Source: an optimization exercise on an open RTL-to-GDS flow (aim: small area). Production flows keep margins and buffers that such runs may drop. The RTL was checked by simulation tests, not by an equivalence proof against the original design. Not every run is shown, and edits may drop behaviour that the tests do not exercise. The flow treats the clock pin as an ideal source, which a real chip does not have. Power and IR drop assume default switching activity.

**flow/config.mk**
```make
export PLATFORM = sky130hd
export DESIGN_NAME = can_top
export DESIGN_NICKNAME = can_top
export VERILOG_FILES = /design/flow/design.v
export SDC_FILE = /design/flow/constraint.sdc
export NUM_CORES = 4
export LEC_CHECK = 0
export CAP_MARGIN = 20
export CORE_MARGIN = 2
export CORE_UTILIZATION = 40
export PLACE_DENSITY = 0.6
export SLEW_MARGIN = 20
```
**flow/constraint.sdc**
```tcl
create_clock -name core_clock -period 10.0 [get_ports {clk_i}]
set_input_delay 2.0000 -clock core_clock [delete_from_list [all_inputs] [get_ports {clk_i}]]
set_output_delay 2.0000 -clock core_clock [all_outputs]
set_load 0.01 [all_outputs]
```
**flow/design.v**
```verilog
`timescale 1ns/10ps
`timescale 1ns/10ps
module can_register
( data_in,
  data_out,
  we,
  clk
);
parameter WIDTH = 8;  
input [WIDTH-1:0] data_in;
input             we;
input             clk;
output [WIDTH-1:0] data_out;
reg    [WIDTH-1:0] data_out;
always @ (posedge clk)
begin
  if (we)                         
    data_out<=#1 data_in;
end
endmodule
`timescale 1ns/10ps
module can_register_asyn
( data_in,
  data_out,
  we,
  clk,
  rst
);
parameter WIDTH = 8;  
parameter RESET_VALUE = 0;
input [WIDTH-1:0] data_in;
input             we;
input             clk;
input             rst;
output [WIDTH-1:0] data_out;
reg    [WIDTH-1:0] data_out;
always @ (posedge clk or posedge rst)
begin
  if (rst)                             
    data_out<=#1 RESET_VALUE;
  else if (we)                         
    data_out<=#1 data_in;
end
endmodule
`timescale 1ns/10ps
module can_register_syn
( data_in,
  data_out,
  we,
  clk,
  rst_sync
);
parameter WIDTH = 8;  
parameter RESET_VALUE = 0;
input [WIDTH-1:0] data_in;
input             we;
input             clk;
input             rst_sync;
output [WIDTH-1:0] data_out;
reg    [WIDTH-1:0] data_out;
always @ (posedge clk)
begin
  if (rst_sync)                        
    data_out<=#1 RESET_VALUE;
  else if (we)                         
    data_out<=#1 data_in;
end
endmodule
`timescale 1ns/10ps
module can_register_asyn_syn
( data_in,
  data_out,
  we,
  clk,
  rst,
  rst_sync
);
parameter WIDTH = 8;  
parameter RESET_VALUE = 0;
input [WIDTH-1:0] data_in;
input             we;
input             clk;
input             rst;
input             rst_sync;
output [WIDTH-1:0] data_out;
reg    [WIDTH-1:0] data_out;
always @ (posedge clk or posedge rst)
begin
  if(rst)
    data_out<=#1 RESET_VALUE;
  else if (rst_sync)                   
    data_out<=#1 RESET_VALUE;
  else if (we)                         
    data_out<=#1 data_in;
end
endmodule
`timescale 1ns/10ps
module can_crc (clk, data, enable, initialize, crc);
parameter Tp = 1;
input         clk;
input         data;
input         enable;
input         initialize;
output [14:0] crc;
reg    [14:0] crc;
wire          crc_next;
wire   [14:0] crc_tmp;
assign crc_next = data ^ crc[14];
assign crc_tmp = {crc[13:0], 1'b0};
always @ (posedge clk)
begin
  if(initialize)
    crc <= 15'h0;
  else if (enable)
    begin
      if (crc_next)
        crc <= crc_tmp ^ 15'h4599;
      else
        crc <= crc_tmp;
    end    
end
endmodule
module can_ibo
( 
  di,
  d_o
);
input   [7:0] di;
output  [7:0] d_o;
assign d_o[0] = di[7];
assign d_o[1] = di[6];
assign d_o[2] = di[5];
assign d_o[3] = di[4];
assign d_o[4] = di[3];
assign d_o[5] = di[2];
assign d_o[6] = di[1];
assign d_o[7] = di[0];
endmodule
`timescale 1ns/10ps
module can_acf
( 
  clk,
  rst,
  id,
  reset_mode,
  acceptance_filter_mode,
  extended_mode,
  acceptance_code_0,
  acceptance_code_1,
  acceptance_code_2,
  acceptance_code_3,
  acceptance_mask_0,
  acceptance_mask_1,
  acceptance_mask_2,
  acceptance_mask_3,
  go_rx_crc_lim,
  go_rx_inter,
  go_error_frame,
  data0,
  data1,
  rtr1,
  rtr2,
  ide,
  no_byte0,
  no_byte1,
  id_ok
);
parameter Tp = 1;
input         clk;
input         rst;
input  [28:0] id;
input         reset_mode;
input         acceptance_filter_mode;
input         extended_mode;
input   [7:0] acceptance_code_0;
input   [7:0] acceptance_code_1;
input   [7:0] acceptance_code_2;
input   [7:0] acceptance_code_3;
input   [7:0] acceptance_mask_0;
input   [7:0] acceptance_mask_1;
input   [7:0] acceptance_mask_2;
input   [7:0] acceptance_mask_3;
input         go_rx_crc_lim;
input         go_rx_inter;
input         go_error_frame;
input   [7:0] data0;
input   [7:0] data1;
input         rtr1;
input         rtr2;
input         ide;
input         no_byte0;
input         no_byte1;
output        id_ok;
reg           id_ok;
wire          match;
wire          match_sf_std;
wire          match_sf_ext;
wire          match_df_std;
wire          match_df_ext;
   assign match = ((id[10:3] & acceptance_mask_0 ) == ( acceptance_code_0 & acceptance_mask_0 ));
assign match_sf_std = ( (id[3]  == acceptance_code_0[0] | acceptance_mask_0[0] ) &
                        (id[4]  == acceptance_code_0[1] | acceptance_mask_0[1] ) &
                        (id[5]  == acceptance_code_0[2] | acceptance_mask_0[2] ) &
                        (id[6]  == acceptance_code_0[3] | acceptance_mask_0[3] ) &
                        (id[7]  == acceptance_code_0[4] | acceptance_mask_0[4] ) &
                        (id[8]  == acceptance_code_0[5] | acceptance_mask_0[5] ) &
                        (id[9]  == acceptance_code_0[6] | acceptance_mask_0[6] ) &
                        (id[10] == acceptance_code_0[7] | acceptance_mask_0[7] ) &
                        (rtr1   == acceptance_code_1[4] | acceptance_mask_1[4] ) &
                        (id[0]  == acceptance_code_1[5] | acceptance_mask_1[5] ) &
                        (id[1]  == acceptance_code_1[6] | acceptance_mask_1[6] ) &
                        (id[2]  == acceptance_code_1[7] | acceptance_mask_1[7] ) &
                        (data0[0]  == acceptance_code_2[0] | acceptance_mask_2[0] | no_byte0) &
                        (data0[1]  == acceptance_code_2[1] | acceptance_mask_2[1] | no_byte0) &
                        (data0[2]  == acceptance_code_2[2] | acceptance_mask_2[2] | no_byte0) &
                        (data0[3]  == acceptance_code_2[3] | acceptance_mask_2[3] | no_byte0) &
                        (data0[4]  == acceptance_code_2[4] | acceptance_mask_2[4] | no_byte0) &
                        (data0[5]  == acceptance_code_2[5] | acceptance_mask_2[5] | no_byte0) &
                        (data0[6]  == acceptance_code_2[6] | acceptance_mask_2[6] | no_byte0) &
                        (data0[7]  == acceptance_code_2[7] | acceptance_mask_2[7] | no_byte0) &
                        (data1[0]  == acceptance_code_3[0] | acceptance_mask_3[0] | no_byte1) &
                        (data1[1]  == acceptance_code_3[1] | acceptance_mask_3[1] | no_byte1) &
                        (data1[2]  == acceptance_code_3[2] | acceptance_mask_3[2] | no_byte1) &
                        (data1[3]  == acceptance_code_3[3] | acceptance_mask_3[3] | no_byte1) &
                        (data1[4]  == acceptance_code_3[4] | acceptance_mask_3[4] | no_byte1) &
                        (data1[5]  == acceptance_code_3[5] | acceptance_mask_3[5] | no_byte1) &
                        (data1[6]  == acceptance_code_3[6] | acceptance_mask_3[6] | no_byte1) &
                        (data1[7]  == acceptance_code_3[7] | acceptance_mask_3[7] | no_byte1)
                      );
assign match_sf_ext = ( (id[21]  == acceptance_code_0[0] | acceptance_mask_0[0] ) &
                        (id[22]  == acceptance_code_0[1] | acceptance_mask_0[1] ) &
                        (id[23]  == acceptance_code_0[2] | acceptance_mask_0[2] ) &
                        (id[24]  == acceptance_code_0[3] | acceptance_mask_0[3] ) &
                        (id[25]  == acceptance_code_0[4] | acceptance_mask_0[4] ) &
                        (id[26]  == acceptance_code_0[5] | acceptance_mask_0[5] ) &
                        (id[27]  == acceptance_code_0[6] | acceptance_mask_0[6] ) &
                        (id[28]  == acceptance_code_0[7] | acceptance_mask_0[7] ) &
                        (id[13]  == acceptance_code_1[0] | acceptance_mask_1[0] ) &
                        (id[14]  == acceptance_code_1[1] | acceptance_mask_1[1] ) &
                        (id[15]  == acceptance_code_1[2] | acceptance_mask_1[2] ) &
                        (id[16]  == acceptance_code_1[3] | acceptance_mask_1[3] ) &
                        (id[17]  == acceptance_code_1[4] | acceptance_mask_1[4] ) &
                        (id[18]  == acceptance_code_1[5] | acceptance_mask_1[5] ) &
                        (id[19]  == acceptance_code_1[6] | acceptance_mask_1[6] ) &
                        (id[20]  == acceptance_code_1[7] | acceptance_mask_1[7] ) &
                        (id[5]  == acceptance_code_2[0] | acceptance_mask_2[0] ) &
                        (id[6]  == acceptance_code_2[1] | acceptance_mask_2[1] ) &
                        (id[7]  == acceptance_code_2[2] | acceptance_mask_2[2] ) &
                        (id[8]  == acceptance_code_2[3] | acceptance_mask_2[3] ) &
                        (id[9]  == acceptance_code_2[4] | acceptance_mask_2[4] ) &
                        (id[10] == acceptance_code_2[5] | acceptance_mask_2[5] ) &
                        (id[11] == acceptance_code_2[6] | acceptance_mask_2[6] ) &
                        (id[12] == acceptance_code_2[7] | acceptance_mask_2[7] ) &
                        (rtr2   == acceptance_code_3[2] | acceptance_mask_3[2] ) &
                        (id[0]  == acceptance_code_3[3] | acceptance_mask_3[3] ) &
                        (id[1]  == acceptance_code_3[4] | acceptance_mask_3[4] ) &
                        (id[2]  == acceptance_code_3[5] | acceptance_mask_3[5] ) &
                        (id[3]  == acceptance_code_3[6] | acceptance_mask_3[6] ) &
                        (id[4]  == acceptance_code_3[7] | acceptance_mask_3[7] )
                      );
assign match_df_std = (((id[3]  == acceptance_code_0[0] | acceptance_mask_0[0] ) &
                        (id[4]  == acceptance_code_0[1] | acceptance_mask_0[1] ) &
                        (id[5]  == acceptance_code_0[2] | acceptance_mask_0[2] ) &
                        (id[6]  == acceptance_code_0[3] | acceptance_mask_0[3] ) &
                        (id[7]  == acceptance_code_0[4] | acceptance_mask_0[4] ) &
                        (id[8]  == acceptance_code_0[5] | acceptance_mask_0[5] ) &
                        (id[9]  == acceptance_code_0[6] | acceptance_mask_0[6] ) &
                        (id[10] == acceptance_code_0[7] | acceptance_mask_0[7] ) &
                        (rtr1   == acceptance_code_1[4] | acceptance_mask_1[4] ) &
                        (id[0]  == acceptance_code_1[5] | acceptance_mask_1[5] ) &
                        (id[1]  == acceptance_code_1[6] | acceptance_mask_1[6] ) &
                        (id[2]  == acceptance_code_1[7] | acceptance_mask_1[7] ) &
                        (data0[0] == acceptance_code_3[0] | acceptance_mask_3[0] | no_byte0) &
                        (data0[1] == acceptance_code_3[1] | acceptance_mask_3[1] | no_byte0) &
                        (data0[2] == acceptance_code_3[2] | acceptance_mask_3[2] | no_byte0) &
                        (data0[3] == acceptance_code_3[3] | acceptance_mask_3[3] | no_byte0) &
                        (data0[4] == acceptance_code_1[0] | acceptance_mask_1[0] | no_byte0) &
                        (data0[5] == acceptance_code_1[1] | acceptance_mask_1[1] | no_byte0) &
                        (data0[6] == acceptance_code_1[2] | acceptance_mask_1[2] | no_byte0) &
                        (data0[7] == acceptance_code_1[3] | acceptance_mask_1[3] | no_byte0) )
                       |
                       ((id[3]  == acceptance_code_2[0] | acceptance_mask_2[0] ) &
                        (id[4]  == acceptance_code_2[1] | acceptance_mask_2[1] ) &
                        (id[5]  == acceptance_code_2[2] | acceptance_mask_2[2] ) &
                        (id[6]  == acceptance_code_2[3] | acceptance_mask_2[3] ) &
                        (id[7]  == acceptance_code_2[4] | acceptance_mask_2[4] ) &
                        (id[8]  == acceptance_code_2[5] | acceptance_mask_2[5] ) &
                        (id[9]  == acceptance_code_2[6] | acceptance_mask_2[6] ) &
                        (id[10] == acceptance_code_2[7] | acceptance_mask_2[7] ) &
                        (rtr1   == acceptance_code_3[4] | acceptance_mask_3[4] ) &
                        (id[0]  == acceptance_code_3[5] | acceptance_mask_3[5] ) &
                        (id[1]  == acceptance_code_3[6] | acceptance_mask_3[6] ) &
                        (id[2]  == acceptance_code_3[7] | acceptance_mask_3[7] ) )
                      );
assign match_df_ext = (((id[21]  == acceptance_code_0[0] | acceptance_mask_0[0] ) &
                        (id[22]  == acceptance_code_0[1] | acceptance_mask_0[1] ) &
                        (id[23]  == acceptance_code_0[2] | acceptance_mask_0[2] ) &
                        (id[24]  == acceptance_code_0[3] | acceptance_mask_0[3] ) &
                        (id[25]  == acceptance_code_0[4] | acceptance_mask_0[4] ) &
                        (id[26]  == acceptance_code_0[5] | acceptance_mask_0[5] ) &
                        (id[27]  == acceptance_code_0[6] | acceptance_mask_0[6] ) &
                        (id[28]  == acceptance_code_0[7] | acceptance_mask_0[7] ) &
                        (id[13]  == acceptance_code_1[0] | acceptance_mask_1[0] ) &
                        (id[14]  == acceptance_code_1[1] | acceptance_mask_1[1] ) &
                        (id[15]  == acceptance_code_1[2] | acceptance_mask_1[2] ) &
                        (id[16]  == acceptance_code_1[3] | acceptance_mask_1[3] ) &
                        (id[17]  == acceptance_code_1[4] | acceptance_mask_1[4] ) &
                        (id[18]  == acceptance_code_1[5] | acceptance_mask_1[5] ) &
                        (id[19]  == acceptance_code_1[6] | acceptance_mask_1[6] ) &
                        (id[20]  == acceptance_code_1[7] | acceptance_mask_1[7] ) )
                       |
                       ((id[21]  == acceptance_code_2[0] | acceptance_mask_2[0] ) &
                        (id[22]  == acceptance_code_2[1] | acceptance_mask_2[1] ) &
                        (id[23]  == acceptance_code_2[2] | acceptance_mask_2[2] ) &
                        (id[24]  == acceptance_code_2[3] | acceptance_mask_2[3] ) &
                        (id[25]  == acceptance_code_2[4] | acceptance_mask_2[4] ) &
                        (id[26]  == acceptance_code_2[5] | acceptance_mask_2[5] ) &
                        (id[27]  == acceptance_code_2[6] | acceptance_mask_2[6] ) &
                        (id[28]  == acceptance_code_2[7] | acceptance_mask_2[7] ) &
                        (id[13]  == acceptance_code_3[0] | acceptance_mask_3[0] ) &
                        (id[14]  == acceptance_code_3[1] | acceptance_mask_3[1] ) &
                        (id[15]  == acceptance_code_3[2] | acceptance_mask_3[2] ) &
                        (id[16]  == acceptance_code_3[3] | acceptance_mask_3[3] ) &
                        (id[17]  == acceptance_code_3[4] | acceptance_mask_3[4] ) &
                        (id[18]  == acceptance_code_3[5] | acceptance_mask_3[5] ) &
                        (id[19]  == acceptance_code_3[6] | acceptance_mask_3[6] ) &
                        (id[20]  == acceptance_code_3[7] | acceptance_mask_3[7] ) )
                      );
always @ (posedge clk or posedge rst)
begin
  if (rst)
    id_ok <= 1'b0;
  else if (go_rx_crc_lim)                    
    begin
      if (extended_mode)
        begin
          if (~acceptance_filter_mode)       
            begin
              if (ide)                       
                id_ok <= match_df_ext;
              else                           
                id_ok <= match_df_std;
            end           
          else                               
            begin
              if (ide)                       
                id_ok <= match_sf_ext;
              else                           
                id_ok <= match_sf_std;
            end
        end
      else      
        id_ok <= match;
    end
  else if (reset_mode | go_rx_inter | go_error_frame)         
    id_ok <= 1'b0;
end
endmodule
`timescale 1ns/10ps
module can_fifo
( 
  clk,
  rst,
  wr,
  data_in,
  addr,
  data_out,
  fifo_selected,
  reset_mode,
  release_buffer,
  extended_mode,
  overrun,
  info_empty,
  info_cnt
);
parameter Tp = 1;
input         clk;
input         rst;
input         wr;
input   [7:0] data_in;
input   [5:0] addr;
input         reset_mode;
input         release_buffer;
input         extended_mode;
input         fifo_selected;
output  [7:0] data_out;
output        overrun;
output        info_empty;
output  [6:0] info_cnt;
  reg     [7:0] fifo [0:63];
  reg     [3:0] length_fifo[0:63];
  reg           overrun_info[0:63];
reg     [5:0] rd_pointer;
reg     [5:0] wr_pointer;
reg     [5:0] read_address;
reg     [5:0] wr_info_pointer;
reg     [5:0] rd_info_pointer;
reg           wr_q;
reg     [3:0] len_cnt;
reg     [6:0] fifo_cnt;
reg     [6:0] info_cnt;
reg           latch_overrun;
reg           initialize_memories;
wire    [3:0] length_info;
wire          write_length_info;
wire          fifo_empty;
wire          fifo_full;
wire          info_full;
assign write_length_info = (~wr) & wr_q;
always @ (posedge clk or posedge rst)
begin
  if (rst)
    wr_q <= 1'b0;
  else if (reset_mode)
    wr_q <= 1'b0;
  else
    wr_q <= wr;
end
always @ (posedge clk or posedge rst)
begin
  if (rst)
    len_cnt <= 4'h0;
  else if (reset_mode | write_length_info)
    len_cnt <= 4'h0;
  else if (wr & (~fifo_full))
    len_cnt <= len_cnt + 1'b1;
end
always @ (posedge clk or posedge rst)
begin
  if (rst)
    wr_info_pointer <= 6'h0;
  else if (write_length_info & (~info_full) | initialize_memories)
    wr_info_pointer <= wr_info_pointer + 1'b1;
  else if (reset_mode)
    wr_info_pointer <= rd_info_pointer;
end
always @ (posedge clk or posedge rst)
begin
  if (rst)
    rd_info_pointer <= 6'h0;
  else if (release_buffer & (~info_full))
    rd_info_pointer <= rd_info_pointer + 1'b1;
end
always @ (posedge clk or posedge rst)
begin
  if (rst)
    rd_pointer <= 5'h0;
  else if (release_buffer & (~fifo_empty))
    rd_pointer <= rd_pointer + {2'h0, length_info};
end
always @ (posedge clk or posedge rst)
begin
  if (rst)
    wr_pointer <= 5'h0;
  else if (reset_mode)
    wr_pointer <= rd_pointer;
  else if (wr & (~fifo_full))
    wr_pointer <= wr_pointer + 1'b1;
end
always @ (posedge clk or posedge rst)
begin
  if (rst)
    latch_overrun <= 1'b0;
  else if (reset_mode | write_length_info)
    latch_overrun <= 1'b0;
  else if (wr & fifo_full)
    latch_overrun <= 1'b1;
end
always @ (posedge clk or posedge rst)
begin
  if (rst)
    fifo_cnt <= 7'h0;
  else if (reset_mode)
    fifo_cnt <= 7'h0;
  else if (wr & (~release_buffer) & (~fifo_full))
    fifo_cnt <= fifo_cnt + 1'b1;
  else if ((~wr) & release_buffer & (~fifo_empty))
    fifo_cnt <= fifo_cnt - {3'h0, length_info};
  else if (wr & release_buffer & (~fifo_full) & (~fifo_empty))
    fifo_cnt <= fifo_cnt - {3'h0, length_info} + 1'b1;
end
assign fifo_full = fifo_cnt == 7'd64;
assign fifo_empty = fifo_cnt == 7'd0;
always @ (posedge clk or posedge rst)
begin
  if (rst)
    info_cnt <= 7'h0;
  else if (reset_mode)
    info_cnt <= 7'h0;
  else if (write_length_info ^ release_buffer)
    begin
      if (release_buffer & (~info_empty))
        info_cnt <= info_cnt - 1'b1;
      else if (write_length_info & (~info_full))
        info_cnt <= info_cnt + 1'b1;
    end
end
assign info_full = info_cnt == 7'd64;
assign info_empty = info_cnt == 7'd0;
always @ (extended_mode or rd_pointer or addr)
begin
  if (extended_mode)       
    read_address = rd_pointer + (addr - 6'd16);
  else                     
    read_address = rd_pointer + (addr - 6'd20);
end
always @ (posedge clk or posedge rst)
begin
  if (rst)
    initialize_memories <= 1'b1;
  else if (&wr_info_pointer)
    initialize_memories <= 1'b0;
end
  always @ (posedge clk)
  begin
    if (wr & (~fifo_full))
      fifo[wr_pointer] <= data_in;
  end
  assign data_out = fifo[read_address];
  always @ (posedge clk)
  begin
    if (write_length_info & (~info_full) | initialize_memories)
      length_fifo[wr_info_pointer] <= len_cnt & {4{~initialize_memories}};
  end
  assign length_info = length_fifo[rd_info_pointer];
  always @ (posedge clk)
  begin
    if (write_length_info & (~info_full) | initialize_memories)
      overrun_info[wr_info_pointer] <= (latch_overrun | (wr & fifo_full)) & (~initialize_memories);
  end
  assign overrun = overrun_info[rd_info_pointer];
endmodule
`timescale 1ns/10ps
module can_btl
( 
  clk,
  rst,
  rx,
  tx,
  baud_r_presc,
  sync_jump_width,
  time_segment1,
  time_segment2,
  triple_sampling,
  sample_point,
  sampled_bit,
  sampled_bit_q,
  tx_point,
  hard_sync,
  rx_idle,
  rx_inter,
  transmitting,
  transmitter,
  go_rx_inter,
  tx_next,
  go_overload_frame,
  go_error_frame,
  go_tx,
  send_ack,
  node_error_passive
);
parameter Tp = 1;
input         clk;
input         rst;
input         rx;
input         tx;
input   [5:0] baud_r_presc;
input   [1:0] sync_jump_width;
input   [3:0] time_segment1;
input   [2:0] time_segment2;
input         triple_sampling;
input         rx_idle;
input         rx_inter;
input         transmitting;
input         transmitter;
input         go_rx_inter;
input         tx_next;
input         go_overload_frame;
input         go_error_frame;
input         go_tx;
input         send_ack;
input         node_error_passive;
output        sample_point;
output        sampled_bit;
output        sampled_bit_q;
output        tx_point;
output        hard_sync;
reg     [6:0] clk_cnt;
reg           clk_en;
reg           clk_en_q;
reg           sync_blocked;
reg           hard_sync_blocked;
reg           sampled_bit;
reg           sampled_bit_q;
reg     [4:0] quant_cnt;
reg     [3:0] delay;
reg           sync;
reg           seg1;
reg           seg2;
reg           resync_latched;
reg           sample_point;
reg     [1:0] sample;
reg           tx_point;
reg           tx_next_sp;
wire          go_sync;
wire          go_seg1;
wire          go_seg2;
wire [7:0]    preset_cnt;
wire          sync_window;
wire          resync;
assign preset_cnt = (baud_r_presc + 1'b1); 
assign hard_sync  =   (rx_idle | rx_inter)    & (~rx) & sampled_bit & (~hard_sync_blocked);   
assign resync     =  (~rx_idle) & (~rx_inter) & (~rx) & sampled_bit & (~sync_blocked);        
always @ (posedge clk or posedge rst)
begin
  if (rst)
    clk_cnt <= 7'h0;
  else if (clk_cnt >= (preset_cnt-1'b1))
    clk_cnt <= 7'h0;
  else
    clk_cnt <= clk_cnt + 1'b1;
end
always @ (posedge clk or posedge rst)
begin
  if (rst)
    clk_en  <= 1'b0;
  else if ({1'b0, clk_cnt} == (preset_cnt-1'b1))
    clk_en  <= 1'b1;
  else
    clk_en  <= 1'b0;
end
always @ (posedge clk or posedge rst)
begin
  if (rst)
    clk_en_q  <= 1'b0;
  else
    clk_en_q  <= clk_en;
end
assign go_sync = clk_en_q & seg2 & (quant_cnt[2:0] == time_segment2) & (~hard_sync) & (~resync);
assign go_seg1 = clk_en_q & (sync | hard_sync | (resync & seg2 & sync_window) | (resync_latched & sync_window));
assign go_seg2 = clk_en_q & (seg1 & (~hard_sync) & (quant_cnt == (time_segment1 + delay)));
always @ (posedge clk or posedge rst)
begin
  if (rst)
    tx_point <= 1'b0;
  else
    tx_point <= ~tx_point & seg2 & (  clk_en & (quant_cnt[2:0] == time_segment2)
                                       | (clk_en | clk_en_q) & (resync | hard_sync)
                                      );     
end
always @ (posedge clk or posedge rst)
begin
  if (rst)
    resync_latched <= 1'b0;
  else if (resync & seg2 & (~sync_window))
    resync_latched <= 1'b1;
  else if (go_seg1)
    resync_latched <= 1'b0;
end
always @ (posedge clk or posedge rst)
begin
  if (rst)
    sync <= 1'b0;
  else if (clk_en_q)
    sync <= go_sync;
end
always @ (posedge clk or posedge rst)
begin
  if (rst)
    seg1 <= 1'b1;
  else if (go_seg1)
    seg1 <= 1'b1;
  else if (go_seg2)
    seg1 <= 1'b0;
end
always @ (posedge clk or posedge rst)
begin
  if (rst)
    seg2 <= 1'b0;
  else if (go_seg2)
    seg2 <= 1'b1;
  else if (go_sync | go_seg1)
    seg2 <= 1'b0;
end
always @ (posedge clk or posedge rst)
begin
  if (rst)
    quant_cnt <= 5'h0;
  else if (go_sync | go_seg1 | go_seg2)
    quant_cnt <= 5'h0;
  else if (clk_en_q)
    quant_cnt <= quant_cnt + 1'b1;
end
always @ (posedge clk or posedge rst)
begin
  if (rst)
    delay <= 4'h0;
  else if (resync & seg1 & (~transmitting | transmitting & (tx_next_sp | (tx & (~rx)))))   
    delay <= (quant_cnt > {3'h0, sync_jump_width})? ({2'h0, sync_jump_width} + 1'b1) : (quant_cnt + 1'b1);
  else if (go_sync | go_seg1)
    delay <= 4'h0;
end
assign sync_window = ((time_segment2 - quant_cnt[2:0]) < ( sync_jump_width + 1'b1));
always @ (posedge clk or posedge rst)
begin
  if (rst)
    sample <= 2'b11;
  else if (clk_en_q)
    sample <= {sample[0], rx};
end
always @ (posedge clk or posedge rst)
begin
  if (rst)
    begin
      sampled_bit <= 1'b1;
      sampled_bit_q <= 1'b1;
      sample_point <= 1'b0;
    end
  else if (go_error_frame)
    begin
      sampled_bit_q <= sampled_bit;
      sample_point <= 1'b0;
    end
  else if (clk_en_q & (~hard_sync))
    begin
      if (seg1 & (quant_cnt == (time_segment1 + delay)))
        begin
          sample_point <= 1'b1;
          sampled_bit_q <= sampled_bit;
          if (triple_sampling)
            sampled_bit <= (sample[0] & sample[1]) | ( sample[0] & rx) | (sample[1] & rx);
          else
            sampled_bit <= rx;
        end
    end
  else
    sample_point <= 1'b0;
end
always @ (posedge clk or posedge rst)
begin
  if (rst)
    tx_next_sp <= 1'b0;
  else if (go_overload_frame | (go_error_frame & (~node_error_passive)) | go_tx | send_ack)
    tx_next_sp <= 1'b0;
  else if (go_error_frame & node_error_passive)
    tx_next_sp <= 1'b1;
  else if (sample_point)
    tx_next_sp <= tx_next;
end
always @ (posedge clk or posedge rst)
begin
  if (rst)
    sync_blocked <= 1'b1;
  else if (clk_en_q)
    begin
      if (resync)
        sync_blocked <= 1'b1;
      else if (go_seg2)
        sync_blocked <= 1'b0;
    end
end
always @ (posedge clk or posedge rst)
begin
  if (rst)
    hard_sync_blocked <= 1'b0;
  else if (hard_sync & clk_en_q | (transmitting & transmitter | go_tx) & tx_point & (~tx_next))
    hard_sync_blocked <= 1'b1;
  else if (go_rx_inter | (rx_idle | rx_inter) & sample_point & sampled_bit)   
    hard_sync_blocked <= 1'b0;
end
endmodule
`timescale 1ns/10ps
module can_bsp
( 
  clk,
  rst,
  sample_point,
  sampled_bit,
  sampled_bit_q,
  tx_point,
  hard_sync,
  addr,
  data_in,
  data_out,
  fifo_selected,
  reset_mode,
  listen_only_mode,
  acceptance_filter_mode,
  self_test_mode,
  release_buffer,
  tx_request,
  abort_tx,
  self_rx_request,
  single_shot_transmission,
  tx_state,
  tx_state_q,
  overload_request,
  overload_frame,
  read_arbitration_lost_capture_reg,
  read_error_code_capture_reg,
  error_capture_code,
  error_warning_limit,
  we_rx_err_cnt,
  we_tx_err_cnt,
  extended_mode,
  rx_idle,
  transmitting,
  transmitter,
  go_rx_inter,
  not_first_bit_of_inter,
  rx_inter,
  set_reset_mode,
  node_bus_off,
  error_status,
  rx_err_cnt,
  tx_err_cnt,
  transmit_status,
  receive_status,
  tx_successful,
  need_to_tx,
  overrun,
  info_empty,
  set_bus_error_irq,
  set_arbitration_lost_irq,
  arbitration_lost_capture,
  node_error_passive,
  node_error_active,
  rx_message_counter,
  acceptance_code_0,
  acceptance_mask_0,
  acceptance_code_1,
  acceptance_code_2,
  acceptance_code_3,
  acceptance_mask_1,
  acceptance_mask_2,
  acceptance_mask_3,
  tx_data_0,
  tx_data_1,
  tx_data_2,
  tx_data_3,
  tx_data_4,
  tx_data_5,
  tx_data_6,
  tx_data_7,
  tx_data_8,
  tx_data_9,
  tx_data_10,
  tx_data_11,
  tx_data_12,
  tx,
  tx_next,
  bus_off_on,
  go_overload_frame,
  go_error_frame,
  go_tx,
  send_ack
);
parameter Tp = 1;
input         clk;
input         rst;
input         sample_point;
input         sampled_bit;
input         sampled_bit_q;
input         tx_point;
input         hard_sync;
input   [7:0] addr;
input   [7:0] data_in;
output  [7:0] data_out;
input         fifo_selected;
input         reset_mode;
input         listen_only_mode;
input         acceptance_filter_mode;
input         extended_mode;
input         self_test_mode;
input         release_buffer;
input         tx_request;
input         abort_tx;
input         self_rx_request;
input         single_shot_transmission;
output        tx_state;
output        tx_state_q;
input         overload_request;      
output        overload_frame;        
input         read_arbitration_lost_capture_reg;
input         read_error_code_capture_reg;
output  [7:0] error_capture_code;
input   [7:0] error_warning_limit;
input         we_rx_err_cnt;
input         we_tx_err_cnt;
output        rx_idle;
output        transmitting;
output        transmitter;
output        go_rx_inter;
output        not_first_bit_of_inter;
output        rx_inter;
output        set_reset_mode;
output        node_bus_off;
output        error_status;
output  [8:0] rx_err_cnt;
output  [8:0] tx_err_cnt;
output        transmit_status;
output        receive_status;
output        tx_successful;
output        need_to_tx;
output        overrun;
output        info_empty;
output        set_bus_error_irq;
output        set_arbitration_lost_irq;
output  [4:0] arbitration_lost_capture;
output        node_error_passive;
output        node_error_active;
output  [6:0] rx_message_counter;
input   [7:0] acceptance_code_0;
input   [7:0] acceptance_mask_0;
input   [7:0] acceptance_code_1;
input   [7:0] acceptance_code_2;
input   [7:0] acceptance_code_3;
input   [7:0] acceptance_mask_1;
input   [7:0] acceptance_mask_2;
input   [7:0] acceptance_mask_3;
input   [7:0] tx_data_0;
input   [7:0] tx_data_1;
input   [7:0] tx_data_2;
input   [7:0] tx_data_3;
input   [7:0] tx_data_4;
input   [7:0] tx_data_5;
input   [7:0] tx_data_6;
input   [7:0] tx_data_7;
input   [7:0] tx_data_8;
input   [7:0] tx_data_9;
input   [7:0] tx_data_10;
input   [7:0] tx_data_11;
input   [7:0] tx_data_12;
output        tx;
output        tx_next;
output        bus_off_on;
output        go_overload_frame;
output        go_error_frame;
output        go_tx;
output        send_ack;
reg           reset_mode_q;
reg     [5:0] bit_cnt;
reg     [3:0] data_len;
reg    [28:0] id;
reg     [2:0] bit_stuff_cnt;
reg     [2:0] bit_stuff_cnt_tx;
reg           tx_point_q;
reg           rx_idle;
reg           rx_id1;
reg           rx_rtr1;
reg           rx_ide;
reg           rx_id2;
reg           rx_rtr2;
reg           rx_r1;
reg           rx_r0;
reg           rx_dlc;
reg           rx_data;
reg           rx_crc;
reg           rx_crc_lim;
reg           rx_ack;
reg           rx_ack_lim;
reg           rx_eof;
reg           rx_inter;
reg           go_early_tx_latched;
reg           rtr1;
reg           ide;
reg           rtr2;
reg    [14:0] crc_in;
reg     [7:0] tmp_data;
reg     [7:0] tmp_fifo [0:7];
reg           write_data_to_tmp_fifo;
reg     [2:0] byte_cnt;
reg           bit_stuff_cnt_en;
reg           crc_enable;
reg     [2:0] eof_cnt;
reg     [2:0] passive_cnt;
reg           transmitting;
reg           error_frame;
reg           enable_error_cnt2;
reg     [2:0] error_cnt1;
reg     [2:0] error_cnt2;
reg     [2:0] delayed_dominant_cnt;
reg           enable_overload_cnt2;
reg           overload_frame;
reg           overload_frame_blocked;
reg     [1:0] overload_request_cnt;
reg     [2:0] overload_cnt1;
reg     [2:0] overload_cnt2;
reg           tx;
reg           crc_err;
reg           arbitration_lost;
reg           arbitration_lost_q;
reg           arbitration_field_d;
reg     [4:0] arbitration_lost_capture;
reg     [4:0] arbitration_cnt;
reg           arbitration_blocked;
reg           tx_q;
reg           need_to_tx;    
reg     [3:0] data_cnt;      
reg     [2:0] header_cnt;    
reg           wr_fifo;       
reg     [7:0] data_for_fifo; 
reg     [5:0] tx_pointer;
reg           tx_bit;
reg           tx_state;
reg           tx_state_q;
reg           transmitter;
reg           finish_msg;
reg     [8:0] rx_err_cnt;
reg     [8:0] tx_err_cnt;
reg     [3:0] bus_free_cnt;
reg           bus_free_cnt_en;
reg           bus_free;
reg           waiting_for_bus_free;
reg           node_error_passive;
reg           node_bus_off;
reg           node_bus_off_q;
reg           ack_err_latched;
reg           bit_err_latched;
reg           stuff_err_latched;
reg           form_err_latched;
reg           rule3_exc1_1;
reg           rule3_exc1_2;
reg           suspend;
reg           susp_cnt_en;
reg     [2:0] susp_cnt;
reg           error_flag_over_latched;
reg     [7:0] error_capture_code;
reg     [7:6] error_capture_code_type;
reg           error_capture_code_blocked;
reg           tx_next;
reg           first_compare_bit;
wire    [4:0] error_capture_code_segment;
wire          error_capture_code_direction;
wire          bit_de_stuff;
wire          bit_de_stuff_tx;
wire          rule5;
wire          go_rx_idle;
wire          go_rx_id1;
wire          go_rx_rtr1;
wire          go_rx_ide;
wire          go_rx_id2;
wire          go_rx_rtr2;
wire          go_rx_r1;
wire          go_rx_r0;
wire          go_rx_dlc;
wire          go_rx_data;
wire          go_rx_crc;
wire          go_rx_crc_lim;
wire          go_rx_ack;
wire          go_rx_ack_lim;
wire          go_rx_eof;
wire          go_rx_inter;
wire          last_bit_of_inter;
wire          go_crc_enable;
wire          rst_crc_enable;
wire          bit_de_stuff_set;
wire          bit_de_stuff_reset;
wire          go_early_tx;
wire   [14:0] calculated_crc;
wire   [15:0] r_calculated_crc;
wire          remote_rq;
wire    [3:0] limited_data_len;
wire          form_err;
wire          error_frame_ended;
wire          overload_frame_ended;
wire          bit_err;
wire          ack_err;
wire          stuff_err;
wire          id_ok;                 
wire          no_byte0;              
wire          no_byte1;              
wire    [2:0] header_len;
wire          storing_header;
wire    [3:0] limited_data_len_minus1;
wire          reset_wr_fifo;
wire          err;
wire          arbitration_field;
wire   [18:0] basic_chain;
wire   [63:0] basic_chain_data;
wire   [18:0] extended_chain_std;
wire   [38:0] extended_chain_ext;
wire   [63:0] extended_chain_data_std;
wire   [63:0] extended_chain_data_ext;
wire          rst_tx_pointer;
wire    [7:0] r_tx_data_0;
wire    [7:0] r_tx_data_1;
wire    [7:0] r_tx_data_2;
wire    [7:0] r_tx_data_3;
wire    [7:0] r_tx_data_4;
wire    [7:0] r_tx_data_5;
wire    [7:0] r_tx_data_6;
wire    [7:0] r_tx_data_7;
wire    [7:0] r_tx_data_8;
wire    [7:0] r_tx_data_9;
wire    [7:0] r_tx_data_10;
wire    [7:0] r_tx_data_11;
wire    [7:0] r_tx_data_12;
wire          send_ack;
wire          bit_err_exc1;
wire          bit_err_exc2;
wire          bit_err_exc3;
wire          bit_err_exc4;
wire          bit_err_exc5;
wire          bit_err_exc6;
wire          error_flag_over;
wire          overload_flag_over;
wire    [5:0] limited_tx_cnt_ext;
wire    [5:0] limited_tx_cnt_std;
assign go_rx_idle     =                   sample_point &  sampled_bit & last_bit_of_inter | bus_free & (~node_bus_off);
assign go_rx_id1      =                   sample_point &  (~sampled_bit) & (rx_idle | last_bit_of_inter);
assign go_rx_rtr1     = (~bit_de_stuff) & sample_point &  rx_id1  & (bit_cnt[3:0] == 4'd10);
assign go_rx_ide      = (~bit_de_stuff) & sample_point &  rx_rtr1;
assign go_rx_id2      = (~bit_de_stuff) & sample_point &  rx_ide  &   sampled_bit;
assign go_rx_rtr2     = (~bit_de_stuff) & sample_point &  rx_id2  & (bit_cnt[4:0] == 5'd17);
assign go_rx_r1       = (~bit_de_stuff) & sample_point &  rx_rtr2;
assign go_rx_r0       = (~bit_de_stuff) & sample_point & (rx_ide  & (~sampled_bit) | rx_r1);
assign go_rx_dlc      = (~bit_de_stuff) & sample_point &  rx_r0;
assign go_rx_data     = (~bit_de_stuff) & sample_point &  rx_dlc  & (bit_cnt[1:0] == 2'd3) &  (sampled_bit   |   (|data_len[2:0])) & (~remote_rq);
assign go_rx_crc      = (~bit_de_stuff) & sample_point & (rx_dlc  & (bit_cnt[1:0] == 2'd3) & ((~sampled_bit) & (~(|data_len[2:0])) | remote_rq) |
                                                          rx_data & (bit_cnt[5:0] == ((limited_data_len<<3) - 1'b1)));   
assign go_rx_crc_lim  = (~bit_de_stuff) & sample_point &  rx_crc  & (bit_cnt[3:0] == 4'd14);
assign go_rx_ack      = (~bit_de_stuff) & sample_point &  rx_crc_lim;
assign go_rx_ack_lim  =                   sample_point &  rx_ack;
assign go_rx_eof      =                   sample_point &  rx_ack_lim;
assign go_rx_inter    =                 ((sample_point &  rx_eof  & (eof_cnt == 3'd6)) | error_frame_ended | overload_frame_ended) & (~overload_request);
assign go_error_frame = (form_err | stuff_err | bit_err | ack_err | (crc_err & go_rx_eof));
assign error_frame_ended = (error_cnt2 == 3'd7) & tx_point;
assign overload_frame_ended = (overload_cnt2 == 3'd7) & tx_point;
assign go_overload_frame = (     sample_point & ((~sampled_bit) | overload_request) & (rx_eof & (~transmitter) & (eof_cnt == 3'd6) | error_frame_ended | overload_frame_ended) | 
                                 sample_point & (~sampled_bit) & rx_inter & (bit_cnt[1:0] < 2'd2)                                                            |
                                 sample_point & (~sampled_bit) & ((error_cnt2 == 3'd7) | (overload_cnt2 == 3'd7))
                           )
                           & (~overload_frame_blocked)
                           ;
assign go_crc_enable  = hard_sync | go_tx;
assign rst_crc_enable = go_rx_crc;
assign bit_de_stuff_set   = go_rx_id1 & (~go_error_frame);
assign bit_de_stuff_reset = go_rx_ack | go_error_frame | go_overload_frame;
assign remote_rq = ((~ide) & rtr1) | (ide & rtr2);
assign limited_data_len = (data_len < 4'h8)? data_len : 4'h8;
assign ack_err = rx_ack & sample_point & sampled_bit & tx_state & (~self_test_mode);
assign bit_err = (tx_state | error_frame | overload_frame | rx_ack) & sample_point & (tx != sampled_bit) & (~bit_err_exc1) & (~bit_err_exc2) & (~bit_err_exc3) & (~bit_err_exc4) & (~bit_err_exc5) & (~bit_err_exc6) & (~reset_mode);
assign bit_err_exc1 = tx_state & arbitration_field & tx;
assign bit_err_exc2 = rx_ack & tx;
assign bit_err_exc3 = error_frame & node_error_passive & (error_cnt1 < 3'd7);
assign bit_err_exc4 = (error_frame & (error_cnt1 == 3'd7) & (~enable_error_cnt2)) | (overload_frame & (overload_cnt1 == 3'd7) & (~enable_overload_cnt2));
assign bit_err_exc5 = (error_frame & (error_cnt2 == 3'd7)) | (overload_frame & (overload_cnt2 == 3'd7));
assign bit_err_exc6 = (eof_cnt == 3'd6) & rx_eof & (~transmitter); 
assign arbitration_field = rx_id1 | rx_rtr1 | rx_ide | rx_id2 | rx_rtr2;
assign last_bit_of_inter = rx_inter & (bit_cnt[1:0] == 2'd2);
assign not_first_bit_of_inter = rx_inter & (bit_cnt[1:0] != 2'd0);
always @ (posedge clk or posedge rst)
begin
  if (rst)
    rx_idle <= 1'b0;
  else if (go_rx_id1 | go_error_frame)
    rx_idle <= 1'b0;
  else if (go_rx_idle)
    rx_idle <= 1'b1;
end
always @ (posedge clk or posedge rst)
begin
  if (rst)
    rx_id1 <= 1'b0;
  else if (go_rx_rtr1 | go_error_frame)
    rx_id1 <= 1'b0;
  else if (go_rx_id1)
    rx_id1 <= 1'b1;
end
always @ (posedge clk or posedge rst)
begin
  if (rst)
    rx_rtr1 <= 1'b0;
  else if (go_rx_ide | go_error_frame)
    rx_rtr1 <= 1'b0;
  else if (go_rx_rtr1)
    rx_rtr1 <= 1'b1;
end
always @ (posedge clk or posedge rst)
begin
  if (rst)
    rx_ide <= 1'b0;
  else if (go_rx_r0 | go_rx_id2 | go_error_frame)
    rx_ide <= 1'b0;
  else if (go_rx_ide)
    rx_ide <= 1'b1;
end
always @ (posedge clk or posedge rst)
begin
  if (rst)
    rx_id2 <= 1'b0;
  else if (go_rx_rtr2 | go_error_frame)
    rx_id2 <= 1'b0;
  else if (go_rx_id2)
    rx_id2 <= 1'b1;
end
always @ (posedge clk or posedge rst)
begin
  if (rst)
    rx_rtr2 <= 1'b0;
  else if (go_rx_r1 | go_error_frame)
    rx_rtr2 <= 1'b0;
  else if (go_rx_rtr2)
    rx_rtr2 <= 1'b1;
end
always @ (posedge clk or posedge rst)
begin
  if (rst)
    rx_r1 <= 1'b0;
  else if (go_rx_r0 | go_error_frame)
    rx_r1 <= 1'b0;
  else if (go_rx_r1)
    rx_r1 <= 1'b1;
end
always @ (posedge clk or posedge rst)
begin
  if (rst)
    rx_r0 <= 1'b0;
  else if (go_rx_dlc | go_error_frame)
    rx_r0 <= 1'b0;
  else if (go_rx_r0)
    rx_r0 <= 1'b1;
end
always @ (posedge clk or posedge rst)
begin
  if (rst)
    rx_dlc <= 1'b0;
  else if (go_rx_data | go_rx_crc | go_error_frame)
    rx_dlc <= 1'b0;
  else if (go_rx_dlc)
    rx_dlc <= 1'b1;
end
always @ (posedge clk or posedge rst)
begin
  if (rst)
    rx_data <= 1'b0;
  else if (go_rx_crc | go_error_frame)
    rx_data <= 1'b0;
  else if (go_rx_data)
    rx_data <= 1'b1;
end
always @ (posedge clk or posedge rst)
begin
  if (rst)
    rx_crc <= 1'b0;
  else if (go_rx_crc_lim | go_error_frame)
    rx_crc <= 1'b0;
  else if (go_rx_crc)
    rx_crc <= 1'b1;
end
always @ (posedge clk or posedge rst)
begin
  if (rst)
    rx_crc_lim <= 1'b0;
  else if (go_rx_ack | go_error_frame)
    rx_crc_lim <= 1'b0;
  else if (go_rx_crc_lim)
    rx_crc_lim <= 1'b1;
end
always @ (posedge clk or posedge rst)
begin
  if (rst)
    rx_ack <= 1'b0;
  else if (go_rx_ack_lim | go_error_frame)
    rx_ack <= 1'b0;
  else if (go_rx_ack)
    rx_ack <= 1'b1;
end
always @ (posedge clk or posedge rst)
begin
  if (rst)
    rx_ack_lim <= 1'b0;
  else if (go_rx_eof | go_error_frame)
    rx_ack_lim <= 1'b0;
  else if (go_rx_ack_lim)
    rx_ack_lim <= 1'b1;
end
always @ (posedge clk or posedge rst)
begin
  if (rst)
    rx_eof <= 1'b0;
  else if (go_rx_inter | go_error_frame | go_overload_frame)
    rx_eof <= 1'b0;
  else if (go_rx_eof)
    rx_eof <= 1'b1;
end
always @ (posedge clk or posedge rst)
begin
  if (rst)
    rx_inter <= 1'b0;
  else if (go_rx_idle | go_rx_id1 | go_overload_frame | go_error_frame)
    rx_inter <= 1'b0;
  else if (go_rx_inter)
    rx_inter <= 1'b1;
end
always @ (posedge clk or posedge rst)
begin
  if (rst)
    id <= 29'h0;
  else if (sample_point & (rx_id1 | rx_id2) & (~bit_de_stuff))
    id <= {id[27:0], sampled_bit};
end
always @ (posedge clk or posedge rst)
begin
  if (rst)
    rtr1 <= 1'b0;
  else if (sample_point & rx_rtr1 & (~bit_de_stuff))
    rtr1 <= sampled_bit;
end
always @ (posedge clk or posedge rst)
begin
  if (rst)
    rtr2 <= 1'b0;
  else if (sample_point & rx_rtr2 & (~bit_de_stuff))
    rtr2 <= sampled_bit;
end
always @ (posedge clk or posedge rst)
begin
  if (rst)
    ide <= 1'b0;
  else if (sample_point & rx_ide & (~bit_de_stuff))
    ide <= sampled_bit;
end
always @ (posedge clk or posedge rst)
begin
  if (rst)
    data_len <= 4'b0;
  else if (sample_point & rx_dlc & (~bit_de_stuff))
    data_len <= {data_len[2:0], sampled_bit};
end
always @ (posedge clk or posedge rst)
begin
  if (rst)
    tmp_data <= 8'h0;
  else if (sample_point & rx_data & (~bit_de_stuff))
    tmp_data <= {tmp_data[6:0], sampled_bit};
end
always @ (posedge clk or posedge rst)
begin
  if (rst)
    write_data_to_tmp_fifo <= 1'b0;
  else if (sample_point & rx_data & (~bit_de_stuff) & (&bit_cnt[2:0]))
    write_data_to_tmp_fifo <= 1'b1;
  else
    write_data_to_tmp_fifo <= 1'b0;
end
always @ (posedge clk or posedge rst)
begin
  if (rst)
    byte_cnt <= 3'h0;
  else if (write_data_to_tmp_fifo)
    byte_cnt <= byte_cnt + 1'b1;
  else if (sample_point & go_rx_crc_lim)
    byte_cnt <= 3'h0;
end
always @ (posedge clk)
begin
  if (write_data_to_tmp_fifo)
    tmp_fifo[byte_cnt] <= tmp_data;
end
always @ (posedge clk or posedge rst)
begin
  if (rst)
    crc_in <= 15'h0;
  else if (sample_point & rx_crc & (~bit_de_stuff))
    crc_in <= {crc_in[13:0], sampled_bit};
end
always @ (posedge clk or posedge rst)
begin
  if (rst)
    bit_cnt <= 6'd0;
  else if (go_rx_id1 | go_rx_id2 | go_rx_dlc | go_rx_data | go_rx_crc | 
           go_rx_ack | go_rx_eof | go_rx_inter | go_error_frame | go_overload_frame)
    bit_cnt <= 6'd0;
  else if (sample_point & (~bit_de_stuff))
    bit_cnt <= bit_cnt + 1'b1;
end
always @ (posedge clk or posedge rst)
begin
  if (rst)
    eof_cnt <= 3'd0;
  else if (sample_point)
    begin
      if (go_rx_inter | go_error_frame | go_overload_frame)
        eof_cnt <= 3'd0;
      else if (rx_eof)
        eof_cnt <= eof_cnt + 1'b1;
    end
end
always @ (posedge clk or posedge rst)
begin
  if (rst)
    bit_stuff_cnt_en <= 1'b0;
  else if (bit_de_stuff_set)
    bit_stuff_cnt_en <= 1'b1;
  else if (bit_de_stuff_reset)
    bit_stuff_cnt_en <= 1'b0;
end
always @ (posedge clk or posedge rst)
begin
  if (rst)
    bit_stuff_cnt <= 3'h1;
  else if (bit_de_stuff_reset)
    bit_stuff_cnt <= 3'h1;
  else if (sample_point & bit_stuff_cnt_en)
    begin
      if (bit_stuff_cnt == 3'h5)
        bit_stuff_cnt <= 3'h1;
      else if (sampled_bit == sampled_bit_q)
        bit_stuff_cnt <= bit_stuff_cnt + 1'b1;
      else
        bit_stuff_cnt <= 3'h1;
    end
end
always @ (posedge clk or posedge rst)
begin
  if (rst)
    bit_stuff_cnt_tx <= 3'h1;
  else if (reset_mode || bit_de_stuff_reset)
    bit_stuff_cnt_tx <= 3'h1;
  else if (tx_point_q & bit_stuff_cnt_en)
    begin
      if (bit_stuff_cnt_tx == 3'h5)
        bit_stuff_cnt_tx <= 3'h1;
      else if (tx == tx_q)
        bit_stuff_cnt_tx <= bit_stuff_cnt_tx + 1'b1;
      else
        bit_stuff_cnt_tx <= 3'h1;
    end
end
assign bit_de_stuff = bit_stuff_cnt == 3'h5;
assign bit_de_stuff_tx = bit_stuff_cnt_tx == 3'h5;
assign stuff_err = sample_point & bit_stuff_cnt_en & bit_de_stuff & (sampled_bit == sampled_bit_q);
always @ (posedge clk or posedge rst)
begin
  if (rst)
    begin
      reset_mode_q <= 1'b0;
      node_bus_off_q <= 1'b0;
    end
  else
    begin
      reset_mode_q <= reset_mode;
      node_bus_off_q <= node_bus_off;
    end
end
always @ (posedge clk or posedge rst)
begin
  if (rst)
    crc_enable <= 1'b0;
  else if (rst_crc_enable)
    crc_enable <= 1'b0;
  else if (go_crc_enable)
    crc_enable <= 1'b1;
end
always @ (posedge clk or posedge rst)
begin
  if (rst)
    crc_err <= 1'b0;
  else if (reset_mode | error_frame_ended)
    crc_err <= 1'b0;
  else if (go_rx_ack)
    crc_err <= crc_in != calculated_crc;
end
assign form_err = sample_point & ( ((~bit_de_stuff) & rx_crc_lim & (~sampled_bit)                  ) |
                                   (                  rx_ack_lim & (~sampled_bit)                  ) |
                                   ((eof_cnt < 3'd6)& rx_eof     & (~sampled_bit) & (~transmitter) ) |
                                   (                & rx_eof     & (~sampled_bit) &   transmitter  )
                                 );
always @ (posedge clk or posedge rst)
begin
  if (rst)
    ack_err_latched <= 1'b0;
  else if (reset_mode | error_frame_ended | go_overload_frame)
    ack_err_latched <= 1'b0;
  else if (ack_err)
    ack_err_latched <= 1'b1;
end
always @ (posedge clk or posedge rst)
begin
  if (rst)
    bit_err_latched <= 1'b0;
  else if (reset_mode | error_frame_ended | go_overload_frame)
    bit_err_latched <= 1'b0;
  else if (bit_err)
    bit_err_latched <= 1'b1;
end
assign rule5 = bit_err &  ( (~node_error_passive) & error_frame    & (error_cnt1    < 3'd7)
                            | 
                                                    overload_frame & (overload_cnt1 < 3'd7)
                          );
always @ (posedge clk or posedge rst)
begin
  if (rst)
    rule3_exc1_1 <= 1'b0;
  else if (error_flag_over | rule3_exc1_2)
    rule3_exc1_1 <= 1'b0;
  else if (transmitter & node_error_passive & ack_err)
    rule3_exc1_1 <= 1'b1;
end
always @ (posedge clk or posedge rst)
begin
  if (rst)
    rule3_exc1_2 <= 1'b0;
  else if (go_error_frame | rule3_exc1_2)
    rule3_exc1_2 <= 1'b0;
  else if (rule3_exc1_1 & (error_cnt1 < 3'd7) & sample_point & (~sampled_bit))
    rule3_exc1_2 <= 1'b1;
end
always @ (posedge clk or posedge rst)
begin
  if (rst)
    stuff_err_latched <= 1'b0;
  else if (reset_mode | error_frame_ended | go_overload_frame)
    stuff_err_latched <= 1'b0;
  else if (stuff_err)
    stuff_err_latched <= 1'b1;
end
always @ (posedge clk or posedge rst)
begin
  if (rst)
    form_err_latched <= 1'b0;
  else if (reset_mode | error_frame_ended | go_overload_frame)
    form_err_latched <= 1'b0;
  else if (form_err)
    form_err_latched <= 1'b1;
end
can_crc i_can_crc_rx 
(
  .clk(clk),
  .data(sampled_bit),
  .enable(crc_enable & sample_point & (~bit_de_stuff)),
  .initialize(go_crc_enable),
  .crc(calculated_crc)
);
assign no_byte0 = rtr1 | (data_len<4'h1);
assign no_byte1 = rtr1 | (data_len<4'h2);
can_acf i_can_acf
(
  .clk(clk),
  .rst(rst),
  .id(id),
  .reset_mode(reset_mode),
  .acceptance_filter_mode(acceptance_filter_mode),
  .extended_mode(extended_mode),
  .acceptance_code_0(acceptance_code_0),
  .acceptance_mask_0(acceptance_mask_0),
  .acceptance_code_1(acceptance_code_1),
  .acceptance_code_2(acceptance_code_2),
  .acceptance_code_3(acceptance_code_3),
  .acceptance_mask_1(acceptance_mask_1),
  .acceptance_mask_2(acceptance_mask_2),
  .acceptance_mask_3(acceptance_mask_3),
  .go_rx_crc_lim(go_rx_crc_lim),
  .go_rx_inter(go_rx_inter),
  .go_error_frame(go_error_frame),
  .data0(tmp_fifo[0]),
  .data1(tmp_fifo[1]),
  .rtr1(rtr1),
  .rtr2(rtr2),
  .ide(ide),
  .no_byte0(no_byte0),
  .no_byte1(no_byte1),
  .id_ok(id_ok)
);
assign header_len[2:0] = extended_mode ? (ide? (3'h5) : (3'h3)) : 3'h2;
assign storing_header = header_cnt < header_len;
assign limited_data_len_minus1[3:0] = remote_rq? 4'hf : ((data_len < 4'h8)? (data_len -1'b1) : 4'h7);    
assign reset_wr_fifo = (data_cnt == (limited_data_len_minus1 + {1'b0, header_len})) || reset_mode;
assign err = form_err | stuff_err | bit_err | ack_err | form_err_latched | stuff_err_latched | bit_err_latched | ack_err_latched | crc_err;
always @ (posedge clk or posedge rst)
begin
  if (rst)
    wr_fifo <= 1'b0;
  else if (reset_wr_fifo)
    wr_fifo <= 1'b0;
  else if (go_rx_inter & id_ok & (~error_frame_ended) & ((~tx_state) | self_rx_request))
    wr_fifo <= 1'b1;
end
always @ (posedge clk or posedge rst)
begin
  if (rst)
    header_cnt <= 3'h0;
  else if (reset_wr_fifo)
    header_cnt <= 3'h0;
  else if (wr_fifo & storing_header)
    header_cnt <= header_cnt + 1'h1;
end
always @ (posedge clk or posedge rst)
begin
  if (rst)
    data_cnt <= 4'h0;
  else if (reset_wr_fifo)
    data_cnt <= 4'h0;
  else if (wr_fifo)
    data_cnt <= data_cnt + 4'h1;
end
always @ (extended_mode or ide or data_cnt or header_cnt or  header_len or 
          storing_header or id or rtr1 or rtr2 or data_len or
          tmp_fifo[0] or tmp_fifo[2] or tmp_fifo[4] or tmp_fifo[6] or 
          tmp_fifo[1] or tmp_fifo[3] or tmp_fifo[5] or tmp_fifo[7])
begin
  casex ({storing_header, extended_mode, ide, header_cnt})   
    6'b1_1_1_000  : data_for_fifo = {1'b1, rtr2, 2'h0, data_len};   
    6'b1_1_1_001  : data_for_fifo = id[28:21];                      
    6'b1_1_1_010  : data_for_fifo = id[20:13];                      
    6'b1_1_1_011  : data_for_fifo = id[12:5];                       
    6'b1_1_1_100  : data_for_fifo = {id[4:0], 3'h0};                
    6'b1_1_0_000  : data_for_fifo = {1'b0, rtr1, 2'h0, data_len};   
    6'b1_1_0_001  : data_for_fifo = id[10:3];                       
    6'b1_1_0_010  : data_for_fifo = {id[2:0], rtr1, 4'h0};          
    6'b1_0_x_000  : data_for_fifo = id[10:3];                       
    6'b1_0_x_001  : data_for_fifo = {id[2:0], rtr1, data_len};      
    default       : data_for_fifo = tmp_fifo[data_cnt - {1'b0, header_len}];  
  endcase
end
can_fifo i_can_fifo
( 
  .clk(clk),
  .rst(rst),
  .wr(wr_fifo),
  .data_in(data_for_fifo),
  .addr(addr[5:0]),
  .data_out(data_out),
  .fifo_selected(fifo_selected),
  .reset_mode(reset_mode),
  .release_buffer(release_buffer),
  .extended_mode(extended_mode),
  .overrun(overrun),
  .info_empty(info_empty),
  .info_cnt(rx_message_counter)
);
always @ (posedge clk or posedge rst)
begin
  if (rst)
    error_frame <= 1'b0;
  else if (set_reset_mode || error_frame_ended || go_overload_frame)
    error_frame <= 1'b0;
  else if (go_error_frame)
    error_frame <= 1'b1;
end
always @ (posedge clk or posedge rst)
begin
  if (rst)
    error_cnt1 <= 3'd0;
  else if (error_frame_ended | go_error_frame | go_overload_frame)
    error_cnt1 <= 3'd0;
  else if (error_frame & tx_point & (error_cnt1 < 3'd7))
    error_cnt1 <= error_cnt1 + 1'b1;
end
assign error_flag_over = ((~node_error_passive) & sample_point & (error_cnt1 == 3'd7) | node_error_passive  & sample_point & (passive_cnt == 3'h6)) & (~enable_error_cnt2);
always @ (posedge clk or posedge rst)
begin
  if (rst)
    error_flag_over_latched <= 1'b0;
  else if (error_frame_ended | go_error_frame | go_overload_frame)
    error_flag_over_latched <= 1'b0;
  else if (error_flag_over)
    error_flag_over_latched <= 1'b1;
end
always @ (posedge clk or posedge rst)
begin
  if (rst)
    enable_error_cnt2 <= 1'b0;
  else if (error_frame_ended | go_error_frame | go_overload_frame)
    enable_error_cnt2 <= 1'b0;
  else if (error_frame & (error_flag_over & sampled_bit))
    enable_error_cnt2 <= 1'b1;
end
always @ (posedge clk or posedge rst)
begin
  if (rst)
    error_cnt2 <= 3'd0;
  else if (error_frame_ended | go_error_frame | go_overload_frame)
    error_cnt2 <= 3'd0;
  else if (enable_error_cnt2 & tx_point)
    error_cnt2 <= error_cnt2 + 1'b1;
end
always @ (posedge clk or posedge rst)
begin
  if (rst)
    delayed_dominant_cnt <= 3'h0;
  else if (enable_error_cnt2 | go_error_frame | enable_overload_cnt2 | go_overload_frame)
    delayed_dominant_cnt <= 3'h0;
  else if (sample_point & (~sampled_bit) & ((error_cnt1 == 3'd7) | (overload_cnt1 == 3'd7)))
    delayed_dominant_cnt <= delayed_dominant_cnt + 1'b1;
end
always @ (posedge clk or posedge rst)
begin
  if (rst)
    passive_cnt <= 3'h1;
  else if (error_frame_ended | go_error_frame | go_overload_frame | first_compare_bit)
    passive_cnt <= 3'h1;
  else if (sample_point & (passive_cnt < 3'h6))
    begin
      if (error_frame & (~enable_error_cnt2) & (sampled_bit == sampled_bit_q))
        passive_cnt <= passive_cnt + 1'b1;
      else
        passive_cnt <= 3'h1;
    end
end
always @ (posedge clk or posedge rst)
begin
  if (rst)
    first_compare_bit <= 1'b0;
  else if (go_error_frame)
    first_compare_bit <= 1'b1;
  else if (sample_point)
    first_compare_bit <= 1'b0;
end
always @ (posedge clk or posedge rst)
begin
  if (rst)
    overload_frame <= 1'b0;
  else if (overload_frame_ended | go_error_frame)
    overload_frame <= 1'b0;
  else if (go_overload_frame)
    overload_frame <= 1'b1;
end
always @ (posedge clk or posedge rst)
begin
  if (rst)
    overload_cnt1 <= 3'd0;
  else if (overload_frame_ended | go_error_frame | go_overload_frame)
    overload_cnt1 <= 3'd0;
  else if (overload_frame & tx_point & (overload_cnt1 < 3'd7))
    overload_cnt1 <= overload_cnt1 + 1'b1;
end
assign overload_flag_over = sample_point & (overload_cnt1 == 3'd7) & (~enable_overload_cnt2);
always @ (posedge clk or posedge rst)
begin
  if (rst)
    enable_overload_cnt2 <= 1'b0;
  else if (overload_frame_ended | go_error_frame | go_overload_frame)
    enable_overload_cnt2 <= 1'b0;
  else if (overload_frame & (overload_flag_over & sampled_bit))
    enable_overload_cnt2 <= 1'b1;
end
always @ (posedge clk or posedge rst)
begin
  if (rst)
    overload_cnt2 <= 3'd0;
  else if (overload_frame_ended | go_error_frame | go_overload_frame)
    overload_cnt2 <= 3'd0;
  else if (enable_overload_cnt2 & tx_point)
    overload_cnt2 <= overload_cnt2 + 1'b1;
end
always @ (posedge clk or posedge rst)
begin
  if (rst)
    overload_request_cnt <= 2'b0;
  else if (go_error_frame | go_rx_id1)
    overload_request_cnt <= 2'b0;
  else if (overload_request & overload_frame)
    overload_request_cnt <= overload_request_cnt + 1'b1;
end
always @ (posedge clk or posedge rst)
begin
  if (rst)
    overload_frame_blocked <= 1'b0;
  else if (go_error_frame | go_rx_id1)
    overload_frame_blocked <= 1'b0;
  else if (overload_request & overload_frame & overload_request_cnt == 2'h2)    
    overload_frame_blocked <= 1'b1;
end
assign send_ack = (~tx_state) & rx_ack & (~err) & (~listen_only_mode);
always @ (reset_mode or node_bus_off or tx_state or go_tx or bit_de_stuff_tx or tx_bit or tx_q or
          send_ack or go_overload_frame or overload_frame or overload_cnt1 or
          go_error_frame or error_frame or error_cnt1 or node_error_passive)
begin
  if (reset_mode | node_bus_off)                                                 
    tx_next = 1'b1;
  else
    begin
      if (go_error_frame | error_frame)                                          
        begin
          if (error_cnt1 < 3'd6)
            begin
              if (node_error_passive)
                tx_next = 1'b1;
              else
                tx_next = 1'b0;
            end
          else
            tx_next = 1'b1;
        end
      else if (go_overload_frame | overload_frame)                               
        begin
          if (overload_cnt1 < 3'd6)
            tx_next = 1'b0;
          else
            tx_next = 1'b1;
        end
      else if (go_tx | tx_state)                                                         
        tx_next = ((~bit_de_stuff_tx) & tx_bit) | (bit_de_stuff_tx & (~tx_q));
      else if (send_ack)                                                         
        tx_next = 1'b0;
      else
        tx_next = 1'b1;
    end
end
always @ (posedge clk or posedge rst)
begin
  if (rst)
    tx <= 1'b1;
  else if (reset_mode)
    tx <= 1'b1;
  else if (tx_point)
    tx <= tx_next;
end
always @ (posedge clk or posedge rst)
begin
  if (rst)
    tx_q <= 1'b0;
  else if (reset_mode)
    tx_q <= 1'b0;
  else if (tx_point)
    tx_q <= tx & (~go_early_tx_latched);
end
always @ (posedge clk or posedge rst)
begin
  if (rst)
    tx_point_q <= 1'b0;
  else if (reset_mode)
    tx_point_q <= 1'b0;
  else
    tx_point_q <= tx_point;
end
can_ibo i_ibo_tx_data_0  (.di(tx_data_0),  .d_o(r_tx_data_0));
can_ibo i_ibo_tx_data_1  (.di(tx_data_1),  .d_o(r_tx_data_1));
can_ibo i_ibo_tx_data_2  (.di(tx_data_2),  .d_o(r_tx_data_2));
can_ibo i_ibo_tx_data_3  (.di(tx_data_3),  .d_o(r_tx_data_3));
can_ibo i_ibo_tx_data_4  (.di(tx_data_4),  .d_o(r_tx_data_4));
can_ibo i_ibo_tx_data_5  (.di(tx_data_5),  .d_o(r_tx_data_5));
can_ibo i_ibo_tx_data_6  (.di(tx_data_6),  .d_o(r_tx_data_6));
can_ibo i_ibo_tx_data_7  (.di(tx_data_7),  .d_o(r_tx_data_7));
can_ibo i_ibo_tx_data_8  (.di(tx_data_8),  .d_o(r_tx_data_8));
can_ibo i_ibo_tx_data_9  (.di(tx_data_9),  .d_o(r_tx_data_9));
can_ibo i_ibo_tx_data_10 (.di(tx_data_10), .d_o(r_tx_data_10));
can_ibo i_ibo_tx_data_11 (.di(tx_data_11), .d_o(r_tx_data_11));
can_ibo i_ibo_tx_data_12 (.di(tx_data_12), .d_o(r_tx_data_12));
can_ibo i_calculated_crc0 (.di(calculated_crc[14:7]), .d_o(r_calculated_crc[7:0]));
can_ibo i_calculated_crc1 (.di({calculated_crc[6:0], 1'b0}), .d_o(r_calculated_crc[15:8]));
assign basic_chain = {r_tx_data_1[7:4], 2'h0, r_tx_data_1[3:0], r_tx_data_0[7:0], 1'b0};
assign basic_chain_data = {r_tx_data_9, r_tx_data_8, r_tx_data_7, r_tx_data_6, r_tx_data_5, r_tx_data_4, r_tx_data_3, r_tx_data_2};
assign extended_chain_std = {r_tx_data_0[7:4], 2'h0, r_tx_data_0[1], r_tx_data_2[2:0], r_tx_data_1[7:0], 1'b0};
assign extended_chain_ext = {r_tx_data_0[7:4], 2'h0, r_tx_data_0[1], r_tx_data_4[4:0], r_tx_data_3[7:0], r_tx_data_2[7:3], 1'b1, 1'b1, r_tx_data_2[2:0], r_tx_data_1[7:0], 1'b0};
assign extended_chain_data_std = {r_tx_data_10, r_tx_data_9, r_tx_data_8, r_tx_data_7, r_tx_data_6, r_tx_data_5, r_tx_data_4, r_tx_data_3};
assign extended_chain_data_ext = {r_tx_data_12, r_tx_data_11, r_tx_data_10, r_tx_data_9, r_tx_data_8, r_tx_data_7, r_tx_data_6, r_tx_data_5};
always @ (extended_mode or rx_data or tx_pointer or extended_chain_data_std or extended_chain_data_ext or rx_crc or r_calculated_crc or
          r_tx_data_0   or extended_chain_ext or extended_chain_std or basic_chain_data or basic_chain or
          finish_msg)
begin
  if (extended_mode)
    begin
      if (rx_data)   
        if (r_tx_data_0[0])     
          tx_bit = extended_chain_data_ext[tx_pointer];
        else
          tx_bit = extended_chain_data_std[tx_pointer];
      else if (rx_crc)
        tx_bit = r_calculated_crc[tx_pointer];
      else if (finish_msg)
        tx_bit = 1'b1;
      else
        begin
          if (r_tx_data_0[0])     
            tx_bit = extended_chain_ext[tx_pointer];
          else
            tx_bit = extended_chain_std[tx_pointer];
        end
    end
  else   
    begin
      if (rx_data)   
        tx_bit = basic_chain_data[tx_pointer];
      else if (rx_crc)
        tx_bit = r_calculated_crc[tx_pointer];
      else if (finish_msg)
        tx_bit = 1'b1;
      else
        tx_bit = basic_chain[tx_pointer];
    end
end
assign limited_tx_cnt_ext = tx_data_0[3] ? 6'h3f : ((tx_data_0[2:0] <<3) - 1'b1);
assign limited_tx_cnt_std = tx_data_1[3] ? 6'h3f : ((tx_data_1[2:0] <<3) - 1'b1);
assign rst_tx_pointer = ((~bit_de_stuff_tx) & tx_point & (~rx_data) &   extended_mode  &   r_tx_data_0[0]   & tx_pointer == 6'd38             ) |    
                        ((~bit_de_stuff_tx) & tx_point & (~rx_data) &   extended_mode  & (~r_tx_data_0[0])  & tx_pointer == 6'd18             ) |    
                        ((~bit_de_stuff_tx) & tx_point & (~rx_data) & (~extended_mode)                      & tx_pointer == 6'd18             ) |    
                        ((~bit_de_stuff_tx) & tx_point &   rx_data  &   extended_mode                       & tx_pointer == limited_tx_cnt_ext) |    
                        ((~bit_de_stuff_tx) & tx_point &   rx_data  & (~extended_mode)                      & tx_pointer == limited_tx_cnt_std) |    
                        (                     tx_point &   rx_crc_lim                                                                         ) |    
                        (go_rx_idle                                                                                                           ) |    
                        (reset_mode                                                                                                           ) |
                        (overload_frame                                                                                                       ) |
                        (error_frame                                                                                                          ) ;
always @ (posedge clk or posedge rst)
begin
  if (rst)
    tx_pointer <= 6'h0;
  else if (rst_tx_pointer)
    tx_pointer <= 6'h0;
  else if (go_early_tx | (tx_point & (tx_state | go_tx) & (~bit_de_stuff_tx)))
    tx_pointer <= tx_pointer + 1'b1;
end
assign tx_successful = transmitter & go_rx_inter & (~go_error_frame) & (~error_frame_ended) & (~overload_frame_ended) & (~arbitration_lost);
always @ (posedge clk or posedge rst)
begin
  if (rst)
    need_to_tx <= 1'b0;
  else if (tx_successful | reset_mode | (abort_tx & (~transmitting)) | ((~tx_state) & tx_state_q & single_shot_transmission))
    need_to_tx <= 1'h0;
  else if (tx_request & sample_point)
    need_to_tx <= 1'b1;
end
assign go_early_tx = (~listen_only_mode) & need_to_tx & (~tx_state) & (~suspend | (susp_cnt == 3'h7)) & sample_point & (~sampled_bit) & (rx_idle | last_bit_of_inter);
assign go_tx       = (~listen_only_mode) & need_to_tx & (~tx_state) & (~suspend | (sample_point & (susp_cnt == 3'h7))) & (go_early_tx | rx_idle);
always @ (posedge clk or posedge rst)
begin
  if (rst)
    go_early_tx_latched <= 1'b0;
  else if (reset_mode || tx_point)
    go_early_tx_latched <= 1'b0;
  else if (go_early_tx)
    go_early_tx_latched <= 1'b1;
end
always @ (posedge clk or posedge rst)
begin
  if (rst)
    tx_state <= 1'b0;
  else if (reset_mode | go_rx_inter | error_frame | arbitration_lost)
    tx_state <= 1'b0;
  else if (go_tx)
    tx_state <= 1'b1;
end
always @ (posedge clk or posedge rst)
begin
  if (rst)
    tx_state_q <= 1'b0;
  else if (reset_mode)
    tx_state_q <= 1'b0;
  else
    tx_state_q <= tx_state;
end
always @ (posedge clk or posedge rst)
begin
  if (rst)
    transmitter <= 1'b0;
  else if (go_tx)
    transmitter <= 1'b1;
  else if (reset_mode | go_rx_idle | suspend & go_rx_id1)
    transmitter <= 1'b0;
end
always @ (posedge clk or posedge rst)
begin
  if (rst)
    transmitting <= 1'b0;
  else if (go_error_frame | go_overload_frame | go_tx | send_ack)
    transmitting <= 1'b1;
  else if (reset_mode | go_rx_idle | (go_rx_id1 & (~tx_state)) | (arbitration_lost & tx_state))
    transmitting <= 1'b0;
end
always @ (posedge clk or posedge rst)
begin
  if (rst)
    suspend <= 1'b0;
  else if (reset_mode | (sample_point & (susp_cnt == 3'h7)))
    suspend <= 1'b0;
  else if (not_first_bit_of_inter & transmitter & node_error_passive)
    suspend <= 1'b1;
end
always @ (posedge clk or posedge rst)
begin
  if (rst)
    susp_cnt_en <= 1'b0;
  else if (reset_mode | (sample_point & (susp_cnt == 3'h7)))
    susp_cnt_en <= 1'b0;
  else if (suspend & sample_point & last_bit_of_inter)
    susp_cnt_en <= 1'b1;
end
always @ (posedge clk or posedge rst)
begin
  if (rst)
    susp_cnt <= 3'h0;
  else if (reset_mode | (sample_point & (susp_cnt == 3'h7)))
    susp_cnt <= 3'h0;
  else if (susp_cnt_en & sample_point)
    susp_cnt <= susp_cnt + 1'b1;
end
always @ (posedge clk or posedge rst)
begin
  if (rst)
    finish_msg <= 1'b0;
  else if (go_rx_idle | go_rx_id1 | error_frame | reset_mode)
    finish_msg <= 1'b0;
  else if (go_rx_crc_lim)
    finish_msg <= 1'b1;
end
always @ (posedge clk or posedge rst)
begin
  if (rst)
    arbitration_lost <= 1'b0;
  else if (go_rx_idle | error_frame_ended)
    arbitration_lost <= 1'b0;
  else if (transmitter & sample_point & tx & arbitration_field & ~sampled_bit)
    arbitration_lost <= 1'b1;
end
always @ (posedge clk or posedge rst)
begin
  if (rst)
    arbitration_lost_q <= 1'b0;
  else
    arbitration_lost_q <= arbitration_lost;
end
always @ (posedge clk or posedge rst)
begin
  if (rst)
    arbitration_field_d <= 1'b0;
  else if (sample_point)
    arbitration_field_d <= arbitration_field;
end
assign set_arbitration_lost_irq = arbitration_lost & (~arbitration_lost_q) & (~arbitration_blocked);
always @ (posedge clk or posedge rst)
begin
  if (rst)
    arbitration_cnt <= 5'h0;
  else if (sample_point && !bit_de_stuff)
    if (arbitration_field_d)
      arbitration_cnt <= arbitration_cnt + 1'b1;
    else
      arbitration_cnt <= 5'h0;
end
always @ (posedge clk or posedge rst)
begin
  if (rst)
    arbitration_lost_capture <= 5'h0;
  else if (set_arbitration_lost_irq)
    arbitration_lost_capture <= arbitration_cnt;
end
always @ (posedge clk or posedge rst)
begin
  if (rst)
    arbitration_blocked <= 1'b0;
  else if (read_arbitration_lost_capture_reg)
    arbitration_blocked <= 1'b0;
  else if (set_arbitration_lost_irq)
    arbitration_blocked <= 1'b1;
end
always @ (posedge clk or posedge rst)
begin
  if (rst)
    rx_err_cnt <= 9'h0;
  else if (we_rx_err_cnt & (~node_bus_off))
    rx_err_cnt <= {1'b0, data_in};
  else if (set_reset_mode)
    rx_err_cnt <= 9'h0;
  else
    begin
      if ((~listen_only_mode) & (~transmitter | arbitration_lost))
        begin
          if (go_rx_ack_lim & (~go_error_frame) & (~crc_err) & (rx_err_cnt > 9'h0))
            begin
              if (rx_err_cnt > 9'd127)
                rx_err_cnt <= 9'd127;
              else
                rx_err_cnt <= rx_err_cnt - 1'b1;
            end
          else if (rx_err_cnt < 9'd128)
            begin
              if (go_error_frame & (~rule5))                                                                                           
                rx_err_cnt <= rx_err_cnt + 1'b1;
              else if ( (error_flag_over & (~error_flag_over_latched) & sample_point & (~sampled_bit) & (error_cnt1 == 3'd7)     ) |   
                        (go_error_frame & rule5                                                                                  ) |   
                        (sample_point & (~sampled_bit) & (delayed_dominant_cnt == 3'h7)                            )                   
                      )
                rx_err_cnt <= rx_err_cnt + 4'h8;
            end
        end
    end
end
always @ (posedge clk or posedge rst)
begin
  if (rst)
    tx_err_cnt <= 9'h0;
  else if (we_tx_err_cnt)
    tx_err_cnt <= {1'b0, data_in};
  else
    begin
      if (set_reset_mode)
        tx_err_cnt <= 9'd128;
      else if ((tx_err_cnt > 9'd0) & (tx_successful | bus_free))
        tx_err_cnt <= tx_err_cnt - 1'h1;
      else if (transmitter & (~arbitration_lost))
        begin
          if ( (sample_point & (~sampled_bit) & (delayed_dominant_cnt == 3'h7)                                          ) |        
               (go_error_frame & rule5                                                                                  ) |        
               (go_error_frame & (~(transmitter & node_error_passive & ack_err)) & (~(transmitter & stuff_err & 
                arbitration_field & sample_point & tx & (~sampled_bit)))                                                ) |        
               (error_frame & rule3_exc1_2                                                                              )          
             )
            tx_err_cnt <= tx_err_cnt + 4'h8;
        end
    end
end
always @ (posedge clk or posedge rst)
begin
  if (rst)
    node_error_passive <= 1'b0;
  else if ((rx_err_cnt < 128) & (tx_err_cnt < 9'd128))
    node_error_passive <= 1'b0;
  else if (((rx_err_cnt >= 128) | (tx_err_cnt >= 9'd128)) & (error_frame_ended | go_error_frame | (~reset_mode) & reset_mode_q) & (~node_bus_off))
    node_error_passive <= 1'b1;
end
assign node_error_active = ~(node_error_passive | node_bus_off);
always @ (posedge clk or posedge rst)
begin
  if (rst)
    node_bus_off <= 1'b0;
  else if ((rx_err_cnt == 9'h0) & (tx_err_cnt == 9'd0) & (~reset_mode) | (we_tx_err_cnt & (data_in < 8'd255)))
    node_bus_off <= 1'b0;
  else if ((tx_err_cnt >= 9'd256) | (we_tx_err_cnt & (data_in == 8'd255)))
    node_bus_off <= 1'b1;
end
always @ (posedge clk or posedge rst)
begin
  if (rst)
    bus_free_cnt <= 4'h0;
  else if (sample_point)
    begin
      if (sampled_bit & bus_free_cnt_en & (bus_free_cnt < 4'd10))
        bus_free_cnt <= bus_free_cnt + 1'b1;
      else
        bus_free_cnt <= 4'h0;
    end
end
always @ (posedge clk or posedge rst)
begin
  if (rst)
    bus_free_cnt_en <= 1'b0;
  else if ((~reset_mode) & reset_mode_q | node_bus_off_q & (~reset_mode))
    bus_free_cnt_en <= 1'b1;
  else if (sample_point & sampled_bit & (bus_free_cnt==4'd10) & (~node_bus_off))
    bus_free_cnt_en <= 1'b0;
end
always @ (posedge clk or posedge rst)
begin
  if (rst)
    bus_free <= 1'b0;
  else if (sample_point & sampled_bit & (bus_free_cnt==4'd10) && waiting_for_bus_free)
    bus_free <= 1'b1;
  else
    bus_free <= 1'b0;
end
always @ (posedge clk or posedge rst)
begin
  if (rst)
    waiting_for_bus_free <= 1'b1;
  else if (bus_free & (~node_bus_off))
    waiting_for_bus_free <= 1'b0;
  else if (node_bus_off_q & (~reset_mode))
    waiting_for_bus_free <= 1'b1;
end
assign bus_off_on = ~node_bus_off;
assign set_reset_mode = node_bus_off & (~node_bus_off_q);
assign error_status = extended_mode? ((rx_err_cnt >= error_warning_limit) | (tx_err_cnt >= error_warning_limit))    :
                                     ((rx_err_cnt >= 9'd96) | (tx_err_cnt >= 9'd96))                                ;
assign transmit_status = transmitting  || (extended_mode && waiting_for_bus_free);
assign receive_status  = extended_mode ? (waiting_for_bus_free || (!rx_idle) && (!transmitting)) : 
                                         ((!waiting_for_bus_free) && (!rx_idle) && (!transmitting));
always @ (posedge clk or posedge rst)
begin
  if (rst)
    error_capture_code <= 8'h0;
  else if (read_error_code_capture_reg)
    error_capture_code <= 8'h0;
  else if (set_bus_error_irq)
    error_capture_code <= {error_capture_code_type[7:6], error_capture_code_direction, error_capture_code_segment[4:0]};
end
assign error_capture_code_segment[0] = rx_idle | rx_ide | (rx_id2 & (bit_cnt<6'd13)) | rx_r1 | rx_r0 | rx_dlc | rx_ack | rx_ack_lim | error_frame & node_error_active;
assign error_capture_code_segment[1] = rx_idle | rx_id1 | rx_id2 | rx_dlc | rx_data | rx_ack_lim | rx_eof | rx_inter | error_frame & node_error_passive;
assign error_capture_code_segment[2] = (rx_id1 & (bit_cnt>6'd7)) | rx_rtr1 | rx_ide | rx_id2 | rx_rtr2 | rx_r1 | error_frame & node_error_passive | overload_frame;
assign error_capture_code_segment[3] = (rx_id2 & (bit_cnt>6'd4)) | rx_rtr2 | rx_r1 | rx_r0 | rx_dlc | rx_data | rx_crc | rx_crc_lim | rx_ack | rx_ack_lim | rx_eof | overload_frame;
assign error_capture_code_segment[4] = rx_crc_lim | rx_ack | rx_ack_lim | rx_eof | rx_inter | error_frame | overload_frame;
assign error_capture_code_direction  = ~transmitting;
always @ (bit_err or form_err or stuff_err)
begin
  if (bit_err)
    error_capture_code_type[7:6] = 2'b00;
  else if (form_err)
    error_capture_code_type[7:6] = 2'b01;
  else if (stuff_err)
    error_capture_code_type[7:6] = 2'b10;
  else
    error_capture_code_type[7:6] = 2'b11;
end
assign set_bus_error_irq = go_error_frame & (~error_capture_code_blocked);
always @ (posedge clk or posedge rst)
begin
  if (rst)
    error_capture_code_blocked <= 1'b0;
  else if (read_error_code_capture_reg)
    error_capture_code_blocked <= 1'b0;
  else if (set_bus_error_irq)
    error_capture_code_blocked <= 1'b1;
end
endmodule
`timescale 1ns/10ps
module can_registers
( 
  clk,
  rst,
  cs,
  we,
  addr,
  data_in,
  data_out,
  irq_n,
  sample_point,
  transmitting,
  set_reset_mode,
  node_bus_off,
  error_status,
  rx_err_cnt,
  tx_err_cnt,
  transmit_status,
  receive_status,
  tx_successful,
  need_to_tx,
  overrun,
  info_empty,
  set_bus_error_irq,
  set_arbitration_lost_irq,
  arbitration_lost_capture,
  node_error_passive,
  node_error_active,
  rx_message_counter,
  reset_mode,
  listen_only_mode,
  acceptance_filter_mode,
  self_test_mode,
  clear_data_overrun,
  release_buffer,
  abort_tx,
  tx_request,
  self_rx_request,
  single_shot_transmission,
  tx_state,
  tx_state_q,
  overload_request,
  overload_frame,
  read_arbitration_lost_capture_reg,
  read_error_code_capture_reg,
  error_capture_code,
  baud_r_presc,
  sync_jump_width,
  time_segment1,
  time_segment2,
  triple_sampling,
  error_warning_limit,
  we_rx_err_cnt,
  we_tx_err_cnt,
  extended_mode,
  clkout,
  acceptance_code_0,
  acceptance_mask_0,
  acceptance_code_1,
  acceptance_code_2,
  acceptance_code_3,
  acceptance_mask_1,
  acceptance_mask_2,
  acceptance_mask_3,
  tx_data_0,
  tx_data_1,
  tx_data_2,
  tx_data_3,
  tx_data_4,
  tx_data_5,
  tx_data_6,
  tx_data_7,
  tx_data_8,
  tx_data_9,
  tx_data_10,
  tx_data_11,
  tx_data_12
);
parameter Tp = 1;
input         clk;
input         rst;
input         cs;
input         we;
input   [7:0] addr;
input   [7:0] data_in;
output  [7:0] data_out;
reg     [7:0] data_out;
output        irq_n;
input         sample_point;
input         transmitting;
input         set_reset_mode;
input         node_bus_off;
input         error_status;
input   [7:0] rx_err_cnt;
input   [7:0] tx_err_cnt;
input         transmit_status;
input         receive_status;
input         tx_successful;
input         need_to_tx;
input         overrun;
input         info_empty;
input         set_bus_error_irq;
input         set_arbitration_lost_irq;
input   [4:0] arbitration_lost_capture;
input         node_error_passive;
input         node_error_active;
input   [6:0] rx_message_counter;
output        reset_mode;
output        listen_only_mode;
output        acceptance_filter_mode;
output        self_test_mode;
output        clear_data_overrun;
output        release_buffer;
output        abort_tx;
output        tx_request;
output        self_rx_request;
output        single_shot_transmission;
input         tx_state;
input         tx_state_q;
output        overload_request;
input         overload_frame;
output        read_arbitration_lost_capture_reg;
output        read_error_code_capture_reg;
input   [7:0] error_capture_code;
output  [5:0] baud_r_presc;
output  [1:0] sync_jump_width;
output  [3:0] time_segment1;
output  [2:0] time_segment2;
output        triple_sampling;
output  [7:0] error_warning_limit;
output        we_rx_err_cnt;
output        we_tx_err_cnt;
output        extended_mode;
output        clkout;
output  [7:0] acceptance_code_0;
output  [7:0] acceptance_mask_0;
output  [7:0] acceptance_code_1;
output  [7:0] acceptance_code_2;
output  [7:0] acceptance_code_3;
output  [7:0] acceptance_mask_1;
output  [7:0] acceptance_mask_2;
output  [7:0] acceptance_mask_3;
output  [7:0] tx_data_0;
output  [7:0] tx_data_1;
output  [7:0] tx_data_2;
output  [7:0] tx_data_3;
output  [7:0] tx_data_4;
output  [7:0] tx_data_5;
output  [7:0] tx_data_6;
output  [7:0] tx_data_7;
output  [7:0] tx_data_8;
output  [7:0] tx_data_9;
output  [7:0] tx_data_10;
output  [7:0] tx_data_11;
output  [7:0] tx_data_12;
reg           tx_successful_q;
reg           overrun_q;
reg           overrun_status;
reg           transmission_complete;
reg           transmit_buffer_status_q;
reg           receive_buffer_status;
reg           error_status_q;
reg           node_bus_off_q;
reg           node_error_passive_q;
reg           transmit_buffer_status;
reg           single_shot_transmission;
reg           self_rx_request;
reg           irq_n;
wire          data_overrun_irq_en;
wire          error_warning_irq_en;
wire          transmit_irq_en;
wire          receive_irq_en;
wire    [7:0] irq_reg;
wire          irq;
wire we_mode                  = cs & we & (addr == 8'd0);
wire we_command               = cs & we & (addr == 8'd1);
wire we_bus_timing_0          = cs & we & (addr == 8'd6) & reset_mode;
wire we_bus_timing_1          = cs & we & (addr == 8'd7) & reset_mode;
wire we_clock_divider_low     = cs & we & (addr == 8'd31);
wire we_clock_divider_hi      = we_clock_divider_low & reset_mode;
wire read = cs & (~we);
wire read_irq_reg = read & (addr == 8'd3);
assign read_arbitration_lost_capture_reg = read & extended_mode & (addr == 8'd11);
assign read_error_code_capture_reg = read & extended_mode & (addr == 8'd12);
wire we_acceptance_code_0       = cs & we &   reset_mode  & ((~extended_mode) & (addr == 8'd4)  | extended_mode & (addr == 8'd16));
wire we_acceptance_mask_0       = cs & we &   reset_mode  & ((~extended_mode) & (addr == 8'd5)  | extended_mode & (addr == 8'd20));
wire we_tx_data_0               = cs & we & (~reset_mode) & ((~extended_mode) & (addr == 8'd10) | extended_mode & (addr == 8'd16)) & transmit_buffer_status;
wire we_tx_data_1               = cs & we & (~reset_mode) & ((~extended_mode) & (addr == 8'd11) | extended_mode & (addr == 8'd17)) & transmit_buffer_status;
wire we_tx_data_2               = cs & we & (~reset_mode) & ((~extended_mode) & (addr == 8'd12) | extended_mode & (addr == 8'd18)) & transmit_buffer_status;
wire we_tx_data_3               = cs & we & (~reset_mode) & ((~extended_mode) & (addr == 8'd13) | extended_mode & (addr == 8'd19)) & transmit_buffer_status;
wire we_tx_data_4               = cs & we & (~reset_mode) & ((~extended_mode) & (addr == 8'd14) | extended_mode & (addr == 8'd20)) & transmit_buffer_status;
wire we_tx_data_5               = cs & we & (~reset_mode) & ((~extended_mode) & (addr == 8'd15) | extended_mode & (addr == 8'd21)) & transmit_buffer_status;
wire we_tx_data_6               = cs & we & (~reset_mode) & ((~extended_mode) & (addr == 8'd16) | extended_mode & (addr == 8'd22)) & transmit_buffer_status;
wire we_tx_data_7               = cs & we & (~reset_mode) & ((~extended_mode) & (addr == 8'd17) | extended_mode & (addr == 8'd23)) & transmit_buffer_status;
wire we_tx_data_8               = cs & we & (~reset_mode) & ((~extended_mode) & (addr == 8'd18) | extended_mode & (addr == 8'd24)) & transmit_buffer_status;
wire we_tx_data_9               = cs & we & (~reset_mode) & ((~extended_mode) & (addr == 8'd19) | extended_mode & (addr == 8'd25)) & transmit_buffer_status;
wire we_tx_data_10              = cs & we & (~reset_mode) & (                                     extended_mode & (addr == 8'd26)) & transmit_buffer_status;
wire we_tx_data_11              = cs & we & (~reset_mode) & (                                     extended_mode & (addr == 8'd27)) & transmit_buffer_status;
wire we_tx_data_12              = cs & we & (~reset_mode) & (                                     extended_mode & (addr == 8'd28)) & transmit_buffer_status;
wire   we_interrupt_enable      = cs & we & (addr == 8'd4)  & extended_mode;
wire   we_error_warning_limit   = cs & we & (addr == 8'd13) & reset_mode & extended_mode;
assign we_rx_err_cnt            = cs & we & (addr == 8'd14) & reset_mode & extended_mode;
assign we_tx_err_cnt            = cs & we & (addr == 8'd15) & reset_mode & extended_mode;
wire   we_acceptance_code_1     = cs & we & (addr == 8'd17) & reset_mode & extended_mode;
wire   we_acceptance_code_2     = cs & we & (addr == 8'd18) & reset_mode & extended_mode;
wire   we_acceptance_code_3     = cs & we & (addr == 8'd19) & reset_mode & extended_mode;
wire   we_acceptance_mask_1     = cs & we & (addr == 8'd21) & reset_mode & extended_mode;
wire   we_acceptance_mask_2     = cs & we & (addr == 8'd22) & reset_mode & extended_mode;
wire   we_acceptance_mask_3     = cs & we & (addr == 8'd23) & reset_mode & extended_mode;
always @ (posedge clk)
begin
  tx_successful_q           <= tx_successful;
  overrun_q                 <= overrun;
  transmit_buffer_status_q  <= transmit_buffer_status;
  error_status_q            <= error_status;
  node_bus_off_q            <= node_bus_off;
  node_error_passive_q      <= node_error_passive;
end
wire   [0:0] mode;
wire   [4:1] mode_basic;
wire   [3:1] mode_ext;
wire         receive_irq_en_basic;
wire         transmit_irq_en_basic;
wire         error_irq_en_basic;
wire         overrun_irq_en_basic;
can_register_asyn_syn #(1, 1'h1) MODE_REG0
( .data_in(data_in[0]),
  .data_out(mode[0]),
  .we(we_mode),
  .clk(clk),
  .rst(rst),
  .rst_sync(set_reset_mode)
);
can_register_asyn #(4, 0) MODE_REG_BASIC
( .data_in(data_in[4:1]),
  .data_out(mode_basic[4:1]),
  .we(we_mode),
  .clk(clk),
  .rst(rst)
);
can_register_asyn #(3, 0) MODE_REG_EXT
( .data_in(data_in[3:1]),
  .data_out(mode_ext[3:1]),
  .we(we_mode & reset_mode),
  .clk(clk),
  .rst(rst)
);
assign reset_mode             = mode[0];
assign listen_only_mode       = extended_mode & mode_ext[1];
assign self_test_mode         = extended_mode & mode_ext[2];
assign acceptance_filter_mode = extended_mode & mode_ext[3];
assign receive_irq_en_basic  = mode_basic[1];
assign transmit_irq_en_basic = mode_basic[2];
assign error_irq_en_basic    = mode_basic[3];
assign overrun_irq_en_basic  = mode_basic[4];
wire   [4:0] command;
can_register_asyn_syn #(1, 1'h0) COMMAND_REG0
( .data_in(data_in[0]),
  .data_out(command[0]),
  .we(we_command),
  .clk(clk),
  .rst(rst),
  .rst_sync(command[0] & sample_point | reset_mode)
);
can_register_asyn_syn #(1, 1'h0) COMMAND_REG1
( .data_in(data_in[1]),
  .data_out(command[1]),
  .we(we_command),
  .clk(clk),
  .rst(rst),
  .rst_sync(sample_point & (tx_request | (abort_tx & ~transmitting)) | reset_mode)
);
can_register_asyn_syn #(2, 2'h0) COMMAND_REG
( .data_in(data_in[3:2]),
  .data_out(command[3:2]),
  .we(we_command),
  .clk(clk),
  .rst(rst),
  .rst_sync(|command[3:2] | reset_mode)
);
can_register_asyn_syn #(1, 1'h0) COMMAND_REG4
( .data_in(data_in[4]),
  .data_out(command[4]),
  .we(we_command),
  .clk(clk),
  .rst(rst),
  .rst_sync(command[4] & sample_point | reset_mode)
);
always @ (posedge clk or posedge rst)
begin
  if (rst)
    self_rx_request <= 1'b0;
  else if (command[4] & (~command[0]))
    self_rx_request <= 1'b1;
  else if ((~tx_state) & tx_state_q)
    self_rx_request <= 1'b0;
end
assign clear_data_overrun = command[3];
assign release_buffer = command[2];
assign tx_request = command[0] | command[4];
assign abort_tx = command[1] & (~tx_request);
always @ (posedge clk or posedge rst)
begin
  if (rst)
    single_shot_transmission <= 1'b0;
  else if (tx_request & command[1] & sample_point)
    single_shot_transmission <= 1'b1;
  else if ((~tx_state) & tx_state_q)
    single_shot_transmission <= 1'b0;
end
assign overload_request = 0;   
wire   [7:0] status;
assign status[7] = node_bus_off;
assign status[6] = error_status;
assign status[5] = transmit_status;
assign status[4] = receive_status;
assign status[3] = transmission_complete;
assign status[2] = transmit_buffer_status;
assign status[1] = overrun_status;
assign status[0] = receive_buffer_status;
always @ (posedge clk or posedge rst)
begin
  if (rst)
    transmission_complete <= 1'b1;
  else if (tx_successful & (~tx_successful_q) | abort_tx)
    transmission_complete <= 1'b1;
  else if (tx_request)
    transmission_complete <= 1'b0;
end
always @ (posedge clk or posedge rst)
begin
  if (rst)
    transmit_buffer_status <= 1'b1;
  else if (tx_request)
    transmit_buffer_status <= 1'b0;
  else if (reset_mode || !need_to_tx)
    transmit_buffer_status <= 1'b1;
end
always @ (posedge clk or posedge rst)
begin
  if (rst)
    overrun_status <= 1'b0;
  else if (overrun & (~overrun_q))
    overrun_status <= 1'b1;
  else if (reset_mode || clear_data_overrun)
    overrun_status <= 1'b0;
end
always @ (posedge clk or posedge rst)
begin
  if (rst)
    receive_buffer_status <= 1'b0;
  else if (reset_mode || release_buffer)
    receive_buffer_status <= 1'b0;
  else if (~info_empty)
    receive_buffer_status <= 1'b1;
end
wire   [7:0] irq_en_ext;
wire         bus_error_irq_en;
wire         arbitration_lost_irq_en;
wire         error_passive_irq_en;
wire         data_overrun_irq_en_ext;
wire         error_warning_irq_en_ext;
wire         transmit_irq_en_ext;
wire         receive_irq_en_ext;
can_register_asyn #(8, 0) IRQ_EN_REG
( .data_in(data_in),
  .data_out(irq_en_ext),
  .we(we_interrupt_enable),
  .clk(clk),
  .rst(rst)
);
assign bus_error_irq_en             = irq_en_ext[7];
assign arbitration_lost_irq_en      = irq_en_ext[6];
assign error_passive_irq_en         = irq_en_ext[5];
assign data_overrun_irq_en_ext      = irq_en_ext[3];
assign error_warning_irq_en_ext     = irq_en_ext[2];
assign transmit_irq_en_ext          = irq_en_ext[1];
assign receive_irq_en_ext           = irq_en_ext[0];
wire   [7:0] bus_timing_0;
can_register_asyn #(8, 0) BUS_TIMING_0_REG
( .data_in(data_in),
  .data_out(bus_timing_0),
  .we(we_bus_timing_0),
  .clk(clk),
  .rst(rst)
);
assign baud_r_presc = bus_timing_0[5:0];
assign sync_jump_width = bus_timing_0[7:6];
wire   [7:0] bus_timing_1;
can_register_asyn #(8, 0) BUS_TIMING_1_REG
( .data_in(data_in),
  .data_out(bus_timing_1),
  .we(we_bus_timing_1),
  .clk(clk),
  .rst(rst)
);
assign time_segment1 = bus_timing_1[3:0];
assign time_segment2 = bus_timing_1[6:4];
assign triple_sampling = bus_timing_1[7];
can_register_asyn #(8, 96) ERROR_WARNING_REG
( .data_in(data_in),
  .data_out(error_warning_limit),
  .we(we_error_warning_limit),
  .clk(clk),
  .rst(rst)
);
wire   [7:0] clock_divider;
wire         clock_off;
wire   [2:0] cd;
reg    [2:0] clkout_div;
reg    [2:0] clkout_cnt;
reg          clkout_tmp;
can_register_asyn #(1, 0) CLOCK_DIVIDER_REG_7
( .data_in(data_in[7]),
  .data_out(clock_divider[7]),
  .we(we_clock_divider_hi),
  .clk(clk),
  .rst(rst)
);
assign clock_divider[6:4] = 3'h0;
can_register_asyn #(1, 0) CLOCK_DIVIDER_REG_3
( .data_in(data_in[3]),
  .data_out(clock_divider[3]),
  .we(we_clock_divider_hi),
  .clk(clk),
  .rst(rst)
);
can_register_asyn #(3, 0) CLOCK_DIVIDER_REG_LOW
( .data_in(data_in[2:0]),
  .data_out(clock_divider[2:0]),
  .we(we_clock_divider_low),
  .clk(clk),
  .rst(rst)
);
assign extended_mode = clock_divider[7];
assign clock_off     = clock_divider[3];
assign cd[2:0]       = clock_divider[2:0];
always @ (cd)
begin
  case (cd)                         
    3'b000 : clkout_div = 3'd0;
    3'b001 : clkout_div = 3'd1;
    3'b010 : clkout_div = 3'd2;
    3'b011 : clkout_div = 3'd3;
    3'b100 : clkout_div = 3'd4;
    3'b101 : clkout_div = 3'd5;
    3'b110 : clkout_div = 3'd6;
    3'b111 : clkout_div = 3'd0;
  endcase
end
always @ (posedge clk or posedge rst)
begin
  if (rst)
    clkout_cnt <= 3'h0;
  else if (clkout_cnt == clkout_div)
    clkout_cnt <= 3'h0;
  else
    clkout_cnt <= clkout_cnt + 1'b1;
end
always @ (posedge clk or posedge rst)
begin
  if (rst)
    clkout_tmp <= 1'b0;
  else if (clkout_cnt == clkout_div)
    clkout_tmp <= ~clkout_tmp;
end
assign clkout = 1'b1;
can_register #(8) ACCEPTANCE_CODE_REG0
( .data_in(data_in),
  .data_out(acceptance_code_0),
  .we(we_acceptance_code_0),
  .clk(clk)
);
can_register #(8) ACCEPTANCE_MASK_REG0
( .data_in(data_in),
  .data_out(acceptance_mask_0),
  .we(we_acceptance_mask_0),
  .clk(clk)
);
can_register #(8) TX_DATA_REG0
( .data_in(data_in),
  .data_out(tx_data_0),
  .we(we_tx_data_0),
  .clk(clk)
);
can_register #(8) TX_DATA_REG1
( .data_in(data_in),
  .data_out(tx_data_1),
  .we(we_tx_data_1),
  .clk(clk)
);
can_register #(8) TX_DATA_REG2
( .data_in(data_in),
  .data_out(tx_data_2),
  .we(we_tx_data_2),
  .clk(clk)
);
can_register #(8) TX_DATA_REG3
( .data_in(data_in),
  .data_out(tx_data_3),
  .we(we_tx_data_3),
  .clk(clk)
);
can_register #(8) TX_DATA_REG4
( .data_in(data_in),
  .data_out(tx_data_4),
  .we(we_tx_data_4),
  .clk(clk)
);
can_register #(8) TX_DATA_REG5
( .data_in(data_in),
  .data_out(tx_data_5),
  .we(we_tx_data_5),
  .clk(clk)
);
can_register #(8) TX_DATA_REG6
( .data_in(data_in),
  .data_out(tx_data_6),
  .we(we_tx_data_6),
  .clk(clk)
);
can_register #(8) TX_DATA_REG7
( .data_in(data_in),
  .data_out(tx_data_7),
  .we(we_tx_data_7),
  .clk(clk)
);
can_register #(8) TX_DATA_REG8
( .data_in(data_in),
  .data_out(tx_data_8),
  .we(we_tx_data_8),
  .clk(clk)
);
can_register #(8) TX_DATA_REG9
( .data_in(data_in),
  .data_out(tx_data_9),
  .we(we_tx_data_9),
  .clk(clk)
);
can_register #(8) TX_DATA_REG10
( .data_in(data_in),
  .data_out(tx_data_10),
  .we(we_tx_data_10),
  .clk(clk)
);
can_register #(8) TX_DATA_REG11
( .data_in(data_in),
  .data_out(tx_data_11),
  .we(we_tx_data_11),
  .clk(clk)
);
can_register #(8) TX_DATA_REG12
( .data_in(data_in),
  .data_out(tx_data_12),
  .we(we_tx_data_12),
  .clk(clk)
);
can_register #(8) ACCEPTANCE_CODE_REG1
( .data_in(data_in),
  .data_out(acceptance_code_1),
  .we(we_acceptance_code_1),
  .clk(clk)
);
can_register #(8) ACCEPTANCE_CODE_REG2
( .data_in(data_in),
  .data_out(acceptance_code_2),
  .we(we_acceptance_code_2),
  .clk(clk)
);
can_register #(8) ACCEPTANCE_CODE_REG3
( .data_in(data_in),
  .data_out(acceptance_code_3),
  .we(we_acceptance_code_3),
  .clk(clk)
);
can_register #(8) ACCEPTANCE_MASK_REG1
( .data_in(data_in),
  .data_out(acceptance_mask_1),
  .we(we_acceptance_mask_1),
  .clk(clk)
);
can_register #(8) ACCEPTANCE_MASK_REG2
( .data_in(data_in),
  .data_out(acceptance_mask_2),
  .we(we_acceptance_mask_2),
  .clk(clk)
);
can_register #(8) ACCEPTANCE_MASK_REG3
( .data_in(data_in),
  .data_out(acceptance_mask_3),
  .we(we_acceptance_mask_3),
  .clk(clk)
);
always @ ( addr or extended_mode or mode or bus_timing_0 or bus_timing_1 or clock_divider or
           acceptance_code_0 or acceptance_code_1 or acceptance_code_2 or acceptance_code_3 or
           acceptance_mask_0 or acceptance_mask_1 or acceptance_mask_2 or acceptance_mask_3 or
           reset_mode or tx_data_0 or tx_data_1 or tx_data_2 or tx_data_3 or tx_data_4 or 
           tx_data_5 or tx_data_6 or tx_data_7 or tx_data_8 or tx_data_9 or status or 
           error_warning_limit or rx_err_cnt or tx_err_cnt or irq_en_ext or irq_reg or mode_ext or
           arbitration_lost_capture or rx_message_counter or mode_basic or error_capture_code
         )
begin
  case({extended_mode, addr[4:0]})    
    {1'h1, 5'd00} :  data_out = {4'b0000, mode_ext[3:1], mode[0]};       
    {1'h1, 5'd01} :  data_out = 8'h0;                                    
    {1'h1, 5'd02} :  data_out = status;                                  
    {1'h1, 5'd03} :  data_out = irq_reg;                                 
    {1'h1, 5'd04} :  data_out = irq_en_ext;                              
    {1'h1, 5'd06} :  data_out = bus_timing_0;                            
    {1'h1, 5'd07} :  data_out = bus_timing_1;                            
    {1'h1, 5'd11} :  data_out = {3'h0, arbitration_lost_capture[4:0]};   
    {1'h1, 5'd12} :  data_out = error_capture_code;                      
    {1'h1, 5'd13} :  data_out = error_warning_limit;                     
    {1'h1, 5'd14} :  data_out = rx_err_cnt;                              
    {1'h1, 5'd15} :  data_out = tx_err_cnt;                              
    {1'h1, 5'd16} :  data_out = acceptance_code_0;                       
    {1'h1, 5'd17} :  data_out = acceptance_code_1;                       
    {1'h1, 5'd18} :  data_out = acceptance_code_2;                       
    {1'h1, 5'd19} :  data_out = acceptance_code_3;                       
    {1'h1, 5'd20} :  data_out = acceptance_mask_0;                       
    {1'h1, 5'd21} :  data_out = acceptance_mask_1;                       
    {1'h1, 5'd22} :  data_out = acceptance_mask_2;                       
    {1'h1, 5'd23} :  data_out = acceptance_mask_3;                       
    {1'h1, 5'd24} :  data_out = 8'h0;                                    
    {1'h1, 5'd25} :  data_out = 8'h0;                                    
    {1'h1, 5'd26} :  data_out = 8'h0;                                    
    {1'h1, 5'd27} :  data_out = 8'h0;                                    
    {1'h1, 5'd28} :  data_out = 8'h0;                                    
    {1'h1, 5'd29} :  data_out = {1'b0, rx_message_counter};              
    {1'h1, 5'd31} :  data_out = clock_divider;                           
    {1'h0, 5'd00} :  data_out = {3'b001, mode_basic[4:1], mode[0]};      
    {1'h0, 5'd01} :  data_out = 8'hff;                                   
    {1'h0, 5'd02} :  data_out = status;                                  
    {1'h0, 5'd03} :  data_out = {4'he, irq_reg[3:0]};                    
    {1'h0, 5'd04} :  data_out = reset_mode? acceptance_code_0 : 8'hff;   
    {1'h0, 5'd05} :  data_out = reset_mode? acceptance_mask_0 : 8'hff;   
    {1'h0, 5'd06} :  data_out = reset_mode? bus_timing_0 : 8'hff;        
    {1'h0, 5'd07} :  data_out = reset_mode? bus_timing_1 : 8'hff;        
    {1'h0, 5'd10} :  data_out = reset_mode? 8'hff : tx_data_0;           
    {1'h0, 5'd11} :  data_out = reset_mode? 8'hff : tx_data_1;           
    {1'h0, 5'd12} :  data_out = reset_mode? 8'hff : tx_data_2;           
    {1'h0, 5'd13} :  data_out = reset_mode? 8'hff : tx_data_3;           
    {1'h0, 5'd14} :  data_out = reset_mode? 8'hff : tx_data_4;           
    {1'h0, 5'd15} :  data_out = reset_mode? 8'hff : tx_data_5;           
    {1'h0, 5'd16} :  data_out = reset_mode? 8'hff : tx_data_6;           
    {1'h0, 5'd17} :  data_out = reset_mode? 8'hff : tx_data_7;           
    {1'h0, 5'd18} :  data_out = reset_mode? 8'hff : tx_data_8;           
    {1'h0, 5'd19} :  data_out = reset_mode? 8'hff : tx_data_9;           
    {1'h0, 5'd31} :  data_out = clock_divider;                           
    default :  data_out = 8'h0;                                    
  endcase
end
assign data_overrun_irq_en  = extended_mode ? data_overrun_irq_en_ext  : overrun_irq_en_basic;
assign error_warning_irq_en = extended_mode ? error_warning_irq_en_ext : error_irq_en_basic;
assign transmit_irq_en      = extended_mode ? transmit_irq_en_ext      : transmit_irq_en_basic;
assign receive_irq_en       = extended_mode ? receive_irq_en_ext       : receive_irq_en_basic;
reg data_overrun_irq;
always @ (posedge clk or posedge rst)
begin
  if (rst)
    data_overrun_irq <= 1'b0;
  else if (overrun & (~overrun_q) & data_overrun_irq_en)
    data_overrun_irq <= 1'b1;
  else if (reset_mode || read_irq_reg)
    data_overrun_irq <= 1'b0;
end
reg transmit_irq;
always @ (posedge clk or posedge rst)
begin
  if (rst)
    transmit_irq <= 1'b0;
  else if (reset_mode || read_irq_reg)
    transmit_irq <= 1'b0;
  else if (transmit_buffer_status & (~transmit_buffer_status_q) & transmit_irq_en)
    transmit_irq <= 1'b1;
end
reg receive_irq;
always @ (posedge clk or posedge rst)
begin
  if (rst)
    receive_irq <= 1'b0;
  else if ((~info_empty) & (~receive_irq) & receive_irq_en)
    receive_irq <= 1'b1;
  else if (reset_mode || release_buffer)
    receive_irq <= 1'b0;
end
reg error_irq;
always @ (posedge clk or posedge rst)
begin
  if (rst)
    error_irq <= 1'b0;
  else if (((error_status ^ error_status_q) | (node_bus_off ^ node_bus_off_q)) & error_warning_irq_en)
    error_irq <= 1'b1;
  else if (read_irq_reg)
    error_irq <= 1'b0;
end
reg bus_error_irq;
always @ (posedge clk or posedge rst)
begin
  if (rst)
    bus_error_irq <= 1'b0;
  else if (set_bus_error_irq & bus_error_irq_en)
    bus_error_irq <= 1'b1;
  else if (reset_mode || read_irq_reg)
    bus_error_irq <= 1'b0;
end
reg arbitration_lost_irq;
always @ (posedge clk or posedge rst)
begin
  if (rst)
    arbitration_lost_irq <= 1'b0;
  else if (set_arbitration_lost_irq & arbitration_lost_irq_en)
    arbitration_lost_irq <= 1'b1;
  else if (reset_mode || read_irq_reg)
    arbitration_lost_irq <= 1'b0;
end
reg error_passive_irq;
always @ (posedge clk or posedge rst)
begin
  if (rst)
    error_passive_irq <= 1'b0;
  else if ((node_error_passive & (~node_error_passive_q) | (~node_error_passive) & node_error_passive_q & node_error_active) & error_passive_irq_en)
    error_passive_irq <= 1'b1;
  else if (reset_mode || read_irq_reg)
    error_passive_irq <= 1'b0;
end
assign irq_reg = {bus_error_irq, arbitration_lost_irq, error_passive_irq, 1'b0, data_overrun_irq, error_irq, transmit_irq, receive_irq};
assign irq = data_overrun_irq | transmit_irq | receive_irq | error_irq | bus_error_irq | arbitration_lost_irq | error_passive_irq;
always @ (posedge clk or posedge rst)
begin
  if (rst)
    irq_n <= 1'b1;
  else if (read_irq_reg || release_buffer)
    irq_n <= 1'b1;
  else if (irq)
    irq_n <= 1'b0;
end
endmodule
`timescale 1ns/10ps
module can_top
( 
    wb_rst_i,
    wb_dat_i,
    wb_dat_o,
    wb_cyc_i,
    wb_stb_i,
    wb_we_i,
    wb_adr_i,
    wb_ack_o,
  clk_i,
  rx_i,
  tx_o,
  bus_off_on,
  irq_on,
  clkout_o
);
parameter Tp = 1;
  input        wb_rst_i;
  input  [7:0] wb_dat_i;
  output [7:0] wb_dat_o;
  input        wb_cyc_i;
  input        wb_stb_i;
  input        wb_we_i;
  input  [7:0] wb_adr_i;
  output       wb_ack_o;
  reg          wb_ack_o;
  reg          cs_sync1;
  reg          cs_sync2;
  reg          cs_sync3;
  reg          cs_ack1;
  reg          cs_ack2;
  reg          cs_ack3;
  reg          cs_sync_rst1;
  reg          cs_sync_rst2;
  wire         cs_can_i;
input        clk_i;
input        rx_i;
output       tx_o;
output       bus_off_on;
output       irq_on;
output       clkout_o;
reg          data_out_fifo_selected;
wire   [7:0] data_out_fifo;
wire   [7:0] data_out_regs;
wire         reset_mode;
wire         listen_only_mode;
wire         acceptance_filter_mode;
wire         self_test_mode;
wire         release_buffer;
wire         tx_request;
wire         abort_tx;
wire         self_rx_request;
wire         single_shot_transmission;
wire         tx_state;
wire         tx_state_q;
wire         overload_request;
wire         overload_frame;
wire         read_arbitration_lost_capture_reg;
wire         read_error_code_capture_reg;
wire   [7:0] error_capture_code;
wire   [5:0] baud_r_presc;
wire   [1:0] sync_jump_width;
wire   [3:0] time_segment1;
wire   [2:0] time_segment2;
wire         triple_sampling;
wire   [7:0] error_warning_limit;
wire         we_rx_err_cnt;
wire         we_tx_err_cnt;
wire         extended_mode;
wire   [7:0] acceptance_code_0;
wire   [7:0] acceptance_mask_0;
wire   [7:0] acceptance_code_1;
wire   [7:0] acceptance_code_2;
wire   [7:0] acceptance_code_3;
wire   [7:0] acceptance_mask_1;
wire   [7:0] acceptance_mask_2;
wire   [7:0] acceptance_mask_3;
wire   [7:0] tx_data_0;
wire   [7:0] tx_data_1;
wire   [7:0] tx_data_2;
wire   [7:0] tx_data_3;
wire   [7:0] tx_data_4;
wire   [7:0] tx_data_5;
wire   [7:0] tx_data_6;
wire   [7:0] tx_data_7;
wire   [7:0] tx_data_8;
wire   [7:0] tx_data_9;
wire   [7:0] tx_data_10;
wire   [7:0] tx_data_11;
wire   [7:0] tx_data_12;
wire         cs;
wire         sample_point;
wire         sampled_bit;
wire         sampled_bit_q;
wire         tx_point;
wire         hard_sync;
wire         rx_idle;
wire         transmitting;
wire         transmitter;
wire         go_rx_inter;
wire         not_first_bit_of_inter;
wire         set_reset_mode;
wire         node_bus_off;
wire         error_status;
wire   [7:0] rx_err_cnt;
wire   [7:0] tx_err_cnt;
wire         rx_err_cnt_dummy;   
wire         tx_err_cnt_dummy;   
wire         transmit_status;
wire         receive_status;
wire         tx_successful;
wire         need_to_tx;
wire         overrun;
wire         info_empty;
wire         set_bus_error_irq;
wire         set_arbitration_lost_irq;
wire   [4:0] arbitration_lost_capture;
wire         node_error_passive;
wire         node_error_active;
wire   [6:0] rx_message_counter;
wire         tx_next;
wire         go_overload_frame;
wire         go_error_frame;
wire         go_tx;
wire         send_ack;
wire         rst;
wire         we;
wire   [7:0] addr;
wire   [7:0] data_in;
reg    [7:0] data_out;
reg          rx_sync_tmp;
reg          rx_sync;
can_registers i_can_registers
( 
  .clk(clk_i),
  .rst(rst),
  .cs(cs),
  .we(we),
  .addr(addr),
  .data_in(data_in),
  .data_out(data_out_regs),
  .irq_n(irq_on),
  .sample_point(sample_point),
  .transmitting(transmitting),
  .set_reset_mode(set_reset_mode),
  .node_bus_off(node_bus_off),
  .error_status(error_status),
  .rx_err_cnt(rx_err_cnt),
  .tx_err_cnt(tx_err_cnt),
  .transmit_status(transmit_status),
  .receive_status(receive_status),
  .tx_successful(tx_successful),
  .need_to_tx(need_to_tx),
  .overrun(overrun),
  .info_empty(info_empty),
  .set_bus_error_irq(set_bus_error_irq),
  .set_arbitration_lost_irq(set_arbitration_lost_irq),
  .arbitration_lost_capture(arbitration_lost_capture),
  .node_error_passive(node_error_passive),
  .node_error_active(node_error_active),
  .rx_message_counter(rx_message_counter),
  .reset_mode(reset_mode),
  .listen_only_mode(listen_only_mode),
  .acceptance_filter_mode(acceptance_filter_mode),
  .self_test_mode(self_test_mode),
  .clear_data_overrun(),
  .release_buffer(release_buffer),
  .abort_tx(abort_tx),
  .tx_request(tx_request),
  .self_rx_request(self_rx_request),
  .single_shot_transmission(single_shot_transmission),
  .tx_state(tx_state),
  .tx_state_q(tx_state_q),
  .overload_request(overload_request),
  .overload_frame(overload_frame),
  .read_arbitration_lost_capture_reg(read_arbitration_lost_capture_reg),
  .read_error_code_capture_reg(read_error_code_capture_reg),
  .error_capture_code(error_capture_code),
  .baud_r_presc(baud_r_presc),
  .sync_jump_width(sync_jump_width),
  .time_segment1(time_segment1),
  .time_segment2(time_segment2),
  .triple_sampling(triple_sampling),
  .error_warning_limit(error_warning_limit),
  .we_rx_err_cnt(we_rx_err_cnt),
  .we_tx_err_cnt(we_tx_err_cnt),
  .extended_mode(extended_mode),
  .clkout(clkout_o),
  .acceptance_code_0(acceptance_code_0),
  .acceptance_mask_0(acceptance_mask_0),
  .acceptance_code_1(acceptance_code_1),
  .acceptance_code_2(acceptance_code_2),
  .acceptance_code_3(acceptance_code_3),
  .acceptance_mask_1(acceptance_mask_1),
  .acceptance_mask_2(acceptance_mask_2),
  .acceptance_mask_3(acceptance_mask_3),
  .tx_data_0(tx_data_0),
  .tx_data_1(tx_data_1),
  .tx_data_2(tx_data_2),
  .tx_data_3(tx_data_3),
  .tx_data_4(tx_data_4),
  .tx_data_5(tx_data_5),
  .tx_data_6(tx_data_6),
  .tx_data_7(tx_data_7),
  .tx_data_8(tx_data_8),
  .tx_data_9(tx_data_9),
  .tx_data_10(tx_data_10),
  .tx_data_11(tx_data_11),
  .tx_data_12(tx_data_12)
);
can_btl i_can_btl
( 
  .clk(clk_i),
  .rst(rst),
  .rx(rx_sync), 
  .tx(tx_o),
  .baud_r_presc(baud_r_presc),
  .sync_jump_width(sync_jump_width),
  .time_segment1(time_segment1),
  .time_segment2(time_segment2),
  .triple_sampling(triple_sampling),
  .sample_point(sample_point),
  .sampled_bit(sampled_bit),
  .sampled_bit_q(sampled_bit_q),
  .tx_point(tx_point),
  .hard_sync(hard_sync),
  .rx_idle(rx_idle),
  .rx_inter(rx_inter),
  .transmitting(transmitting),
  .transmitter(transmitter),
  .go_rx_inter(go_rx_inter),
  .tx_next(tx_next),
  .go_overload_frame(go_overload_frame),
  .go_error_frame(go_error_frame),
  .go_tx(go_tx),
  .send_ack(send_ack),
  .node_error_passive(node_error_passive)
);
can_bsp i_can_bsp
(
  .clk(clk_i),
  .rst(rst),
  .sample_point(sample_point),
  .sampled_bit(sampled_bit),
  .sampled_bit_q(sampled_bit_q),
  .tx_point(tx_point),
  .hard_sync(hard_sync),
  .addr(addr),
  .data_in(data_in),
  .data_out(data_out_fifo),
  .fifo_selected(data_out_fifo_selected),
  .reset_mode(reset_mode),
  .listen_only_mode(listen_only_mode),
  .acceptance_filter_mode(acceptance_filter_mode),
  .self_test_mode(self_test_mode),
  .release_buffer(release_buffer),
  .tx_request(tx_request),
  .abort_tx(abort_tx),
  .self_rx_request(self_rx_request),
  .single_shot_transmission(single_shot_transmission),
  .tx_state(tx_state),
  .tx_state_q(tx_state_q),
  .overload_request(overload_request),
  .overload_frame(overload_frame),
  .read_arbitration_lost_capture_reg(read_arbitration_lost_capture_reg),
  .read_error_code_capture_reg(read_error_code_capture_reg),
  .error_capture_code(error_capture_code),
  .error_warning_limit(error_warning_limit),
  .we_rx_err_cnt(we_rx_err_cnt),
  .we_tx_err_cnt(we_tx_err_cnt),
  .extended_mode(extended_mode),
  .rx_idle(rx_idle),
  .transmitting(transmitting),
  .transmitter(transmitter),
  .go_rx_inter(go_rx_inter),
  .not_first_bit_of_inter(not_first_bit_of_inter),
  .rx_inter(rx_inter),
  .set_reset_mode(set_reset_mode),
  .node_bus_off(node_bus_off),
  .error_status(error_status),
  .rx_err_cnt({rx_err_cnt_dummy, rx_err_cnt[7:0]}),    
  .tx_err_cnt({tx_err_cnt_dummy, tx_err_cnt[7:0]}),    
  .transmit_status(transmit_status),
  .receive_status(receive_status),
  .tx_successful(tx_successful),
  .need_to_tx(need_to_tx),
  .overrun(overrun),
  .info_empty(info_empty),
  .set_bus_error_irq(set_bus_error_irq),
  .set_arbitration_lost_irq(set_arbitration_lost_irq),
  .arbitration_lost_capture(arbitration_lost_capture),
  .node_error_passive(node_error_passive),
  .node_error_active(node_error_active),
  .rx_message_counter(rx_message_counter),
  .acceptance_code_0(acceptance_code_0),
  .acceptance_mask_0(acceptance_mask_0),
  .acceptance_code_1(acceptance_code_1),
  .acceptance_code_2(acceptance_code_2),
  .acceptance_code_3(acceptance_code_3),
  .acceptance_mask_1(acceptance_mask_1),
  .acceptance_mask_2(acceptance_mask_2),
  .acceptance_mask_3(acceptance_mask_3),
  .tx_data_0(tx_data_0),
  .tx_data_1(tx_data_1),
  .tx_data_2(tx_data_2),
  .tx_data_3(tx_data_3),
  .tx_data_4(tx_data_4),
  .tx_data_5(tx_data_5),
  .tx_data_6(tx_data_6),
  .tx_data_7(tx_data_7),
  .tx_data_8(tx_data_8),
  .tx_data_9(tx_data_9),
  .tx_data_10(tx_data_10),
  .tx_data_11(tx_data_11),
  .tx_data_12(tx_data_12),
  .tx(tx_o),
  .tx_next(tx_next),
  .bus_off_on(bus_off_on),
  .go_overload_frame(go_overload_frame),
  .go_error_frame(go_error_frame),
  .go_tx(go_tx),
  .send_ack(send_ack)
);
always @ (extended_mode or addr or reset_mode)
begin
  if (extended_mode & (~reset_mode) & ((addr >= 8'd16) && (addr <= 8'd28)) | (~extended_mode) & ((addr >= 8'd20) && (addr <= 8'd29)))
    data_out_fifo_selected = 1'b1;
  else
    data_out_fifo_selected = 1'b0;
end
always @ (posedge clk_i)
begin
  if (cs & (~we))
    begin
      if (data_out_fifo_selected)
        data_out <= data_out_fifo;
      else
        data_out <= data_out_regs;
    end
end
always @ (posedge clk_i or posedge rst)
begin
  if (rst)
    begin
      rx_sync_tmp <= 1'b1;
      rx_sync     <= 1'b1;
    end
  else
    begin
      rx_sync_tmp <= rx_i;
      rx_sync     <= rx_sync_tmp;
    end
end
  assign cs_can_i = 1'b1;
  always @ (posedge clk_i or posedge rst)
  begin
    if (rst)
      begin
        cs_sync1     <= 1'b0;
        cs_sync2     <= 1'b0;
        cs_sync3     <= 1'b0;
        cs_sync_rst1 <= 1'b0;
        cs_sync_rst2 <= 1'b0;
      end
    else
      begin
        cs_sync1     <= wb_cyc_i & wb_stb_i & (~cs_sync_rst2) & cs_can_i;
        cs_sync2     <= cs_sync1            & (~cs_sync_rst2);
        cs_sync3     <= cs_sync2            & (~cs_sync_rst2);
        cs_sync_rst1 <= cs_ack3;
        cs_sync_rst2 <= cs_sync_rst1;
      end
  end
  assign cs = cs_sync2 & (~cs_sync3);
  always @ (posedge clk_i)
  begin
    cs_ack1 <= cs_sync3;
    cs_ack2 <= cs_ack1;
    cs_ack3 <= cs_ack2;
  end
  always @ (posedge clk_i)
  begin
    wb_ack_o <= (cs_ack2 & (~cs_ack3));
  end
  assign rst      = wb_rst_i;
  assign we       = wb_we_i;
  assign addr     = wb_adr_i;
  assign data_in  = wb_dat_i;
  assign wb_dat_o = data_out;
endmodule
```
**flow/run.sh**
```bash
#!/bin/bash
# synth_recipe.tcl (not shown) runs the flow's synth.tcl, then flattens the netlist and writes it again
# the make line also repeats each setting of config.mk as NAME=value (left out here)
make -C /OpenROAD-flow-scripts/flow DESIGN_CONFIG=/design/flow/config.mk WORK_HOME=/design/flow/orfs CLKGATE_MAP_FILE= SYNTH_SCRIPT=/design/flow/synth_recipe.tcl finish
```
==> impl_metrics.py, run 1 <==
metrics = {
    "clock_tree": {
        "clockBufferDepth": 3,
        "htree_levels": 4,
        "cts_tree": "yes",
        "cts_resized": 0,
        "postCtsSetupRepairBufs": 0,
        "cts_inserted_buffers": 155,
        "clkSinkCount": 1453,
        "clk_latency_ps": 840,
        "clock-root-buffer": "clkbuf_16",
    },
    "synth": {
        "synth_area_sq_um": 67400,
        "postSynth.asyncResetShare_pct": 24.5,
        "yosysWarnings": 17,
        "post_synth.cell_area_avg_sq_um": 13.9,
        "synth_fp_nets": 5019,
        "synth_seq_cells": 1453,
        "synth_cell_types": 100,
        "synthCells": 4862,
        "yosys_most_used_dff": "edfxtp_1",
    },
    "placement": {
        "gp_congestion": 1.04,
        "portBuffers": 33,
        "place_area_sq_um": 70300,
        "placedCellCount": 6906,
        "dpl.hpwl_um": 139000,
    },
    "worst_setup_path": {
        "cp-start-kind": "primary input",
        "crit_path_cell_trace": "clkdlybuf4s50_1, ha_4, ha_4, buf_12, mux4_2, and2_1, a211oi_1, a31oi_1, a211oi_1, a31oi_1, mux2_2",
        "crit_slowest_cell": "ha_4",
        "arrival_ps": 6510,
        "critPathKind": "primary input to register",
        "cp.required_ps": 10570,
    },
    "sta": {
        "worst_pin_slew_ps": 1210,
        "holdWs_ps": 333,
        "fmax_ghz": 0.168,
        "grt_setup_unrepaired": "false",
        "fin_crit_sh_pct": 59.4,
        "finalSetupViolations": 0,
        "finalCriticalPeriod_ps": 5940,
        "slew_violations": 0,
        "max_slew_margin_pct": 18.5,
        "fin_setup_tns_ps": 0,
        "finClkSkew_ps": 94.7,
    },
    "final_layout": {
        "diodes": 0,
        "fillers": 14600,
        "drive_above_1_share_pct": 16.6,
        "syn_to_final_growth_pct": 12.2,
        "layout_common_cells": "1072 x edfxtp_1, 423 x nor2_1, 405 x nand2_1",
        "multi_input_area_sq_um": 24400,
        "layout.nets": 5018,
        "final_common_cell": "edfxtp_1",
        "fin_area_sq_um": 75700,
    },
    "detailed_routing": {
        "vias_per_cell": 6.00,
        "drc": 0,
        "drt_pass1_iterations": 6,
        "antenna_left": 0,
    },
    "global_routing": {
        "grt_util_all_layers_pct": 23.5,
        "grt_max_degree": 163,
    },
    "floorplan": {
        "io_pins": 35,
        "die_h_um": 415,
        "coreArea_sq_um": 167000,
        "die_x_um": 415,
        "initial_core_util_pct": 40.3,
        "std_cell_rows": 150,
    },
    "pwr": {
        "pwr-share-seq_pct": 50.3,
        "clockPowerShare_pct": 46.3,
        "power.leakage_uw": 0.0238,
        "ir_drop_mv": 0.196,
        "p_per_area_nw_per_um2": 171,
        "p_comb_share_pct": 3.3,
    },
    "hold_path": {
        "min_path_type": "register to register",
    },
    "flow_run": {
        "maxCapViolations": 0,
    },
    "status": {
        "status": "finished clean",
    },
}
==> run 1: metrics by stage <==
stage               worst slack (ps)  power, uW  utilization (%)
detailed placement              3280       7050             42.0
global route                    3730      13300             45.3
CTS                             4070      13000             45.2
global placement                3260       7040             42.0
floorplan                       3250       6870                -
finish                          4060      12900             45.3
==> run 1: sequential cells by signal, indices dropped and copies added (netlist names), 9 cells and up <==
name and count:
i_can_bsp.i_can_fifo.fifo 512, i_can_bsp.i_can_fifo.length_fifo 256, i_can_bsp.i_can_fifo.overrun_info 64, i_can_bsp.tmp_fifo 64
i_can_bsp.id 29, i_can_bsp.crc_in 15, i_can_bsp.i_can_crc_rx.crc 15, i_can_bsp.rx_err_cnt 9
i_can_bsp.tx_err_cnt 9
==> run 1: synth_stat cells, drive strengths merged, types with 31 or more instances <==
| cell type | count | share of area (%) |
|---|---|---|
| xor2 | 59 | 0.78 |
| buf | 97 | 0.72 |
| nor2 | 426 | 2.4 |
| nand2 | 405 | 2.3 |
| nand4 | 51 | 0.47 |
| dfrtp | 336 | 12 |
| nor4 | 51 | 0.54 |
| a22oi | 65 | 0.72 |
| clkbuf | 187 | 1.0 |
| nand2b | 37 | 0.34 |
| xnor2 | 162 | 2.1 |
| mux2 | 107 | 1.8 |
| a21oi | 178 | 1.3 |
| nor3 | 81 | 0.62 |
| a31oi | 35 | 0.32 |
| a211oi | 50 | 0.56 |
| mux4 | 292 | 9.8 |
| nand3 | 98 | 0.73 |
| o22ai | 64 | 0.59 |
| o211ai | 31 | 0.35 |
| o21ai | 143 | 1.1 |
| mux2i | 70 | 1.0 |
| inv | 119 | 0.66 |
| and2 | 34 | 0.32 |
| ha | 126 | 2.3 |
| nor2b | 38 | 0.35 |
| edfxtp | 1072 | 48 |
==> run 1: critical path, delay by kind of cell <==
family / cells / cell delay (ps)
compound gates: 4 / 930
fa+ha+maj: 2 / 1330
simple gates: 1 / 170
mux: 2 / 640
buf+inv: 2 / 1290
==> run 1: per-layer routing <==
| metal | track usage, % | vias up | share of wire (%) |
|---|---|---|---|
| met1 | 32.5 | 22200 | 42 |
| met3 | 3.96 | 409 | 7.2 |
| li1 | - | 18700 | - |
| met4 | 8.57 | 14 | 3.8 |
| met5 | 0 | - | 0.040 |
| met2 | 37.5 | 1847 | 47 |
==> run 1: path summary, 6_finish.rpt <==
| kind | start | to | slack (ps) | cells after the start |
|---|---|---|---|---|
| max reg2reg | i_can_bsp.i_can_fifo.rd_info_pointer[0] | i_can_bsp.i_can_fifo.fifo_cnt[4] | 4150 | 14 |
| max in group asynchronous | wb_rst_i | i_can_bsp.crc_in[5] | 6770 | 4 |
| min reg2reg | cs_ack1 | cs_ack2 | 330 | 0 |
| min | cs_ack1 | cs_ack2 | 330 | 0 |
| max | wb_adr_i[0] | data_out[4] | 4060 | 11 |
| min in group asynchronous | wb_rst_i | i_can_btl.sync | 1710 | 3 |
==> run 1: area by class of cell <==
cell class,instances,share of cell area (%)
clock inverters,74,1.37
repair buffers,126,1.40
multi-input cells,3004,32.2
inverters,121,0.605
well taps,2204,3.64
clock buffers,215,5.72
flip-flops and latches,1453,55.0
==> run 1: kinds of logic (layout without fill, tap and decap cells) <==
logic type / count (synthesis) / after routing / share of synthesized area, %
xor+xnor: 221 / 221 / 2.88
mux: 469 / 469 / 12.6
buf+inv: 405 / 536 / 2.44
fa+ha+maj: 135 / 135 / 2.61
simple gates: 1355 / 1355 / 9.48
compound gates: 823 / 823 / 8.26
other cells: 1 / 1 / 0.00556
flops: 1453 / 1453 / 61.7
==> run 1: power by group through the flow <==
stage	clock, uW	combinational (uW)	sequential, uW
after floorplan	0	279	6590
after global placement	0	424	6620
after detailed placement	0	429	6620
after CTS	6070	431	6500
after global routing	6310	464	6500
final	5980	430	6500
Figure 1. Wires after detailed routing (run 1).
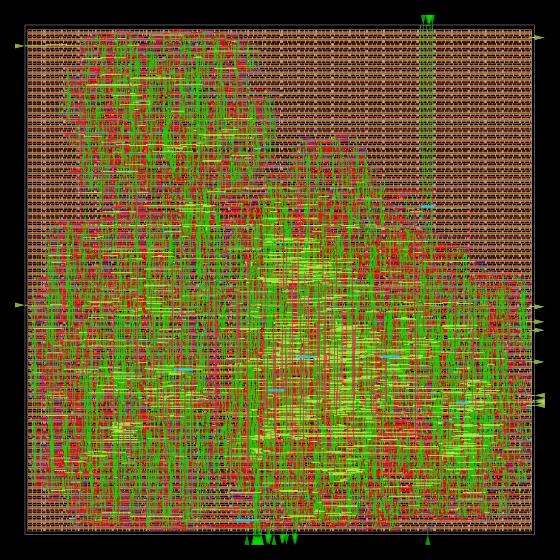
Routed wire per std cell: 28.4 um
via count: 43200
routed wire length on met2: 96000 um
Top Layer Used: met5
Met3 Routed Length: 14700 um

Figure 2. Signal wires on met2 (run 1).
Scale: 1 px per um.
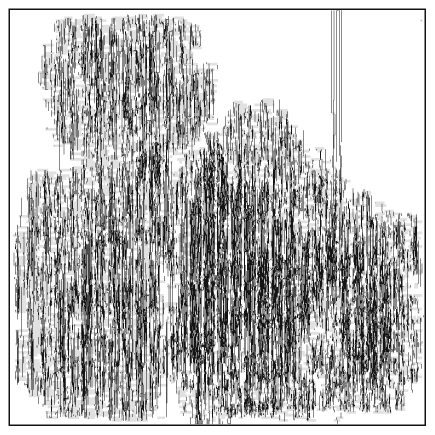
- main direction: vertical
- share of all routed wire: 47%
- nets with wire on the layer: 4220
- longest straight run: 151 um
drt total wl: 204000 um
global routing usage on met2: 37.5%

Figure 3. Hierarchy map of the flops (run 1).
Scale: 1.5 px per um. Other sequential cells in the stronger gray, the rest of the logic in the fainter gray.
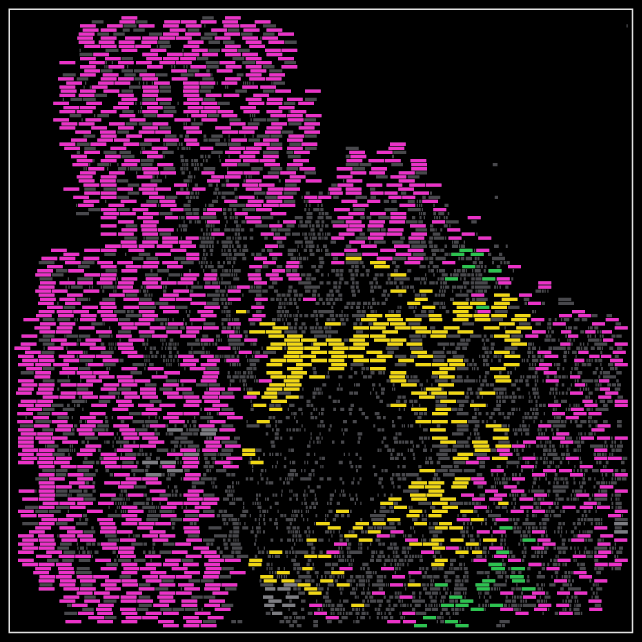
- i_can_btl: green (flops 31)
- i_can_registers: yellow (flops 238)
- i_can_bsp: magenta (flops 1165; where all over the die)
Total Die Area: 172000 sq um
Core Util, Final: 45.3%
final cell count without fillers: 7197

Figure 4. Cells colored by class (run 1).
Scale: 1 px per um.
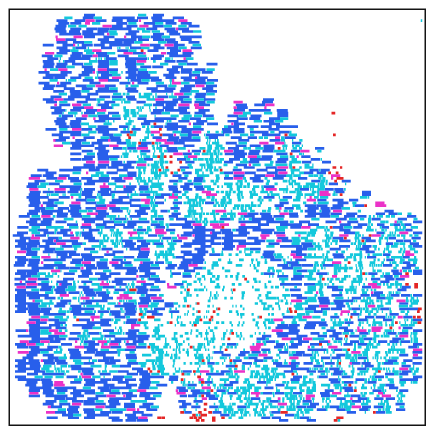

==> inputs of run 2 (changes only) <==
--- a/flow/design.v
+++ b/flow/design.v
@@ -516,19 +516,37 @@
     if (wr & (~fifo_full))
       fifo[wr_pointer] <= data_in;
   end
-  assign data_out = fifo[read_address];
+  wire   [63:0] rd_sel = 64'h1 << read_address;
+  reg     [7:0] data_out_r;
+  integer       ri;
+  always @*
+  begin
+    data_out_r = 8'h0;
+    for (ri = 0; ri < 64; ri = ri + 1)
+      data_out_r = data_out_r | (fifo[ri] & {8{rd_sel[ri]}});
+  end
+  assign data_out = data_out_r;
   always @ (posedge clk)
   begin
     if (write_length_info & (~info_full) | initialize_memories)
       length_fifo[wr_info_pointer] <= len_cnt & {4{~initialize_memories}};
   end
-  assign length_info = length_fifo[rd_info_pointer];
+  wire   [63:0] info_sel = 64'h1 << rd_info_pointer;
+  reg     [4:0] info_out_r;
+  integer       ii;
+  always @*
+  begin
+    info_out_r = 5'h0;
+    for (ii = 0; ii < 64; ii = ii + 1)
+      info_out_r = info_out_r | ({overrun_info[ii], length_fifo[ii]} & {5{info_sel[ii]}});
+  end
+  assign length_info = info_out_r[3:0];
   always @ (posedge clk)
   begin
     if (write_length_info & (~info_full) | initialize_memories)
       overrun_info[wr_info_pointer] <= (latch_overrun | (wr & fifo_full)) & (~initialize_memories);
   end
-  assign overrun = overrun_info[rd_info_pointer];
+  assign overrun = info_out_r[4];
 endmodule
 `timescale 1ns/10ps
 module can_btl
--- a/flow/config.mk
+++ b/flow/config.mk
@@ -8,5 +8,8 @@
 export CAP_MARGIN = 20
 export CORE_MARGIN = 2
 export CORE_UTILIZATION = 40
+export CTS_BUF_LIST = sky130_fd_sc_hd__clkbuf_16
+export CTS_CLUSTER_DIAMETER = 120
+export CTS_CLUSTER_SIZE = 22
 export PLACE_DENSITY = 0.6
 export SLEW_MARGIN = 20
Figure 5. Cells colored by class (run 2).
Scale: 1 px per um.
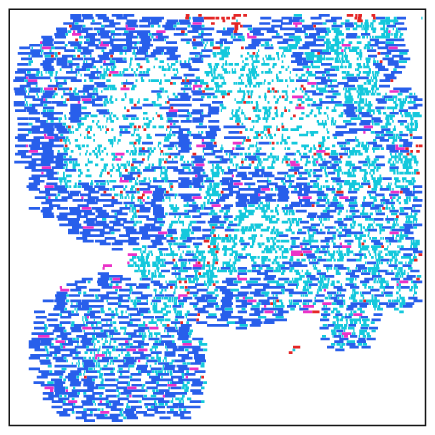
- flip-flops: blue (cells 1453; share of their area 59%)
- clock drivers and dummy loads: magenta (cells 142; share of their area 3.3%)
- all other logic: cyan (cells 3745; share of their area 36%)
- other buffers and delay cells: red (cells 183; share of their area 2.1%)
core area: 167000 sq um
final cell area excluding filler cells: 73200 sq um
Seq area share: 56.9%
Core Util, Final: 43.7%

Figure 6. Signal wires on met2 (run 2).
Scale: 1 px per um.
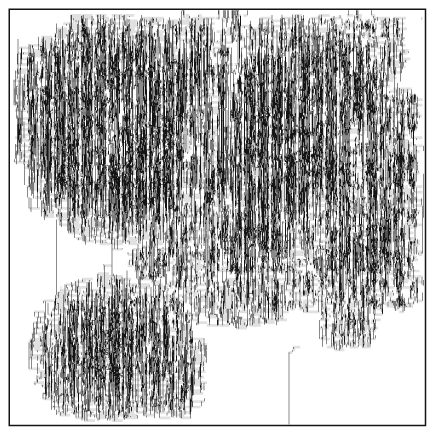
- longest straight run: 133 um
- share of all routed wire: 44%
- wire length on this layer: 115 mm
- nets with wire on the layer: 4652
drt total wl: 258000 um
global routing usage on met2: 44.8%
via count: 50200

==> run 2 against run 1 <==
Effect of this change: still clean on timing, DRC and antenna; hold slack barely moved; combinational power rose by 31%; first-iteration DRC count rose by 63%; count of clock-buffer cells in the layout fell by 139; critical path type unchanged.
==> impl_metrics.py, run 2 <==
metrics = {
    "status": {
        "status": "finished clean",
    },
    "synth": {
        "yosys_most_used_dff": "edfxtp_1",
        "yosysSeqAreaShare_pct": 61.7,
        "postSynth.asyncResetShare_pct": 24.5,
        "synth_area_sq_um": 67500,
        "yosys.area.top_type": "edfxtp_1",
        "synth_fp_nets": 5665,
        "synthCells": 5503,
        "yosysTopAreaCellShare_pct": 47.7,
        "yosysWarnings": 17,
        "synthTopCellsByArea": "edfxtp_1 48%, dfrtp_1 12%, nor2_1 3.0%",
        "synth.most_common_cell": "edfxtp_1",
        "synth_cell_types": 96,
        "synth_commonest_cells": "1072 x edfxtp_1, 548 x nor2_1, 438 x nand2_1",
        "synth_seq_cells": 1453,
        "post_synth.cell_area_avg_sq_um": 12.3,
    },
    "clock_tree": {
        "postCtsSetupRepairBufs": 0,
        "clkSinkCount": 1453,
        "cts_resized": 0,
        "clk_latency_ps": 760,
        "clockBufferDepth": 3,
        "cts_inserted_buffers": 76,
        "htree_levels": 3,
        "hold_buffers": 0,
        "clock-root-buffer": "clkbuf_16",
        "cts_tree": "yes",
    },
    "detailed_routing": {
        "antenna_left": 0,
        "drc": 0,
        "wl_per_cell_um": 33.3,
        "drt_pass1_iterations": 9,
        "vias_per_cell": 6.49,
    },
    "global_routing": {
        "grt_max_degree": 134,
        "overflow": 0,
        "first_global_vias": 47500,
        "grt_util_all_layers_pct": 29.2,
    },
    "worst_setup_path": {
        "critPathKind": "primary input to register",
        "cp.required_ps": 10480,
        "arrival_ps": 8740,
        "crit_fanout": 27,
        "r2r_cells": 13,
        "cp-start-kind": "primary input",
        "rr_startpoint": "i_can_bsp.i_can_fifo.rd_pointer[2]",
        "rr_endpoint": "data_out[3]",
        "reg2reg_slack_ps": 4030,
    },
    "sta": {
        "worst_pin_slew_ps": 1210,
        "max_slew_margin_pct": 18.7,
        "finalCriticalPeriod_ps": 8260,
        "fmax_ghz": 0.121,
        "fin_crit_sh_pct": 82.6,
        "setup_ws_ps": 1740,
        "fin_setup_tns_ps": 0,
        "grt_setup_unrepaired": "false",
        "finClkSkew_ps": 83.6,
        "finalSetupViolations": 0,
        "slew_violations": 0,
    },
    "final_layout": {
        "syn_to_final_growth_pct": 8.53,
        "final_common_cell": "edfxtp_1",
        "layout_common_cells": "1072 x edfxtp_1, 518 x nor2_1, 438 x nand2_1",
        "multi_input_area_sq_um": 24500,
        "regArea_sq_um": 41600,
        "drive_above_1_share_pct": 9.85,
        "layout.nets": 5621,
        "fillers": 15300,
        "largest_register_ffs": 512,
        "top_regs": "i_can_bsp.i_can_fifo.fifo (512), i_can_bsp.i_can_fifo.length_fifo (256)",
        "max_flop_register": "i_can_bsp.i_can_fifo.fifo",
    },
    "pwr": {
        "power.leakage_uw": 0.0253,
        "ir_drop_mv": 0.149,
        "p_per_area_nw_per_um2": 145,
    },
    "floorplan": {
        "io_pins": 35,
        "initial_core_util_pct": 40.3,
        "dieArea_sq_um": 172000,
        "std_cell_rows": 150,
        "die_h_um": 415,
        "die_x_um": 415,
    },
    "hold_path": {
        "min_path_type": "register to register",
        "hold_end": "cs_ack2",
        "min_delay_path_depth": 0,
        "worstHoldStart": "cs_ack1",
    },
    "flow_run": {
        "maxCapViolations": 0,
    },
    "placement": {
        "gp_congestion": 1.06,
        "dpl.hpwl_um": 179000,
        "portBuffers": 33,
        "dpl_worst_slack_ps": 1280,
    },
}
[run 2: changes by cell type after synthesis, sizes merged, moves of 50 or more]
| cell | delta |
|---|---|
| a21oi | +62 |
| mux4 | -237 |
| nand3 | +76 |
| nor3 | +50 |
| a22oi | +139 |
| o21ai | +61 |
| clkbuf | +64 |
| nor2 | +122 |
| a221oi | +58 |
[run 2: worst max-delay path by stage]
stage                  endpoint  cells after the start        start  slack [ps]
floorplan              cs_sync1                      1     wb_rst_i        3250
global placement    data_out[3]                     14  wb_adr_i[3]        1420
detailed placement  data_out[3]                     14  wb_adr_i[3]        1280
CTS                 data_out[3]                     14  wb_adr_i[3]        2100
global route        data_out[4]                     15  wb_adr_i[3]        1690
finish              data_out[3]                     14  wb_adr_i[3]        1740
[run 2: through the flow]
| step | std cells | util [%] | instance area (sq um) | total power (uW) | hold slack, ps |
|---|---|---|---|---|---|
| final | 7730 | 43.7 | 73200 | 10600 | 333 |
| after global routing | 7727 | 43.7 | 73200 | 10900 | 343 |
| after CTS | 7726 | 43.7 | 73200 | 10600 | 333 |
| after detailed placement | 7584 | 42.3 | 70900 | 7220 | 317 |
| after global placement | 7584 | 42.3 | 70900 | 7210 | 317 |
| after floorplan | 5503 | - | 67500 | 6970 | 310 |
[run 2: report_power, final]
| group | internal, uW | switching (uW) | leakage [uW] |
|---|---|---|---|
| Combinational | 175 | 390 | 0.00952 |
| Clock | 1430 | 2060 | 0.00131 |
| Sequential | 6460 | 76.4 | 0.0145 |
| Total | 8070 | 2530 | 0.0253 |
[run 2: worst max-delay path, cell delays in order]
cell and delay [ps]:
clkdlybuf4s50_1 1180, clkinv_1 510, ha_1 450, inv_1 50, ha_1 340, a21oi_1 190
a21oi_1 140, or4_2 1050, nand2_1 730, nor2_1 390, a221oi_1 390, a21oi_1 170
nor4_1 880, a31oi_1 230
[run 2: per-layer routing]
layer | part of all wire [%] | vias up | routed length, um | track usage, %
met5 | 0.030 | - | 78 | 0
met4 | 6.1 | 12 | 15600 | 15.0
met3 | 10 | 695 | 26300 | 5.62
met2 | 44 | 3285 | 115000 | 44.8
met1 | 39 | 25300 | 101000 | 39.4
li1 | - | 20900 | - | -
[run 2: final cells by class]
type / instances / share of cell area, %
Antenna cell: 3 / 0.0103
Sequential cell: 1453 / 56.9
Timing Repair Buffer: 183 / 2.05
Clock buffer: 76 / 2.60
Tap cell: 2204 / 3.77
Inverter: 127 / 0.656
Clock inverter: 66 / 0.531
Multi-Input combinational cell: 3618 / 33.5
[run 2: kinds of logic (layout without fill, tap and decap cells)]
logic type	after synthesis	count (layout)	synth area share (%)
XOR/XNOR	225	225	2.93
buffers and inverters	432	452	2.45
other	1	4	0.00556
AND/OR/NAND/NOR	1739	1739	12.2
flip-flops	1453	1453	61.7
adder cells (fa/ha/maj)	140	140	2.70
AO/OA/AOI/OAI	1239	1239	12.7
multiplexers	274	274	5.30
Figure 7. Wires after detailed routing (run 2).
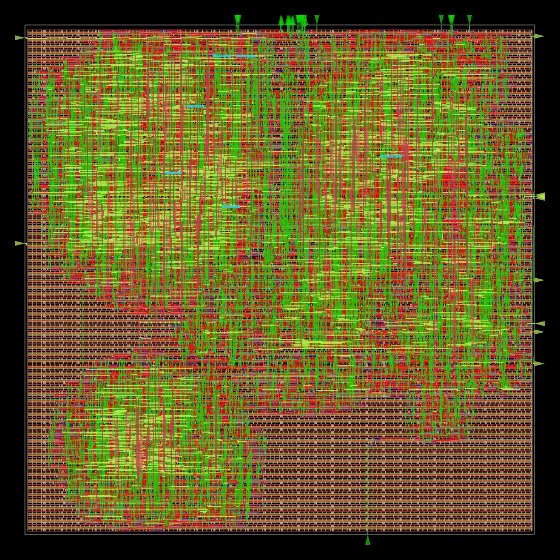

==> inputs of run 3 (changes only) <==
--- a/flow/design.v
+++ b/flow/design.v
@@ -516,37 +516,19 @@
     if (wr & (~fifo_full))
       fifo[wr_pointer] <= data_in;
   end
-  wire   [63:0] rd_sel = 64'h1 << read_address;
-  reg     [7:0] data_out_r;
-  integer       ri;
-  always @*
-  begin
-    data_out_r = 8'h0;
-    for (ri = 0; ri < 64; ri = ri + 1)
-      data_out_r = data_out_r | (fifo[ri] & {8{rd_sel[ri]}});
-  end
-  assign data_out = data_out_r;
+  assign data_out = fifo[read_address];
   always @ (posedge clk)
   begin
     if (write_length_info & (~info_full) | initialize_memories)
       length_fifo[wr_info_pointer] <= len_cnt & {4{~initialize_memories}};
   end
-  wire   [63:0] info_sel = 64'h1 << rd_info_pointer;
-  reg     [4:0] info_out_r;
-  integer       ii;
-  always @*
-  begin
-    info_out_r = 5'h0;
-    for (ii = 0; ii < 64; ii = ii + 1)
-      info_out_r = info_out_r | ({overrun_info[ii], length_fifo[ii]} & {5{info_sel[ii]}});
-  end
-  assign length_info = info_out_r[3:0];
+  assign length_info = length_fifo[rd_info_pointer];
   always @ (posedge clk)
   begin
     if (write_length_info & (~info_full) | initialize_memories)
       overrun_info[wr_info_pointer] <= (latch_overrun | (wr & fifo_full)) & (~initialize_memories);
   end
-  assign overrun = info_out_r[4];
+  assign overrun = overrun_info[rd_info_pointer];
 endmodule
 `timescale 1ns/10ps
 module can_btl
==> flow/flow/run.sh (new file) <==
#!/bin/bash
# Own layout flow: the standard flow, with clock tree synthesis run without
# dummy loads and with larger sink clusters, and a power-recovery resizing pass
# (downsizing gates off the critical path) after CTS.
set -euo pipefail
WORK=$(pwd)
export CTS_ARGS="-sink_clustering_enable -repair_clock_nets -dont_use_dummy_load -buf_list sky130_fd_sc_hd__clkbuf_16 -sink_clustering_size 22 -sink_clustering_max_diameter 120"
export POST_CTS_TCL="$WORK/flow/post_cts.tcl"
bash standard.sh > "$WORK/standard_flow.log" 2>&1
test -f "$WORK/out/final.def"
==> flow/flow/post_cts.tcl (new file) <==
# Downsize gates that have timing slack, then re-legalize the placement.
puts "post_cts: area before recover_power [rsz::design_area]"
repair_timing -recover_power 100
detailed_placement
check_placement -verbose
puts "post_cts: area after recover_power [rsz::design_area]"
==> flow/standard.sh (new file) <==
#!/bin/bash
# synth_recipe.tcl (not shown) runs the flow's synth.tcl, then flattens the netlist and writes it again
# the make line also repeats each setting of config.mk as NAME=value (left out here)
make -C /OpenROAD-flow-scripts/flow DESIGN_CONFIG=/design/flow/config.mk WORK_HOME=/design/flow/orfs CLKGATE_MAP_FILE= SYNTH_SCRIPT=/design/flow/synth_recipe.tcl "${@:-finish}"
--- a/flow/config.mk
+++ b/flow/config.mk
@@ -8,8 +8,5 @@
 export CAP_MARGIN = 20
 export CORE_MARGIN = 2
 export CORE_UTILIZATION = 40
-export CTS_BUF_LIST = sky130_fd_sc_hd__clkbuf_16
-export CTS_CLUSTER_DIAMETER = 120
-export CTS_CLUSTER_SIZE = 22
 export PLACE_DENSITY = 0.6
 export SLEW_MARGIN = 20
removed: flow/run.sh
Figure 8. Wires after detailed routing (run 3).
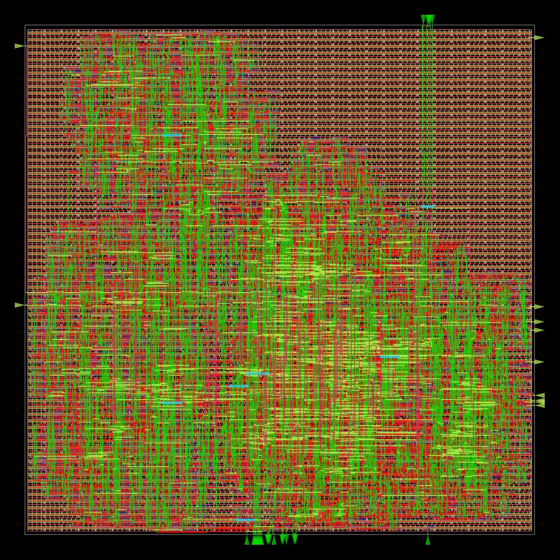
routed wire length on met2: 94700 um
drt total wl: 202000 um
via count: 42700

==> run 3 against run 2 <==
Effect of this change: synthesized cell count shrank 12%; critical path type unchanged; setup slack gained 2100 ps; critical endpoint is now data_out[4]; via count shrank 15%; non-clock buffer count shrank 35; die area is essentially flat; hold slack lost 25 ps.
==> impl_metrics.py, run 3 <==
metrics = {
    "floorplan": {
        "initial_core_util_pct": 40.3,
        "std_cell_rows": 150,
        "dieArea_sq_um": 172000,
        "io_pins": 35,
        "coreArea_sq_um": 167000,
        "die_h_um": 415,
        "die_x_um": 415,
    },
    "synth": {
        "yosysSeqAreaShare_pct": 61.7,
        "synthCells": 4862,
        "postSynth.asyncResetShare_pct": 24.5,
        "synth_fp_nets": 5019,
        "yosys.area.top_type": "edfxtp_1",
        "yosys_most_used_dff": "edfxtp_1",
        "synth_cell_types": 100,
        "yosysTopAreaCellShare_pct": 47.7,
        "synth_area_sq_um": 67400,
        "synth_seq_cells": 1453,
        "synth.most_common_cell": "edfxtp_1",
        "post_synth.cell_area_avg_sq_um": 13.9,
        "yosysWarnings": 17,
        "synthTopCellsByArea": "edfxtp_1 48%, dfrtp_1 12%, mux4_2 9.8%",
        "synth-edff-count": 1072,
        "synth_commonest_cells": "1072 x edfxtp_1, 425 x nor2_1, 405 x nand2_1",
    },
    "status": {
        "status": "finished clean",
    },
    "final_layout": {
        "top_regs": "i_can_bsp.i_can_fifo.fifo (512), i_can_bsp.i_can_fifo.length_fifo (256)",
        "layout_common_cells": "1072 x edfxtp_1, 424 x nor2_1, 405 x nand2_1",
        "layout.nets": 4962,
        "drive_above_1_share_pct": 13.7,
        "fin_area_sq_um": 72500,
        "fillers": 14900,
        "syn_to_final_growth_pct": 7.54,
        "max_flop_register": "i_can_bsp.i_can_fifo.fifo",
        "largest_register_ffs": 512,
    },
    "hold_path": {
        "min_path_type": "register to register",
        "worstHoldStart": "cs_ack1",
    },
    "detailed_routing": {
        "vias_per_cell": 6.08,
        "antenna_left": 0,
        "drt_pass1_iterations": 6,
        "wl_per_cell_um": 28.8,
        "drtIter0Drc": 5177,
        "drc": 0,
    },
    "worst_setup_path": {
        "critPathKind": "primary input to register",
        "crit_fanout": 36,
        "crit_slowest_cell": "dlygate4sd3_1",
        "path_delay_family": "buffers and inverters",
        "rr_startpoint": "i_can_bsp.i_can_fifo.rd_info_pointer[0]",
        "crit_path_cell_trace": "dlygate4sd3_1, inv_1, ha_1, inv_1, fa_1, mux2_2, clkbuf_4, buf_12, and2_1, a211oi_1, a31oi_1, a211oi_1, a31oi_1, mux2_2",
        "end_kind": "register",
        "arrival_ps": 6630,
        "path_buf_inv": 5,
        "max_stage_delay_ps": 1040,
        "cp.required_ps": 10440,
        "startpoint": "wb_adr_i[2]",
        "cp-start-kind": "primary input",
    },
    "global_routing": {
        "grt_max_degree": 163,
        "grt_util_all_layers_pct": 23.1,
        "antenna_found_initial": 18,
        "grt_pass1_wl_um": 295000,
        "first_global_vias": 41400,
        "overflow": 0,
    },
    "clock_tree": {
        "clkSinkCount": 1453,
        "clkSlewWorstSetupHoldPaths_ps": 90,
        "cts_tree": "yes",
        "clk_latency_ps": 740,
    },
    "sta": {
        "slew_violations": 0,
        "fmax_ghz": 0.162,
        "finalCriticalPeriod_ps": 6190,
        "finalSetupViolations": 0,
        "finClkSkew_ps": 106,
        "fin_crit_sh_pct": 61.9,
        "grt_setup_unrepaired": "false",
        "fin_setup_tns_ps": 0,
        "max_slew_margin_pct": 17.1,
        "worst_pin_slew_ps": 1240,
        "holdWs_ps": 308,
        "setup_ws_ps": 3810,
    },
    "placement": {
        "dpl.hpwl_um": 139000,
        "portBuffers": 33,
        "dpl_worst_slack_ps": 3280,
        "place_area_sq_um": 70300,
        "gp_congestion": 1.04,
    },
    "pwr": {
        "p_per_area_nw_per_um2": 140,
        "ir_drop_mv": 0.127,
        "finalPower_uw": 10200,
        "power.leakage_uw": 0.0223,
    },
    "flow_run": {
        "maxCapViolations": 0,
    },
}
Figure 9. Selected gate families (run 3).
Scale: 1.5 px per um.
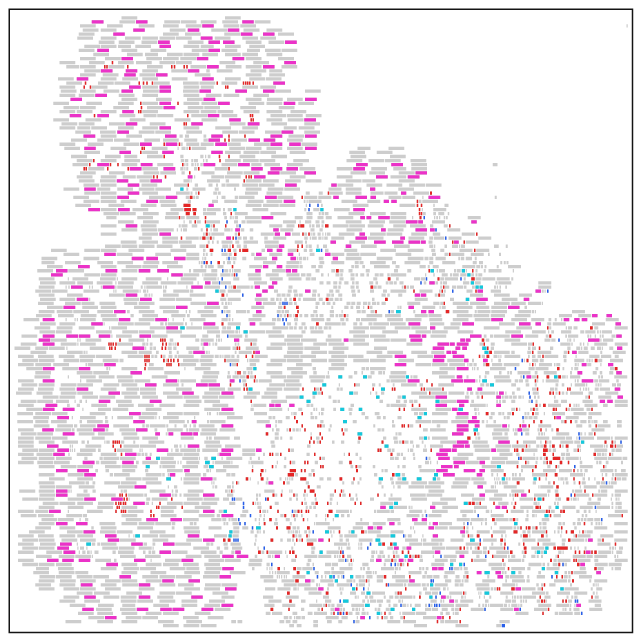
- NOR gates: red (cells 616; most used nor2_1; where all over the die)
- AND-OR and OR-AND gates: cyan (cells 109; most used a21o_1)
- multiplexers: magenta (cells 469; most used mux4_2; where all over the die)
- inverters: blue (cells 121; most used inv_1)
most common cell after layout, fill and taps aside: edfxtp_1
final cell count without fillers: 7012
fraction of area in multi-input gates: 33.5%

-- run 3: worst paths after layout --
path | cells after the start | slack, ps | to
min reg2reg | 0 | 310 | cs_ack2
max | 14 | 3810 | data_out[4]
min in group asynchronous | 3 | 1970 | i_can_btl.sync
min | 0 | 310 | cs_ack2
max reg2reg | 14 | 3930 | i_can_bsp.i_can_fifo.fifo_cnt[4]
max in group asynchronous | 4 | 6590 | i_can_bsp.i_can_fifo.rd_info_pointer[0]
-- run 3: cell families after synthesis --
kind of cell / Yosys count / share of synthesized area [%]
compound gates: 823 / 8.26
xor+xnor: 221 / 2.88
fa+ha+maj: 135 / 2.61
buf+inv: 405 / 2.44
flops: 1453 / 61.7
mux: 469 / 12.6
other cells: 1 / 0.00556
simple gates: 1355 / 9.48
-- run 3: metrics by stage --
stage	util, %	std cells
after detailed placement	42.0	6906
after global placement	42.0	6906
after floorplan	-	4862
after global routing	43.4	7007
final	43.4	7012
-- run 3: power by group --
group / leakage [uW] / internal [uW] / switching [uW]
sequential: 0.0127 / 6440 / 48.9
clock: 0.000949 / 1380 / 1880
combinational: 0.00863 / 156 / 284
-- run 3: worst register-to-register path, cell delays in order, from the launching register on --
cell	delay (ps)
dfrtp_4	1070
buf_4	790
mux4_2	650
mux4_2	550
mux4_2	570
inv_1	160
ha_1	240
nor2b_1	120
o21ai_0	200
a21boi_0	230
nor4_1	630
xnor2_1	170
mux2i_1	250
a21oi_1	100
a22o_1	250
-- run 3: area by class of cell --
class                           count  area [sq um]  area share [%]
Sequential cell                  1453         41600            57.4
Multi-Input combinational cell   3004         24300            33.5
Tap cell                         2204          2760            3.80
Clock buffer                       77          1930            2.66
Timing Repair Buffer              148          1430            1.97
Inverter                          121           458           0.632
Antenna cell                        5          12.5          0.0173
-- run 3: per-layer routing --
metal	global-route usage, %	vias to the layer above	part of all wire, %
li1	-	18400	-
met1	32.4	22100	42
met2	37.0	1793	47
met3	3.38	383	7.0
met4	8.03	14	3.9
met5	0	-	0.046
Figure 10. Hierarchy map of the flops (run 3).
Scale: 1.5 px per um. Other sequential cells in the stronger gray, the rest of the logic in the fainter gray.
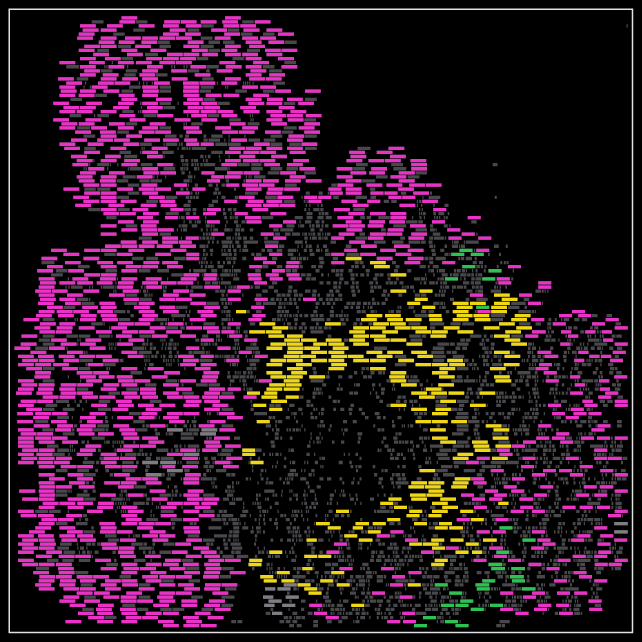

==> inputs of run 4 (changes only) <==
--- a/flow/design.v
+++ b/flow/design.v
@@ -1848,40 +1848,46 @@
 assign extended_chain_ext = {r_tx_data_0[7:4], 2'h0, r_tx_data_0[1], r_tx_data_4[4:0], r_tx_data_3[7:0], r_tx_data_2[7:3], 1'b1, 1'b1, r_tx_data_2[2:0], r_tx_data_1[7:0], 1'b0};
 assign extended_chain_data_std = {r_tx_data_10, r_tx_data_9, r_tx_data_8, r_tx_data_7, r_tx_data_6, r_tx_data_5, r_tx_data_4, r_tx_data_3};
 assign extended_chain_data_ext = {r_tx_data_12, r_tx_data_11, r_tx_data_10, r_tx_data_9, r_tx_data_8, r_tx_data_7, r_tx_data_6, r_tx_data_5};
-always @ (extended_mode or rx_data or tx_pointer or extended_chain_data_std or extended_chain_data_ext or rx_crc or r_calculated_crc or
-          r_tx_data_0   or extended_chain_ext or extended_chain_std or basic_chain_data or basic_chain or
+wire    [3:0] tx_byte_idx = {1'b0, tx_pointer[5:3]} + (extended_mode ? (tx_data_0[7] ? 4'd5 : 4'd3) : 4'd2);
+reg     [7:0] tx_byte;
+always @ (tx_byte_idx or tx_data_2 or tx_data_3 or tx_data_4 or tx_data_5 or tx_data_6 or tx_data_7 or
+          tx_data_8 or tx_data_9 or tx_data_10 or tx_data_11 or tx_data_12)
+begin
+  case (tx_byte_idx)
+    4'd2    : tx_byte = tx_data_2;
+    4'd3    : tx_byte = tx_data_3;
+    4'd4    : tx_byte = tx_data_4;
+    4'd5    : tx_byte = tx_data_5;
+    4'd6    : tx_byte = tx_data_6;
+    4'd7    : tx_byte = tx_data_7;
+    4'd8    : tx_byte = tx_data_8;
+    4'd9    : tx_byte = tx_data_9;
+    4'd10   : tx_byte = tx_data_10;
+    4'd11   : tx_byte = tx_data_11;
+    4'd12   : tx_byte = tx_data_12;
+    default : tx_byte = 8'hxx;
+  endcase
+end
+wire          tx_data_bit = tx_byte[~tx_pointer[2:0]];
+always @ (extended_mode or rx_data or tx_pointer or tx_data_bit or rx_crc or r_calculated_crc or
+          r_tx_data_0   or extended_chain_ext or extended_chain_std or basic_chain or
           finish_msg)
 begin
-  if (extended_mode)
+  if (rx_data)   
+    tx_bit = tx_data_bit;
+  else if (rx_crc)
+    tx_bit = r_calculated_crc[tx_pointer];
+  else if (finish_msg)
+    tx_bit = 1'b1;
+  else if (extended_mode)
     begin
-      if (rx_data)   
-        if (r_tx_data_0[0])     
-          tx_bit = extended_chain_data_ext[tx_pointer];
-        else
-          tx_bit = extended_chain_data_std[tx_pointer];
-      else if (rx_crc)
-        tx_bit = r_calculated_crc[tx_pointer];
-      else if (finish_msg)
-        tx_bit = 1'b1;
+      if (r_tx_data_0[0])     
+        tx_bit = extended_chain_ext[tx_pointer];
       else
-        begin
-          if (r_tx_data_0[0])     
-            tx_bit = extended_chain_ext[tx_pointer];
-          else
-            tx_bit = extended_chain_std[tx_pointer];
-        end
+        tx_bit = extended_chain_std[tx_pointer];
     end
   else   
-    begin
-      if (rx_data)   
-        tx_bit = basic_chain_data[tx_pointer];
-      else if (rx_crc)
-        tx_bit = r_calculated_crc[tx_pointer];
-      else if (finish_msg)
-        tx_bit = 1'b1;
-      else
-        tx_bit = basic_chain[tx_pointer];
-    end
+    tx_bit = basic_chain[tx_pointer];
 end
 assign limited_tx_cnt_ext = tx_data_0[3] ? 6'h3f : ((tx_data_0[2:0] <<3) - 1'b1);
 assign limited_tx_cnt_std = tx_data_1[3] ? 6'h3f : ((tx_data_1[2:0] <<3) - 1'b1);
==> flow/flow/run.sh (replaced) <==
#!/bin/bash
# Own layout flow: the standard flow (standard.sh, unchanged synthesis), with
# clock tree synthesis run without dummy loads and with larger sink clusters.
set -euo pipefail
WORK=$(pwd)
export CTS_ARGS="-sink_clustering_enable -repair_clock_nets -dont_use_dummy_load -buf_list sky130_fd_sc_hd__clkbuf_16 -sink_clustering_size 26 -sink_clustering_max_diameter 80"
bash standard.sh > "$WORK/standard_flow.log" 2>&1
test -f "$WORK/out/final.def"
--- a/flow/config.mk
+++ b/flow/config.mk
@@ -7,6 +7,6 @@
 export LEC_CHECK = 0
 export CAP_MARGIN = 20
 export CORE_MARGIN = 2
-export CORE_UTILIZATION = 40
-export PLACE_DENSITY = 0.6
+export CORE_UTILIZATION = 60
+export PLACE_DENSITY = 0.75
 export SLEW_MARGIN = 20
removed: flow/flow/post_cts.tcl
Figure 11. Hierarchy map of the flops (run 4).
Scale: 2 px per um. Other sequential cells in the stronger gray, the rest of the logic in the fainter gray.
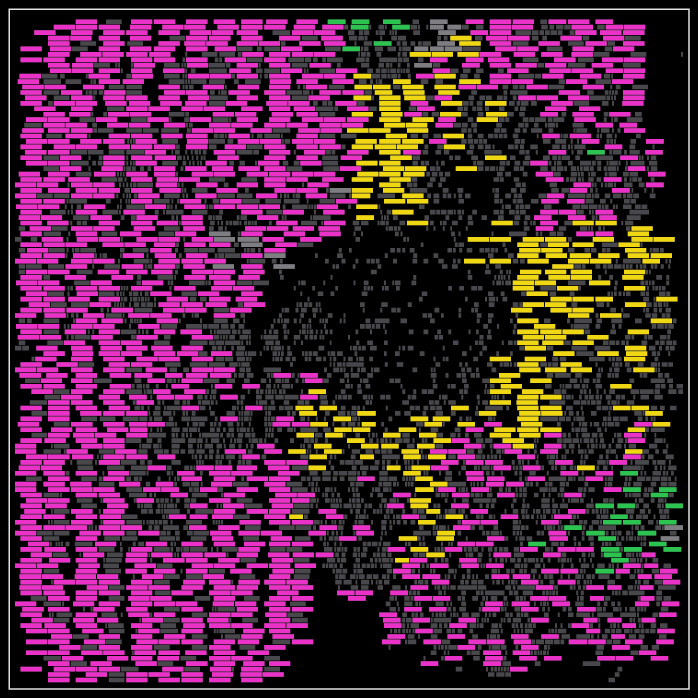
Core Util, Final: 64.1%
final cell count without fillers: 6376
Total Die Area: 115000 sq um

==> run 4 against run 3 <==
Effect of this change: core utilization rose by 21 points; combinational power rose by 17%; critical endpoint unchanged; highest routed layer unchanged; non-clock buffer count shrank 21; sequential cell count unchanged; maximum frequency grew 4.1%; count of clock-buffer cells in the layout fell by 7; still clean.
==> impl_metrics.py, run 4 <==
metrics = {
    "status": {
        "status": "finished clean",
    },
    "worst_setup_path": {
        "end_kind": "register",
        "arrival_ps": 6350,
        "cp.required_ps": 10410,
        "crit_end": "data_out[4]",
        "path_delay_family": "buffers and inverters",
        "crit_path_cell_trace": "clkdlybuf4s50_1, ha_1, ha_4, buf_12, mux4_2, and2_1, a211oi_1, a311oi_1, a211o_1, a21oi_1, a21oi_1",
        "critPathKind": "primary input to register",
        "rr_startpoint": "i_can_bsp.i_can_fifo.rd_info_pointer[0]",
        "path_buf_inv": 2,
        "max_stage_delay_ps": 900,
        "rr_endpoint": "i_can_bsp.i_can_fifo.fifo_cnt[6]",
        "reg2reg_slack_ps": 4090,
    },
    "sta": {
        "fin_setup_tns_ps": 0,
        "fmax_ghz": 0.168,
        "worst_pin_slew_ps": 1160,
        "finalSetupViolations": 0,
        "grt_setup_unrepaired": "false",
        "finalCriticalPeriod_ps": 5950,
        "slew_violations": 0,
        "max_slew_margin_pct": 22.2,
        "fin_crit_sh_pct": 59.5,
        "setup_ws_ps": 4050,
        "finClkSkew_ps": 103,
    },
    "pwr": {
        "p_per_area_nw_per_um2": 142,
        "power.leakage_uw": 0.0226,
        "ir_drop_mv": 0.184,
    },
    "synth": {
        "synth_cell_types": 106,
        "synthTopCellsByArea": "edfxtp_1 48%, dfrtp_1 12%, mux4_2 8.7%",
        "yosys.area.top_type": "edfxtp_1",
        "yosys_most_used_dff": "edfxtp_1",
        "post_synth.cell_area_avg_sq_um": 13.5,
        "postSynth.asyncResetShare_pct": 24.5,
        "synthCells": 4973,
        "synth_area_sq_um": 67400,
        "synth_commonest_cells": "1072 x edfxtp_1, 426 x nand2_1, 425 x nor2_1",
        "synth_seq_cells": 1453,
        "yosysTopAreaCellShare_pct": 47.8,
    },
    "flow_run": {
        "maxCapViolations": 0,
    },
    "final_layout": {
        "drive_above_1_share_pct": 13.0,
        "largest_register_ffs": 512,
        "fin_area_sq_um": 71200,
        "layout.nets": 5050,
        "multi_input_area_sq_um": 24300,
        "max_flop_register": "i_can_bsp.i_can_fifo.fifo",
        "layout_common_cells": "1072 x edfxtp_1, 426 x nand2_1, 419 x nor2_1",
        "top_regs": "i_can_bsp.i_can_fifo.fifo (512), i_can_bsp.i_can_fifo.length_fifo (256)",
    },
    "clock_tree": {
        "cts_inserted_buffers": 70,
        "clock-root-buffer": "clkbuf_16",
        "clockBufferDepth": 3,
        "clkSinkCount": 1453,
        "clk_latency_ps": 720,
        "hold_buffers": 0,
        "cts_tree": "yes",
        "cts_resized": 0,
        "postCtsSetupRepairBufs": 0,
        "htree_levels": 3,
    },
    "detailed_routing": {
        "drt_pass1_iterations": 6,
        "drc": 0,
        "drtIter0Drc": 6102,
        "vias_per_cell": 6.86,
    },
    "floorplan": {
        "die_x_um": 339,
        "die_h_um": 339,
        "initial_core_util_pct": 60.7,
        "std_cell_rows": 122,
    },
    "placement": {
        "place_area_sq_um": 69400,
        "portBuffers": 33,
        "dpl_worst_slack_ps": 3390,
        "gp_congestion": 1.08,
    },
    "global_routing": {
        "grt_util_all_layers_pct": 33.7,
        "first_global_vias": 42400,
        "grt_max_degree": 172,
        "overflow": 0,
    },
    "hold_path": {
        "min_path_type": "register to register",
    },
}
Figure 12. Signal wires on met2 (run 4).
Scale: 1.5 px per um.
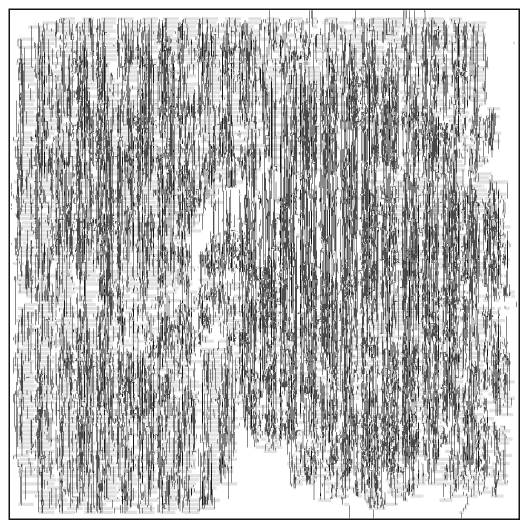
- main direction: vertical
- longest straight run: 178 um
- wire length on this layer: 89.3 mm
global routing usage on met2: 51.8%
drt total wl: 194000 um

==> run 4: changes by cell type after synthesis, sizes merged, moves of 8 or more <==
cell and change:
a22oi +8, and3 +9, nand2 +22, nand3 +18, a21oi +22, mux2 -8
o21ai +55, nand4 +10, inv +26, mux4 -32, o2111ai -10
==> run 4: logic make-up after synthesis <==
logic type	share of synthesized area [%]
flops	61.8
simple gates	9.73
compound gates	8.94
buf+inv	2.55
mux	11.3
xor+xnor	2.96
fa+ha+maj	2.69
other cells	0.00557
==> run 4: cell type report <==
type	count	share of cell area (%)
diodes	1	0.00352
inverters	148	0.786
clock buffers	70	2.46
flip-flops and latches	1453	58.5
multi-input cells	3089	34.1
repair buffers	127	1.51
well taps	1488	2.62
==> run 4: report_power, final <==
part	internal (uW)	switching, uW	leakage [uW]
combinational	193	324	0.00902
sequential	6460	98.9	0.0127
clock	1260	1800	0.000863
==> run 4: through the flow <==
| stage | total power, uW | util, % | cells | hold slack [ps] |
|---|---|---|---|---|
| 3_5_place_dp | 7200 | 62.5 | 6304 | 313 |
| 3_3_place_gp | 7190 | 62.5 | 6303 | 323 |
| 5_1_grt | 10400 | 64.1 | 6375 | 344 |
| 2_1_floorplan | 7000 | - | 4973 | 310 |
| 6_report | 10100 | 64.1 | 6376 | 336 |
| 4_1_cts | 10100 | 64.1 | 6374 | 336 |
==> run 4: metal layers <==
metal	vias up	wire (um)	global-route usage, %
met2	2518	89300	51.8
li1	18600	-	-
met3	459	19200	6.12
met4	10	9510	14.1
met1	22100	75700	47.9
met5	-	70	0
==> run 4: worst min-delay path by stage <==
stage | from | endpoint | slack [ps] | depth (start not counted)
2_1_floorplan | cs_ack1 | cs_ack2 | 310 | 0
3_3_place_gp | cs_ack1 | cs_ack2 | 320 | 0
3_5_place_dp | cs_ack1 | cs_ack2 | 310 | 0
4_1_cts | cs_ack1 | cs_ack2 | 340 | 0
5_1_grt | cs_ack1 | cs_ack2 | 340 | 0
6_report | cs_ack1 | cs_ack2 | 340 | 0
Figure 13. Wires after detailed routing (run 4).
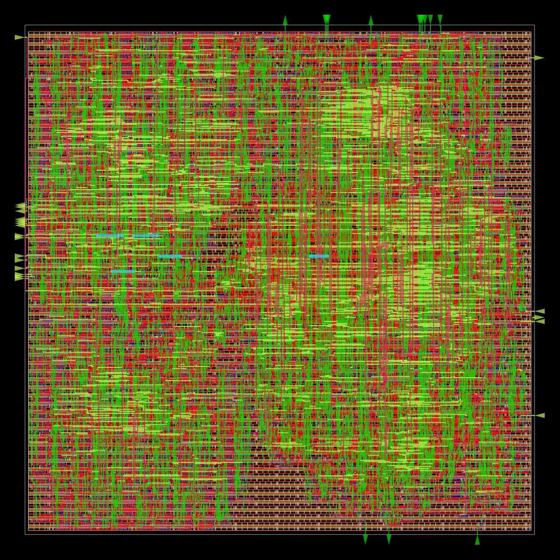

==> inputs of run 5 (changes only) <==
--- a/flow/design.v
+++ b/flow/design.v
@@ -192,140 +192,28 @@
 input         no_byte1;
 output        id_ok;
 reg           id_ok;
-wire          match;
-wire          match_sf_std;
-wire          match_sf_ext;
-wire          match_df_std;
-wire          match_df_ext;
-   assign match = ((id[10:3] & acceptance_mask_0 ) == ( acceptance_code_0 & acceptance_mask_0 ));
-assign match_sf_std = ( (id[3]  == acceptance_code_0[0] | acceptance_mask_0[0] ) &
-                        (id[4]  == acceptance_code_0[1] | acceptance_mask_0[1] ) &
-                        (id[5]  == acceptance_code_0[2] | acceptance_mask_0[2] ) &
-                        (id[6]  == acceptance_code_0[3] | acceptance_mask_0[3] ) &
-                        (id[7]  == acceptance_code_0[4] | acceptance_mask_0[4] ) &
-                        (id[8]  == acceptance_code_0[5] | acceptance_mask_0[5] ) &
-                        (id[9]  == acceptance_code_0[6] | acceptance_mask_0[6] ) &
-                        (id[10] == acceptance_code_0[7] | acceptance_mask_0[7] ) &
-                        (rtr1   == acceptance_code_1[4] | acceptance_mask_1[4] ) &
-                        (id[0]  == acceptance_code_1[5] | acceptance_mask_1[5] ) &
-                        (id[1]  == acceptance_code_1[6] | acceptance_mask_1[6] ) &
-                        (id[2]  == acceptance_code_1[7] | acceptance_mask_1[7] ) &
-                        (data0[0]  == acceptance_code_2[0] | acceptance_mask_2[0] | no_byte0) &
-                        (data0[1]  == acceptance_code_2[1] | acceptance_mask_2[1] | no_byte0) &
-                        (data0[2]  == acceptance_code_2[2] | acceptance_mask_2[2] | no_byte0) &
-                        (data0[3]  == acceptance_code_2[3] | acceptance_mask_2[3] | no_byte0) &
-                        (data0[4]  == acceptance_code_2[4] | acceptance_mask_2[4] | no_byte0) &
-                        (data0[5]  == acceptance_code_2[5] | acceptance_mask_2[5] | no_byte0) &
-                        (data0[6]  == acceptance_code_2[6] | acceptance_mask_2[6] | no_byte0) &
-                        (data0[7]  == acceptance_code_2[7] | acceptance_mask_2[7] | no_byte0) &
-                        (data1[0]  == acceptance_code_3[0] | acceptance_mask_3[0] | no_byte1) &
-                        (data1[1]  == acceptance_code_3[1] | acceptance_mask_3[1] | no_byte1) &
-                        (data1[2]  == acceptance_code_3[2] | acceptance_mask_3[2] | no_byte1) &
-                        (data1[3]  == acceptance_code_3[3] | acceptance_mask_3[3] | no_byte1) &
-                        (data1[4]  == acceptance_code_3[4] | acceptance_mask_3[4] | no_byte1) &
-                        (data1[5]  == acceptance_code_3[5] | acceptance_mask_3[5] | no_byte1) &
-                        (data1[6]  == acceptance_code_3[6] | acceptance_mask_3[6] | no_byte1) &
-                        (data1[7]  == acceptance_code_3[7] | acceptance_mask_3[7] | no_byte1)
-                      );
-assign match_sf_ext = ( (id[21]  == acceptance_code_0[0] | acceptance_mask_0[0] ) &
-                        (id[22]  == acceptance_code_0[1] | acceptance_mask_0[1] ) &
-                        (id[23]  == acceptance_code_0[2] | acceptance_mask_0[2] ) &
-                        (id[24]  == acceptance_code_0[3] | acceptance_mask_0[3] ) &
-                        (id[25]  == acceptance_code_0[4] | acceptance_mask_0[4] ) &
-                        (id[26]  == acceptance_code_0[5] | acceptance_mask_0[5] ) &
-                        (id[27]  == acceptance_code_0[6] | acceptance_mask_0[6] ) &
-                        (id[28]  == acceptance_code_0[7] | acceptance_mask_0[7] ) &
-                        (id[13]  == acceptance_code_1[0] | acceptance_mask_1[0] ) &
-                        (id[14]  == acceptance_code_1[1] | acceptance_mask_1[1] ) &
-                        (id[15]  == acceptance_code_1[2] | acceptance_mask_1[2] ) &
-                        (id[16]  == acceptance_code_1[3] | acceptance_mask_1[3] ) &
-                        (id[17]  == acceptance_code_1[4] | acceptance_mask_1[4] ) &
-                        (id[18]  == acceptance_code_1[5] | acceptance_mask_1[5] ) &
-                        (id[19]  == acceptance_code_1[6] | acceptance_mask_1[6] ) &
-                        (id[20]  == acceptance_code_1[7] | acceptance_mask_1[7] ) &
-                        (id[5]  == acceptance_code_2[0] | acceptance_mask_2[0] ) &
-                        (id[6]  == acceptance_code_2[1] | acceptance_mask_2[1] ) &
-                        (id[7]  == acceptance_code_2[2] | acceptance_mask_2[2] ) &
-                        (id[8]  == acceptance_code_2[3] | acceptance_mask_2[3] ) &
-                        (id[9]  == acceptance_code_2[4] | acceptance_mask_2[4] ) &
-                        (id[10] == acceptance_code_2[5] | acceptance_mask_2[5] ) &
-                        (id[11] == acceptance_code_2[6] | acceptance_mask_2[6] ) &
-                        (id[12] == acceptance_code_2[7] | acceptance_mask_2[7] ) &
-                        (rtr2   == acceptance_code_3[2] | acceptance_mask_3[2] ) &
-                        (id[0]  == acceptance_code_3[3] | acceptance_mask_3[3] ) &
-                        (id[1]  == acceptance_code_3[4] | acceptance_mask_3[4] ) &
-                        (id[2]  == acceptance_code_3[5] | acceptance_mask_3[5] ) &
-                        (id[3]  == acceptance_code_3[6] | acceptance_mask_3[6] ) &
-                        (id[4]  == acceptance_code_3[7] | acceptance_mask_3[7] )
-                      );
-assign match_df_std = (((id[3]  == acceptance_code_0[0] | acceptance_mask_0[0] ) &
-                        (id[4]  == acceptance_code_0[1] | acceptance_mask_0[1] ) &
-                        (id[5]  == acceptance_code_0[2] | acceptance_mask_0[2] ) &
-                        (id[6]  == acceptance_code_0[3] | acceptance_mask_0[3] ) &
-                        (id[7]  == acceptance_code_0[4] | acceptance_mask_0[4] ) &
-                        (id[8]  == acceptance_code_0[5] | acceptance_mask_0[5] ) &
-                        (id[9]  == acceptance_code_0[6] | acceptance_mask_0[6] ) &
-                        (id[10] == acceptance_code_0[7] | acceptance_mask_0[7] ) &
-                        (rtr1   == acceptance_code_1[4] | acceptance_mask_1[4] ) &
-                        (id[0]  == acceptance_code_1[5] | acceptance_mask_1[5] ) &
-                        (id[1]  == acceptance_code_1[6] | acceptance_mask_1[6] ) &
-                        (id[2]  == acceptance_code_1[7] | acceptance_mask_1[7] ) &
-                        (data0[0] == acceptance_code_3[0] | acceptance_mask_3[0] | no_byte0) &
-                        (data0[1] == acceptance_code_3[1] | acceptance_mask_3[1] | no_byte0) &
-                        (data0[2] == acceptance_code_3[2] | acceptance_mask_3[2] | no_byte0) &
-                        (data0[3] == acceptance_code_3[3] | acceptance_mask_3[3] | no_byte0) &
-                        (data0[4] == acceptance_code_1[0] | acceptance_mask_1[0] | no_byte0) &
-                        (data0[5] == acceptance_code_1[1] | acceptance_mask_1[1] | no_byte0) &
-                        (data0[6] == acceptance_code_1[2] | acceptance_mask_1[2] | no_byte0) &
-                        (data0[7] == acceptance_code_1[3] | acceptance_mask_1[3] | no_byte0) )
-                       |
-                       ((id[3]  == acceptance_code_2[0] | acceptance_mask_2[0] ) &
-                        (id[4]  == acceptance_code_2[1] | acceptance_mask_2[1] ) &
-                        (id[5]  == acceptance_code_2[2] | acceptance_mask_2[2] ) &
-                        (id[6]  == acceptance_code_2[3] | acceptance_mask_2[3] ) &
-                        (id[7]  == acceptance_code_2[4] | acceptance_mask_2[4] ) &
-                        (id[8]  == acceptance_code_2[5] | acceptance_mask_2[5] ) &
-                        (id[9]  == acceptance_code_2[6] | acceptance_mask_2[6] ) &
-                        (id[10] == acceptance_code_2[7] | acceptance_mask_2[7] ) &
-                        (rtr1   == acceptance_code_3[4] | acceptance_mask_3[4] ) &
-                        (id[0]  == acceptance_code_3[5] | acceptance_mask_3[5] ) &
-                        (id[1]  == acceptance_code_3[6] | acceptance_mask_3[6] ) &
-                        (id[2]  == acceptance_code_3[7] | acceptance_mask_3[7] ) )
-                      );
-assign match_df_ext = (((id[21]  == acceptance_code_0[0] | acceptance_mask_0[0] ) &
-                        (id[22]  == acceptance_code_0[1] | acceptance_mask_0[1] ) &
-                        (id[23]  == acceptance_code_0[2] | acceptance_mask_0[2] ) &
-                        (id[24]  == acceptance_code_0[3] | acceptance_mask_0[3] ) &
-                        (id[25]  == acceptance_code_0[4] | acceptance_mask_0[4] ) &
-                        (id[26]  == acceptance_code_0[5] | acceptance_mask_0[5] ) &
-                        (id[27]  == acceptance_code_0[6] | acceptance_mask_0[6] ) &
-                        (id[28]  == acceptance_code_0[7] | acceptance_mask_0[7] ) &
-                        (id[13]  == acceptance_code_1[0] | acceptance_mask_1[0] ) &
-                        (id[14]  == acceptance_code_1[1] | acceptance_mask_1[1] ) &
-                        (id[15]  == acceptance_code_1[2] | acceptance_mask_1[2] ) &
-                        (id[16]  == acceptance_code_1[3] | acceptance_mask_1[3] ) &
-                        (id[17]  == acceptance_code_1[4] | acceptance_mask_1[4] ) &
-                        (id[18]  == acceptance_code_1[5] | acceptance_mask_1[5] ) &
-                        (id[19]  == acceptance_code_1[6] | acceptance_mask_1[6] ) &
-                        (id[20]  == acceptance_code_1[7] | acceptance_mask_1[7] ) )
-                       |
-                       ((id[21]  == acceptance_code_2[0] | acceptance_mask_2[0] ) &
-                        (id[22]  == acceptance_code_2[1] | acceptance_mask_2[1] ) &
-                        (id[23]  == acceptance_code_2[2] | acceptance_mask_2[2] ) &
-                        (id[24]  == acceptance_code_2[3] | acceptance_mask_2[3] ) &
-                        (id[25]  == acceptance_code_2[4] | acceptance_mask_2[4] ) &
-                        (id[26]  == acceptance_code_2[5] | acceptance_mask_2[5] ) &
-                        (id[27]  == acceptance_code_2[6] | acceptance_mask_2[6] ) &
-                        (id[28]  == acceptance_code_2[7] | acceptance_mask_2[7] ) &
-                        (id[13]  == acceptance_code_3[0] | acceptance_mask_3[0] ) &
-                        (id[14]  == acceptance_code_3[1] | acceptance_mask_3[1] ) &
-                        (id[15]  == acceptance_code_3[2] | acceptance_mask_3[2] ) &
-                        (id[16]  == acceptance_code_3[3] | acceptance_mask_3[3] ) &
-                        (id[17]  == acceptance_code_3[4] | acceptance_mask_3[4] ) &
-                        (id[18]  == acceptance_code_3[5] | acceptance_mask_3[5] ) &
-                        (id[19]  == acceptance_code_3[6] | acceptance_mask_3[6] ) &
-                        (id[20]  == acceptance_code_3[7] | acceptance_mask_3[7] ) )
-                      );
+wire          single_filter = acceptance_filter_mode;
+wire    [7:0] op0   = (extended_mode & ide) ? id[28:21] : id[10:3];
+wire    [7:0] op1   = ide ? id[20:13] : {id[2:0], rtr1, data0[7:4]};
+wire    [7:0] op2   = single_filter ? (ide ? id[12:5] : data0) : (ide ? id[28:21] : id[10:3]);
+wire    [7:0] op3   = single_filter ? (ide ? {id[4:0], rtr2, 2'b00} : data1) : (ide ? id[20:13] : {id[2:0], rtr1, data0[3:0]});
+wire    [7:0] ign0  = extended_mode ? acceptance_mask_0 : ~acceptance_mask_0;
+wire    [7:0] ign1  = acceptance_mask_1 | {4'h0, {4{(~ide) & no_byte0}}};
+wire    [7:0] ign2  = acceptance_mask_2 | {8{single_filter & (~ide) & no_byte0}};
+wire    [7:0] ign3  = acceptance_mask_3 | {{4{single_filter & (~ide) & no_byte1}},
+                                           {2{(~ide) & (single_filter ? no_byte1 : no_byte0)}},
+                                           {2{(~ide) & (single_filter ? no_byte1 : no_byte0) | single_filter & ide}}};
+wire          e0    = &((op0 ~^ acceptance_code_0) | ign0);
+wire    [7:0] b1    =   (op1 ~^ acceptance_code_1) | ign1;
+wire          e2    = &((op2 ~^ acceptance_code_2) | ign2);
+wire    [7:0] b3    =   (op3 ~^ acceptance_code_3) | ign3;
+wire          e1h   = &b1[7:4];
+wire          e1l   = &b1[3:0];
+wire          e3h   = &b3[7:4];
+wire          e3l   = &b3[3:0];
+wire   match_basic  = e0;       
+wire   match_single = e0 & e1h & e2 & e3h & e3l & (e1l | (~ide));
+wire   match_dual   = (e0 & e1h & e1l & (ide | e3l)) | (e2 & e3h & ((~ide) | e3l));
 always @ (posedge clk or posedge rst)
 begin
   if (rst)
@@ -333,24 +221,9 @@
   else if (go_rx_crc_lim)                    
     begin
       if (extended_mode)
-        begin
-          if (~acceptance_filter_mode)       
-            begin
-              if (ide)                       
-                id_ok <= match_df_ext;
-              else                           
-                id_ok <= match_df_std;
-            end           
-          else                               
-            begin
-              if (ide)                       
-                id_ok <= match_sf_ext;
-              else                           
-                id_ok <= match_sf_std;
-            end
-        end
-      else      
-        id_ok <= match;
+        id_ok <= single_filter ? match_single : match_dual;
+      else
+        id_ok <= match_basic;
     end
   else if (reset_mode | go_rx_inter | go_error_frame)         
     id_ok <= 1'b0;
@@ -466,34 +339,29 @@
   else if (wr & fifo_full)
     latch_overrun <= 1'b1;
 end
+wire fifo_cnt_inc = wr & (~fifo_full) & ((~release_buffer) | (~fifo_empty));
+wire fifo_cnt_dec = release_buffer & (~fifo_empty) & ((~wr) | (~fifo_full));
 always @ (posedge clk or posedge rst)
 begin
   if (rst)
     fifo_cnt <= 7'h0;
   else if (reset_mode)
     fifo_cnt <= 7'h0;
-  else if (wr & (~release_buffer) & (~fifo_full))
-    fifo_cnt <= fifo_cnt + 1'b1;
-  else if ((~wr) & release_buffer & (~fifo_empty))
-    fifo_cnt <= fifo_cnt - {3'h0, length_info};
-  else if (wr & release_buffer & (~fifo_full) & (~fifo_empty))
-    fifo_cnt <= fifo_cnt - {3'h0, length_info} + 1'b1;
+  else if (fifo_cnt_inc | fifo_cnt_dec)
+    fifo_cnt <= fifo_cnt + {6'h0, fifo_cnt_inc} - (fifo_cnt_dec ? {3'h0, length_info} : 7'h0);
 end
 assign fifo_full = fifo_cnt == 7'd64;
 assign fifo_empty = fifo_cnt == 7'd0;
+wire info_cnt_dec = release_buffer & (~write_length_info) & (~info_empty);
+wire info_cnt_inc = write_length_info & (~release_buffer) & (~info_full);
 always @ (posedge clk or posedge rst)
 begin
   if (rst)
     info_cnt <= 7'h0;
   else if (reset_mode)
     info_cnt <= 7'h0;
-  else if (write_length_info ^ release_buffer)
-    begin
-      if (release_buffer & (~info_empty))
-        info_cnt <= info_cnt - 1'b1;
-      else if (write_length_info & (~info_full))
-        info_cnt <= info_cnt + 1'b1;
-    end
+  else if (info_cnt_inc | info_cnt_dec)
+    info_cnt <= info_cnt + (info_cnt_dec ? 7'h7f : 7'h01);
 end
 assign info_full = info_cnt == 7'd64;
 assign info_empty = info_cnt == 7'd0;
@@ -2805,63 +2673,44 @@
   .we(we_acceptance_mask_3),
   .clk(clk)
 );
+wire   [7:0] ff_unless_reset = {8{~reset_mode}};
+wire   [7:0] ff_if_reset     = {8{reset_mode}};
 always @ ( addr or extended_mode or mode or bus_timing_0 or bus_timing_1 or clock_divider or
            acceptance_code_0 or acceptance_code_1 or acceptance_code_2 or acceptance_code_3 or
            acceptance_mask_0 or acceptance_mask_1 or acceptance_mask_2 or acceptance_mask_3 or
            reset_mode or tx_data_0 or tx_data_1 or tx_data_2 or tx_data_3 or tx_data_4 or 
            tx_data_5 or tx_data_6 or tx_data_7 or tx_data_8 or tx_data_9 or status or 
            error_warning_limit or rx_err_cnt or tx_err_cnt or irq_en_ext or irq_reg or mode_ext or
-           arbitration_lost_capture or rx_message_counter or mode_basic or error_capture_code
+           arbitration_lost_capture or rx_message_counter or mode_basic or error_capture_code or
+           ff_unless_reset or ff_if_reset
          )
 begin
-  case({extended_mode, addr[4:0]})    
-    {1'h1, 5'd00} :  data_out = {4'b0000, mode_ext[3:1], mode[0]};       
-    {1'h1, 5'd01} :  data_out = 8'h0;                                    
-    {1'h1, 5'd02} :  data_out = status;                                  
-    {1'h1, 5'd03} :  data_out = irq_reg;                                 
-    {1'h1, 5'd04} :  data_out = irq_en_ext;                              
-    {1'h1, 5'd06} :  data_out = bus_timing_0;                            
-    {1'h1, 5'd07} :  data_out = bus_timing_1;                            
-    {1'h1, 5'd11} :  data_out = {3'h0, arbitration_lost_capture[4:0]};   
-    {1'h1, 5'd12} :  data_out = error_capture_code;                      
-    {1'h1, 5'd13} :  data_out = error_warning_limit;                     
-    {1'h1, 5'd14} :  data_out = rx_err_cnt;                              
-    {1'h1, 5'd15} :  data_out = tx_err_cnt;                              
-    {1'h1, 5'd16} :  data_out = acceptance_code_0;                       
-    {1'h1, 5'd17} :  data_out = acceptance_code_1;                       
-    {1'h1, 5'd18} :  data_out = acceptance_code_2;                       
-    {1'h1, 5'd19} :  data_out = acceptance_code_3;                       
-    {1'h1, 5'd20} :  data_out = acceptance_mask_0;                       
-    {1'h1, 5'd21} :  data_out = acceptance_mask_1;                       
-    {1'h1, 5'd22} :  data_out = acceptance_mask_2;                       
-    {1'h1, 5'd23} :  data_out = acceptance_mask_3;                       
-    {1'h1, 5'd24} :  data_out = 8'h0;                                    
-    {1'h1, 5'd25} :  data_out = 8'h0;                                    
-    {1'h1, 5'd26} :  data_out = 8'h0;                                    
-    {1'h1, 5'd27} :  data_out = 8'h0;                                    
-    {1'h1, 5'd28} :  data_out = 8'h0;                                    
-    {1'h1, 5'd29} :  data_out = {1'b0, rx_message_counter};              
-    {1'h1, 5'd31} :  data_out = clock_divider;                           
-    {1'h0, 5'd00} :  data_out = {3'b001, mode_basic[4:1], mode[0]};      
-    {1'h0, 5'd01} :  data_out = 8'hff;                                   
-    {1'h0, 5'd02} :  data_out = status;                                  
-    {1'h0, 5'd03} :  data_out = {4'he, irq_reg[3:0]};                    
-    {1'h0, 5'd04} :  data_out = reset_mode? acceptance_code_0 : 8'hff;   
-    {1'h0, 5'd05} :  data_out = reset_mode? acceptance_mask_0 : 8'hff;   
-    {1'h0, 5'd06} :  data_out = reset_mode? bus_timing_0 : 8'hff;        
-    {1'h0, 5'd07} :  data_out = reset_mode? bus_timing_1 : 8'hff;        
-    {1'h0, 5'd10} :  data_out = reset_mode? 8'hff : tx_data_0;           
-    {1'h0, 5'd11} :  data_out = reset_mode? 8'hff : tx_data_1;           
-    {1'h0, 5'd12} :  data_out = reset_mode? 8'hff : tx_data_2;           
-    {1'h0, 5'd13} :  data_out = reset_mode? 8'hff : tx_data_3;           
-    {1'h0, 5'd14} :  data_out = reset_mode? 8'hff : tx_data_4;           
-    {1'h0, 5'd15} :  data_out = reset_mode? 8'hff : tx_data_5;           
-    {1'h0, 5'd16} :  data_out = reset_mode? 8'hff : tx_data_6;           
-    {1'h0, 5'd17} :  data_out = reset_mode? 8'hff : tx_data_7;           
-    {1'h0, 5'd18} :  data_out = reset_mode? 8'hff : tx_data_8;           
-    {1'h0, 5'd19} :  data_out = reset_mode? 8'hff : tx_data_9;           
-    {1'h0, 5'd31} :  data_out = clock_divider;                           
-    default :  data_out = 8'h0;                                    
+  case (addr[4:0])
+    5'd00 : data_out = extended_mode ? {4'b0000, mode_ext[3:1], mode[0]} : {3'b001, mode_basic[4:1], mode[0]};
+    5'd01 : data_out = {8{~extended_mode}};
+    5'd02 : data_out = status;
+    5'd03 : data_out = {irq_reg[7:5] | {3{~extended_mode}}, irq_reg[4:0]};
+    5'd04 : data_out = extended_mode ? irq_en_ext   : (acceptance_code_0 | ff_unless_reset);
+    5'd05 : data_out = extended_mode ? 8'h0         : (acceptance_mask_0 | ff_unless_reset);
+    5'd06 : data_out = bus_timing_0 | {8{(~extended_mode) & (~reset_mode)}};
+    5'd07 : data_out = bus_timing_1 | {8{(~extended_mode) & (~reset_mode)}};
+    5'd10 : data_out = extended_mode ? 8'h0                               : (tx_data_0 | ff_if_reset);
+    5'd11 : data_out = extended_mode ? {3'h0, arbitration_lost_capture}  : (tx_data_1 | ff_if_reset);
+    5'd12 : data_out = extended_mode ? error_capture_code                 : (tx_data_2 | ff_if_reset);
+    5'd13 : data_out = extended_mode ? error_warning_limit                : (tx_data_3 | ff_if_reset);
+    5'd14 : data_out = extended_mode ? rx_err_cnt                         : (tx_data_4 | ff_if_reset);
+    5'd15 : data_out = extended_mode ? tx_err_cnt                         : (tx_data_5 | ff_if_reset);
+    5'd16 : data_out = extended_mode ? acceptance_code_0                  : (tx_data_6 | ff_if_reset);
+    5'd17 : data_out = extended_mode ? acceptance_code_1                  : (tx_data_7 | ff_if_reset);
+    5'd18 : data_out = extended_mode ? acceptance_code_2                  : (tx_data_8 | ff_if_reset);
+    5'd19 : data_out = extended_mode ? acceptance_code_3                  : (tx_data_9 | ff_if_reset);
+    5'd20 : data_out = acceptance_mask_0 & {8{extended_mode}};
+    5'd21 : data_out = acceptance_mask_1 & {8{extended_mode}};
+    5'd22 : data_out = acceptance_mask_2 & {8{extended_mode}};
+    5'd23 : data_out = acceptance_mask_3 & {8{extended_mode}};
+    5'd29 : data_out = {1'b0, rx_message_counter} & {8{extended_mode}};
+    5'd31 : data_out = clock_divider;
+    default : data_out = 8'h0;                                    
   endcase
 end
 assign data_overrun_irq_en  = extended_mode ? data_overrun_irq_en_ext  : overrun_irq_en_basic;
==> flow/flow/run.sh (replaced) <==
#!/bin/bash
# Own layout flow: the standard flow (standard.sh, unchanged synthesis), with
# clock tree synthesis run without dummy loads and with larger sink clusters.
set -euo pipefail
WORK=$(pwd)
export CTS_ARGS="-sink_clustering_enable -repair_clock_nets -dont_use_dummy_load -buf_list sky130_fd_sc_hd__clkbuf_4 -sink_clustering_size 9 -sink_clustering_max_diameter 40"
bash standard.sh > "$WORK/standard_flow.log" 2>&1
test -f "$WORK/out/final.def"
Figure 14. Wires after detailed routing (run 5).
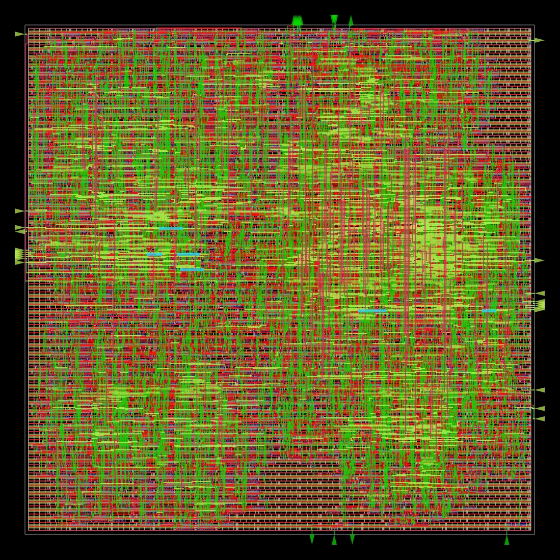
drt total wl: 180000 um
routed wire length on met2: 83000 um

Figure 15. Signal wires on met2 (run 5).
Scale: 1.5 px per um.
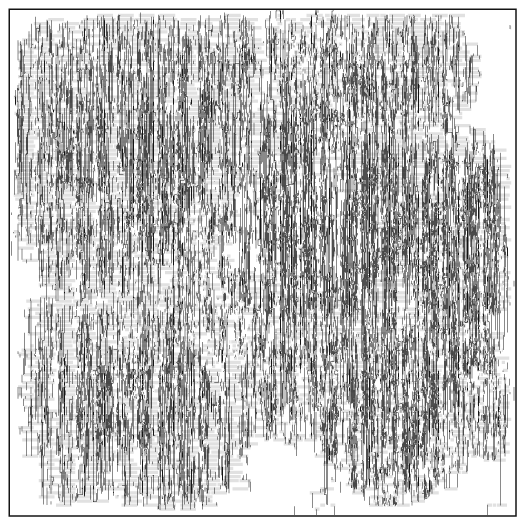
- wire length on this layer: 83.0 mm
- share of all routed wire: 46%
- longest straight run: 102 um
- main direction: vertical
- nets with wire on the layer: 4291
via count: 42800
global routing usage on met2: 49.2%

==> run 5 against run 4 <==
Effect of this change: combinational power down about 10%; power fell by 3.7%; register-to-register slack gained 60 ps; cell count down 0.44%; count of clock-buffer cells in the layout increased by 131; maximum frequency up 1.7%; clock skew grew 73 ps; setup slack better by 99 ps; core utilization decreased by 0.60 points; first-iteration DRC count grew 0.66%; sequential cell count did not move; critical path depth grew 8; largest cell class unchanged.
==> impl_metrics.py, run 5 <==
metrics = {
    "status": {
        "status": "finished clean",
    },
    "floorplan": {
        "die_h_um": 337,
        "dieArea_sq_um": 113000,
        "die_x_um": 337,
        "coreArea_sq_um": 110000,
        "std_cell_rows": 122,
    },
    "synth": {
        "yosysWarnings": 17,
        "synthCells": 4804,
        "yosys.area.top_type": "edfxtp_1",
        "synth_area_sq_um": 66500,
        "synth.most_common_cell": "edfxtp_1",
        "synth-edff-count": 1072,
        "synth_cell_types": 99,
        "synth_fp_nets": 4969,
        "synth_commonest_cells": "1072 x edfxtp_1, 434 x nand2_1, 423 x nor2_1",
        "synthTopCellsByArea": "edfxtp_1 48%, dfrtp_1 13%, mux4_2 9.7%",
        "post_synth.cell_area_avg_sq_um": 13.8,
        "yosysTopAreaCellShare_pct": 48.4,
    },
    "global_routing": {
        "overflow": 0,
        "first_global_vias": 41700,
        "grt_pass1_wl_um": 269000,
        "antenna_found_initial": 8,
        "grt_max_degree": 159,
    },
    "clock_tree": {
        "clockBufferDepth": 3,
        "hold_buffers": 0,
        "cts_tree": "yes",
        "htree_levels": 4,
        "clock-root-buffer": "clkbuf_4",
        "clkSlewWorstSetupHoldPaths_ps": 90,
        "cts_inserted_buffers": 201,
    },
    "sta": {
        "fin_crit_sh_pct": 58.5,
        "worst_pin_slew_ps": 1090,
        "holdWs_ps": 339,
        "finalCriticalPeriod_ps": 5850,
        "max_slew_margin_pct": 27.6,
        "grt_setup_unrepaired": "false",
        "fin_setup_tns_ps": 0,
        "finClkSkew_ps": 176,
        "fmax_ghz": 0.171,
    },
    "final_layout": {
        "layout_common_cells": "1072 x edfxtp_1, 433 x nand2_1, 421 x nor2_1",
        "syn_to_final_growth_pct": 5.35,
        "final_common_cell": "edfxtp_1",
        "fillers": 8162,
        "layout.nets": 5019,
        "largest_register_ffs": 512,
        "fin_area_sq_um": 70000,
    },
    "detailed_routing": {
        "drt_pass1_iterations": 7,
        "antenna_left": 0,
        "vias_per_cell": 6.74,
    },
    "worst_setup_path": {
        "cp-start-kind": "register",
        "cp.required_ps": 11010,
        "r2r_cells": 19,
        "startpoint": "i_can_bsp.i_can_fifo.rd_info_pointer[0]",
        "critPathKind": "register to register",
        "crit_fanout": 45,
        "end_kind": "register",
    },
    "placement": {
        "gp_congestion": 1.10,
        "dpl.hpwl_um": 122000,
    },
    "hold_path": {
        "min_delay_path_depth": 0,
        "min_path_type": "register to register",
        "worstHoldStart": "cs_ack1",
    },
    "pwr": {
        "p_sw_uw": 2220,
        "p_int_uw": 7530,
        "pwr-share-seq_pct": 66.6,
        "finalPower_uw": 9760,
        "p_per_area_nw_per_um2": 139,
        "p_comb_share_pct": 4.8,
    },
    "flow_run": {
        "maxCapViolations": 0,
    },
}
==> run 5: cell count changes after synthesis, moves of 12 or more <==
cell      change
a211oi_1     -12
mux4_2       +25
a22oi_1      -43
o22ai_1      -25
nand3_1      +15
xnor2_1      -66
a221oi_1     -15
nor2b_1      +16
buf_2        -20
inv_1        -25
o221ai_1     +60
==> run 5: power by group through the flow <==
stage                     logic, uW  registers, uW  clock network, uW
after floorplan                 306           6610                  0
after global placement          451           6630                  0
after detailed placement        459           6630                  0
after CTS                       459           6500               2840
after global routing            501           6510               3090
final                           464           6500               2790
==> run 5: worst paths after layout <==
check	endpoint	slack, ps
setup / recovery	i_can_bsp.i_can_fifo.fifo_cnt[6]	4150
hold / removal	cs_ack2	340
setup reg to reg	i_can_bsp.i_can_fifo.fifo_cnt[6]	4150
hold reg to reg	cs_ack2	340
max in group asynchronous	i_can_bsp.i_can_fifo.rd_info_pointer[0]	6890
min in group asynchronous	i_can_bsp.crc_in[12]	1460
==> run 5: cell families after synthesis <==
kind of cell	count (synthesis)	share of synthesized area (%)
AO/OA/AOI/OAI	810	8.00
multiplexers	452	12.4
adder cells (fa/ha/maj)	143	2.80
XOR/XNOR	169	2.23
AND/OR/NAND/NOR	1385	9.65
flip-flops	1453	62.6
other	1	0.00564
buffers and inverters	391	2.34
==> run 5: cell type report <==
class	count	share of cell area, %
tap	1488	2.66
timing repair buffer	117	1.40
antenna	8	0.0286
clock buffer	201	2.15
inverter	121	0.654
multi-input combinational	2960	33.6
sequential	1453	59.5
==> run 5: stage by stage <==
stage	cells	setup WS, ps	util, %
final	6348	4150	63.5
after detailed placement	6139	3390	62.1
after floorplan	4804	3250	-
after CTS	6340	4070	63.5
after global routing	6347	3600	63.5
after global placement	6139	3400	62.1
==> run 5: metal layers <==
metal	share of wire [%]	vias up	wire length (um)	global-route usage, %
li1	-	18400	-	-
met1	38	21400	69200	44.7
met2	46	2458	83000	49.2
met3	11	477	19200	7.73
met4	4.6	12	8290	13.6
met5	0.040	-	72	0
==> run 5: worst max-delay path, stage by stage, from the launching register on <==
cell	delay (ps)
dfrtp_4	980
buf_4	760
mux4_2	630
mux4_2	490
mux4_2	530
and2_1	190
ha_1	270
inv_1	40
ha_1	210
fa_1	400
a21o_1	180
a21oi_1	230
nor2b_1	70
nor2_1	90
nor2_1	50
nor2_1	120
xnor2_1	130
nand2_1	80
xor2_1	150
nor2_1	50
Figure 16. Hierarchy map of the flops (run 5).
Scale: 2 px per um. Other sequential cells in the stronger gray, the rest of the logic in the fainter gray.
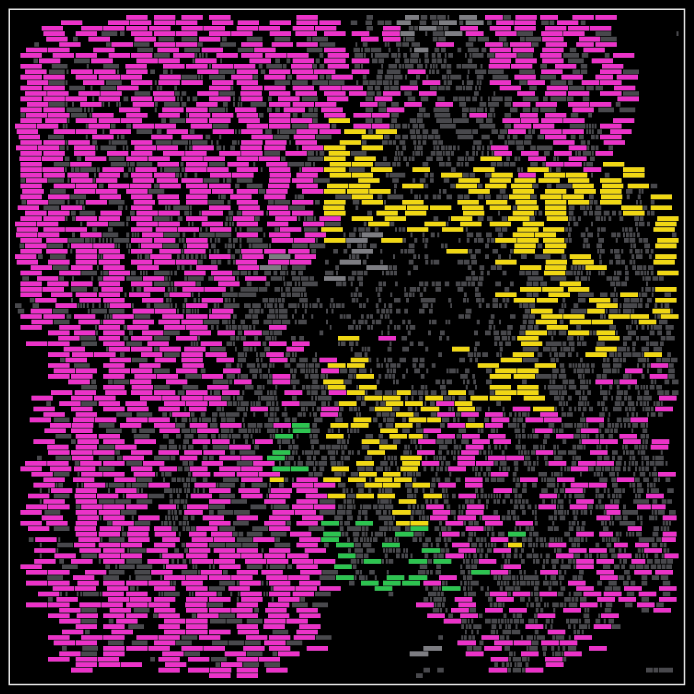

==> inputs of run 6 (changes only) <==
--- a/flow/design.v
+++ b/flow/design.v
@@ -1162,11 +1162,9 @@
   else if (go_rx_inter)
     rx_inter <= 1'b1;
 end
-always @ (posedge clk or posedge rst)
+always @ (posedge clk)
 begin
-  if (rst)
-    id <= 29'h0;
-  else if (sample_point & (rx_id1 | rx_id2) & (~bit_de_stuff))
+  if (sample_point & (rx_id1 | rx_id2) & (~bit_de_stuff))
     id <= {id[27:0], sampled_bit};
 end
 always @ (posedge clk or posedge rst)
@@ -1197,11 +1195,9 @@
   else if (sample_point & rx_dlc & (~bit_de_stuff))
     data_len <= {data_len[2:0], sampled_bit};
 end
-always @ (posedge clk or posedge rst)
+always @ (posedge clk)
 begin
-  if (rst)
-    tmp_data <= 8'h0;
-  else if (sample_point & rx_data & (~bit_de_stuff))
+  if (sample_point & rx_data & (~bit_de_stuff))
     tmp_data <= {tmp_data[6:0], sampled_bit};
 end
 always @ (posedge clk or posedge rst)
@@ -1227,11 +1223,9 @@
   if (write_data_to_tmp_fifo)
     tmp_fifo[byte_cnt] <= tmp_data;
 end
-always @ (posedge clk or posedge rst)
+always @ (posedge clk)
 begin
-  if (rst)
-    crc_in <= 15'h0;
-  else if (sample_point & rx_crc & (~bit_de_stuff))
+  if (sample_point & rx_crc & (~bit_de_stuff))
     crc_in <= {crc_in[13:0], sampled_bit};
 end
 always @ (posedge clk or posedge rst)
Figure 17. Hierarchy map of the flops (run 6).
Scale: 2 px per um. Other sequential cells in the stronger gray, the rest of the logic in the fainter gray.
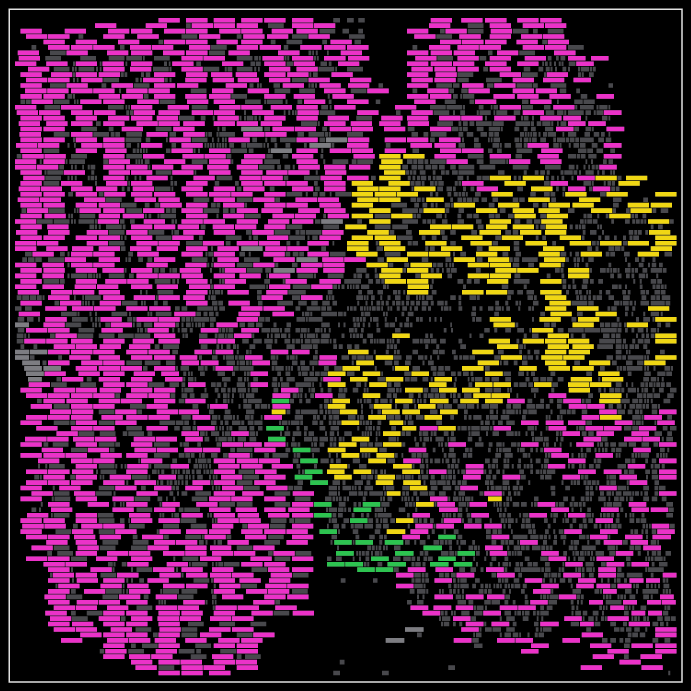
Total Die Area: 113000 sq um
final cell count without fillers: 6159
Core Util, Final: 63.7%

Figure 18. Wires after detailed routing (run 6).
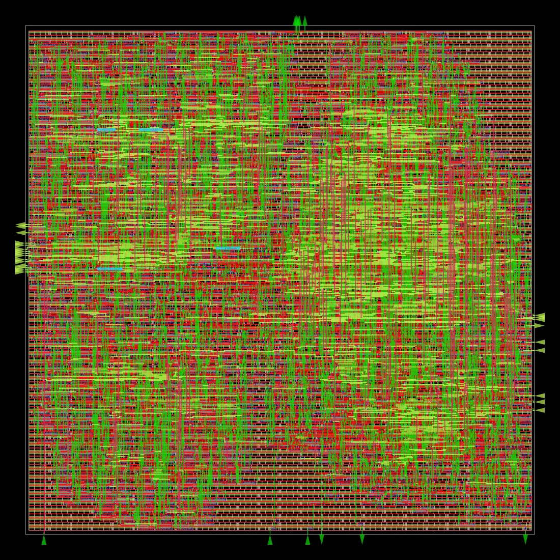
Met3 Routed Length: 19800 um
metal1 wirelength: 67100 um
routed wire length on met2: 78100 um
total global-route track usage: 31.2%

==> run 6 against run 5 <==
Effect of this change: critical path depth is the same; maximum frequency fell by 1.5%; core utilization is 0.20 points higher; highest routed layer unchanged; sequential share of layout area rose by 0.83 points; sequential power hardly changed; final area down 0.78%; register-to-register slack lost 90 ps; still clean; clock skew down 8.1 ps; hold slack improved by 16 ps.
==> impl_metrics.py, run 6 <==
metrics = {
    "status": {
        "status": "finished clean",
    },
    "final_layout": {
        "layout.nets": 4901,
        "max_flop_register": "i_can_bsp.i_can_fifo.fifo",
        "drive_above_1_share_pct": 15.3,
        "syn_to_final_growth_pct": 5.34,
        "layout_common_cells": "1124 x edfxtp_1, 414 x nand2_1, 403 x nor2_1",
        "top_regs": "i_can_bsp.i_can_fifo.fifo (512), i_can_bsp.i_can_fifo.length_fifo (256)",
        "final_common_cell": "edfxtp_1",
    },
    "clock_tree": {
        "clk_latency_ps": 1250,
        "clkSlewWorstSetupHoldPaths_ps": 90,
        "clock-root-buffer": "clkbuf_4",
        "clockBufferDepth": 3,
        "clkSinkCount": 1453,
        "cts_tree": "yes",
        "htree_levels": 4,
        "cts_resized": 0,
        "hold_buffers": 0,
        "postCtsSetupRepairBufs": 0,
    },
    "floorplan": {
        "die_h_um": 336,
        "std_cell_rows": 121,
        "initial_core_util_pct": 60.5,
        "die_x_um": 336,
        "io_pins": 35,
    },
    "global_routing": {
        "grt_max_degree": 76,
        "first_global_vias": 41100,
    },
    "synth": {
        "synth.most_common_cell": "edfxtp_1",
        "synth-edff-count": 1124,
        "synthCells": 4674,
        "yosys.area.top_type": "edfxtp_1",
        "yosysSeqAreaShare_pct": 63.5,
        "yosysWarnings": 17,
        "synth_cell_types": 97,
        "yosysTopAreaCellShare_pct": 51.2,
        "yosys_most_used_dff": "edfxtp_1",
        "postSynth.asyncResetShare_pct": 20.9,
        "post_synth.cell_area_avg_sq_um": 14.1,
        "synth_area_sq_um": 66000,
        "synthTopCellsByArea": "edfxtp_1 51%, dfrtp_1 11%, mux4_2 9.8%",
        "synth_fp_nets": 4839,
        "synth_seq_cells": 1453,
        "synth_commonest_cells": "1124 x edfxtp_1, 416 x nand2_1, 404 x nor2_1",
    },
    "sta": {
        "finalCriticalPeriod_ps": 5940,
        "setup_ws_ps": 4060,
        "slew_violations": 0,
        "fmax_ghz": 0.168,
        "grt_setup_unrepaired": "false",
        "finClkSkew_ps": 167,
        "worst_pin_slew_ps": 1190,
        "max_slew_margin_pct": 19.6,
    },
    "detailed_routing": {
        "wl_per_cell_um": 28.2,
        "vias_per_cell": 6.84,
        "antenna_left": 0,
        "vias": 42100,
        "wl_um": 174000,
        "drt_pass1_iterations": 9,
    },
    "worst_setup_path": {
        "crit_fanout": 49,
        "crit_top_cell": "nor2_1",
        "arrival_ps": 6960,
        "max_stage_delay_ps": 1090,
        "end_kind": "register",
        "crit_slowest_cell": "dfrtp_4",
        "critPathKind": "register to register",
        "cp-start-kind": "register",
    },
    "flow_run": {
        "maxCapViolations": 0,
    },
    "placement": {
        "portBuffers": 33,
        "gp_congestion": 1.00,
        "place_area_sq_um": 67900,
        "dpl.hpwl_um": 116000,
    },
    "pwr": {
        "ir_drop_mv": 0.146,
        "p_per_area_nw_per_um2": 141,
        "finalPower_uw": 9780,
    },
    "hold_path": {
        "min_path_type": "register to register",
    },
}
[run 6: cell count changes after synthesis, sizes merged, moves of 12 or more]
| cell | delta |
|---|---|
| a22oi | -14 |
| buf | -12 |
| dfrtp | -52 |
| edfxtp | +52 |
| mux2 | -48 |
| nand2 | -18 |
| nor2 | -16 |
| o21ai | -31 |
| o22ai | -12 |
| or3 | -13 |
| xnor2 | -14 |
| xor2 | +12 |
[run 6: layer usage]
metal / vias to the layer above / part of all wire [%] / GRT usage [%]
met5: - / 0.030 / 0
met4: 8 / 5.0 / 14.1
met2: 2615 / 45 / 46.6
met3: 516 / 11 / 7.22
met1: 20900 / 39 / 44.2
li1: 18100 / - / -
[run 6: metrics by stage]
step                cells  hold WS (ps)
floorplan            4674           310
global placement     5945           336
detailed placement   5945           327
CTS                  6148           357
global route         6151           365
finish               6159           355
[run 6: final cells by class]
type,count,area [sq um]
multi-input combinational,2849,22900
clock buffer,203,1520
timing repair buffer,114,942
tap,1414,1770
sequential,1453,41900
inverter,115,435
antenna,11,27.5
fill,7981,39500
[run 6: final timing paths]
| check | from | endpoint | slack [ps] | depth (start not counted) |
|---|---|---|---|---|
| min in group asynchronous | wb_rst_i | i_can_bsp.node_bus_off_q | 1270 | 2 |
| max reg2reg | i_can_bsp.i_can_fifo.rd_info_pointer[0] | i_can_bsp.i_can_fifo.fifo_cnt[6] | 4060 | 19 |
| max | i_can_bsp.i_can_fifo.rd_info_pointer[0] | i_can_bsp.i_can_fifo.fifo_cnt[6] | 4060 | 19 |
| max in group asynchronous | wb_rst_i | i_can_bsp.arbitration_lost | 6570 | 4 |
| min | cs_ack2 | cs_ack3 | 350 | 0 |
| min reg2reg | cs_ack2 | cs_ack3 | 350 | 0 |
[run 6: logic make-up (layout without fill, tap and decap cells)]
family | Yosys count | count (layout) | synth area share [%]
AND/OR/NAND/NOR | 1342 | 1342 | 9.46
AO/OA/AOI/OAI | 797 | 797 | 8.17
multiplexers | 398 | 398 | 11.6
XOR/XNOR | 168 | 168 | 2.26
adder cells (fa/ha/maj) | 143 | 143 | 2.83
flip-flops | 1453 | 1453 | 63.5
other | 1 | 12 | 0.00568
buffers and inverters | 372 | 432 | 2.22
[run 6: power breakdown]
| group | switching (uW) | total [uW] | internal, uW | leakage (uW) |
|---|---|---|---|---|
| Clock | 1880 | 2800 | 925 | 0.000934 |
| Sequential | 49.7 | 6530 | 6480 | 0.0120 |
| Combinational | 294 | 446 | 151 | 0.00820 |
Figure 19. Selected gate families (run 6).
Scale: 2 px per um.
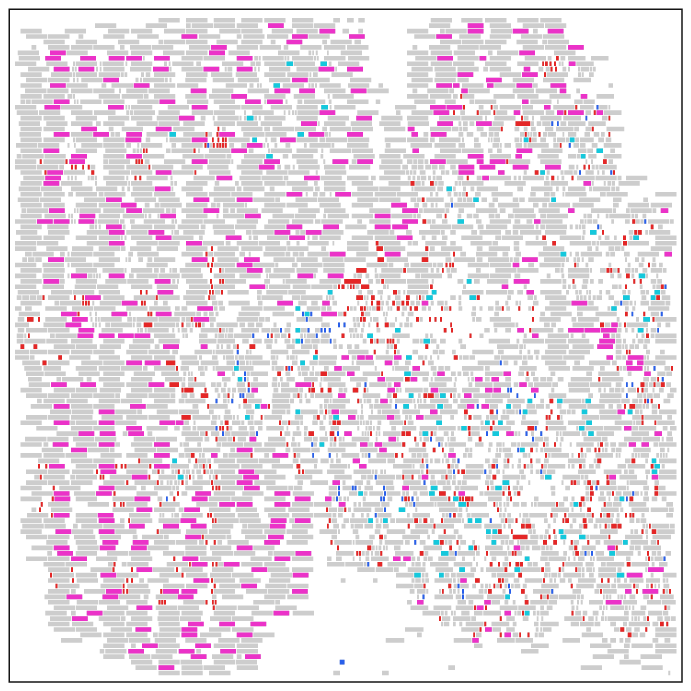

==> inputs of run 7 (changes only) <==
--- a/flow/design.v
+++ b/flow/design.v
@@ -833,7 +833,6 @@
 reg           rtr1;
 reg           ide;
 reg           rtr2;
-reg    [14:0] crc_in;
 reg     [7:0] tmp_data;
 reg     [7:0] tmp_fifo [0:7];
 reg           write_data_to_tmp_fifo;
@@ -1223,10 +1222,15 @@
   if (write_data_to_tmp_fifo)
     tmp_fifo[byte_cnt] <= tmp_data;
 end
-always @ (posedge clk)
+reg           crc_mismatch;
+always @ (posedge clk or posedge rst)
 begin
-  if (sample_point & rx_crc & (~bit_de_stuff))
-    crc_in <= {crc_in[13:0], sampled_bit};
+  if (rst)
+    crc_mismatch <= 1'b0;
+  else if (go_rx_crc)
+    crc_mismatch <= 1'b0;
+  else if (sample_point & rx_crc & (~bit_de_stuff) & (sampled_bit != r_calculated_crc[bit_cnt[3:0]]))
+    crc_mismatch <= 1'b1;
 end
 always @ (posedge clk or posedge rst)
 begin
@@ -1323,7 +1327,7 @@
   else if (reset_mode | error_frame_ended)
     crc_err <= 1'b0;
   else if (go_rx_ack)
-    crc_err <= crc_in != calculated_crc;
+    crc_err <= crc_mismatch;
 end
 assign form_err = sample_point & ( ((~bit_de_stuff) & rx_crc_lim & (~sampled_bit)                  ) |
                                    (                  rx_ack_lim & (~sampled_bit)                  ) |
==> flow/flow/run.sh (replaced) <==
#!/bin/bash
# Own layout flow: the standard flow (standard.sh, unchanged synthesis), with
# clock tree synthesis run without dummy loads and with clkbuf_4 sink clusters, and
# the smallest buffer (buf_1) as the port buffer on every input and output.
set -euo pipefail
WORK=$(pwd)
export CTS_ARGS="-sink_clustering_enable -repair_clock_nets -dont_use_dummy_load -buf_list sky130_fd_sc_hd__clkbuf_4 -sink_clustering_size 9 -sink_clustering_max_diameter 40"
export BUFFER_PORTS_ARGS="-buffer_cell sky130_fd_sc_hd__buf_1"
bash standard.sh > "$WORK/standard_flow.log" 2>&1
test -f "$WORK/out/final.def"
Figure 20. Selected gate families (run 7).
Scale: 2 px per um.
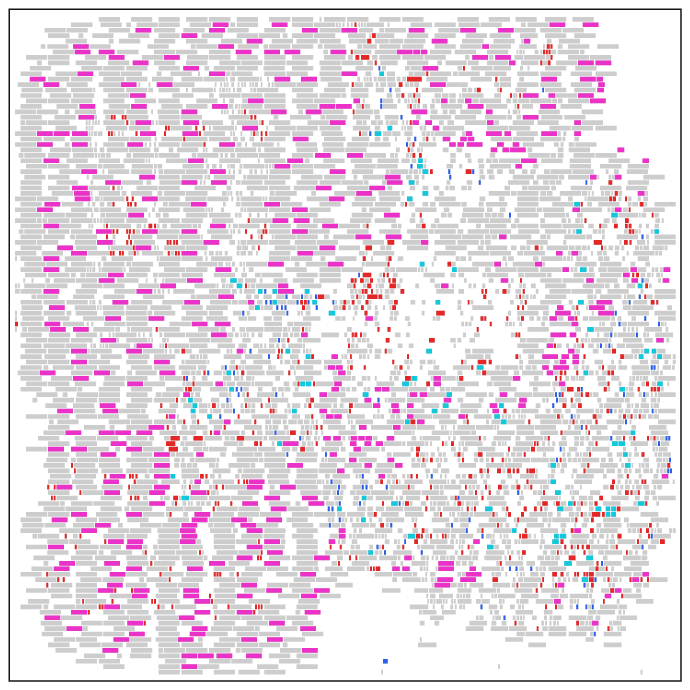
- multiplexers: magenta (cells 429; most used mux4_2; where all over the die)
- NOR gates: red (cells 571; most used nor2_1; where all over the die)
- AND-OR and OR-AND gates: cyan (cells 93; most used a21o_1)
- inverters: blue (cells 127; most used inv_1)
final cell count without fillers: 6204
fraction of area in multi-input gates: 33.4%

Figure 21. Wires after detailed routing (run 7).
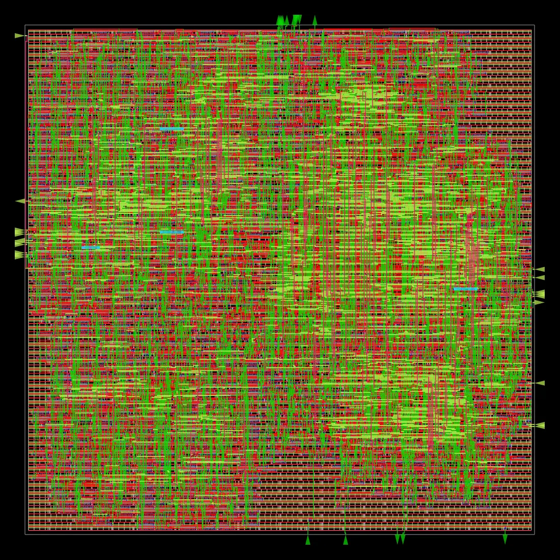
Met3 Routed Length: 18900 um
routed wire length on met2: 80400 um
via count: 42200
metal1 wirelength: 69200 um
Routed wire per std cell: 28.3 um

==> run 7 against run 6 <==
Effect of this change: sequential cell count decreased by 14; non-clock buffer count decreased by 2; clock skew decreased by 25 ps; critical path type is now primary input to register; critical path depth decreased by 6; via count about the same; highest routed layer unchanged.
==> impl_metrics.py, run 7 <==
metrics = {
    "hold_path": {
        "min_path_type": "register to register",
        "worstHoldStart": "cs_ack1",
        "min_delay_path_depth": 0,
    },
    "clock_tree": {
        "clockBufferDepth": 3,
        "clock-root-buffer": "clkbuf_4",
        "clkSlewWorstSetupHoldPaths_ps": 100,
        "hold_buffers": 0,
        "clk_latency_ps": 1210,
        "cts_tree": "yes",
        "clkSinkCount": 1439,
        "htree_levels": 4,
        "cts_inserted_buffers": 200,
        "postCtsSetupRepairBufs": 0,
    },
    "synth": {
        "yosys.area.top_type": "edfxtp_1",
        "yosys_most_used_dff": "edfxtp_1",
        "synthTopCellsByArea": "edfxtp_1 51%, dfrtp_1 11%, mux4_2 9.6%",
        "synth_area_sq_um": 65800,
        "postSynth.asyncResetShare_pct": 21.2,
        "synth-edff-count": 1109,
        "synth_commonest_cells": "1109 x edfxtp_1, 455 x nand2_1, 394 x nor2_1",
        "yosysWarnings": 17,
        "synth_fp_nets": 4899,
        "synthCells": 4734,
        "post_synth.cell_area_avg_sq_um": 13.9,
        "yosysTopAreaCellShare_pct": 50.6,
    },
    "flow_run": {
        "maxCapViolations": 0,
    },
    "final_layout": {
        "fillers": 7906,
        "max_flop_register": "i_can_bsp.i_can_fifo.fifo",
        "layout.nets": 4949,
        "layout_common_cells": "1109 x edfxtp_1, 454 x nand2_1, 393 x nor2_1",
        "drive_above_1_share_pct": 14.8,
    },
    "worst_setup_path": {
        "cp.required_ps": 11050,
        "rr_endpoint": "i_can_bsp.i_can_fifo.fifo_cnt[6]",
        "cp-start-kind": "primary input",
        "critPathKind": "primary input to register",
        "max_stage_delay_ps": 640,
        "crit_path_cell_trace": "buf_1, clkinv_1, ha_1, inv_1, fa_1, mux2i_4, buf_4, nand2_1, nand3_1, o21ai_0, o211ai_1, o211a_1, a211o_1",
        "r2r_cells": 18,
        "crit_slowest_cell": "buf_1",
        "rr_startpoint": "i_can_bsp.i_can_fifo.rd_info_pointer[0]",
    },
    "placement": {
        "gp_congestion": 1.02,
        "placedCellCount": 5996,
        "dpl.hpwl_um": 119000,
        "portBuffers": 33,
    },
    "sta": {
        "finClkSkew_ps": 142,
        "fmax_ghz": 0.182,
        "fin_setup_tns_ps": 0,
        "max_slew_margin_pct": 23.6,
        "slew_violations": 0,
        "worst_pin_slew_ps": 1150,
        "fin_crit_sh_pct": 54.9,
        "finalCriticalPeriod_ps": 5490,
    },
    "global_routing": {
        "grt_max_degree": 89,
        "first_global_vias": 40700,
        "grt_util_all_layers_pct": 31.5,
        "overflow": 0,
        "antenna_found_initial": 11,
    },
    "detailed_routing": {
        "antenna_left": 0,
        "drtIter0Drc": 5879,
        "drt_pass1_iterations": 8,
        "vias_per_cell": 6.80,
        "drc": 0,
    },
    "status": {
        "status": "finished clean",
    },
    "pwr": {
        "ir_drop_mv": 0.131,
        "p_per_area_nw_per_um2": 142,
    },
    "floorplan": {
        "std_cell_rows": 121,
        "die_h_um": 335,
        "initial_core_util_pct": 60.4,
        "die_x_um": 335,
        "io_pins": 35,
    },
}
## run 7: cell types whose count changed after synthesis, moves of 15 or more
cell      change
nand2_1      +39
mux2i_1      +37
xor2_1       -19
a31oi_1      -18
and2_1       -15
edfxtp_1     -15
o211ai_1     +15
## run 7: report_power, final
part           switching (uW)  leakage [uW]  internal, uW
combinational             338       0.00847           193
sequential               93.8        0.0136          6440
clock                    1840      0.000920           911
total                    2270        0.0230          7540
## run 7: area by class of cell
type | count | area (sq um) | area share [%]
clock buffer | 200 | 1500 | 2.17
multi-input combinational | 2904 | 23100 | 33.4
inverter | 127 | 480 | 0.696
antenna | 8 | 20.0 | 0.0290
sequential | 1439 | 41500 | 60.1
timing repair buffer | 112 | 737 | 1.07
tap | 1414 | 1770 | 2.56
## run 7: layer usage
layer	GRT usage [%]	part of all wire (%)	vias to the layer above
met3	6.72	11	401
met5	0	0.029	-
met1	45.3	39	21100
li1	-	-	18200
met2	47.8	46	2439
met4	11.5	3.9	8
## run 7: cell families after synthesis
kind of cell	after synthesis	share of synthesized area, %
xor gates and xnor gates	158	2.13
muxes	429	12.0
and+or+nand+nor	1368	9.58
AOI/OAI and AO/OA	805	8.17
adders and majority gates	143	2.83
other	1	0.00570
buffers and inverters	391	2.30
DFF	1439	63.0
## run 7: worst max path at each step
stage / to / slack, ps / depth (start not counted) / start
CTS: i_can_bsp.i_can_fifo.fifo_cnt[6] / 4460 / 18 / i_can_bsp.i_can_fifo.rd_info_pointer[0]
floorplan: cs_sync1 / 3960 / 1 / wb_rst_i
global route: i_can_bsp.i_can_fifo.fifo_cnt[6] / 4180 / 18 / i_can_bsp.i_can_fifo.rd_info_pointer[0]
detailed placement: data_out[6] / 3530 / 13 / wb_adr_i[2]
global placement: data_out[7] / 3670 / 13 / wb_adr_i[2]
finish: data_out[6] / 4510 / 13 / wb_adr_i[2]
## run 7: per-stage QoR
step	setup slack [ps]	utilization [%]	instance area [sq um]	hold WS, ps	total power, uW
6_report	4510	63.4	69100	348	9820
5_1_grt	4180	63.4	69100	355	10100
4_1_cts	4460	63.4	69000	344	9850
3_5_place_dp	3530	62.0	67500	331	7190
3_3_place_gp	3670	62.0	67500	324	7170
2_1_floorplan	3960	-	65800	310	6990
## run 7: worst max-delay path, delay by kind of cell
family | cells | cell delay [ps]
AO/OA/AOI/OAI | 4 | 870
AND/OR/NAND/NOR | 2 | 190
multiplexers | 1 | 640
adder cells (fa/ha/maj) | 2 | 1000
buffers and inverters | 4 | 1780
Figure 22. Signal wires on met2 (run 7).
Scale: 1.5 px per um.
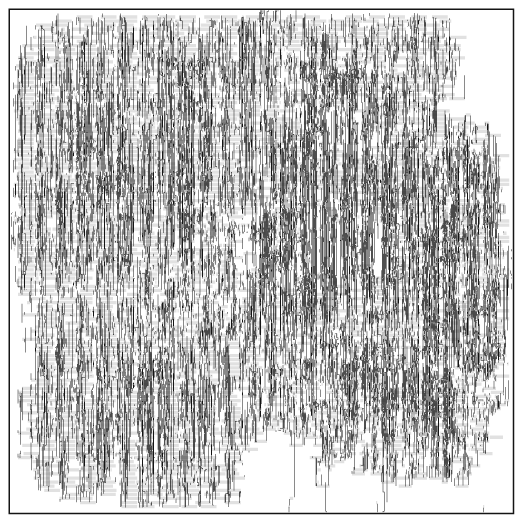

==> inputs of run 8 (changes only) <==
--- a/flow/design.v
+++ b/flow/design.v
@@ -1735,9 +1735,45 @@
   endcase
 end
 wire          tx_data_bit = tx_byte[~tx_pointer[2:0]];
-always @ (extended_mode or rx_data or tx_pointer or tx_data_bit or rx_crc or r_calculated_crc or
-          r_tx_data_0   or extended_chain_ext or extended_chain_std or basic_chain or
-          finish_msg)
+reg     [5:0] hdr_off;
+reg           hdr_const_en;
+reg           hdr_const_val;
+always @ (extended_mode or tx_data_0 or tx_pointer)
+begin
+  hdr_const_en  = 1'b0;
+  hdr_const_val = 1'b0;
+  if (~extended_mode)
+    begin
+      hdr_off = (tx_pointer < 6'd13) ? 6'h3f : 6'h3d;
+      hdr_const_en = (tx_pointer == 6'd0) | (tx_pointer == 6'd13) | (tx_pointer == 6'd14);
+    end
+  else if (~tx_data_0[7])
+    begin
+      hdr_off = (tx_pointer < 6'd12) ? 6'd7 : 6'h35;
+      hdr_const_en = (tx_pointer == 6'd0) | (tx_pointer == 6'd13) | (tx_pointer == 6'd14);
+    end
+  else
+    begin
+      hdr_off = (tx_pointer < 6'd12) ? 6'd7 : ((tx_pointer < 6'd32) ? 6'd5 : 6'h21);
+      hdr_const_en = (tx_pointer == 6'd0) | (tx_pointer == 6'd12) | (tx_pointer == 6'd13) | (tx_pointer == 6'd33) | (tx_pointer == 6'd34);
+      hdr_const_val = (tx_pointer == 6'd12) | (tx_pointer == 6'd13);
+    end
+end
+wire    [5:0] hdr_lin = tx_pointer + hdr_off;
+reg     [7:0] hdr_byte;
+always @ (hdr_lin or tx_data_0 or tx_data_1 or tx_data_2 or tx_data_3 or tx_data_4)
+begin
+  case (hdr_lin[5:3])
+    3'd0    : hdr_byte = tx_data_0;
+    3'd1    : hdr_byte = tx_data_1;
+    3'd2    : hdr_byte = tx_data_2;
+    3'd3    : hdr_byte = tx_data_3;
+    3'd4    : hdr_byte = tx_data_4;
+    default : hdr_byte = 8'hxx;
+  endcase
+end
+wire          hdr_bit = hdr_const_en ? hdr_const_val : hdr_byte[~hdr_lin[2:0]];
+always @ (rx_data or tx_pointer or tx_data_bit or rx_crc or r_calculated_crc or finish_msg or hdr_bit)
 begin
   if (rx_data)   
     tx_bit = tx_data_bit;
@@ -1745,15 +1781,8 @@
     tx_bit = r_calculated_crc[tx_pointer];
   else if (finish_msg)
     tx_bit = 1'b1;
-  else if (extended_mode)
-    begin
-      if (r_tx_data_0[0])     
-        tx_bit = extended_chain_ext[tx_pointer];
-      else
-        tx_bit = extended_chain_std[tx_pointer];
-    end
-  else   
-    tx_bit = basic_chain[tx_pointer];
+  else           
+    tx_bit = hdr_bit;
 end
 assign limited_tx_cnt_ext = tx_data_0[3] ? 6'h3f : ((tx_data_0[2:0] <<3) - 1'b1);
 assign limited_tx_cnt_std = tx_data_1[3] ? 6'h3f : ((tx_data_1[2:0] <<3) - 1'b1);
Figure 23. Signal wires on met2 (run 8).
Scale: 1.5 px per um.
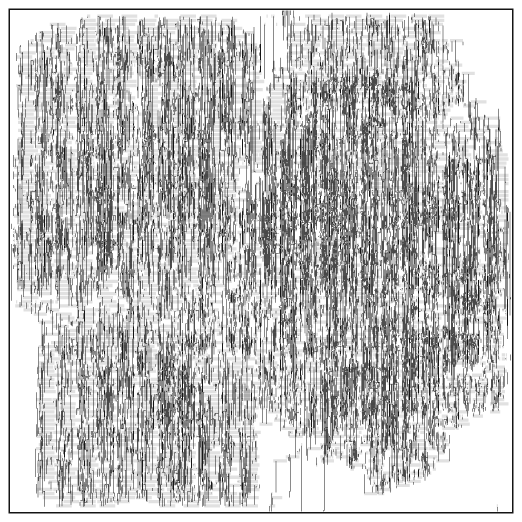
- share of all routed wire: 45%
- longest straight run: 92.0 um
- wire length on this layer: 79.5 mm
- main direction: vertical
- nets with wire on the layer: 4260
drt total wl: 175000 um
via count: 42300

==> run 8 against run 7 <==
Effect of this change: critical path depth is 6 higher; clock power hardly changed; sequential cell count stayed put; die area is 0.31% lower; sequential share of layout area is 0.24 points higher; via count is 0.18% higher; hold slack worse by 1.4 ps; final area is 0.40% lower; setup slack worse by 43 ps; non-clock buffer count is 5 lower; combinational power is 25% lower; clock skew is 16 ps higher.
==> impl_metrics.py, run 8 <==
metrics = {
    "pwr": {
        "ir_drop_mv": 0.133,
        "power.leakage_uw": 0.0210,
    },
    "hold_path": {
        "worstHoldStart": "cs_sync_rst1",
        "min_path_type": "register to register",
        "hold_end": "cs_sync_rst2",
    },
    "sta": {
        "fin_crit_sh_pct": 55.3,
        "fmax_ghz": 0.181,
        "max_slew_margin_pct": 20.2,
        "slew_violations": 0,
        "finClkSkew_ps": 158,
        "grt_setup_unrepaired": "false",
        "fin_setup_tns_ps": 0,
    },
    "synth": {
        "yosysTopAreaCellShare_pct": 50.8,
        "yosys.area.top_type": "edfxtp_1",
        "synth_cell_types": 96,
        "yosys_most_used_dff": "edfxtp_1",
        "synth.most_common_cell": "edfxtp_1",
        "synthCells": 4683,
    },
    "placement": {
        "portBuffers": 33,
        "gp_congestion": 1.02,
        "dpl.hpwl_um": 118000,
    },
    "final_layout": {
        "largest_register_ffs": 512,
        "layout_common_cells": "1109 x edfxtp_1, 438 x nor2_1, 401 x nand2_1",
        "drive_above_1_share_pct": 14.8,
        "fin_area_sq_um": 68800,
        "final_common_cell": "edfxtp_1",
        "top_regs": "i_can_bsp.i_can_fifo.fifo (512), i_can_bsp.i_can_fifo.length_fifo (256)",
    },
    "detailed_routing": {
        "drc": 0,
        "vias_per_cell": 6.87,
        "antenna_left": 0,
        "wl_per_cell_um": 28.5,
    },
    "floorplan": {
        "std_cell_rows": 121,
        "io_pins": 35,
        "die_x_um": 335,
    },
    "global_routing": {
        "overflow": 0,
        "first_global_vias": 41000,
    },
    "worst_setup_path": {
        "rr_endpoint": "i_can_bsp.i_can_fifo.fifo_cnt[6]",
        "arrival_ps": 6530,
        "crit_path_cell_trace": "buf_4, mux4_2, mux4_2, mux4_2, and2_1, ha_1, inv_1, ha_1, fa_1, a21o_1, a21oi_1, nor2b_1, nor2_1, nor2_1, nor2_1, xnor2_1, nand2_1, xnor2_1, nor2_1",
        "path_buf_inv": 2,
        "rr_startpoint": "i_can_bsp.i_can_fifo.rd_info_pointer[0]",
        "r2r_cells": 19,
    },
    "clock_tree": {
        "htree_levels": 4,
        "clockBufferDepth": 3,
        "clkSlewWorstSetupHoldPaths_ps": 90,
        "cts_inserted_buffers": 197,
    },
    "flow_run": {
        "maxCapViolations": 0,
    },
    "status": {
        "status": "finished clean",
    },
}
Figure 24. Hierarchy map of the flops (run 8).
Scale: 2 px per um. Other sequential cells in the stronger gray, the rest of the logic in the fainter gray.
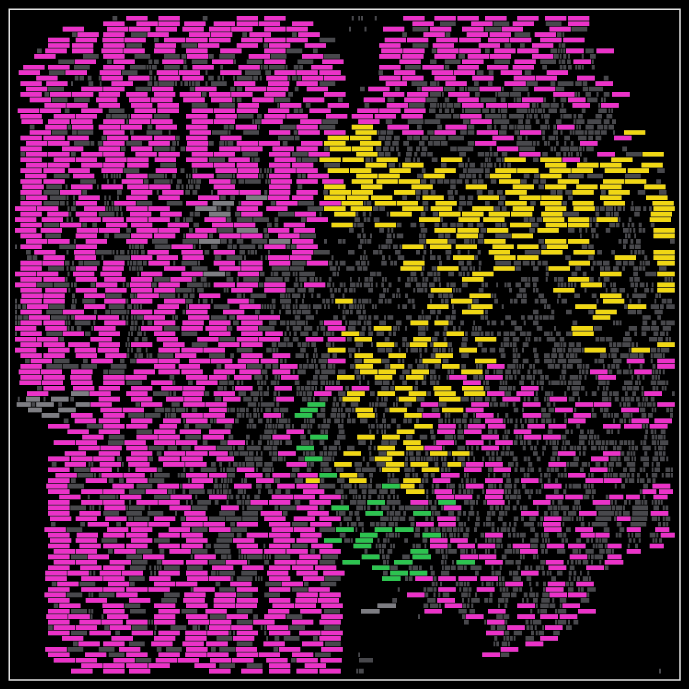
- i_can_registers: yellow (flops 238)
- i_can_btl: green (flops 31; where south)
- i_can_bsp: magenta (flops 1151; where all over the die)
Total Die Area: 112000 sq um
Core Util, Final: 63.3%
final cell count without fillers: 6150

run 8: cell types whose count changed after synthesis, moves of 24 or more:
cell      change
a31oi_1      +30
a211oi_1     +25
mux2i_1      -24
buf_1        -27
nor2_1       +47
nand2_1      -53
nand3_1      -24
run 8: how the worst max path moves through the flow:
stage,cells after the start,from,slack [ps],to
6_report,19,i_can_bsp.i_can_fifo.rd_info_pointer[0],4470,i_can_bsp.i_can_fifo.fifo_cnt[6]
3_3_place_gp,10,wb_adr_i[1],3460,data_out[4]
5_1_grt,19,i_can_bsp.i_can_fifo.rd_info_pointer[0],4110,i_can_bsp.i_can_fifo.fifo_cnt[6]
4_1_cts,19,i_can_bsp.i_can_fifo.rd_info_pointer[0],4420,i_can_bsp.i_can_fifo.fifo_cnt[6]
3_5_place_dp,10,wb_adr_i[1],3340,data_out[3]
2_1_floorplan,1,wb_rst_i,3960,cs_sync1
run 8: area by class of cell:
type,count,area [sq um],area share (%)
flip-flops and latches,1439,41500,60.3
multi-input cells,2860,22800,33.2
well taps,1414,1770,2.57
clock buffers,197,1480,2.15
repair buffers,107,728,1.06
inverters,128,484,0.704
diodes,5,12.5,0.0182
run 8: cells by family after synthesis:
| logic type | Yosys count | synth area share, % |
|---|---|---|
| and+or+nand+nor | 1324 | 9.27 |
| adders and majority gates | 151 | 3.01 |
| other | 1 | 0.00572 |
| xor gates and xnor gates | 166 | 2.24 |
| muxes | 404 | 11.6 |
| buffers and inverters | 384 | 2.33 |
| DFF | 1439 | 63.2 |
| AOI/OAI and AO/OA | 814 | 8.36 |
run 8: where the power goes:
group / switching, uW / total (uW) / internal, uW
clock network: 1840 / 2740 / 898
logic: 268 / 398 / 130
registers: 40.4 / 6450 / 6410
run 8: stage by stage:
stage | power, uW | std cells | setup WS (ps) | hold slack [ps]
6_report | 9580 | 6150 | 4470 | 347
2_1_floorplan | 6820 | 4683 | 3960 | 310
3_5_place_dp | 6970 | 5947 | 3340 | 334
5_1_grt | 9900 | 6149 | 4110 | 366
4_1_cts | 9630 | 6144 | 4420 | 348
3_3_place_gp | 6960 | 5945 | 3460 | 331
run 8: layer usage:
metal	GRT usage (%)	wire [um]	share of wire, %	vias to the layer above
li1	-	-	-	18100
met1	44.9	67600	39	21100
met2	47.6	79500	45	2643
met3	7.65	20200	12	461
met4	13.5	8070	4.6	12
met5	0	99	0.056	-
Figure 25. Cells colored by class (run 8).
Scale: 1.5 px per um.
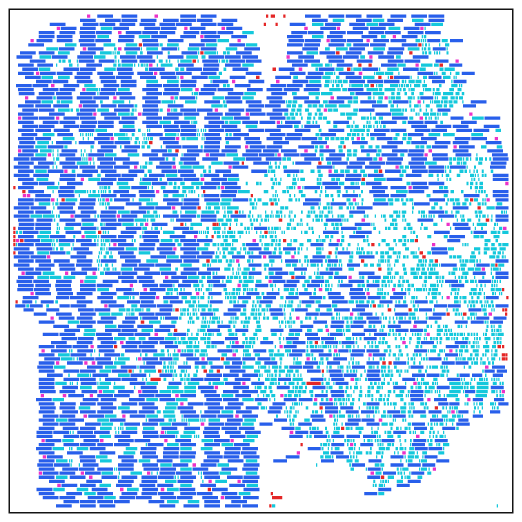

==> inputs of run 9 (changes only) <==
--- a/flow/design.v
+++ b/flow/design.v
@@ -365,12 +365,10 @@
 end
 assign info_full = info_cnt == 7'd64;
 assign info_empty = info_cnt == 7'd0;
-always @ (extended_mode or rd_pointer or addr)
+wire    [3:0] read_offset = extended_mode ? addr[3:0] : (addr[3:0] - 4'd4);
+always @ (read_offset or rd_pointer)
 begin
-  if (extended_mode)       
-    read_address = rd_pointer + (addr - 6'd16);
-  else                     
-    read_address = rd_pointer + (addr - 6'd20);
+  read_address = rd_pointer + {2'b00, read_offset};
 end
 always @ (posedge clk or posedge rst)
 begin
Figure 26. Cells colored by class (run 9).
Scale: 1.5 px per um.
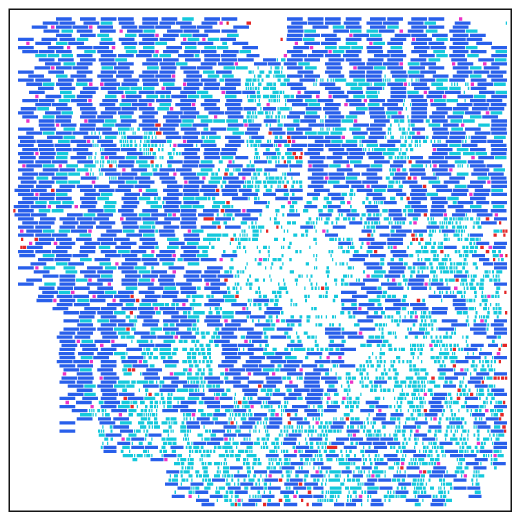
- flip-flops: blue (cells 1439; share of their area 62%)
- cells driving clock nets: magenta (cells 195; share of their area 2.2%)
- other buffers and delay cells: red (cells 109; share of their area 1.1%)
- all other logic: cyan (cells 2788; share of their area 35%)
Core Util, Final: 63.8%
final cell area excluding filler cells: 68500 sq um
Seq area share: 60.5%
core area: 108000 sq um
Cell Rows: 120

==> run 9 against run 8 <==
Effect of this change: via count shrank 2.8%; critical path depth unchanged; sequential share of layout area increased by 0.21 points; still clean; clock power is essentially flat; non-clock buffer count increased by 2; power is 0.97% lower.
==> impl_metrics.py, run 9 <==
metrics = {
    "status": {
        "status": "finished clean",
    },
    "detailed_routing": {
        "antenna_left": 0,
        "drtIter0Drc": 5675,
        "wl_per_cell_um": 29.6,
        "vias_per_cell": 6.91,
        "drc": 0,
    },
    "synth": {
        "synthMuxAreaShare_pct": 13.1,
        "yosysWarnings": 17,
        "synth.most_common_cell": "edfxtp_1",
        "synth_top_family_by_area": "multiplexers",
        "synth_compound_area_share_pct": 8.06,
        "yosys_most_used_dff": "edfxtp_1",
        "yosysTopAreaCellShare_pct": 51.0,
        "synthTopCellsByArea": "edfxtp_1 51%, mux4_2 11%, dfrtp_1 11%",
        "post_synth.cell_area_avg_sq_um": 14.6,
        "synth_area_sq_um": 65200,
        "synth_commonest_cells": "1109 x edfxtp_1, 404 x nor2_1, 318 x mux4_2",
        "synth_fp_nets": 4629,
        "synth_seq_cells": 1439,
        "synth_fa_ha_area_share_pct": 2.88,
        "yosys.area.top_type": "edfxtp_1",
        "synthCells": 4463,
        "synth_cell_types": 98,
        "synth-edff-count": 1109,
    },
    "placement": {
        "gp_congestion": 1.01,
        "dpl.hpwl_um": 118000,
        "place_area_sq_um": 67000,
    },
    "sta": {
        "slew_violations": 0,
        "grt_setup_unrepaired": "false",
        "finalSetupViolations": 0,
        "finClkSkew_ps": 147,
        "fin_crit_sh_pct": 58.0,
        "fmax_ghz": 0.172,
        "finalCriticalPeriod_ps": 5800,
        "fin_setup_tns_ps": 0,
    },
    "worst_setup_path": {
        "critPathKind": "register to register",
        "arrival_ps": 6800,
        "reg2reg_slack_ps": 4200,
        "crit_fanout": 45,
        "max_stage_delay_ps": 960,
        "cp-start-kind": "register",
        "cp.required_ps": 11000,
        "crit_slowest_cell": "dfrtp_4",
        "crit_top_cell": "nor2_1",
    },
    "final_layout": {
        "multi_input_area_sq_um": 22700,
        "max_flop_register": "i_can_bsp.i_can_fifo.fifo",
        "top_regs": "i_can_bsp.i_can_fifo.fifo (512), i_can_bsp.i_can_fifo.length_fifo (256)",
        "final_common_cell": "edfxtp_1",
        "syn_to_final_growth_pct": 5.07,
        "layout.nets": 4699,
        "drive_above_1_share_pct": 16.7,
        "largest_register_ffs": 512,
        "regArea_sq_um": 41500,
        "layout_common_cells": "1109 x edfxtp_1, 399 x nor2_1, 318 x mux4_2",
    },
    "pwr": {
        "pwr-share-seq_pct": 67.9,
        "p_int_uw": 7410,
        "p_sw_uw": 2090,
        "clockPowerShare_pct": 28.5,
        "ir_drop_mv": 0.103,
        "p_comb_share_pct": 3.5,
        "power.leakage_uw": 0.0206,
    },
    "floorplan": {
        "die_h_um": 334,
        "initial_core_util_pct": 60.7,
        "die_x_um": 334,
        "io_pins": 35,
    },
    "clock_tree": {
        "cts_inserted_buffers": 195,
        "clkSinkCount": 1439,
        "cts_tree": "yes",
        "postCtsSetupRepairBufs": 0,
        "clkSlewWorstSetupHoldPaths_ps": 100,
        "clk_latency_ps": 1180,
        "hold_buffers": 0,
        "clockBufferDepth": 3,
    },
    "global_routing": {
        "first_global_vias": 39700,
        "grt_pass1_wl_um": 261000,
        "grt_util_all_layers_pct": 31.8,
        "antenna_found_initial": 7,
    },
    "hold_path": {
        "min_path_type": "register to register",
    },
}
Figure 27. Signal wires on met2 (run 9).
Scale: 1.5 px per um.
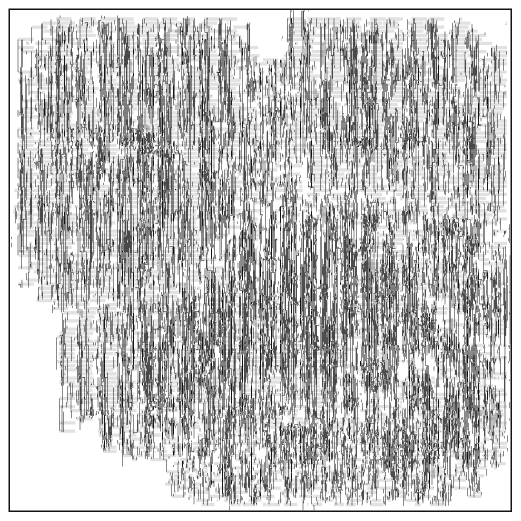
via count: 41100
global routing usage on met2: 47.9%
drt total wl: 176000 um

[run 9: changes by cell type after synthesis, sizes merged, moves of 13 or more]
cell	change
inv	-19
clkbuf	-13
o22ai	+13
nand2	-108
a31oi	-13
nand3	-28
a211oi	-27
and2	-19
nor2	-39
mux4	+40
[run 9: per-layer routing]
metal | vias up | share of wire, % | track usage, % | wire length [um]
li1 | 17500 | - | - | -
met1 | 20700 | 40 | 46.5 | 70900
met2 | 2461 | 45 | 47.9 | 79600
met3 | 412 | 11 | 6.86 | 18500
met4 | 2 | 3.7 | 11.5 | 6590
met5 | - | 0.0074 | 0 | 13
[run 9: worst paths after layout]
| check | cells past startpoint | start | endpoint |
|---|---|---|---|
| max reg2reg | 19 | i_can_bsp.i_can_fifo.rd_info_pointer[0] | i_can_bsp.i_can_fifo.fifo_cnt[6] |
| min reg2reg | 0 | cs_sync_rst1 | cs_sync_rst2 |
| max | 19 | i_can_bsp.i_can_fifo.rd_info_pointer[0] | i_can_bsp.i_can_fifo.fifo_cnt[6] |
| min in group asynchronous | 2 | wb_rst_i | i_can_btl.quant_cnt[4] |
| min | 0 | cs_sync_rst1 | cs_sync_rst2 |
| max in group asynchronous | 3 | wb_rst_i | i_can_bsp.i_can_fifo.rd_info_pointer[1] |
[run 9: cells by family (layout without fill, tap and decap cells)]
| family | count (synthesis) | count (layout) |
|---|---|---|
| AO/OA/AOI/OAI | 786 | 786 |
| XOR/XNOR | 161 | 161 |
| adder cells (fa/ha/maj) | 144 | 144 |
| buffers and inverters | 347 | 415 |
| flip-flops | 1439 | 1439 |
| multiplexers | 447 | 447 |
| other | 1 | 7 |
| AND/OR/NAND/NOR | 1138 | 1138 |
[run 9: power groups by stage]
stage,Sequential (uW),Combinational (uW),Clock (uW)
6_report,6450,335,2710
3_3_place_gp,6580,324,0
3_5_place_dp,6580,331,0
4_1_cts,6450,332,2770
2_1_floorplan,6560,222,0
5_1_grt,6450,363,2970
[run 9: layout make-up]
class	instances	area share, %
multi-input cells	2677	33.1
inverters	111	0.613
well taps	1403	2.56
flip-flops and latches	1439	60.5
clock buffers	195	2.14
repair buffers	109	1.07
diodes	6	0.0219
[run 9: worst max-delay path: cells and delay by family (launching register included)]
family	cells	cell delay [ps]
adder cells (fa/ha/maj)	3	890
multiplexers	3	1630
flip-flops	1	960
AO/OA/AOI/OAI	2	380
AND/OR/NAND/NOR	7	660
buffers and inverters	2	820
XOR/XNOR	2	280
[run 9: per-stage QoR]
stage                     hold WS [ps]  power, uW  setup slack, ps  cells  util [%]
after CTS                          346       9550             4060   5930      63.7
after global routing               347       9790             3660   5940      63.8
final                              336       9490             4200   5940      63.8
after detailed placement           319       6910             3610   5735      62.3
after global placement             318       6900             3690   5734      62.3
after floorplan                    310       6780             3960   4463         -
Figure 28. Wires after detailed routing (run 9).
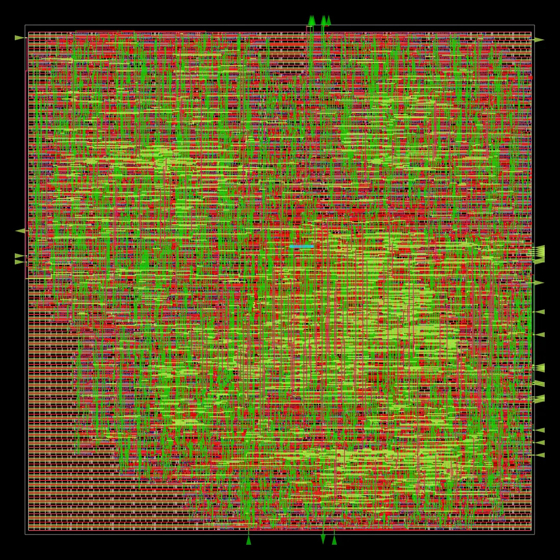

==> inputs of run 10 (changes only) <==
==> flow/flow/run.sh (replaced) <==
#!/bin/bash
# Own layout flow: the standard flow (standard.sh, unchanged synthesis), with
# clock tree synthesis run without dummy loads and with clkbuf_4 sink clusters, and
# the smallest buffer (buf_1) as the port buffer on every input and output, and ORFS's
# power recovery (downsizing gates off the critical path) after global routing.
set -euo pipefail
WORK=$(pwd)
export CTS_ARGS="-sink_clustering_enable -repair_clock_nets -dont_use_dummy_load -buf_list sky130_fd_sc_hd__clkbuf_4 -sink_clustering_size 9 -sink_clustering_max_diameter 40"
export BUFFER_PORTS_ARGS="-buffer_cell sky130_fd_sc_hd__buf_1"
export RECOVER_POWER=100
bash standard.sh > "$WORK/standard_flow.log" 2>&1
test -f "$WORK/out/final.def"
Figure 29. Wires after detailed routing (run 10).
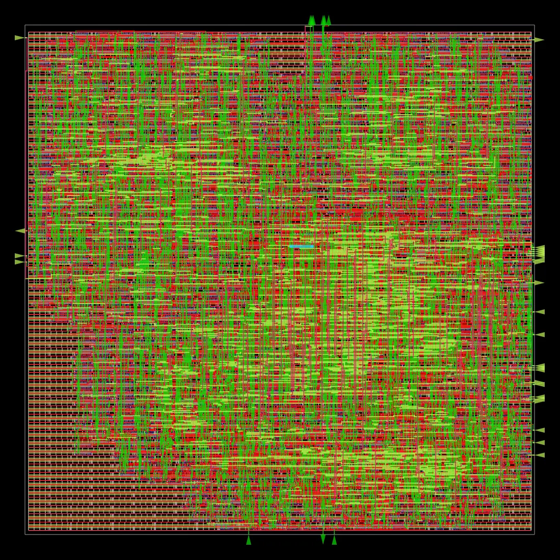
routed wire length on met2: 79700 um
total global-route track usage: 31.8%
metal1 wirelength: 70300 um
Met3 Routed Length: 19100 um

Figure 30. Selected gate families (run 10).
Scale: 2 px per um.
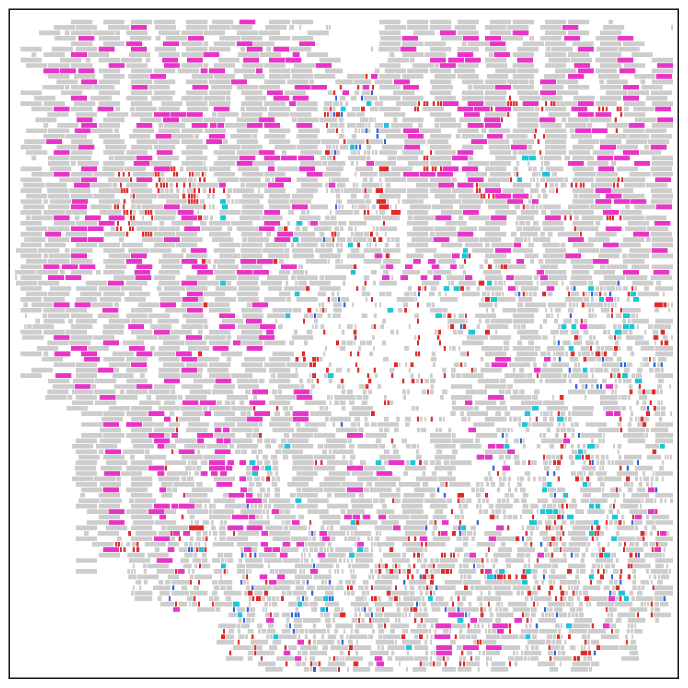
- multiplexers: magenta (cells 447; most used mux4_2; where all over the die)
- AND-OR and OR-AND gates: cyan (cells 98; most used a21o_1)
- NOR gates: red (cells 553; most used nor2_1; where all over the die)
- inverters: blue (cells 111; most used inv_1)
final cell count without fillers: 5942
fraction of area in multi-input gates: 33.1%

==> run 10 against run 9 <==
Effect of this change: now fails the layout checks on max-capacitance violations, max-slew violations; critical path depth is 9 lower; synthesized area stayed put; core utilization is 0.25 points lower; largest cell class unchanged.
==> impl_metrics.py, run 10 <==
metrics = {
    "status": {
        "status": "failed layout checks",
        "so_faults": "max-capacitance violations, max-slew violations",
    },
    "sta": {
        "slew_violations": 1269,
        "finClkSkew_ps": 152,
        "fin_crit_sh_pct": 73.6,
        "fin_setup_tns_ps": 0,
        "grt_setup_unrepaired": "false",
        "finalCriticalPeriod_ps": 7360,
        "fmax_ghz": 0.136,
        "holdWs_ps": 339,
        "finalSetupViolations": 0,
    },
    "floorplan": {
        "std_cell_rows": 120,
        "io_pins": 35,
        "die_h_um": 334,
        "dieArea_sq_um": 111000,
    },
    "placement": {
        "placedCellCount": 5735,
        "portBuffers": 33,
        "dpl.hpwl_um": 118000,
        "gp_congestion": 1.01,
    },
    "pwr": {
        "power.leakage_uw": 0.0203,
        "pwr-share-seq_pct": 68.0,
        "p_per_area_nw_per_um2": 139,
        "swShare_pct": 21.9,
        "p_int_uw": 7410,
    },
    "final_layout": {
        "multi_input_area_sq_um": 22600,
        "largest_register_ffs": 512,
        "drive_above_1_share_pct": 15.1,
        "layout.nets": 4699,
        "fillers": 7814,
        "max_flop_register": "i_can_bsp.i_can_fifo.fifo",
        "syn_to_final_growth_pct": 4.66,
        "layout_common_cells": "1109 x edfxtp_1, 402 x nor2_1, 318 x mux4_2",
    },
    "detailed_routing": {
        "drt_pass1_iterations": 9,
        "wl_per_cell_um": 29.5,
        "wl_um": 176000,
        "vias_per_cell": 6.92,
    },
    "synth": {
        "synth_seq_cells": 1439,
        "synthCells": 4463,
        "synth_area_sq_um": 65200,
        "postSynth.asyncResetShare_pct": 21.2,
        "yosysWarnings": 17,
        "synth_fp_nets": 4629,
        "yosys_most_used_dff": "edfxtp_1",
    },
    "worst_setup_path": {
        "critPathKind": "register to register",
        "arrival_ps": 8180,
        "end_kind": "register",
        "r2r_cells": 10,
        "rr_startpoint": "i_can_registers.CLOCK_DIVIDER_REG_7.data_out",
        "cp-start-kind": "register",
        "reg2reg_slack_ps": 2640,
        "cp.required_ps": 10820,
    },
    "clock_tree": {
        "clockBufferDepth": 3,
        "hold_buffers": 0,
        "cts_tree": "yes",
        "clk_latency_ps": 1190,
        "clkSlewWorstSetupHoldPaths_ps": 100,
        "clock-root-buffer": "clkbuf_4",
    },
    "hold_path": {
        "min_path_type": "register to register",
        "worstHoldStart": "cs_sync_rst1",
        "hold_end": "cs_sync_rst2",
    },
    "flow_run": {
        "maxCapViolations": 32,
    },
    "global_routing": {
        "grt_max_degree": 154,
        "grt_pass1_wl_um": 261000,
        "first_global_vias": 39700,
        "antenna_found_initial": 7,
    },
}
[run 10: cell counts after synthesis]
Identical to the previous run, type by type.
[run 10: how the worst max path moves through the flow]
stage | to | slack (ps) | depth (start not counted)
floorplan | cs_sync1 | 3960 | 1
global placement | data_out[0] | 3690 | 10
CTS | i_can_bsp.i_can_fifo.fifo_cnt[6] | 4060 | 19
global route | i_can_bsp.i_can_fifo.fifo_cnt[6] | 2110 | 19
detailed placement | data_out[0] | 3610 | 10
finish | data_out[4] | 2640 | 10
[run 10: stage by stage]
stage	area, sq um	setup WS (ps)	util, %
after global routing	68300	2110	63.5
after floorplan	65200	3960	-
after CTS	68500	4060	63.7
after global placement	67000	3690	62.3
final	68300	2640	63.5
after detailed placement	67000	3610	62.3
[run 10: logic make-up after synthesis]
family | count (synthesis) | share of synthesized area (%)
xor+xnor | 161 | 2.18
simple gates | 1138 | 8.17
fa+ha+maj | 144 | 2.88
other cells | 1 | 0.00575
buf+inv | 347 | 2.08
compound gates | 786 | 8.06
flops | 1439 | 63.5
mux | 447 | 13.1
[run 10: routing by layer]
| layer | vias to the layer above | wire length [um] | track usage (%) |
|---|---|---|---|
| li1 | 17500 | - | - |
| met1 | 20700 | 70300 | 46.5 |
| met2 | 2512 | 79700 | 47.9 |
| met3 | 390 | 19100 | 6.86 |
| met4 | 2 | 6490 | 11.5 |
| met5 | - | 13 | 0 |
[run 10: power groups by stage]
stage | Combinational, uW | Clock (uW) | Sequential, uW
finish | 332 | 2700 | 6450
global route | 360 | 2970 | 6450
CTS | 332 | 2770 | 6450
detailed placement | 331 | 0 | 6580
global placement | 324 | 0 | 6580
floorplan | 222 | 0 | 6560
[run 10: critical path, stage by stage, from the launching register on]
cell,delay [ps]
dfrtp_2,390
clkbuf_1,830
inv_1,370
buf_4,510
clkbuf_1,1880
nand2_1,690
o221ai_1,440
o21ai_0,200
or4_1,550
o41ai_1,970
nand2_1,140
[run 10: cell type report]
class | count | share of cell area [%]
sequential | 1439 | 60.7
clock buffer | 195 | 2.14
multi-input combinational | 2677 | 33.1
tap | 1403 | 2.57
timing repair buffer | 109 | 0.826
antenna | 8 | 0.0293
inverter | 111 | 0.612

## Gallery

Selected gate families.
(a)
Scale: 1.5 px per um.
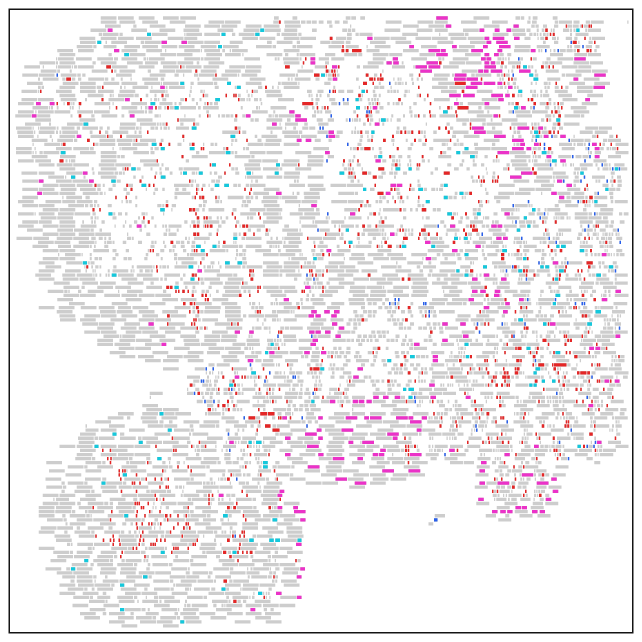
(b)
Scale: 2 px per um.
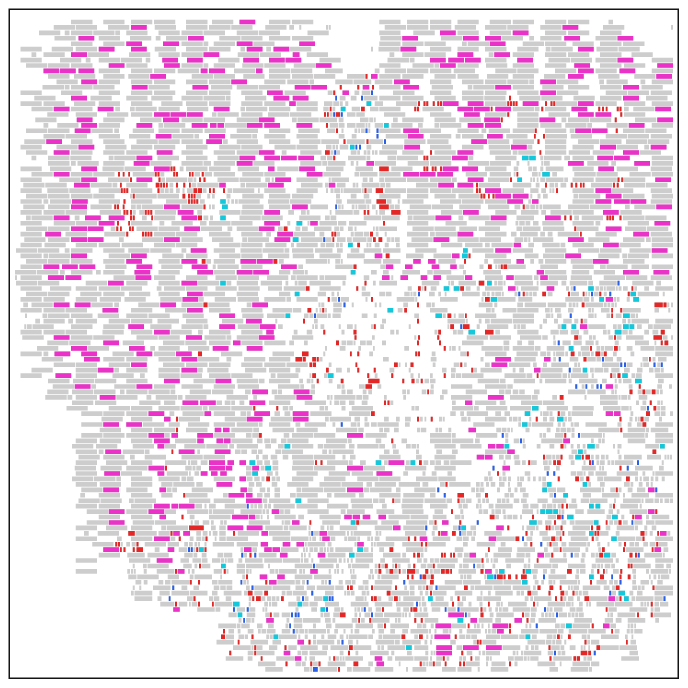
(c)
Scale: 2 px per um.
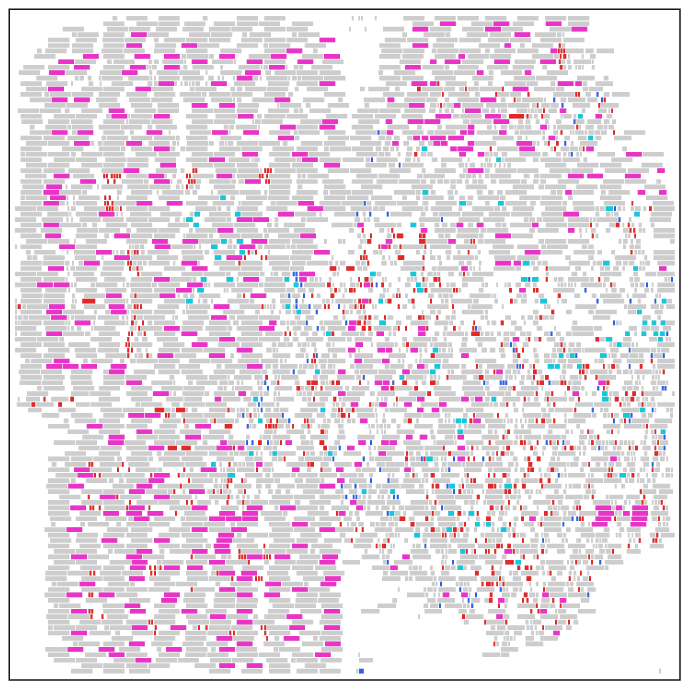
(d)
Scale: 1.5 px per um.
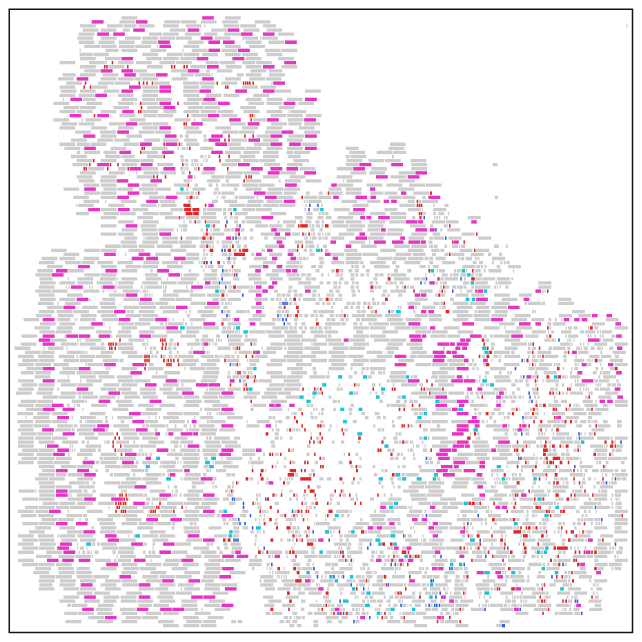
(e)
Scale: 2 px per um.
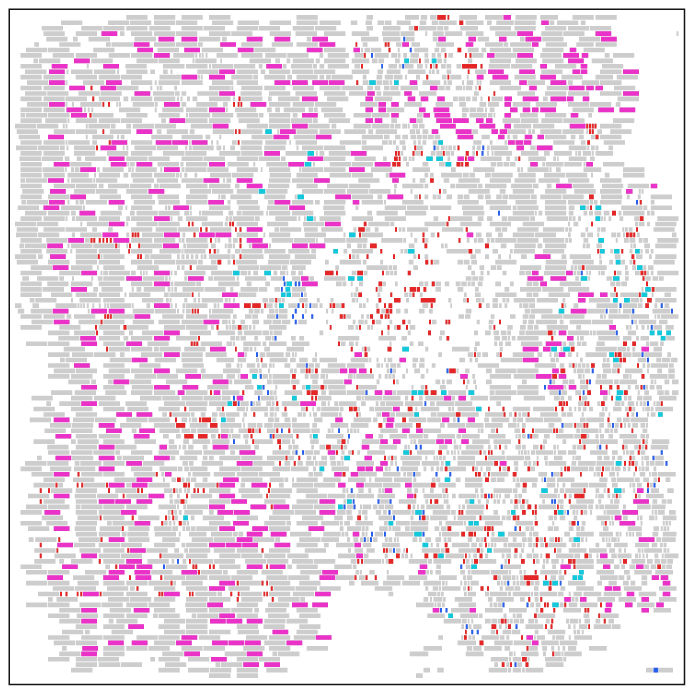
(f)
Scale: 2 px per um.
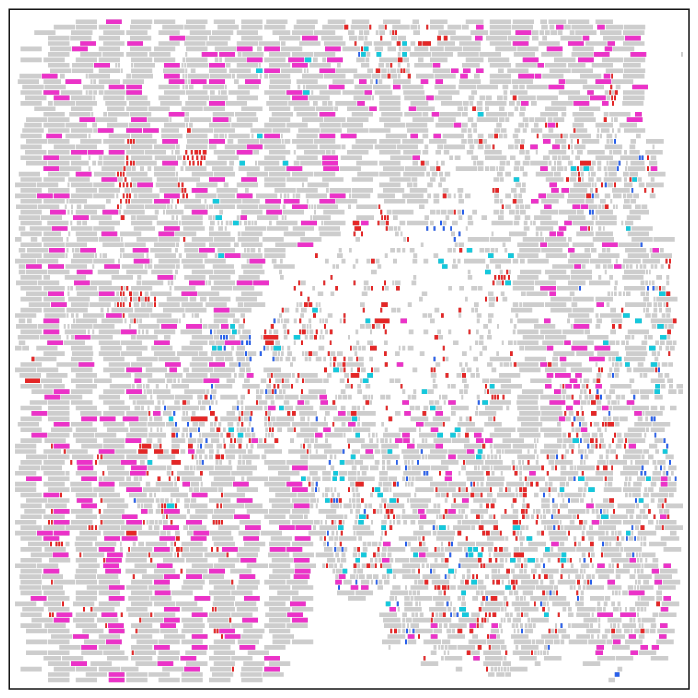
- (b) = run 9
- (a) = run 2
- (e) = run 5
- (f) = run 4
- (c) = run 8
- (d) = run 1

Key to (b):
- NOR gates: red (cells 553; most used nor2_1; where all over the die)
- inverters: blue (cells 111; most used inv_1)
- AND-OR and OR-AND gates: cyan (cells 98; most used a21o_1)
- multiplexers: magenta (cells 447; most used mux4_2; where all over the die)


==> layout pictures side by side <==
Hierarchy map of the flops.
panel A
Scale: 2 px per um. Other sequential cells in the stronger gray, the rest of the logic in the fainter gray.
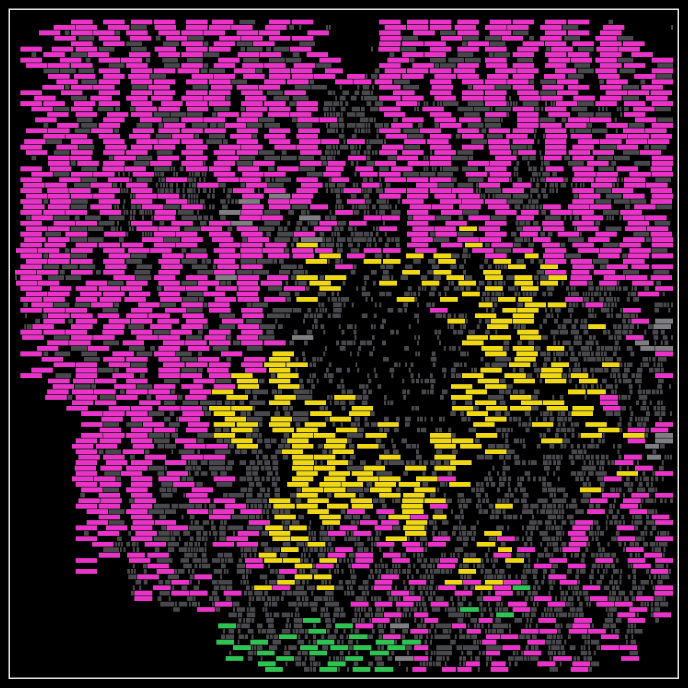
panel B
Scale: 2 px per um. Other sequential cells in the stronger gray, the rest of the logic in the fainter gray.
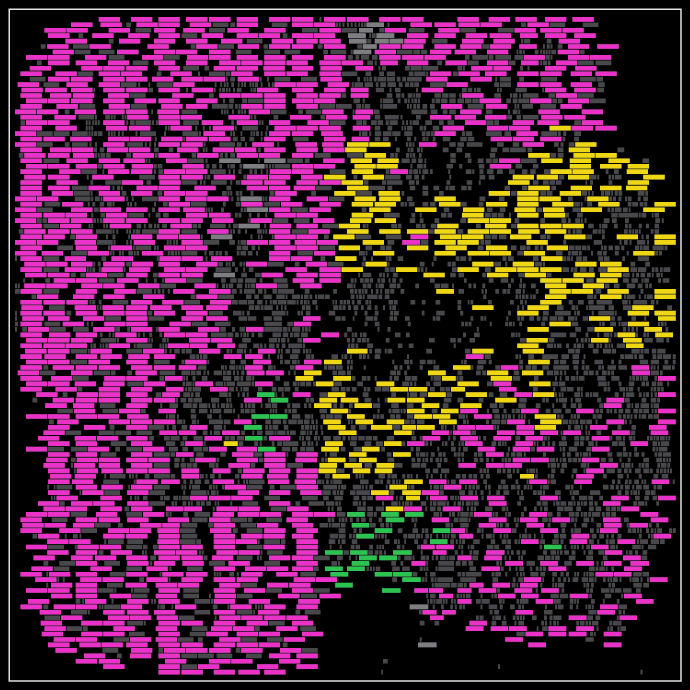
panel C
Scale: 1.5 px per um. Other sequential cells in the stronger gray, the rest of the logic in the fainter gray.
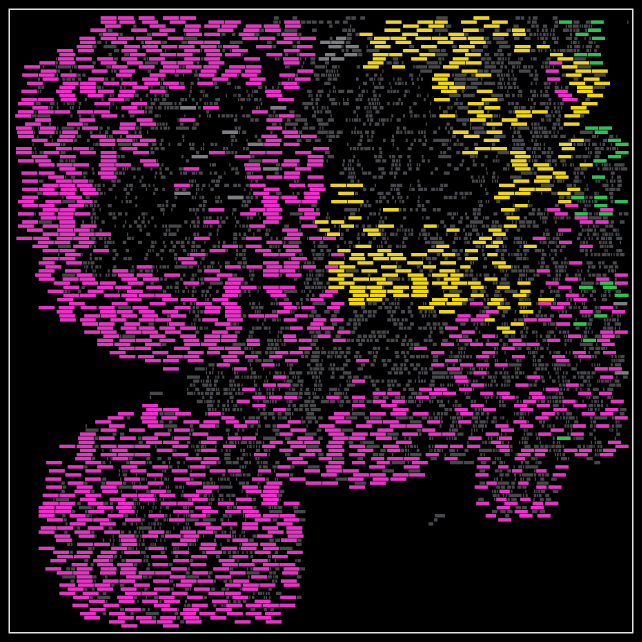
- largest die: panel C
For run 10, see panel A.
For run 2, see panel C.
For run 7, see panel B.

Key to panel B:
- i_can_bsp: magenta (flops 1151; where all over the die)
- i_can_registers: yellow (flops 238)
- i_can_btl: green (flops 31; where south)
- not colored: 19

re-timing with driven ports:
In the flow no input, the clock included, has a driving cell. The finished layouts below were timed again as built, in two steps.
Step 1 (the two cells are an assumption about what drives the block):
set clk [get_ports {clk_i}]
set_driving_cell -lib_cell sky130_fd_sc_hd__clkbuf_16 $clk
set_driving_cell -lib_cell sky130_fd_sc_hd__buf_2 [delete_from_list [all_inputs] $clk]
Step 2 adds t to the input delays and takes it off the output delays; t is the mean of the earliest and latest rising clock arrival at the registers after step 1. Input paths then give back, and output paths get back, about the clock's delay inside the block.
a / b / c = ideal ports / drivers / drivers and shift; a / b = the first two.
run | t (ns) | setup slack, ns | latest minus earliest clock arrival (ns) | worst data-port slew with drivers (ns) | cell pins on the clock port's net
run 1 | 0.884 | 4.060 / 4.031 / 3.147 | 0.095 / 0.096 | 0.18 | 1
run 2 | 0.811 | 1.740 / 1.805 / 0.994 | 0.084 / 0.085 | 0.23 | 1
run 3 | 0.764 | 3.811 / 3.836 / 3.072 | 0.105 / 0.106 | 0.16 | 1
run 4 | 0.740 | 4.054 / 4.023 / 3.283 | 0.108 / 0.108 | 0.11 | 1
run 5 | 1.189 | 4.152 / 4.152 / 3.251 | 0.176 / 0.176 | 0.13 | 1
run 6 | 1.250 | 4.064 / 4.064 / 3.393 | 0.194 / 0.193 | 0.17 | 1
run 7 | 1.200 | 4.510 / 4.538 / 3.341 | 0.153 / 0.153 | 0.13 | 1
run 8 | 1.207 | 4.467 / 4.467 / 3.287 | 0.167 / 0.167 | 0.17 | 1
run 9 | 1.175 | 4.201 / 4.201 / 3.589 | 0.148 / 0.147 | 0.20 | 1
run 10 | 1.178 | 2.638 / 2.638 / 2.561 | 0.152 / 0.152 | 0.20 | 1
For run 8, which loses most, drivers alone change the setup slack by 0.000 ns; drivers and shift together by -1.180 ns. Setup slack includes reset recovery checks.
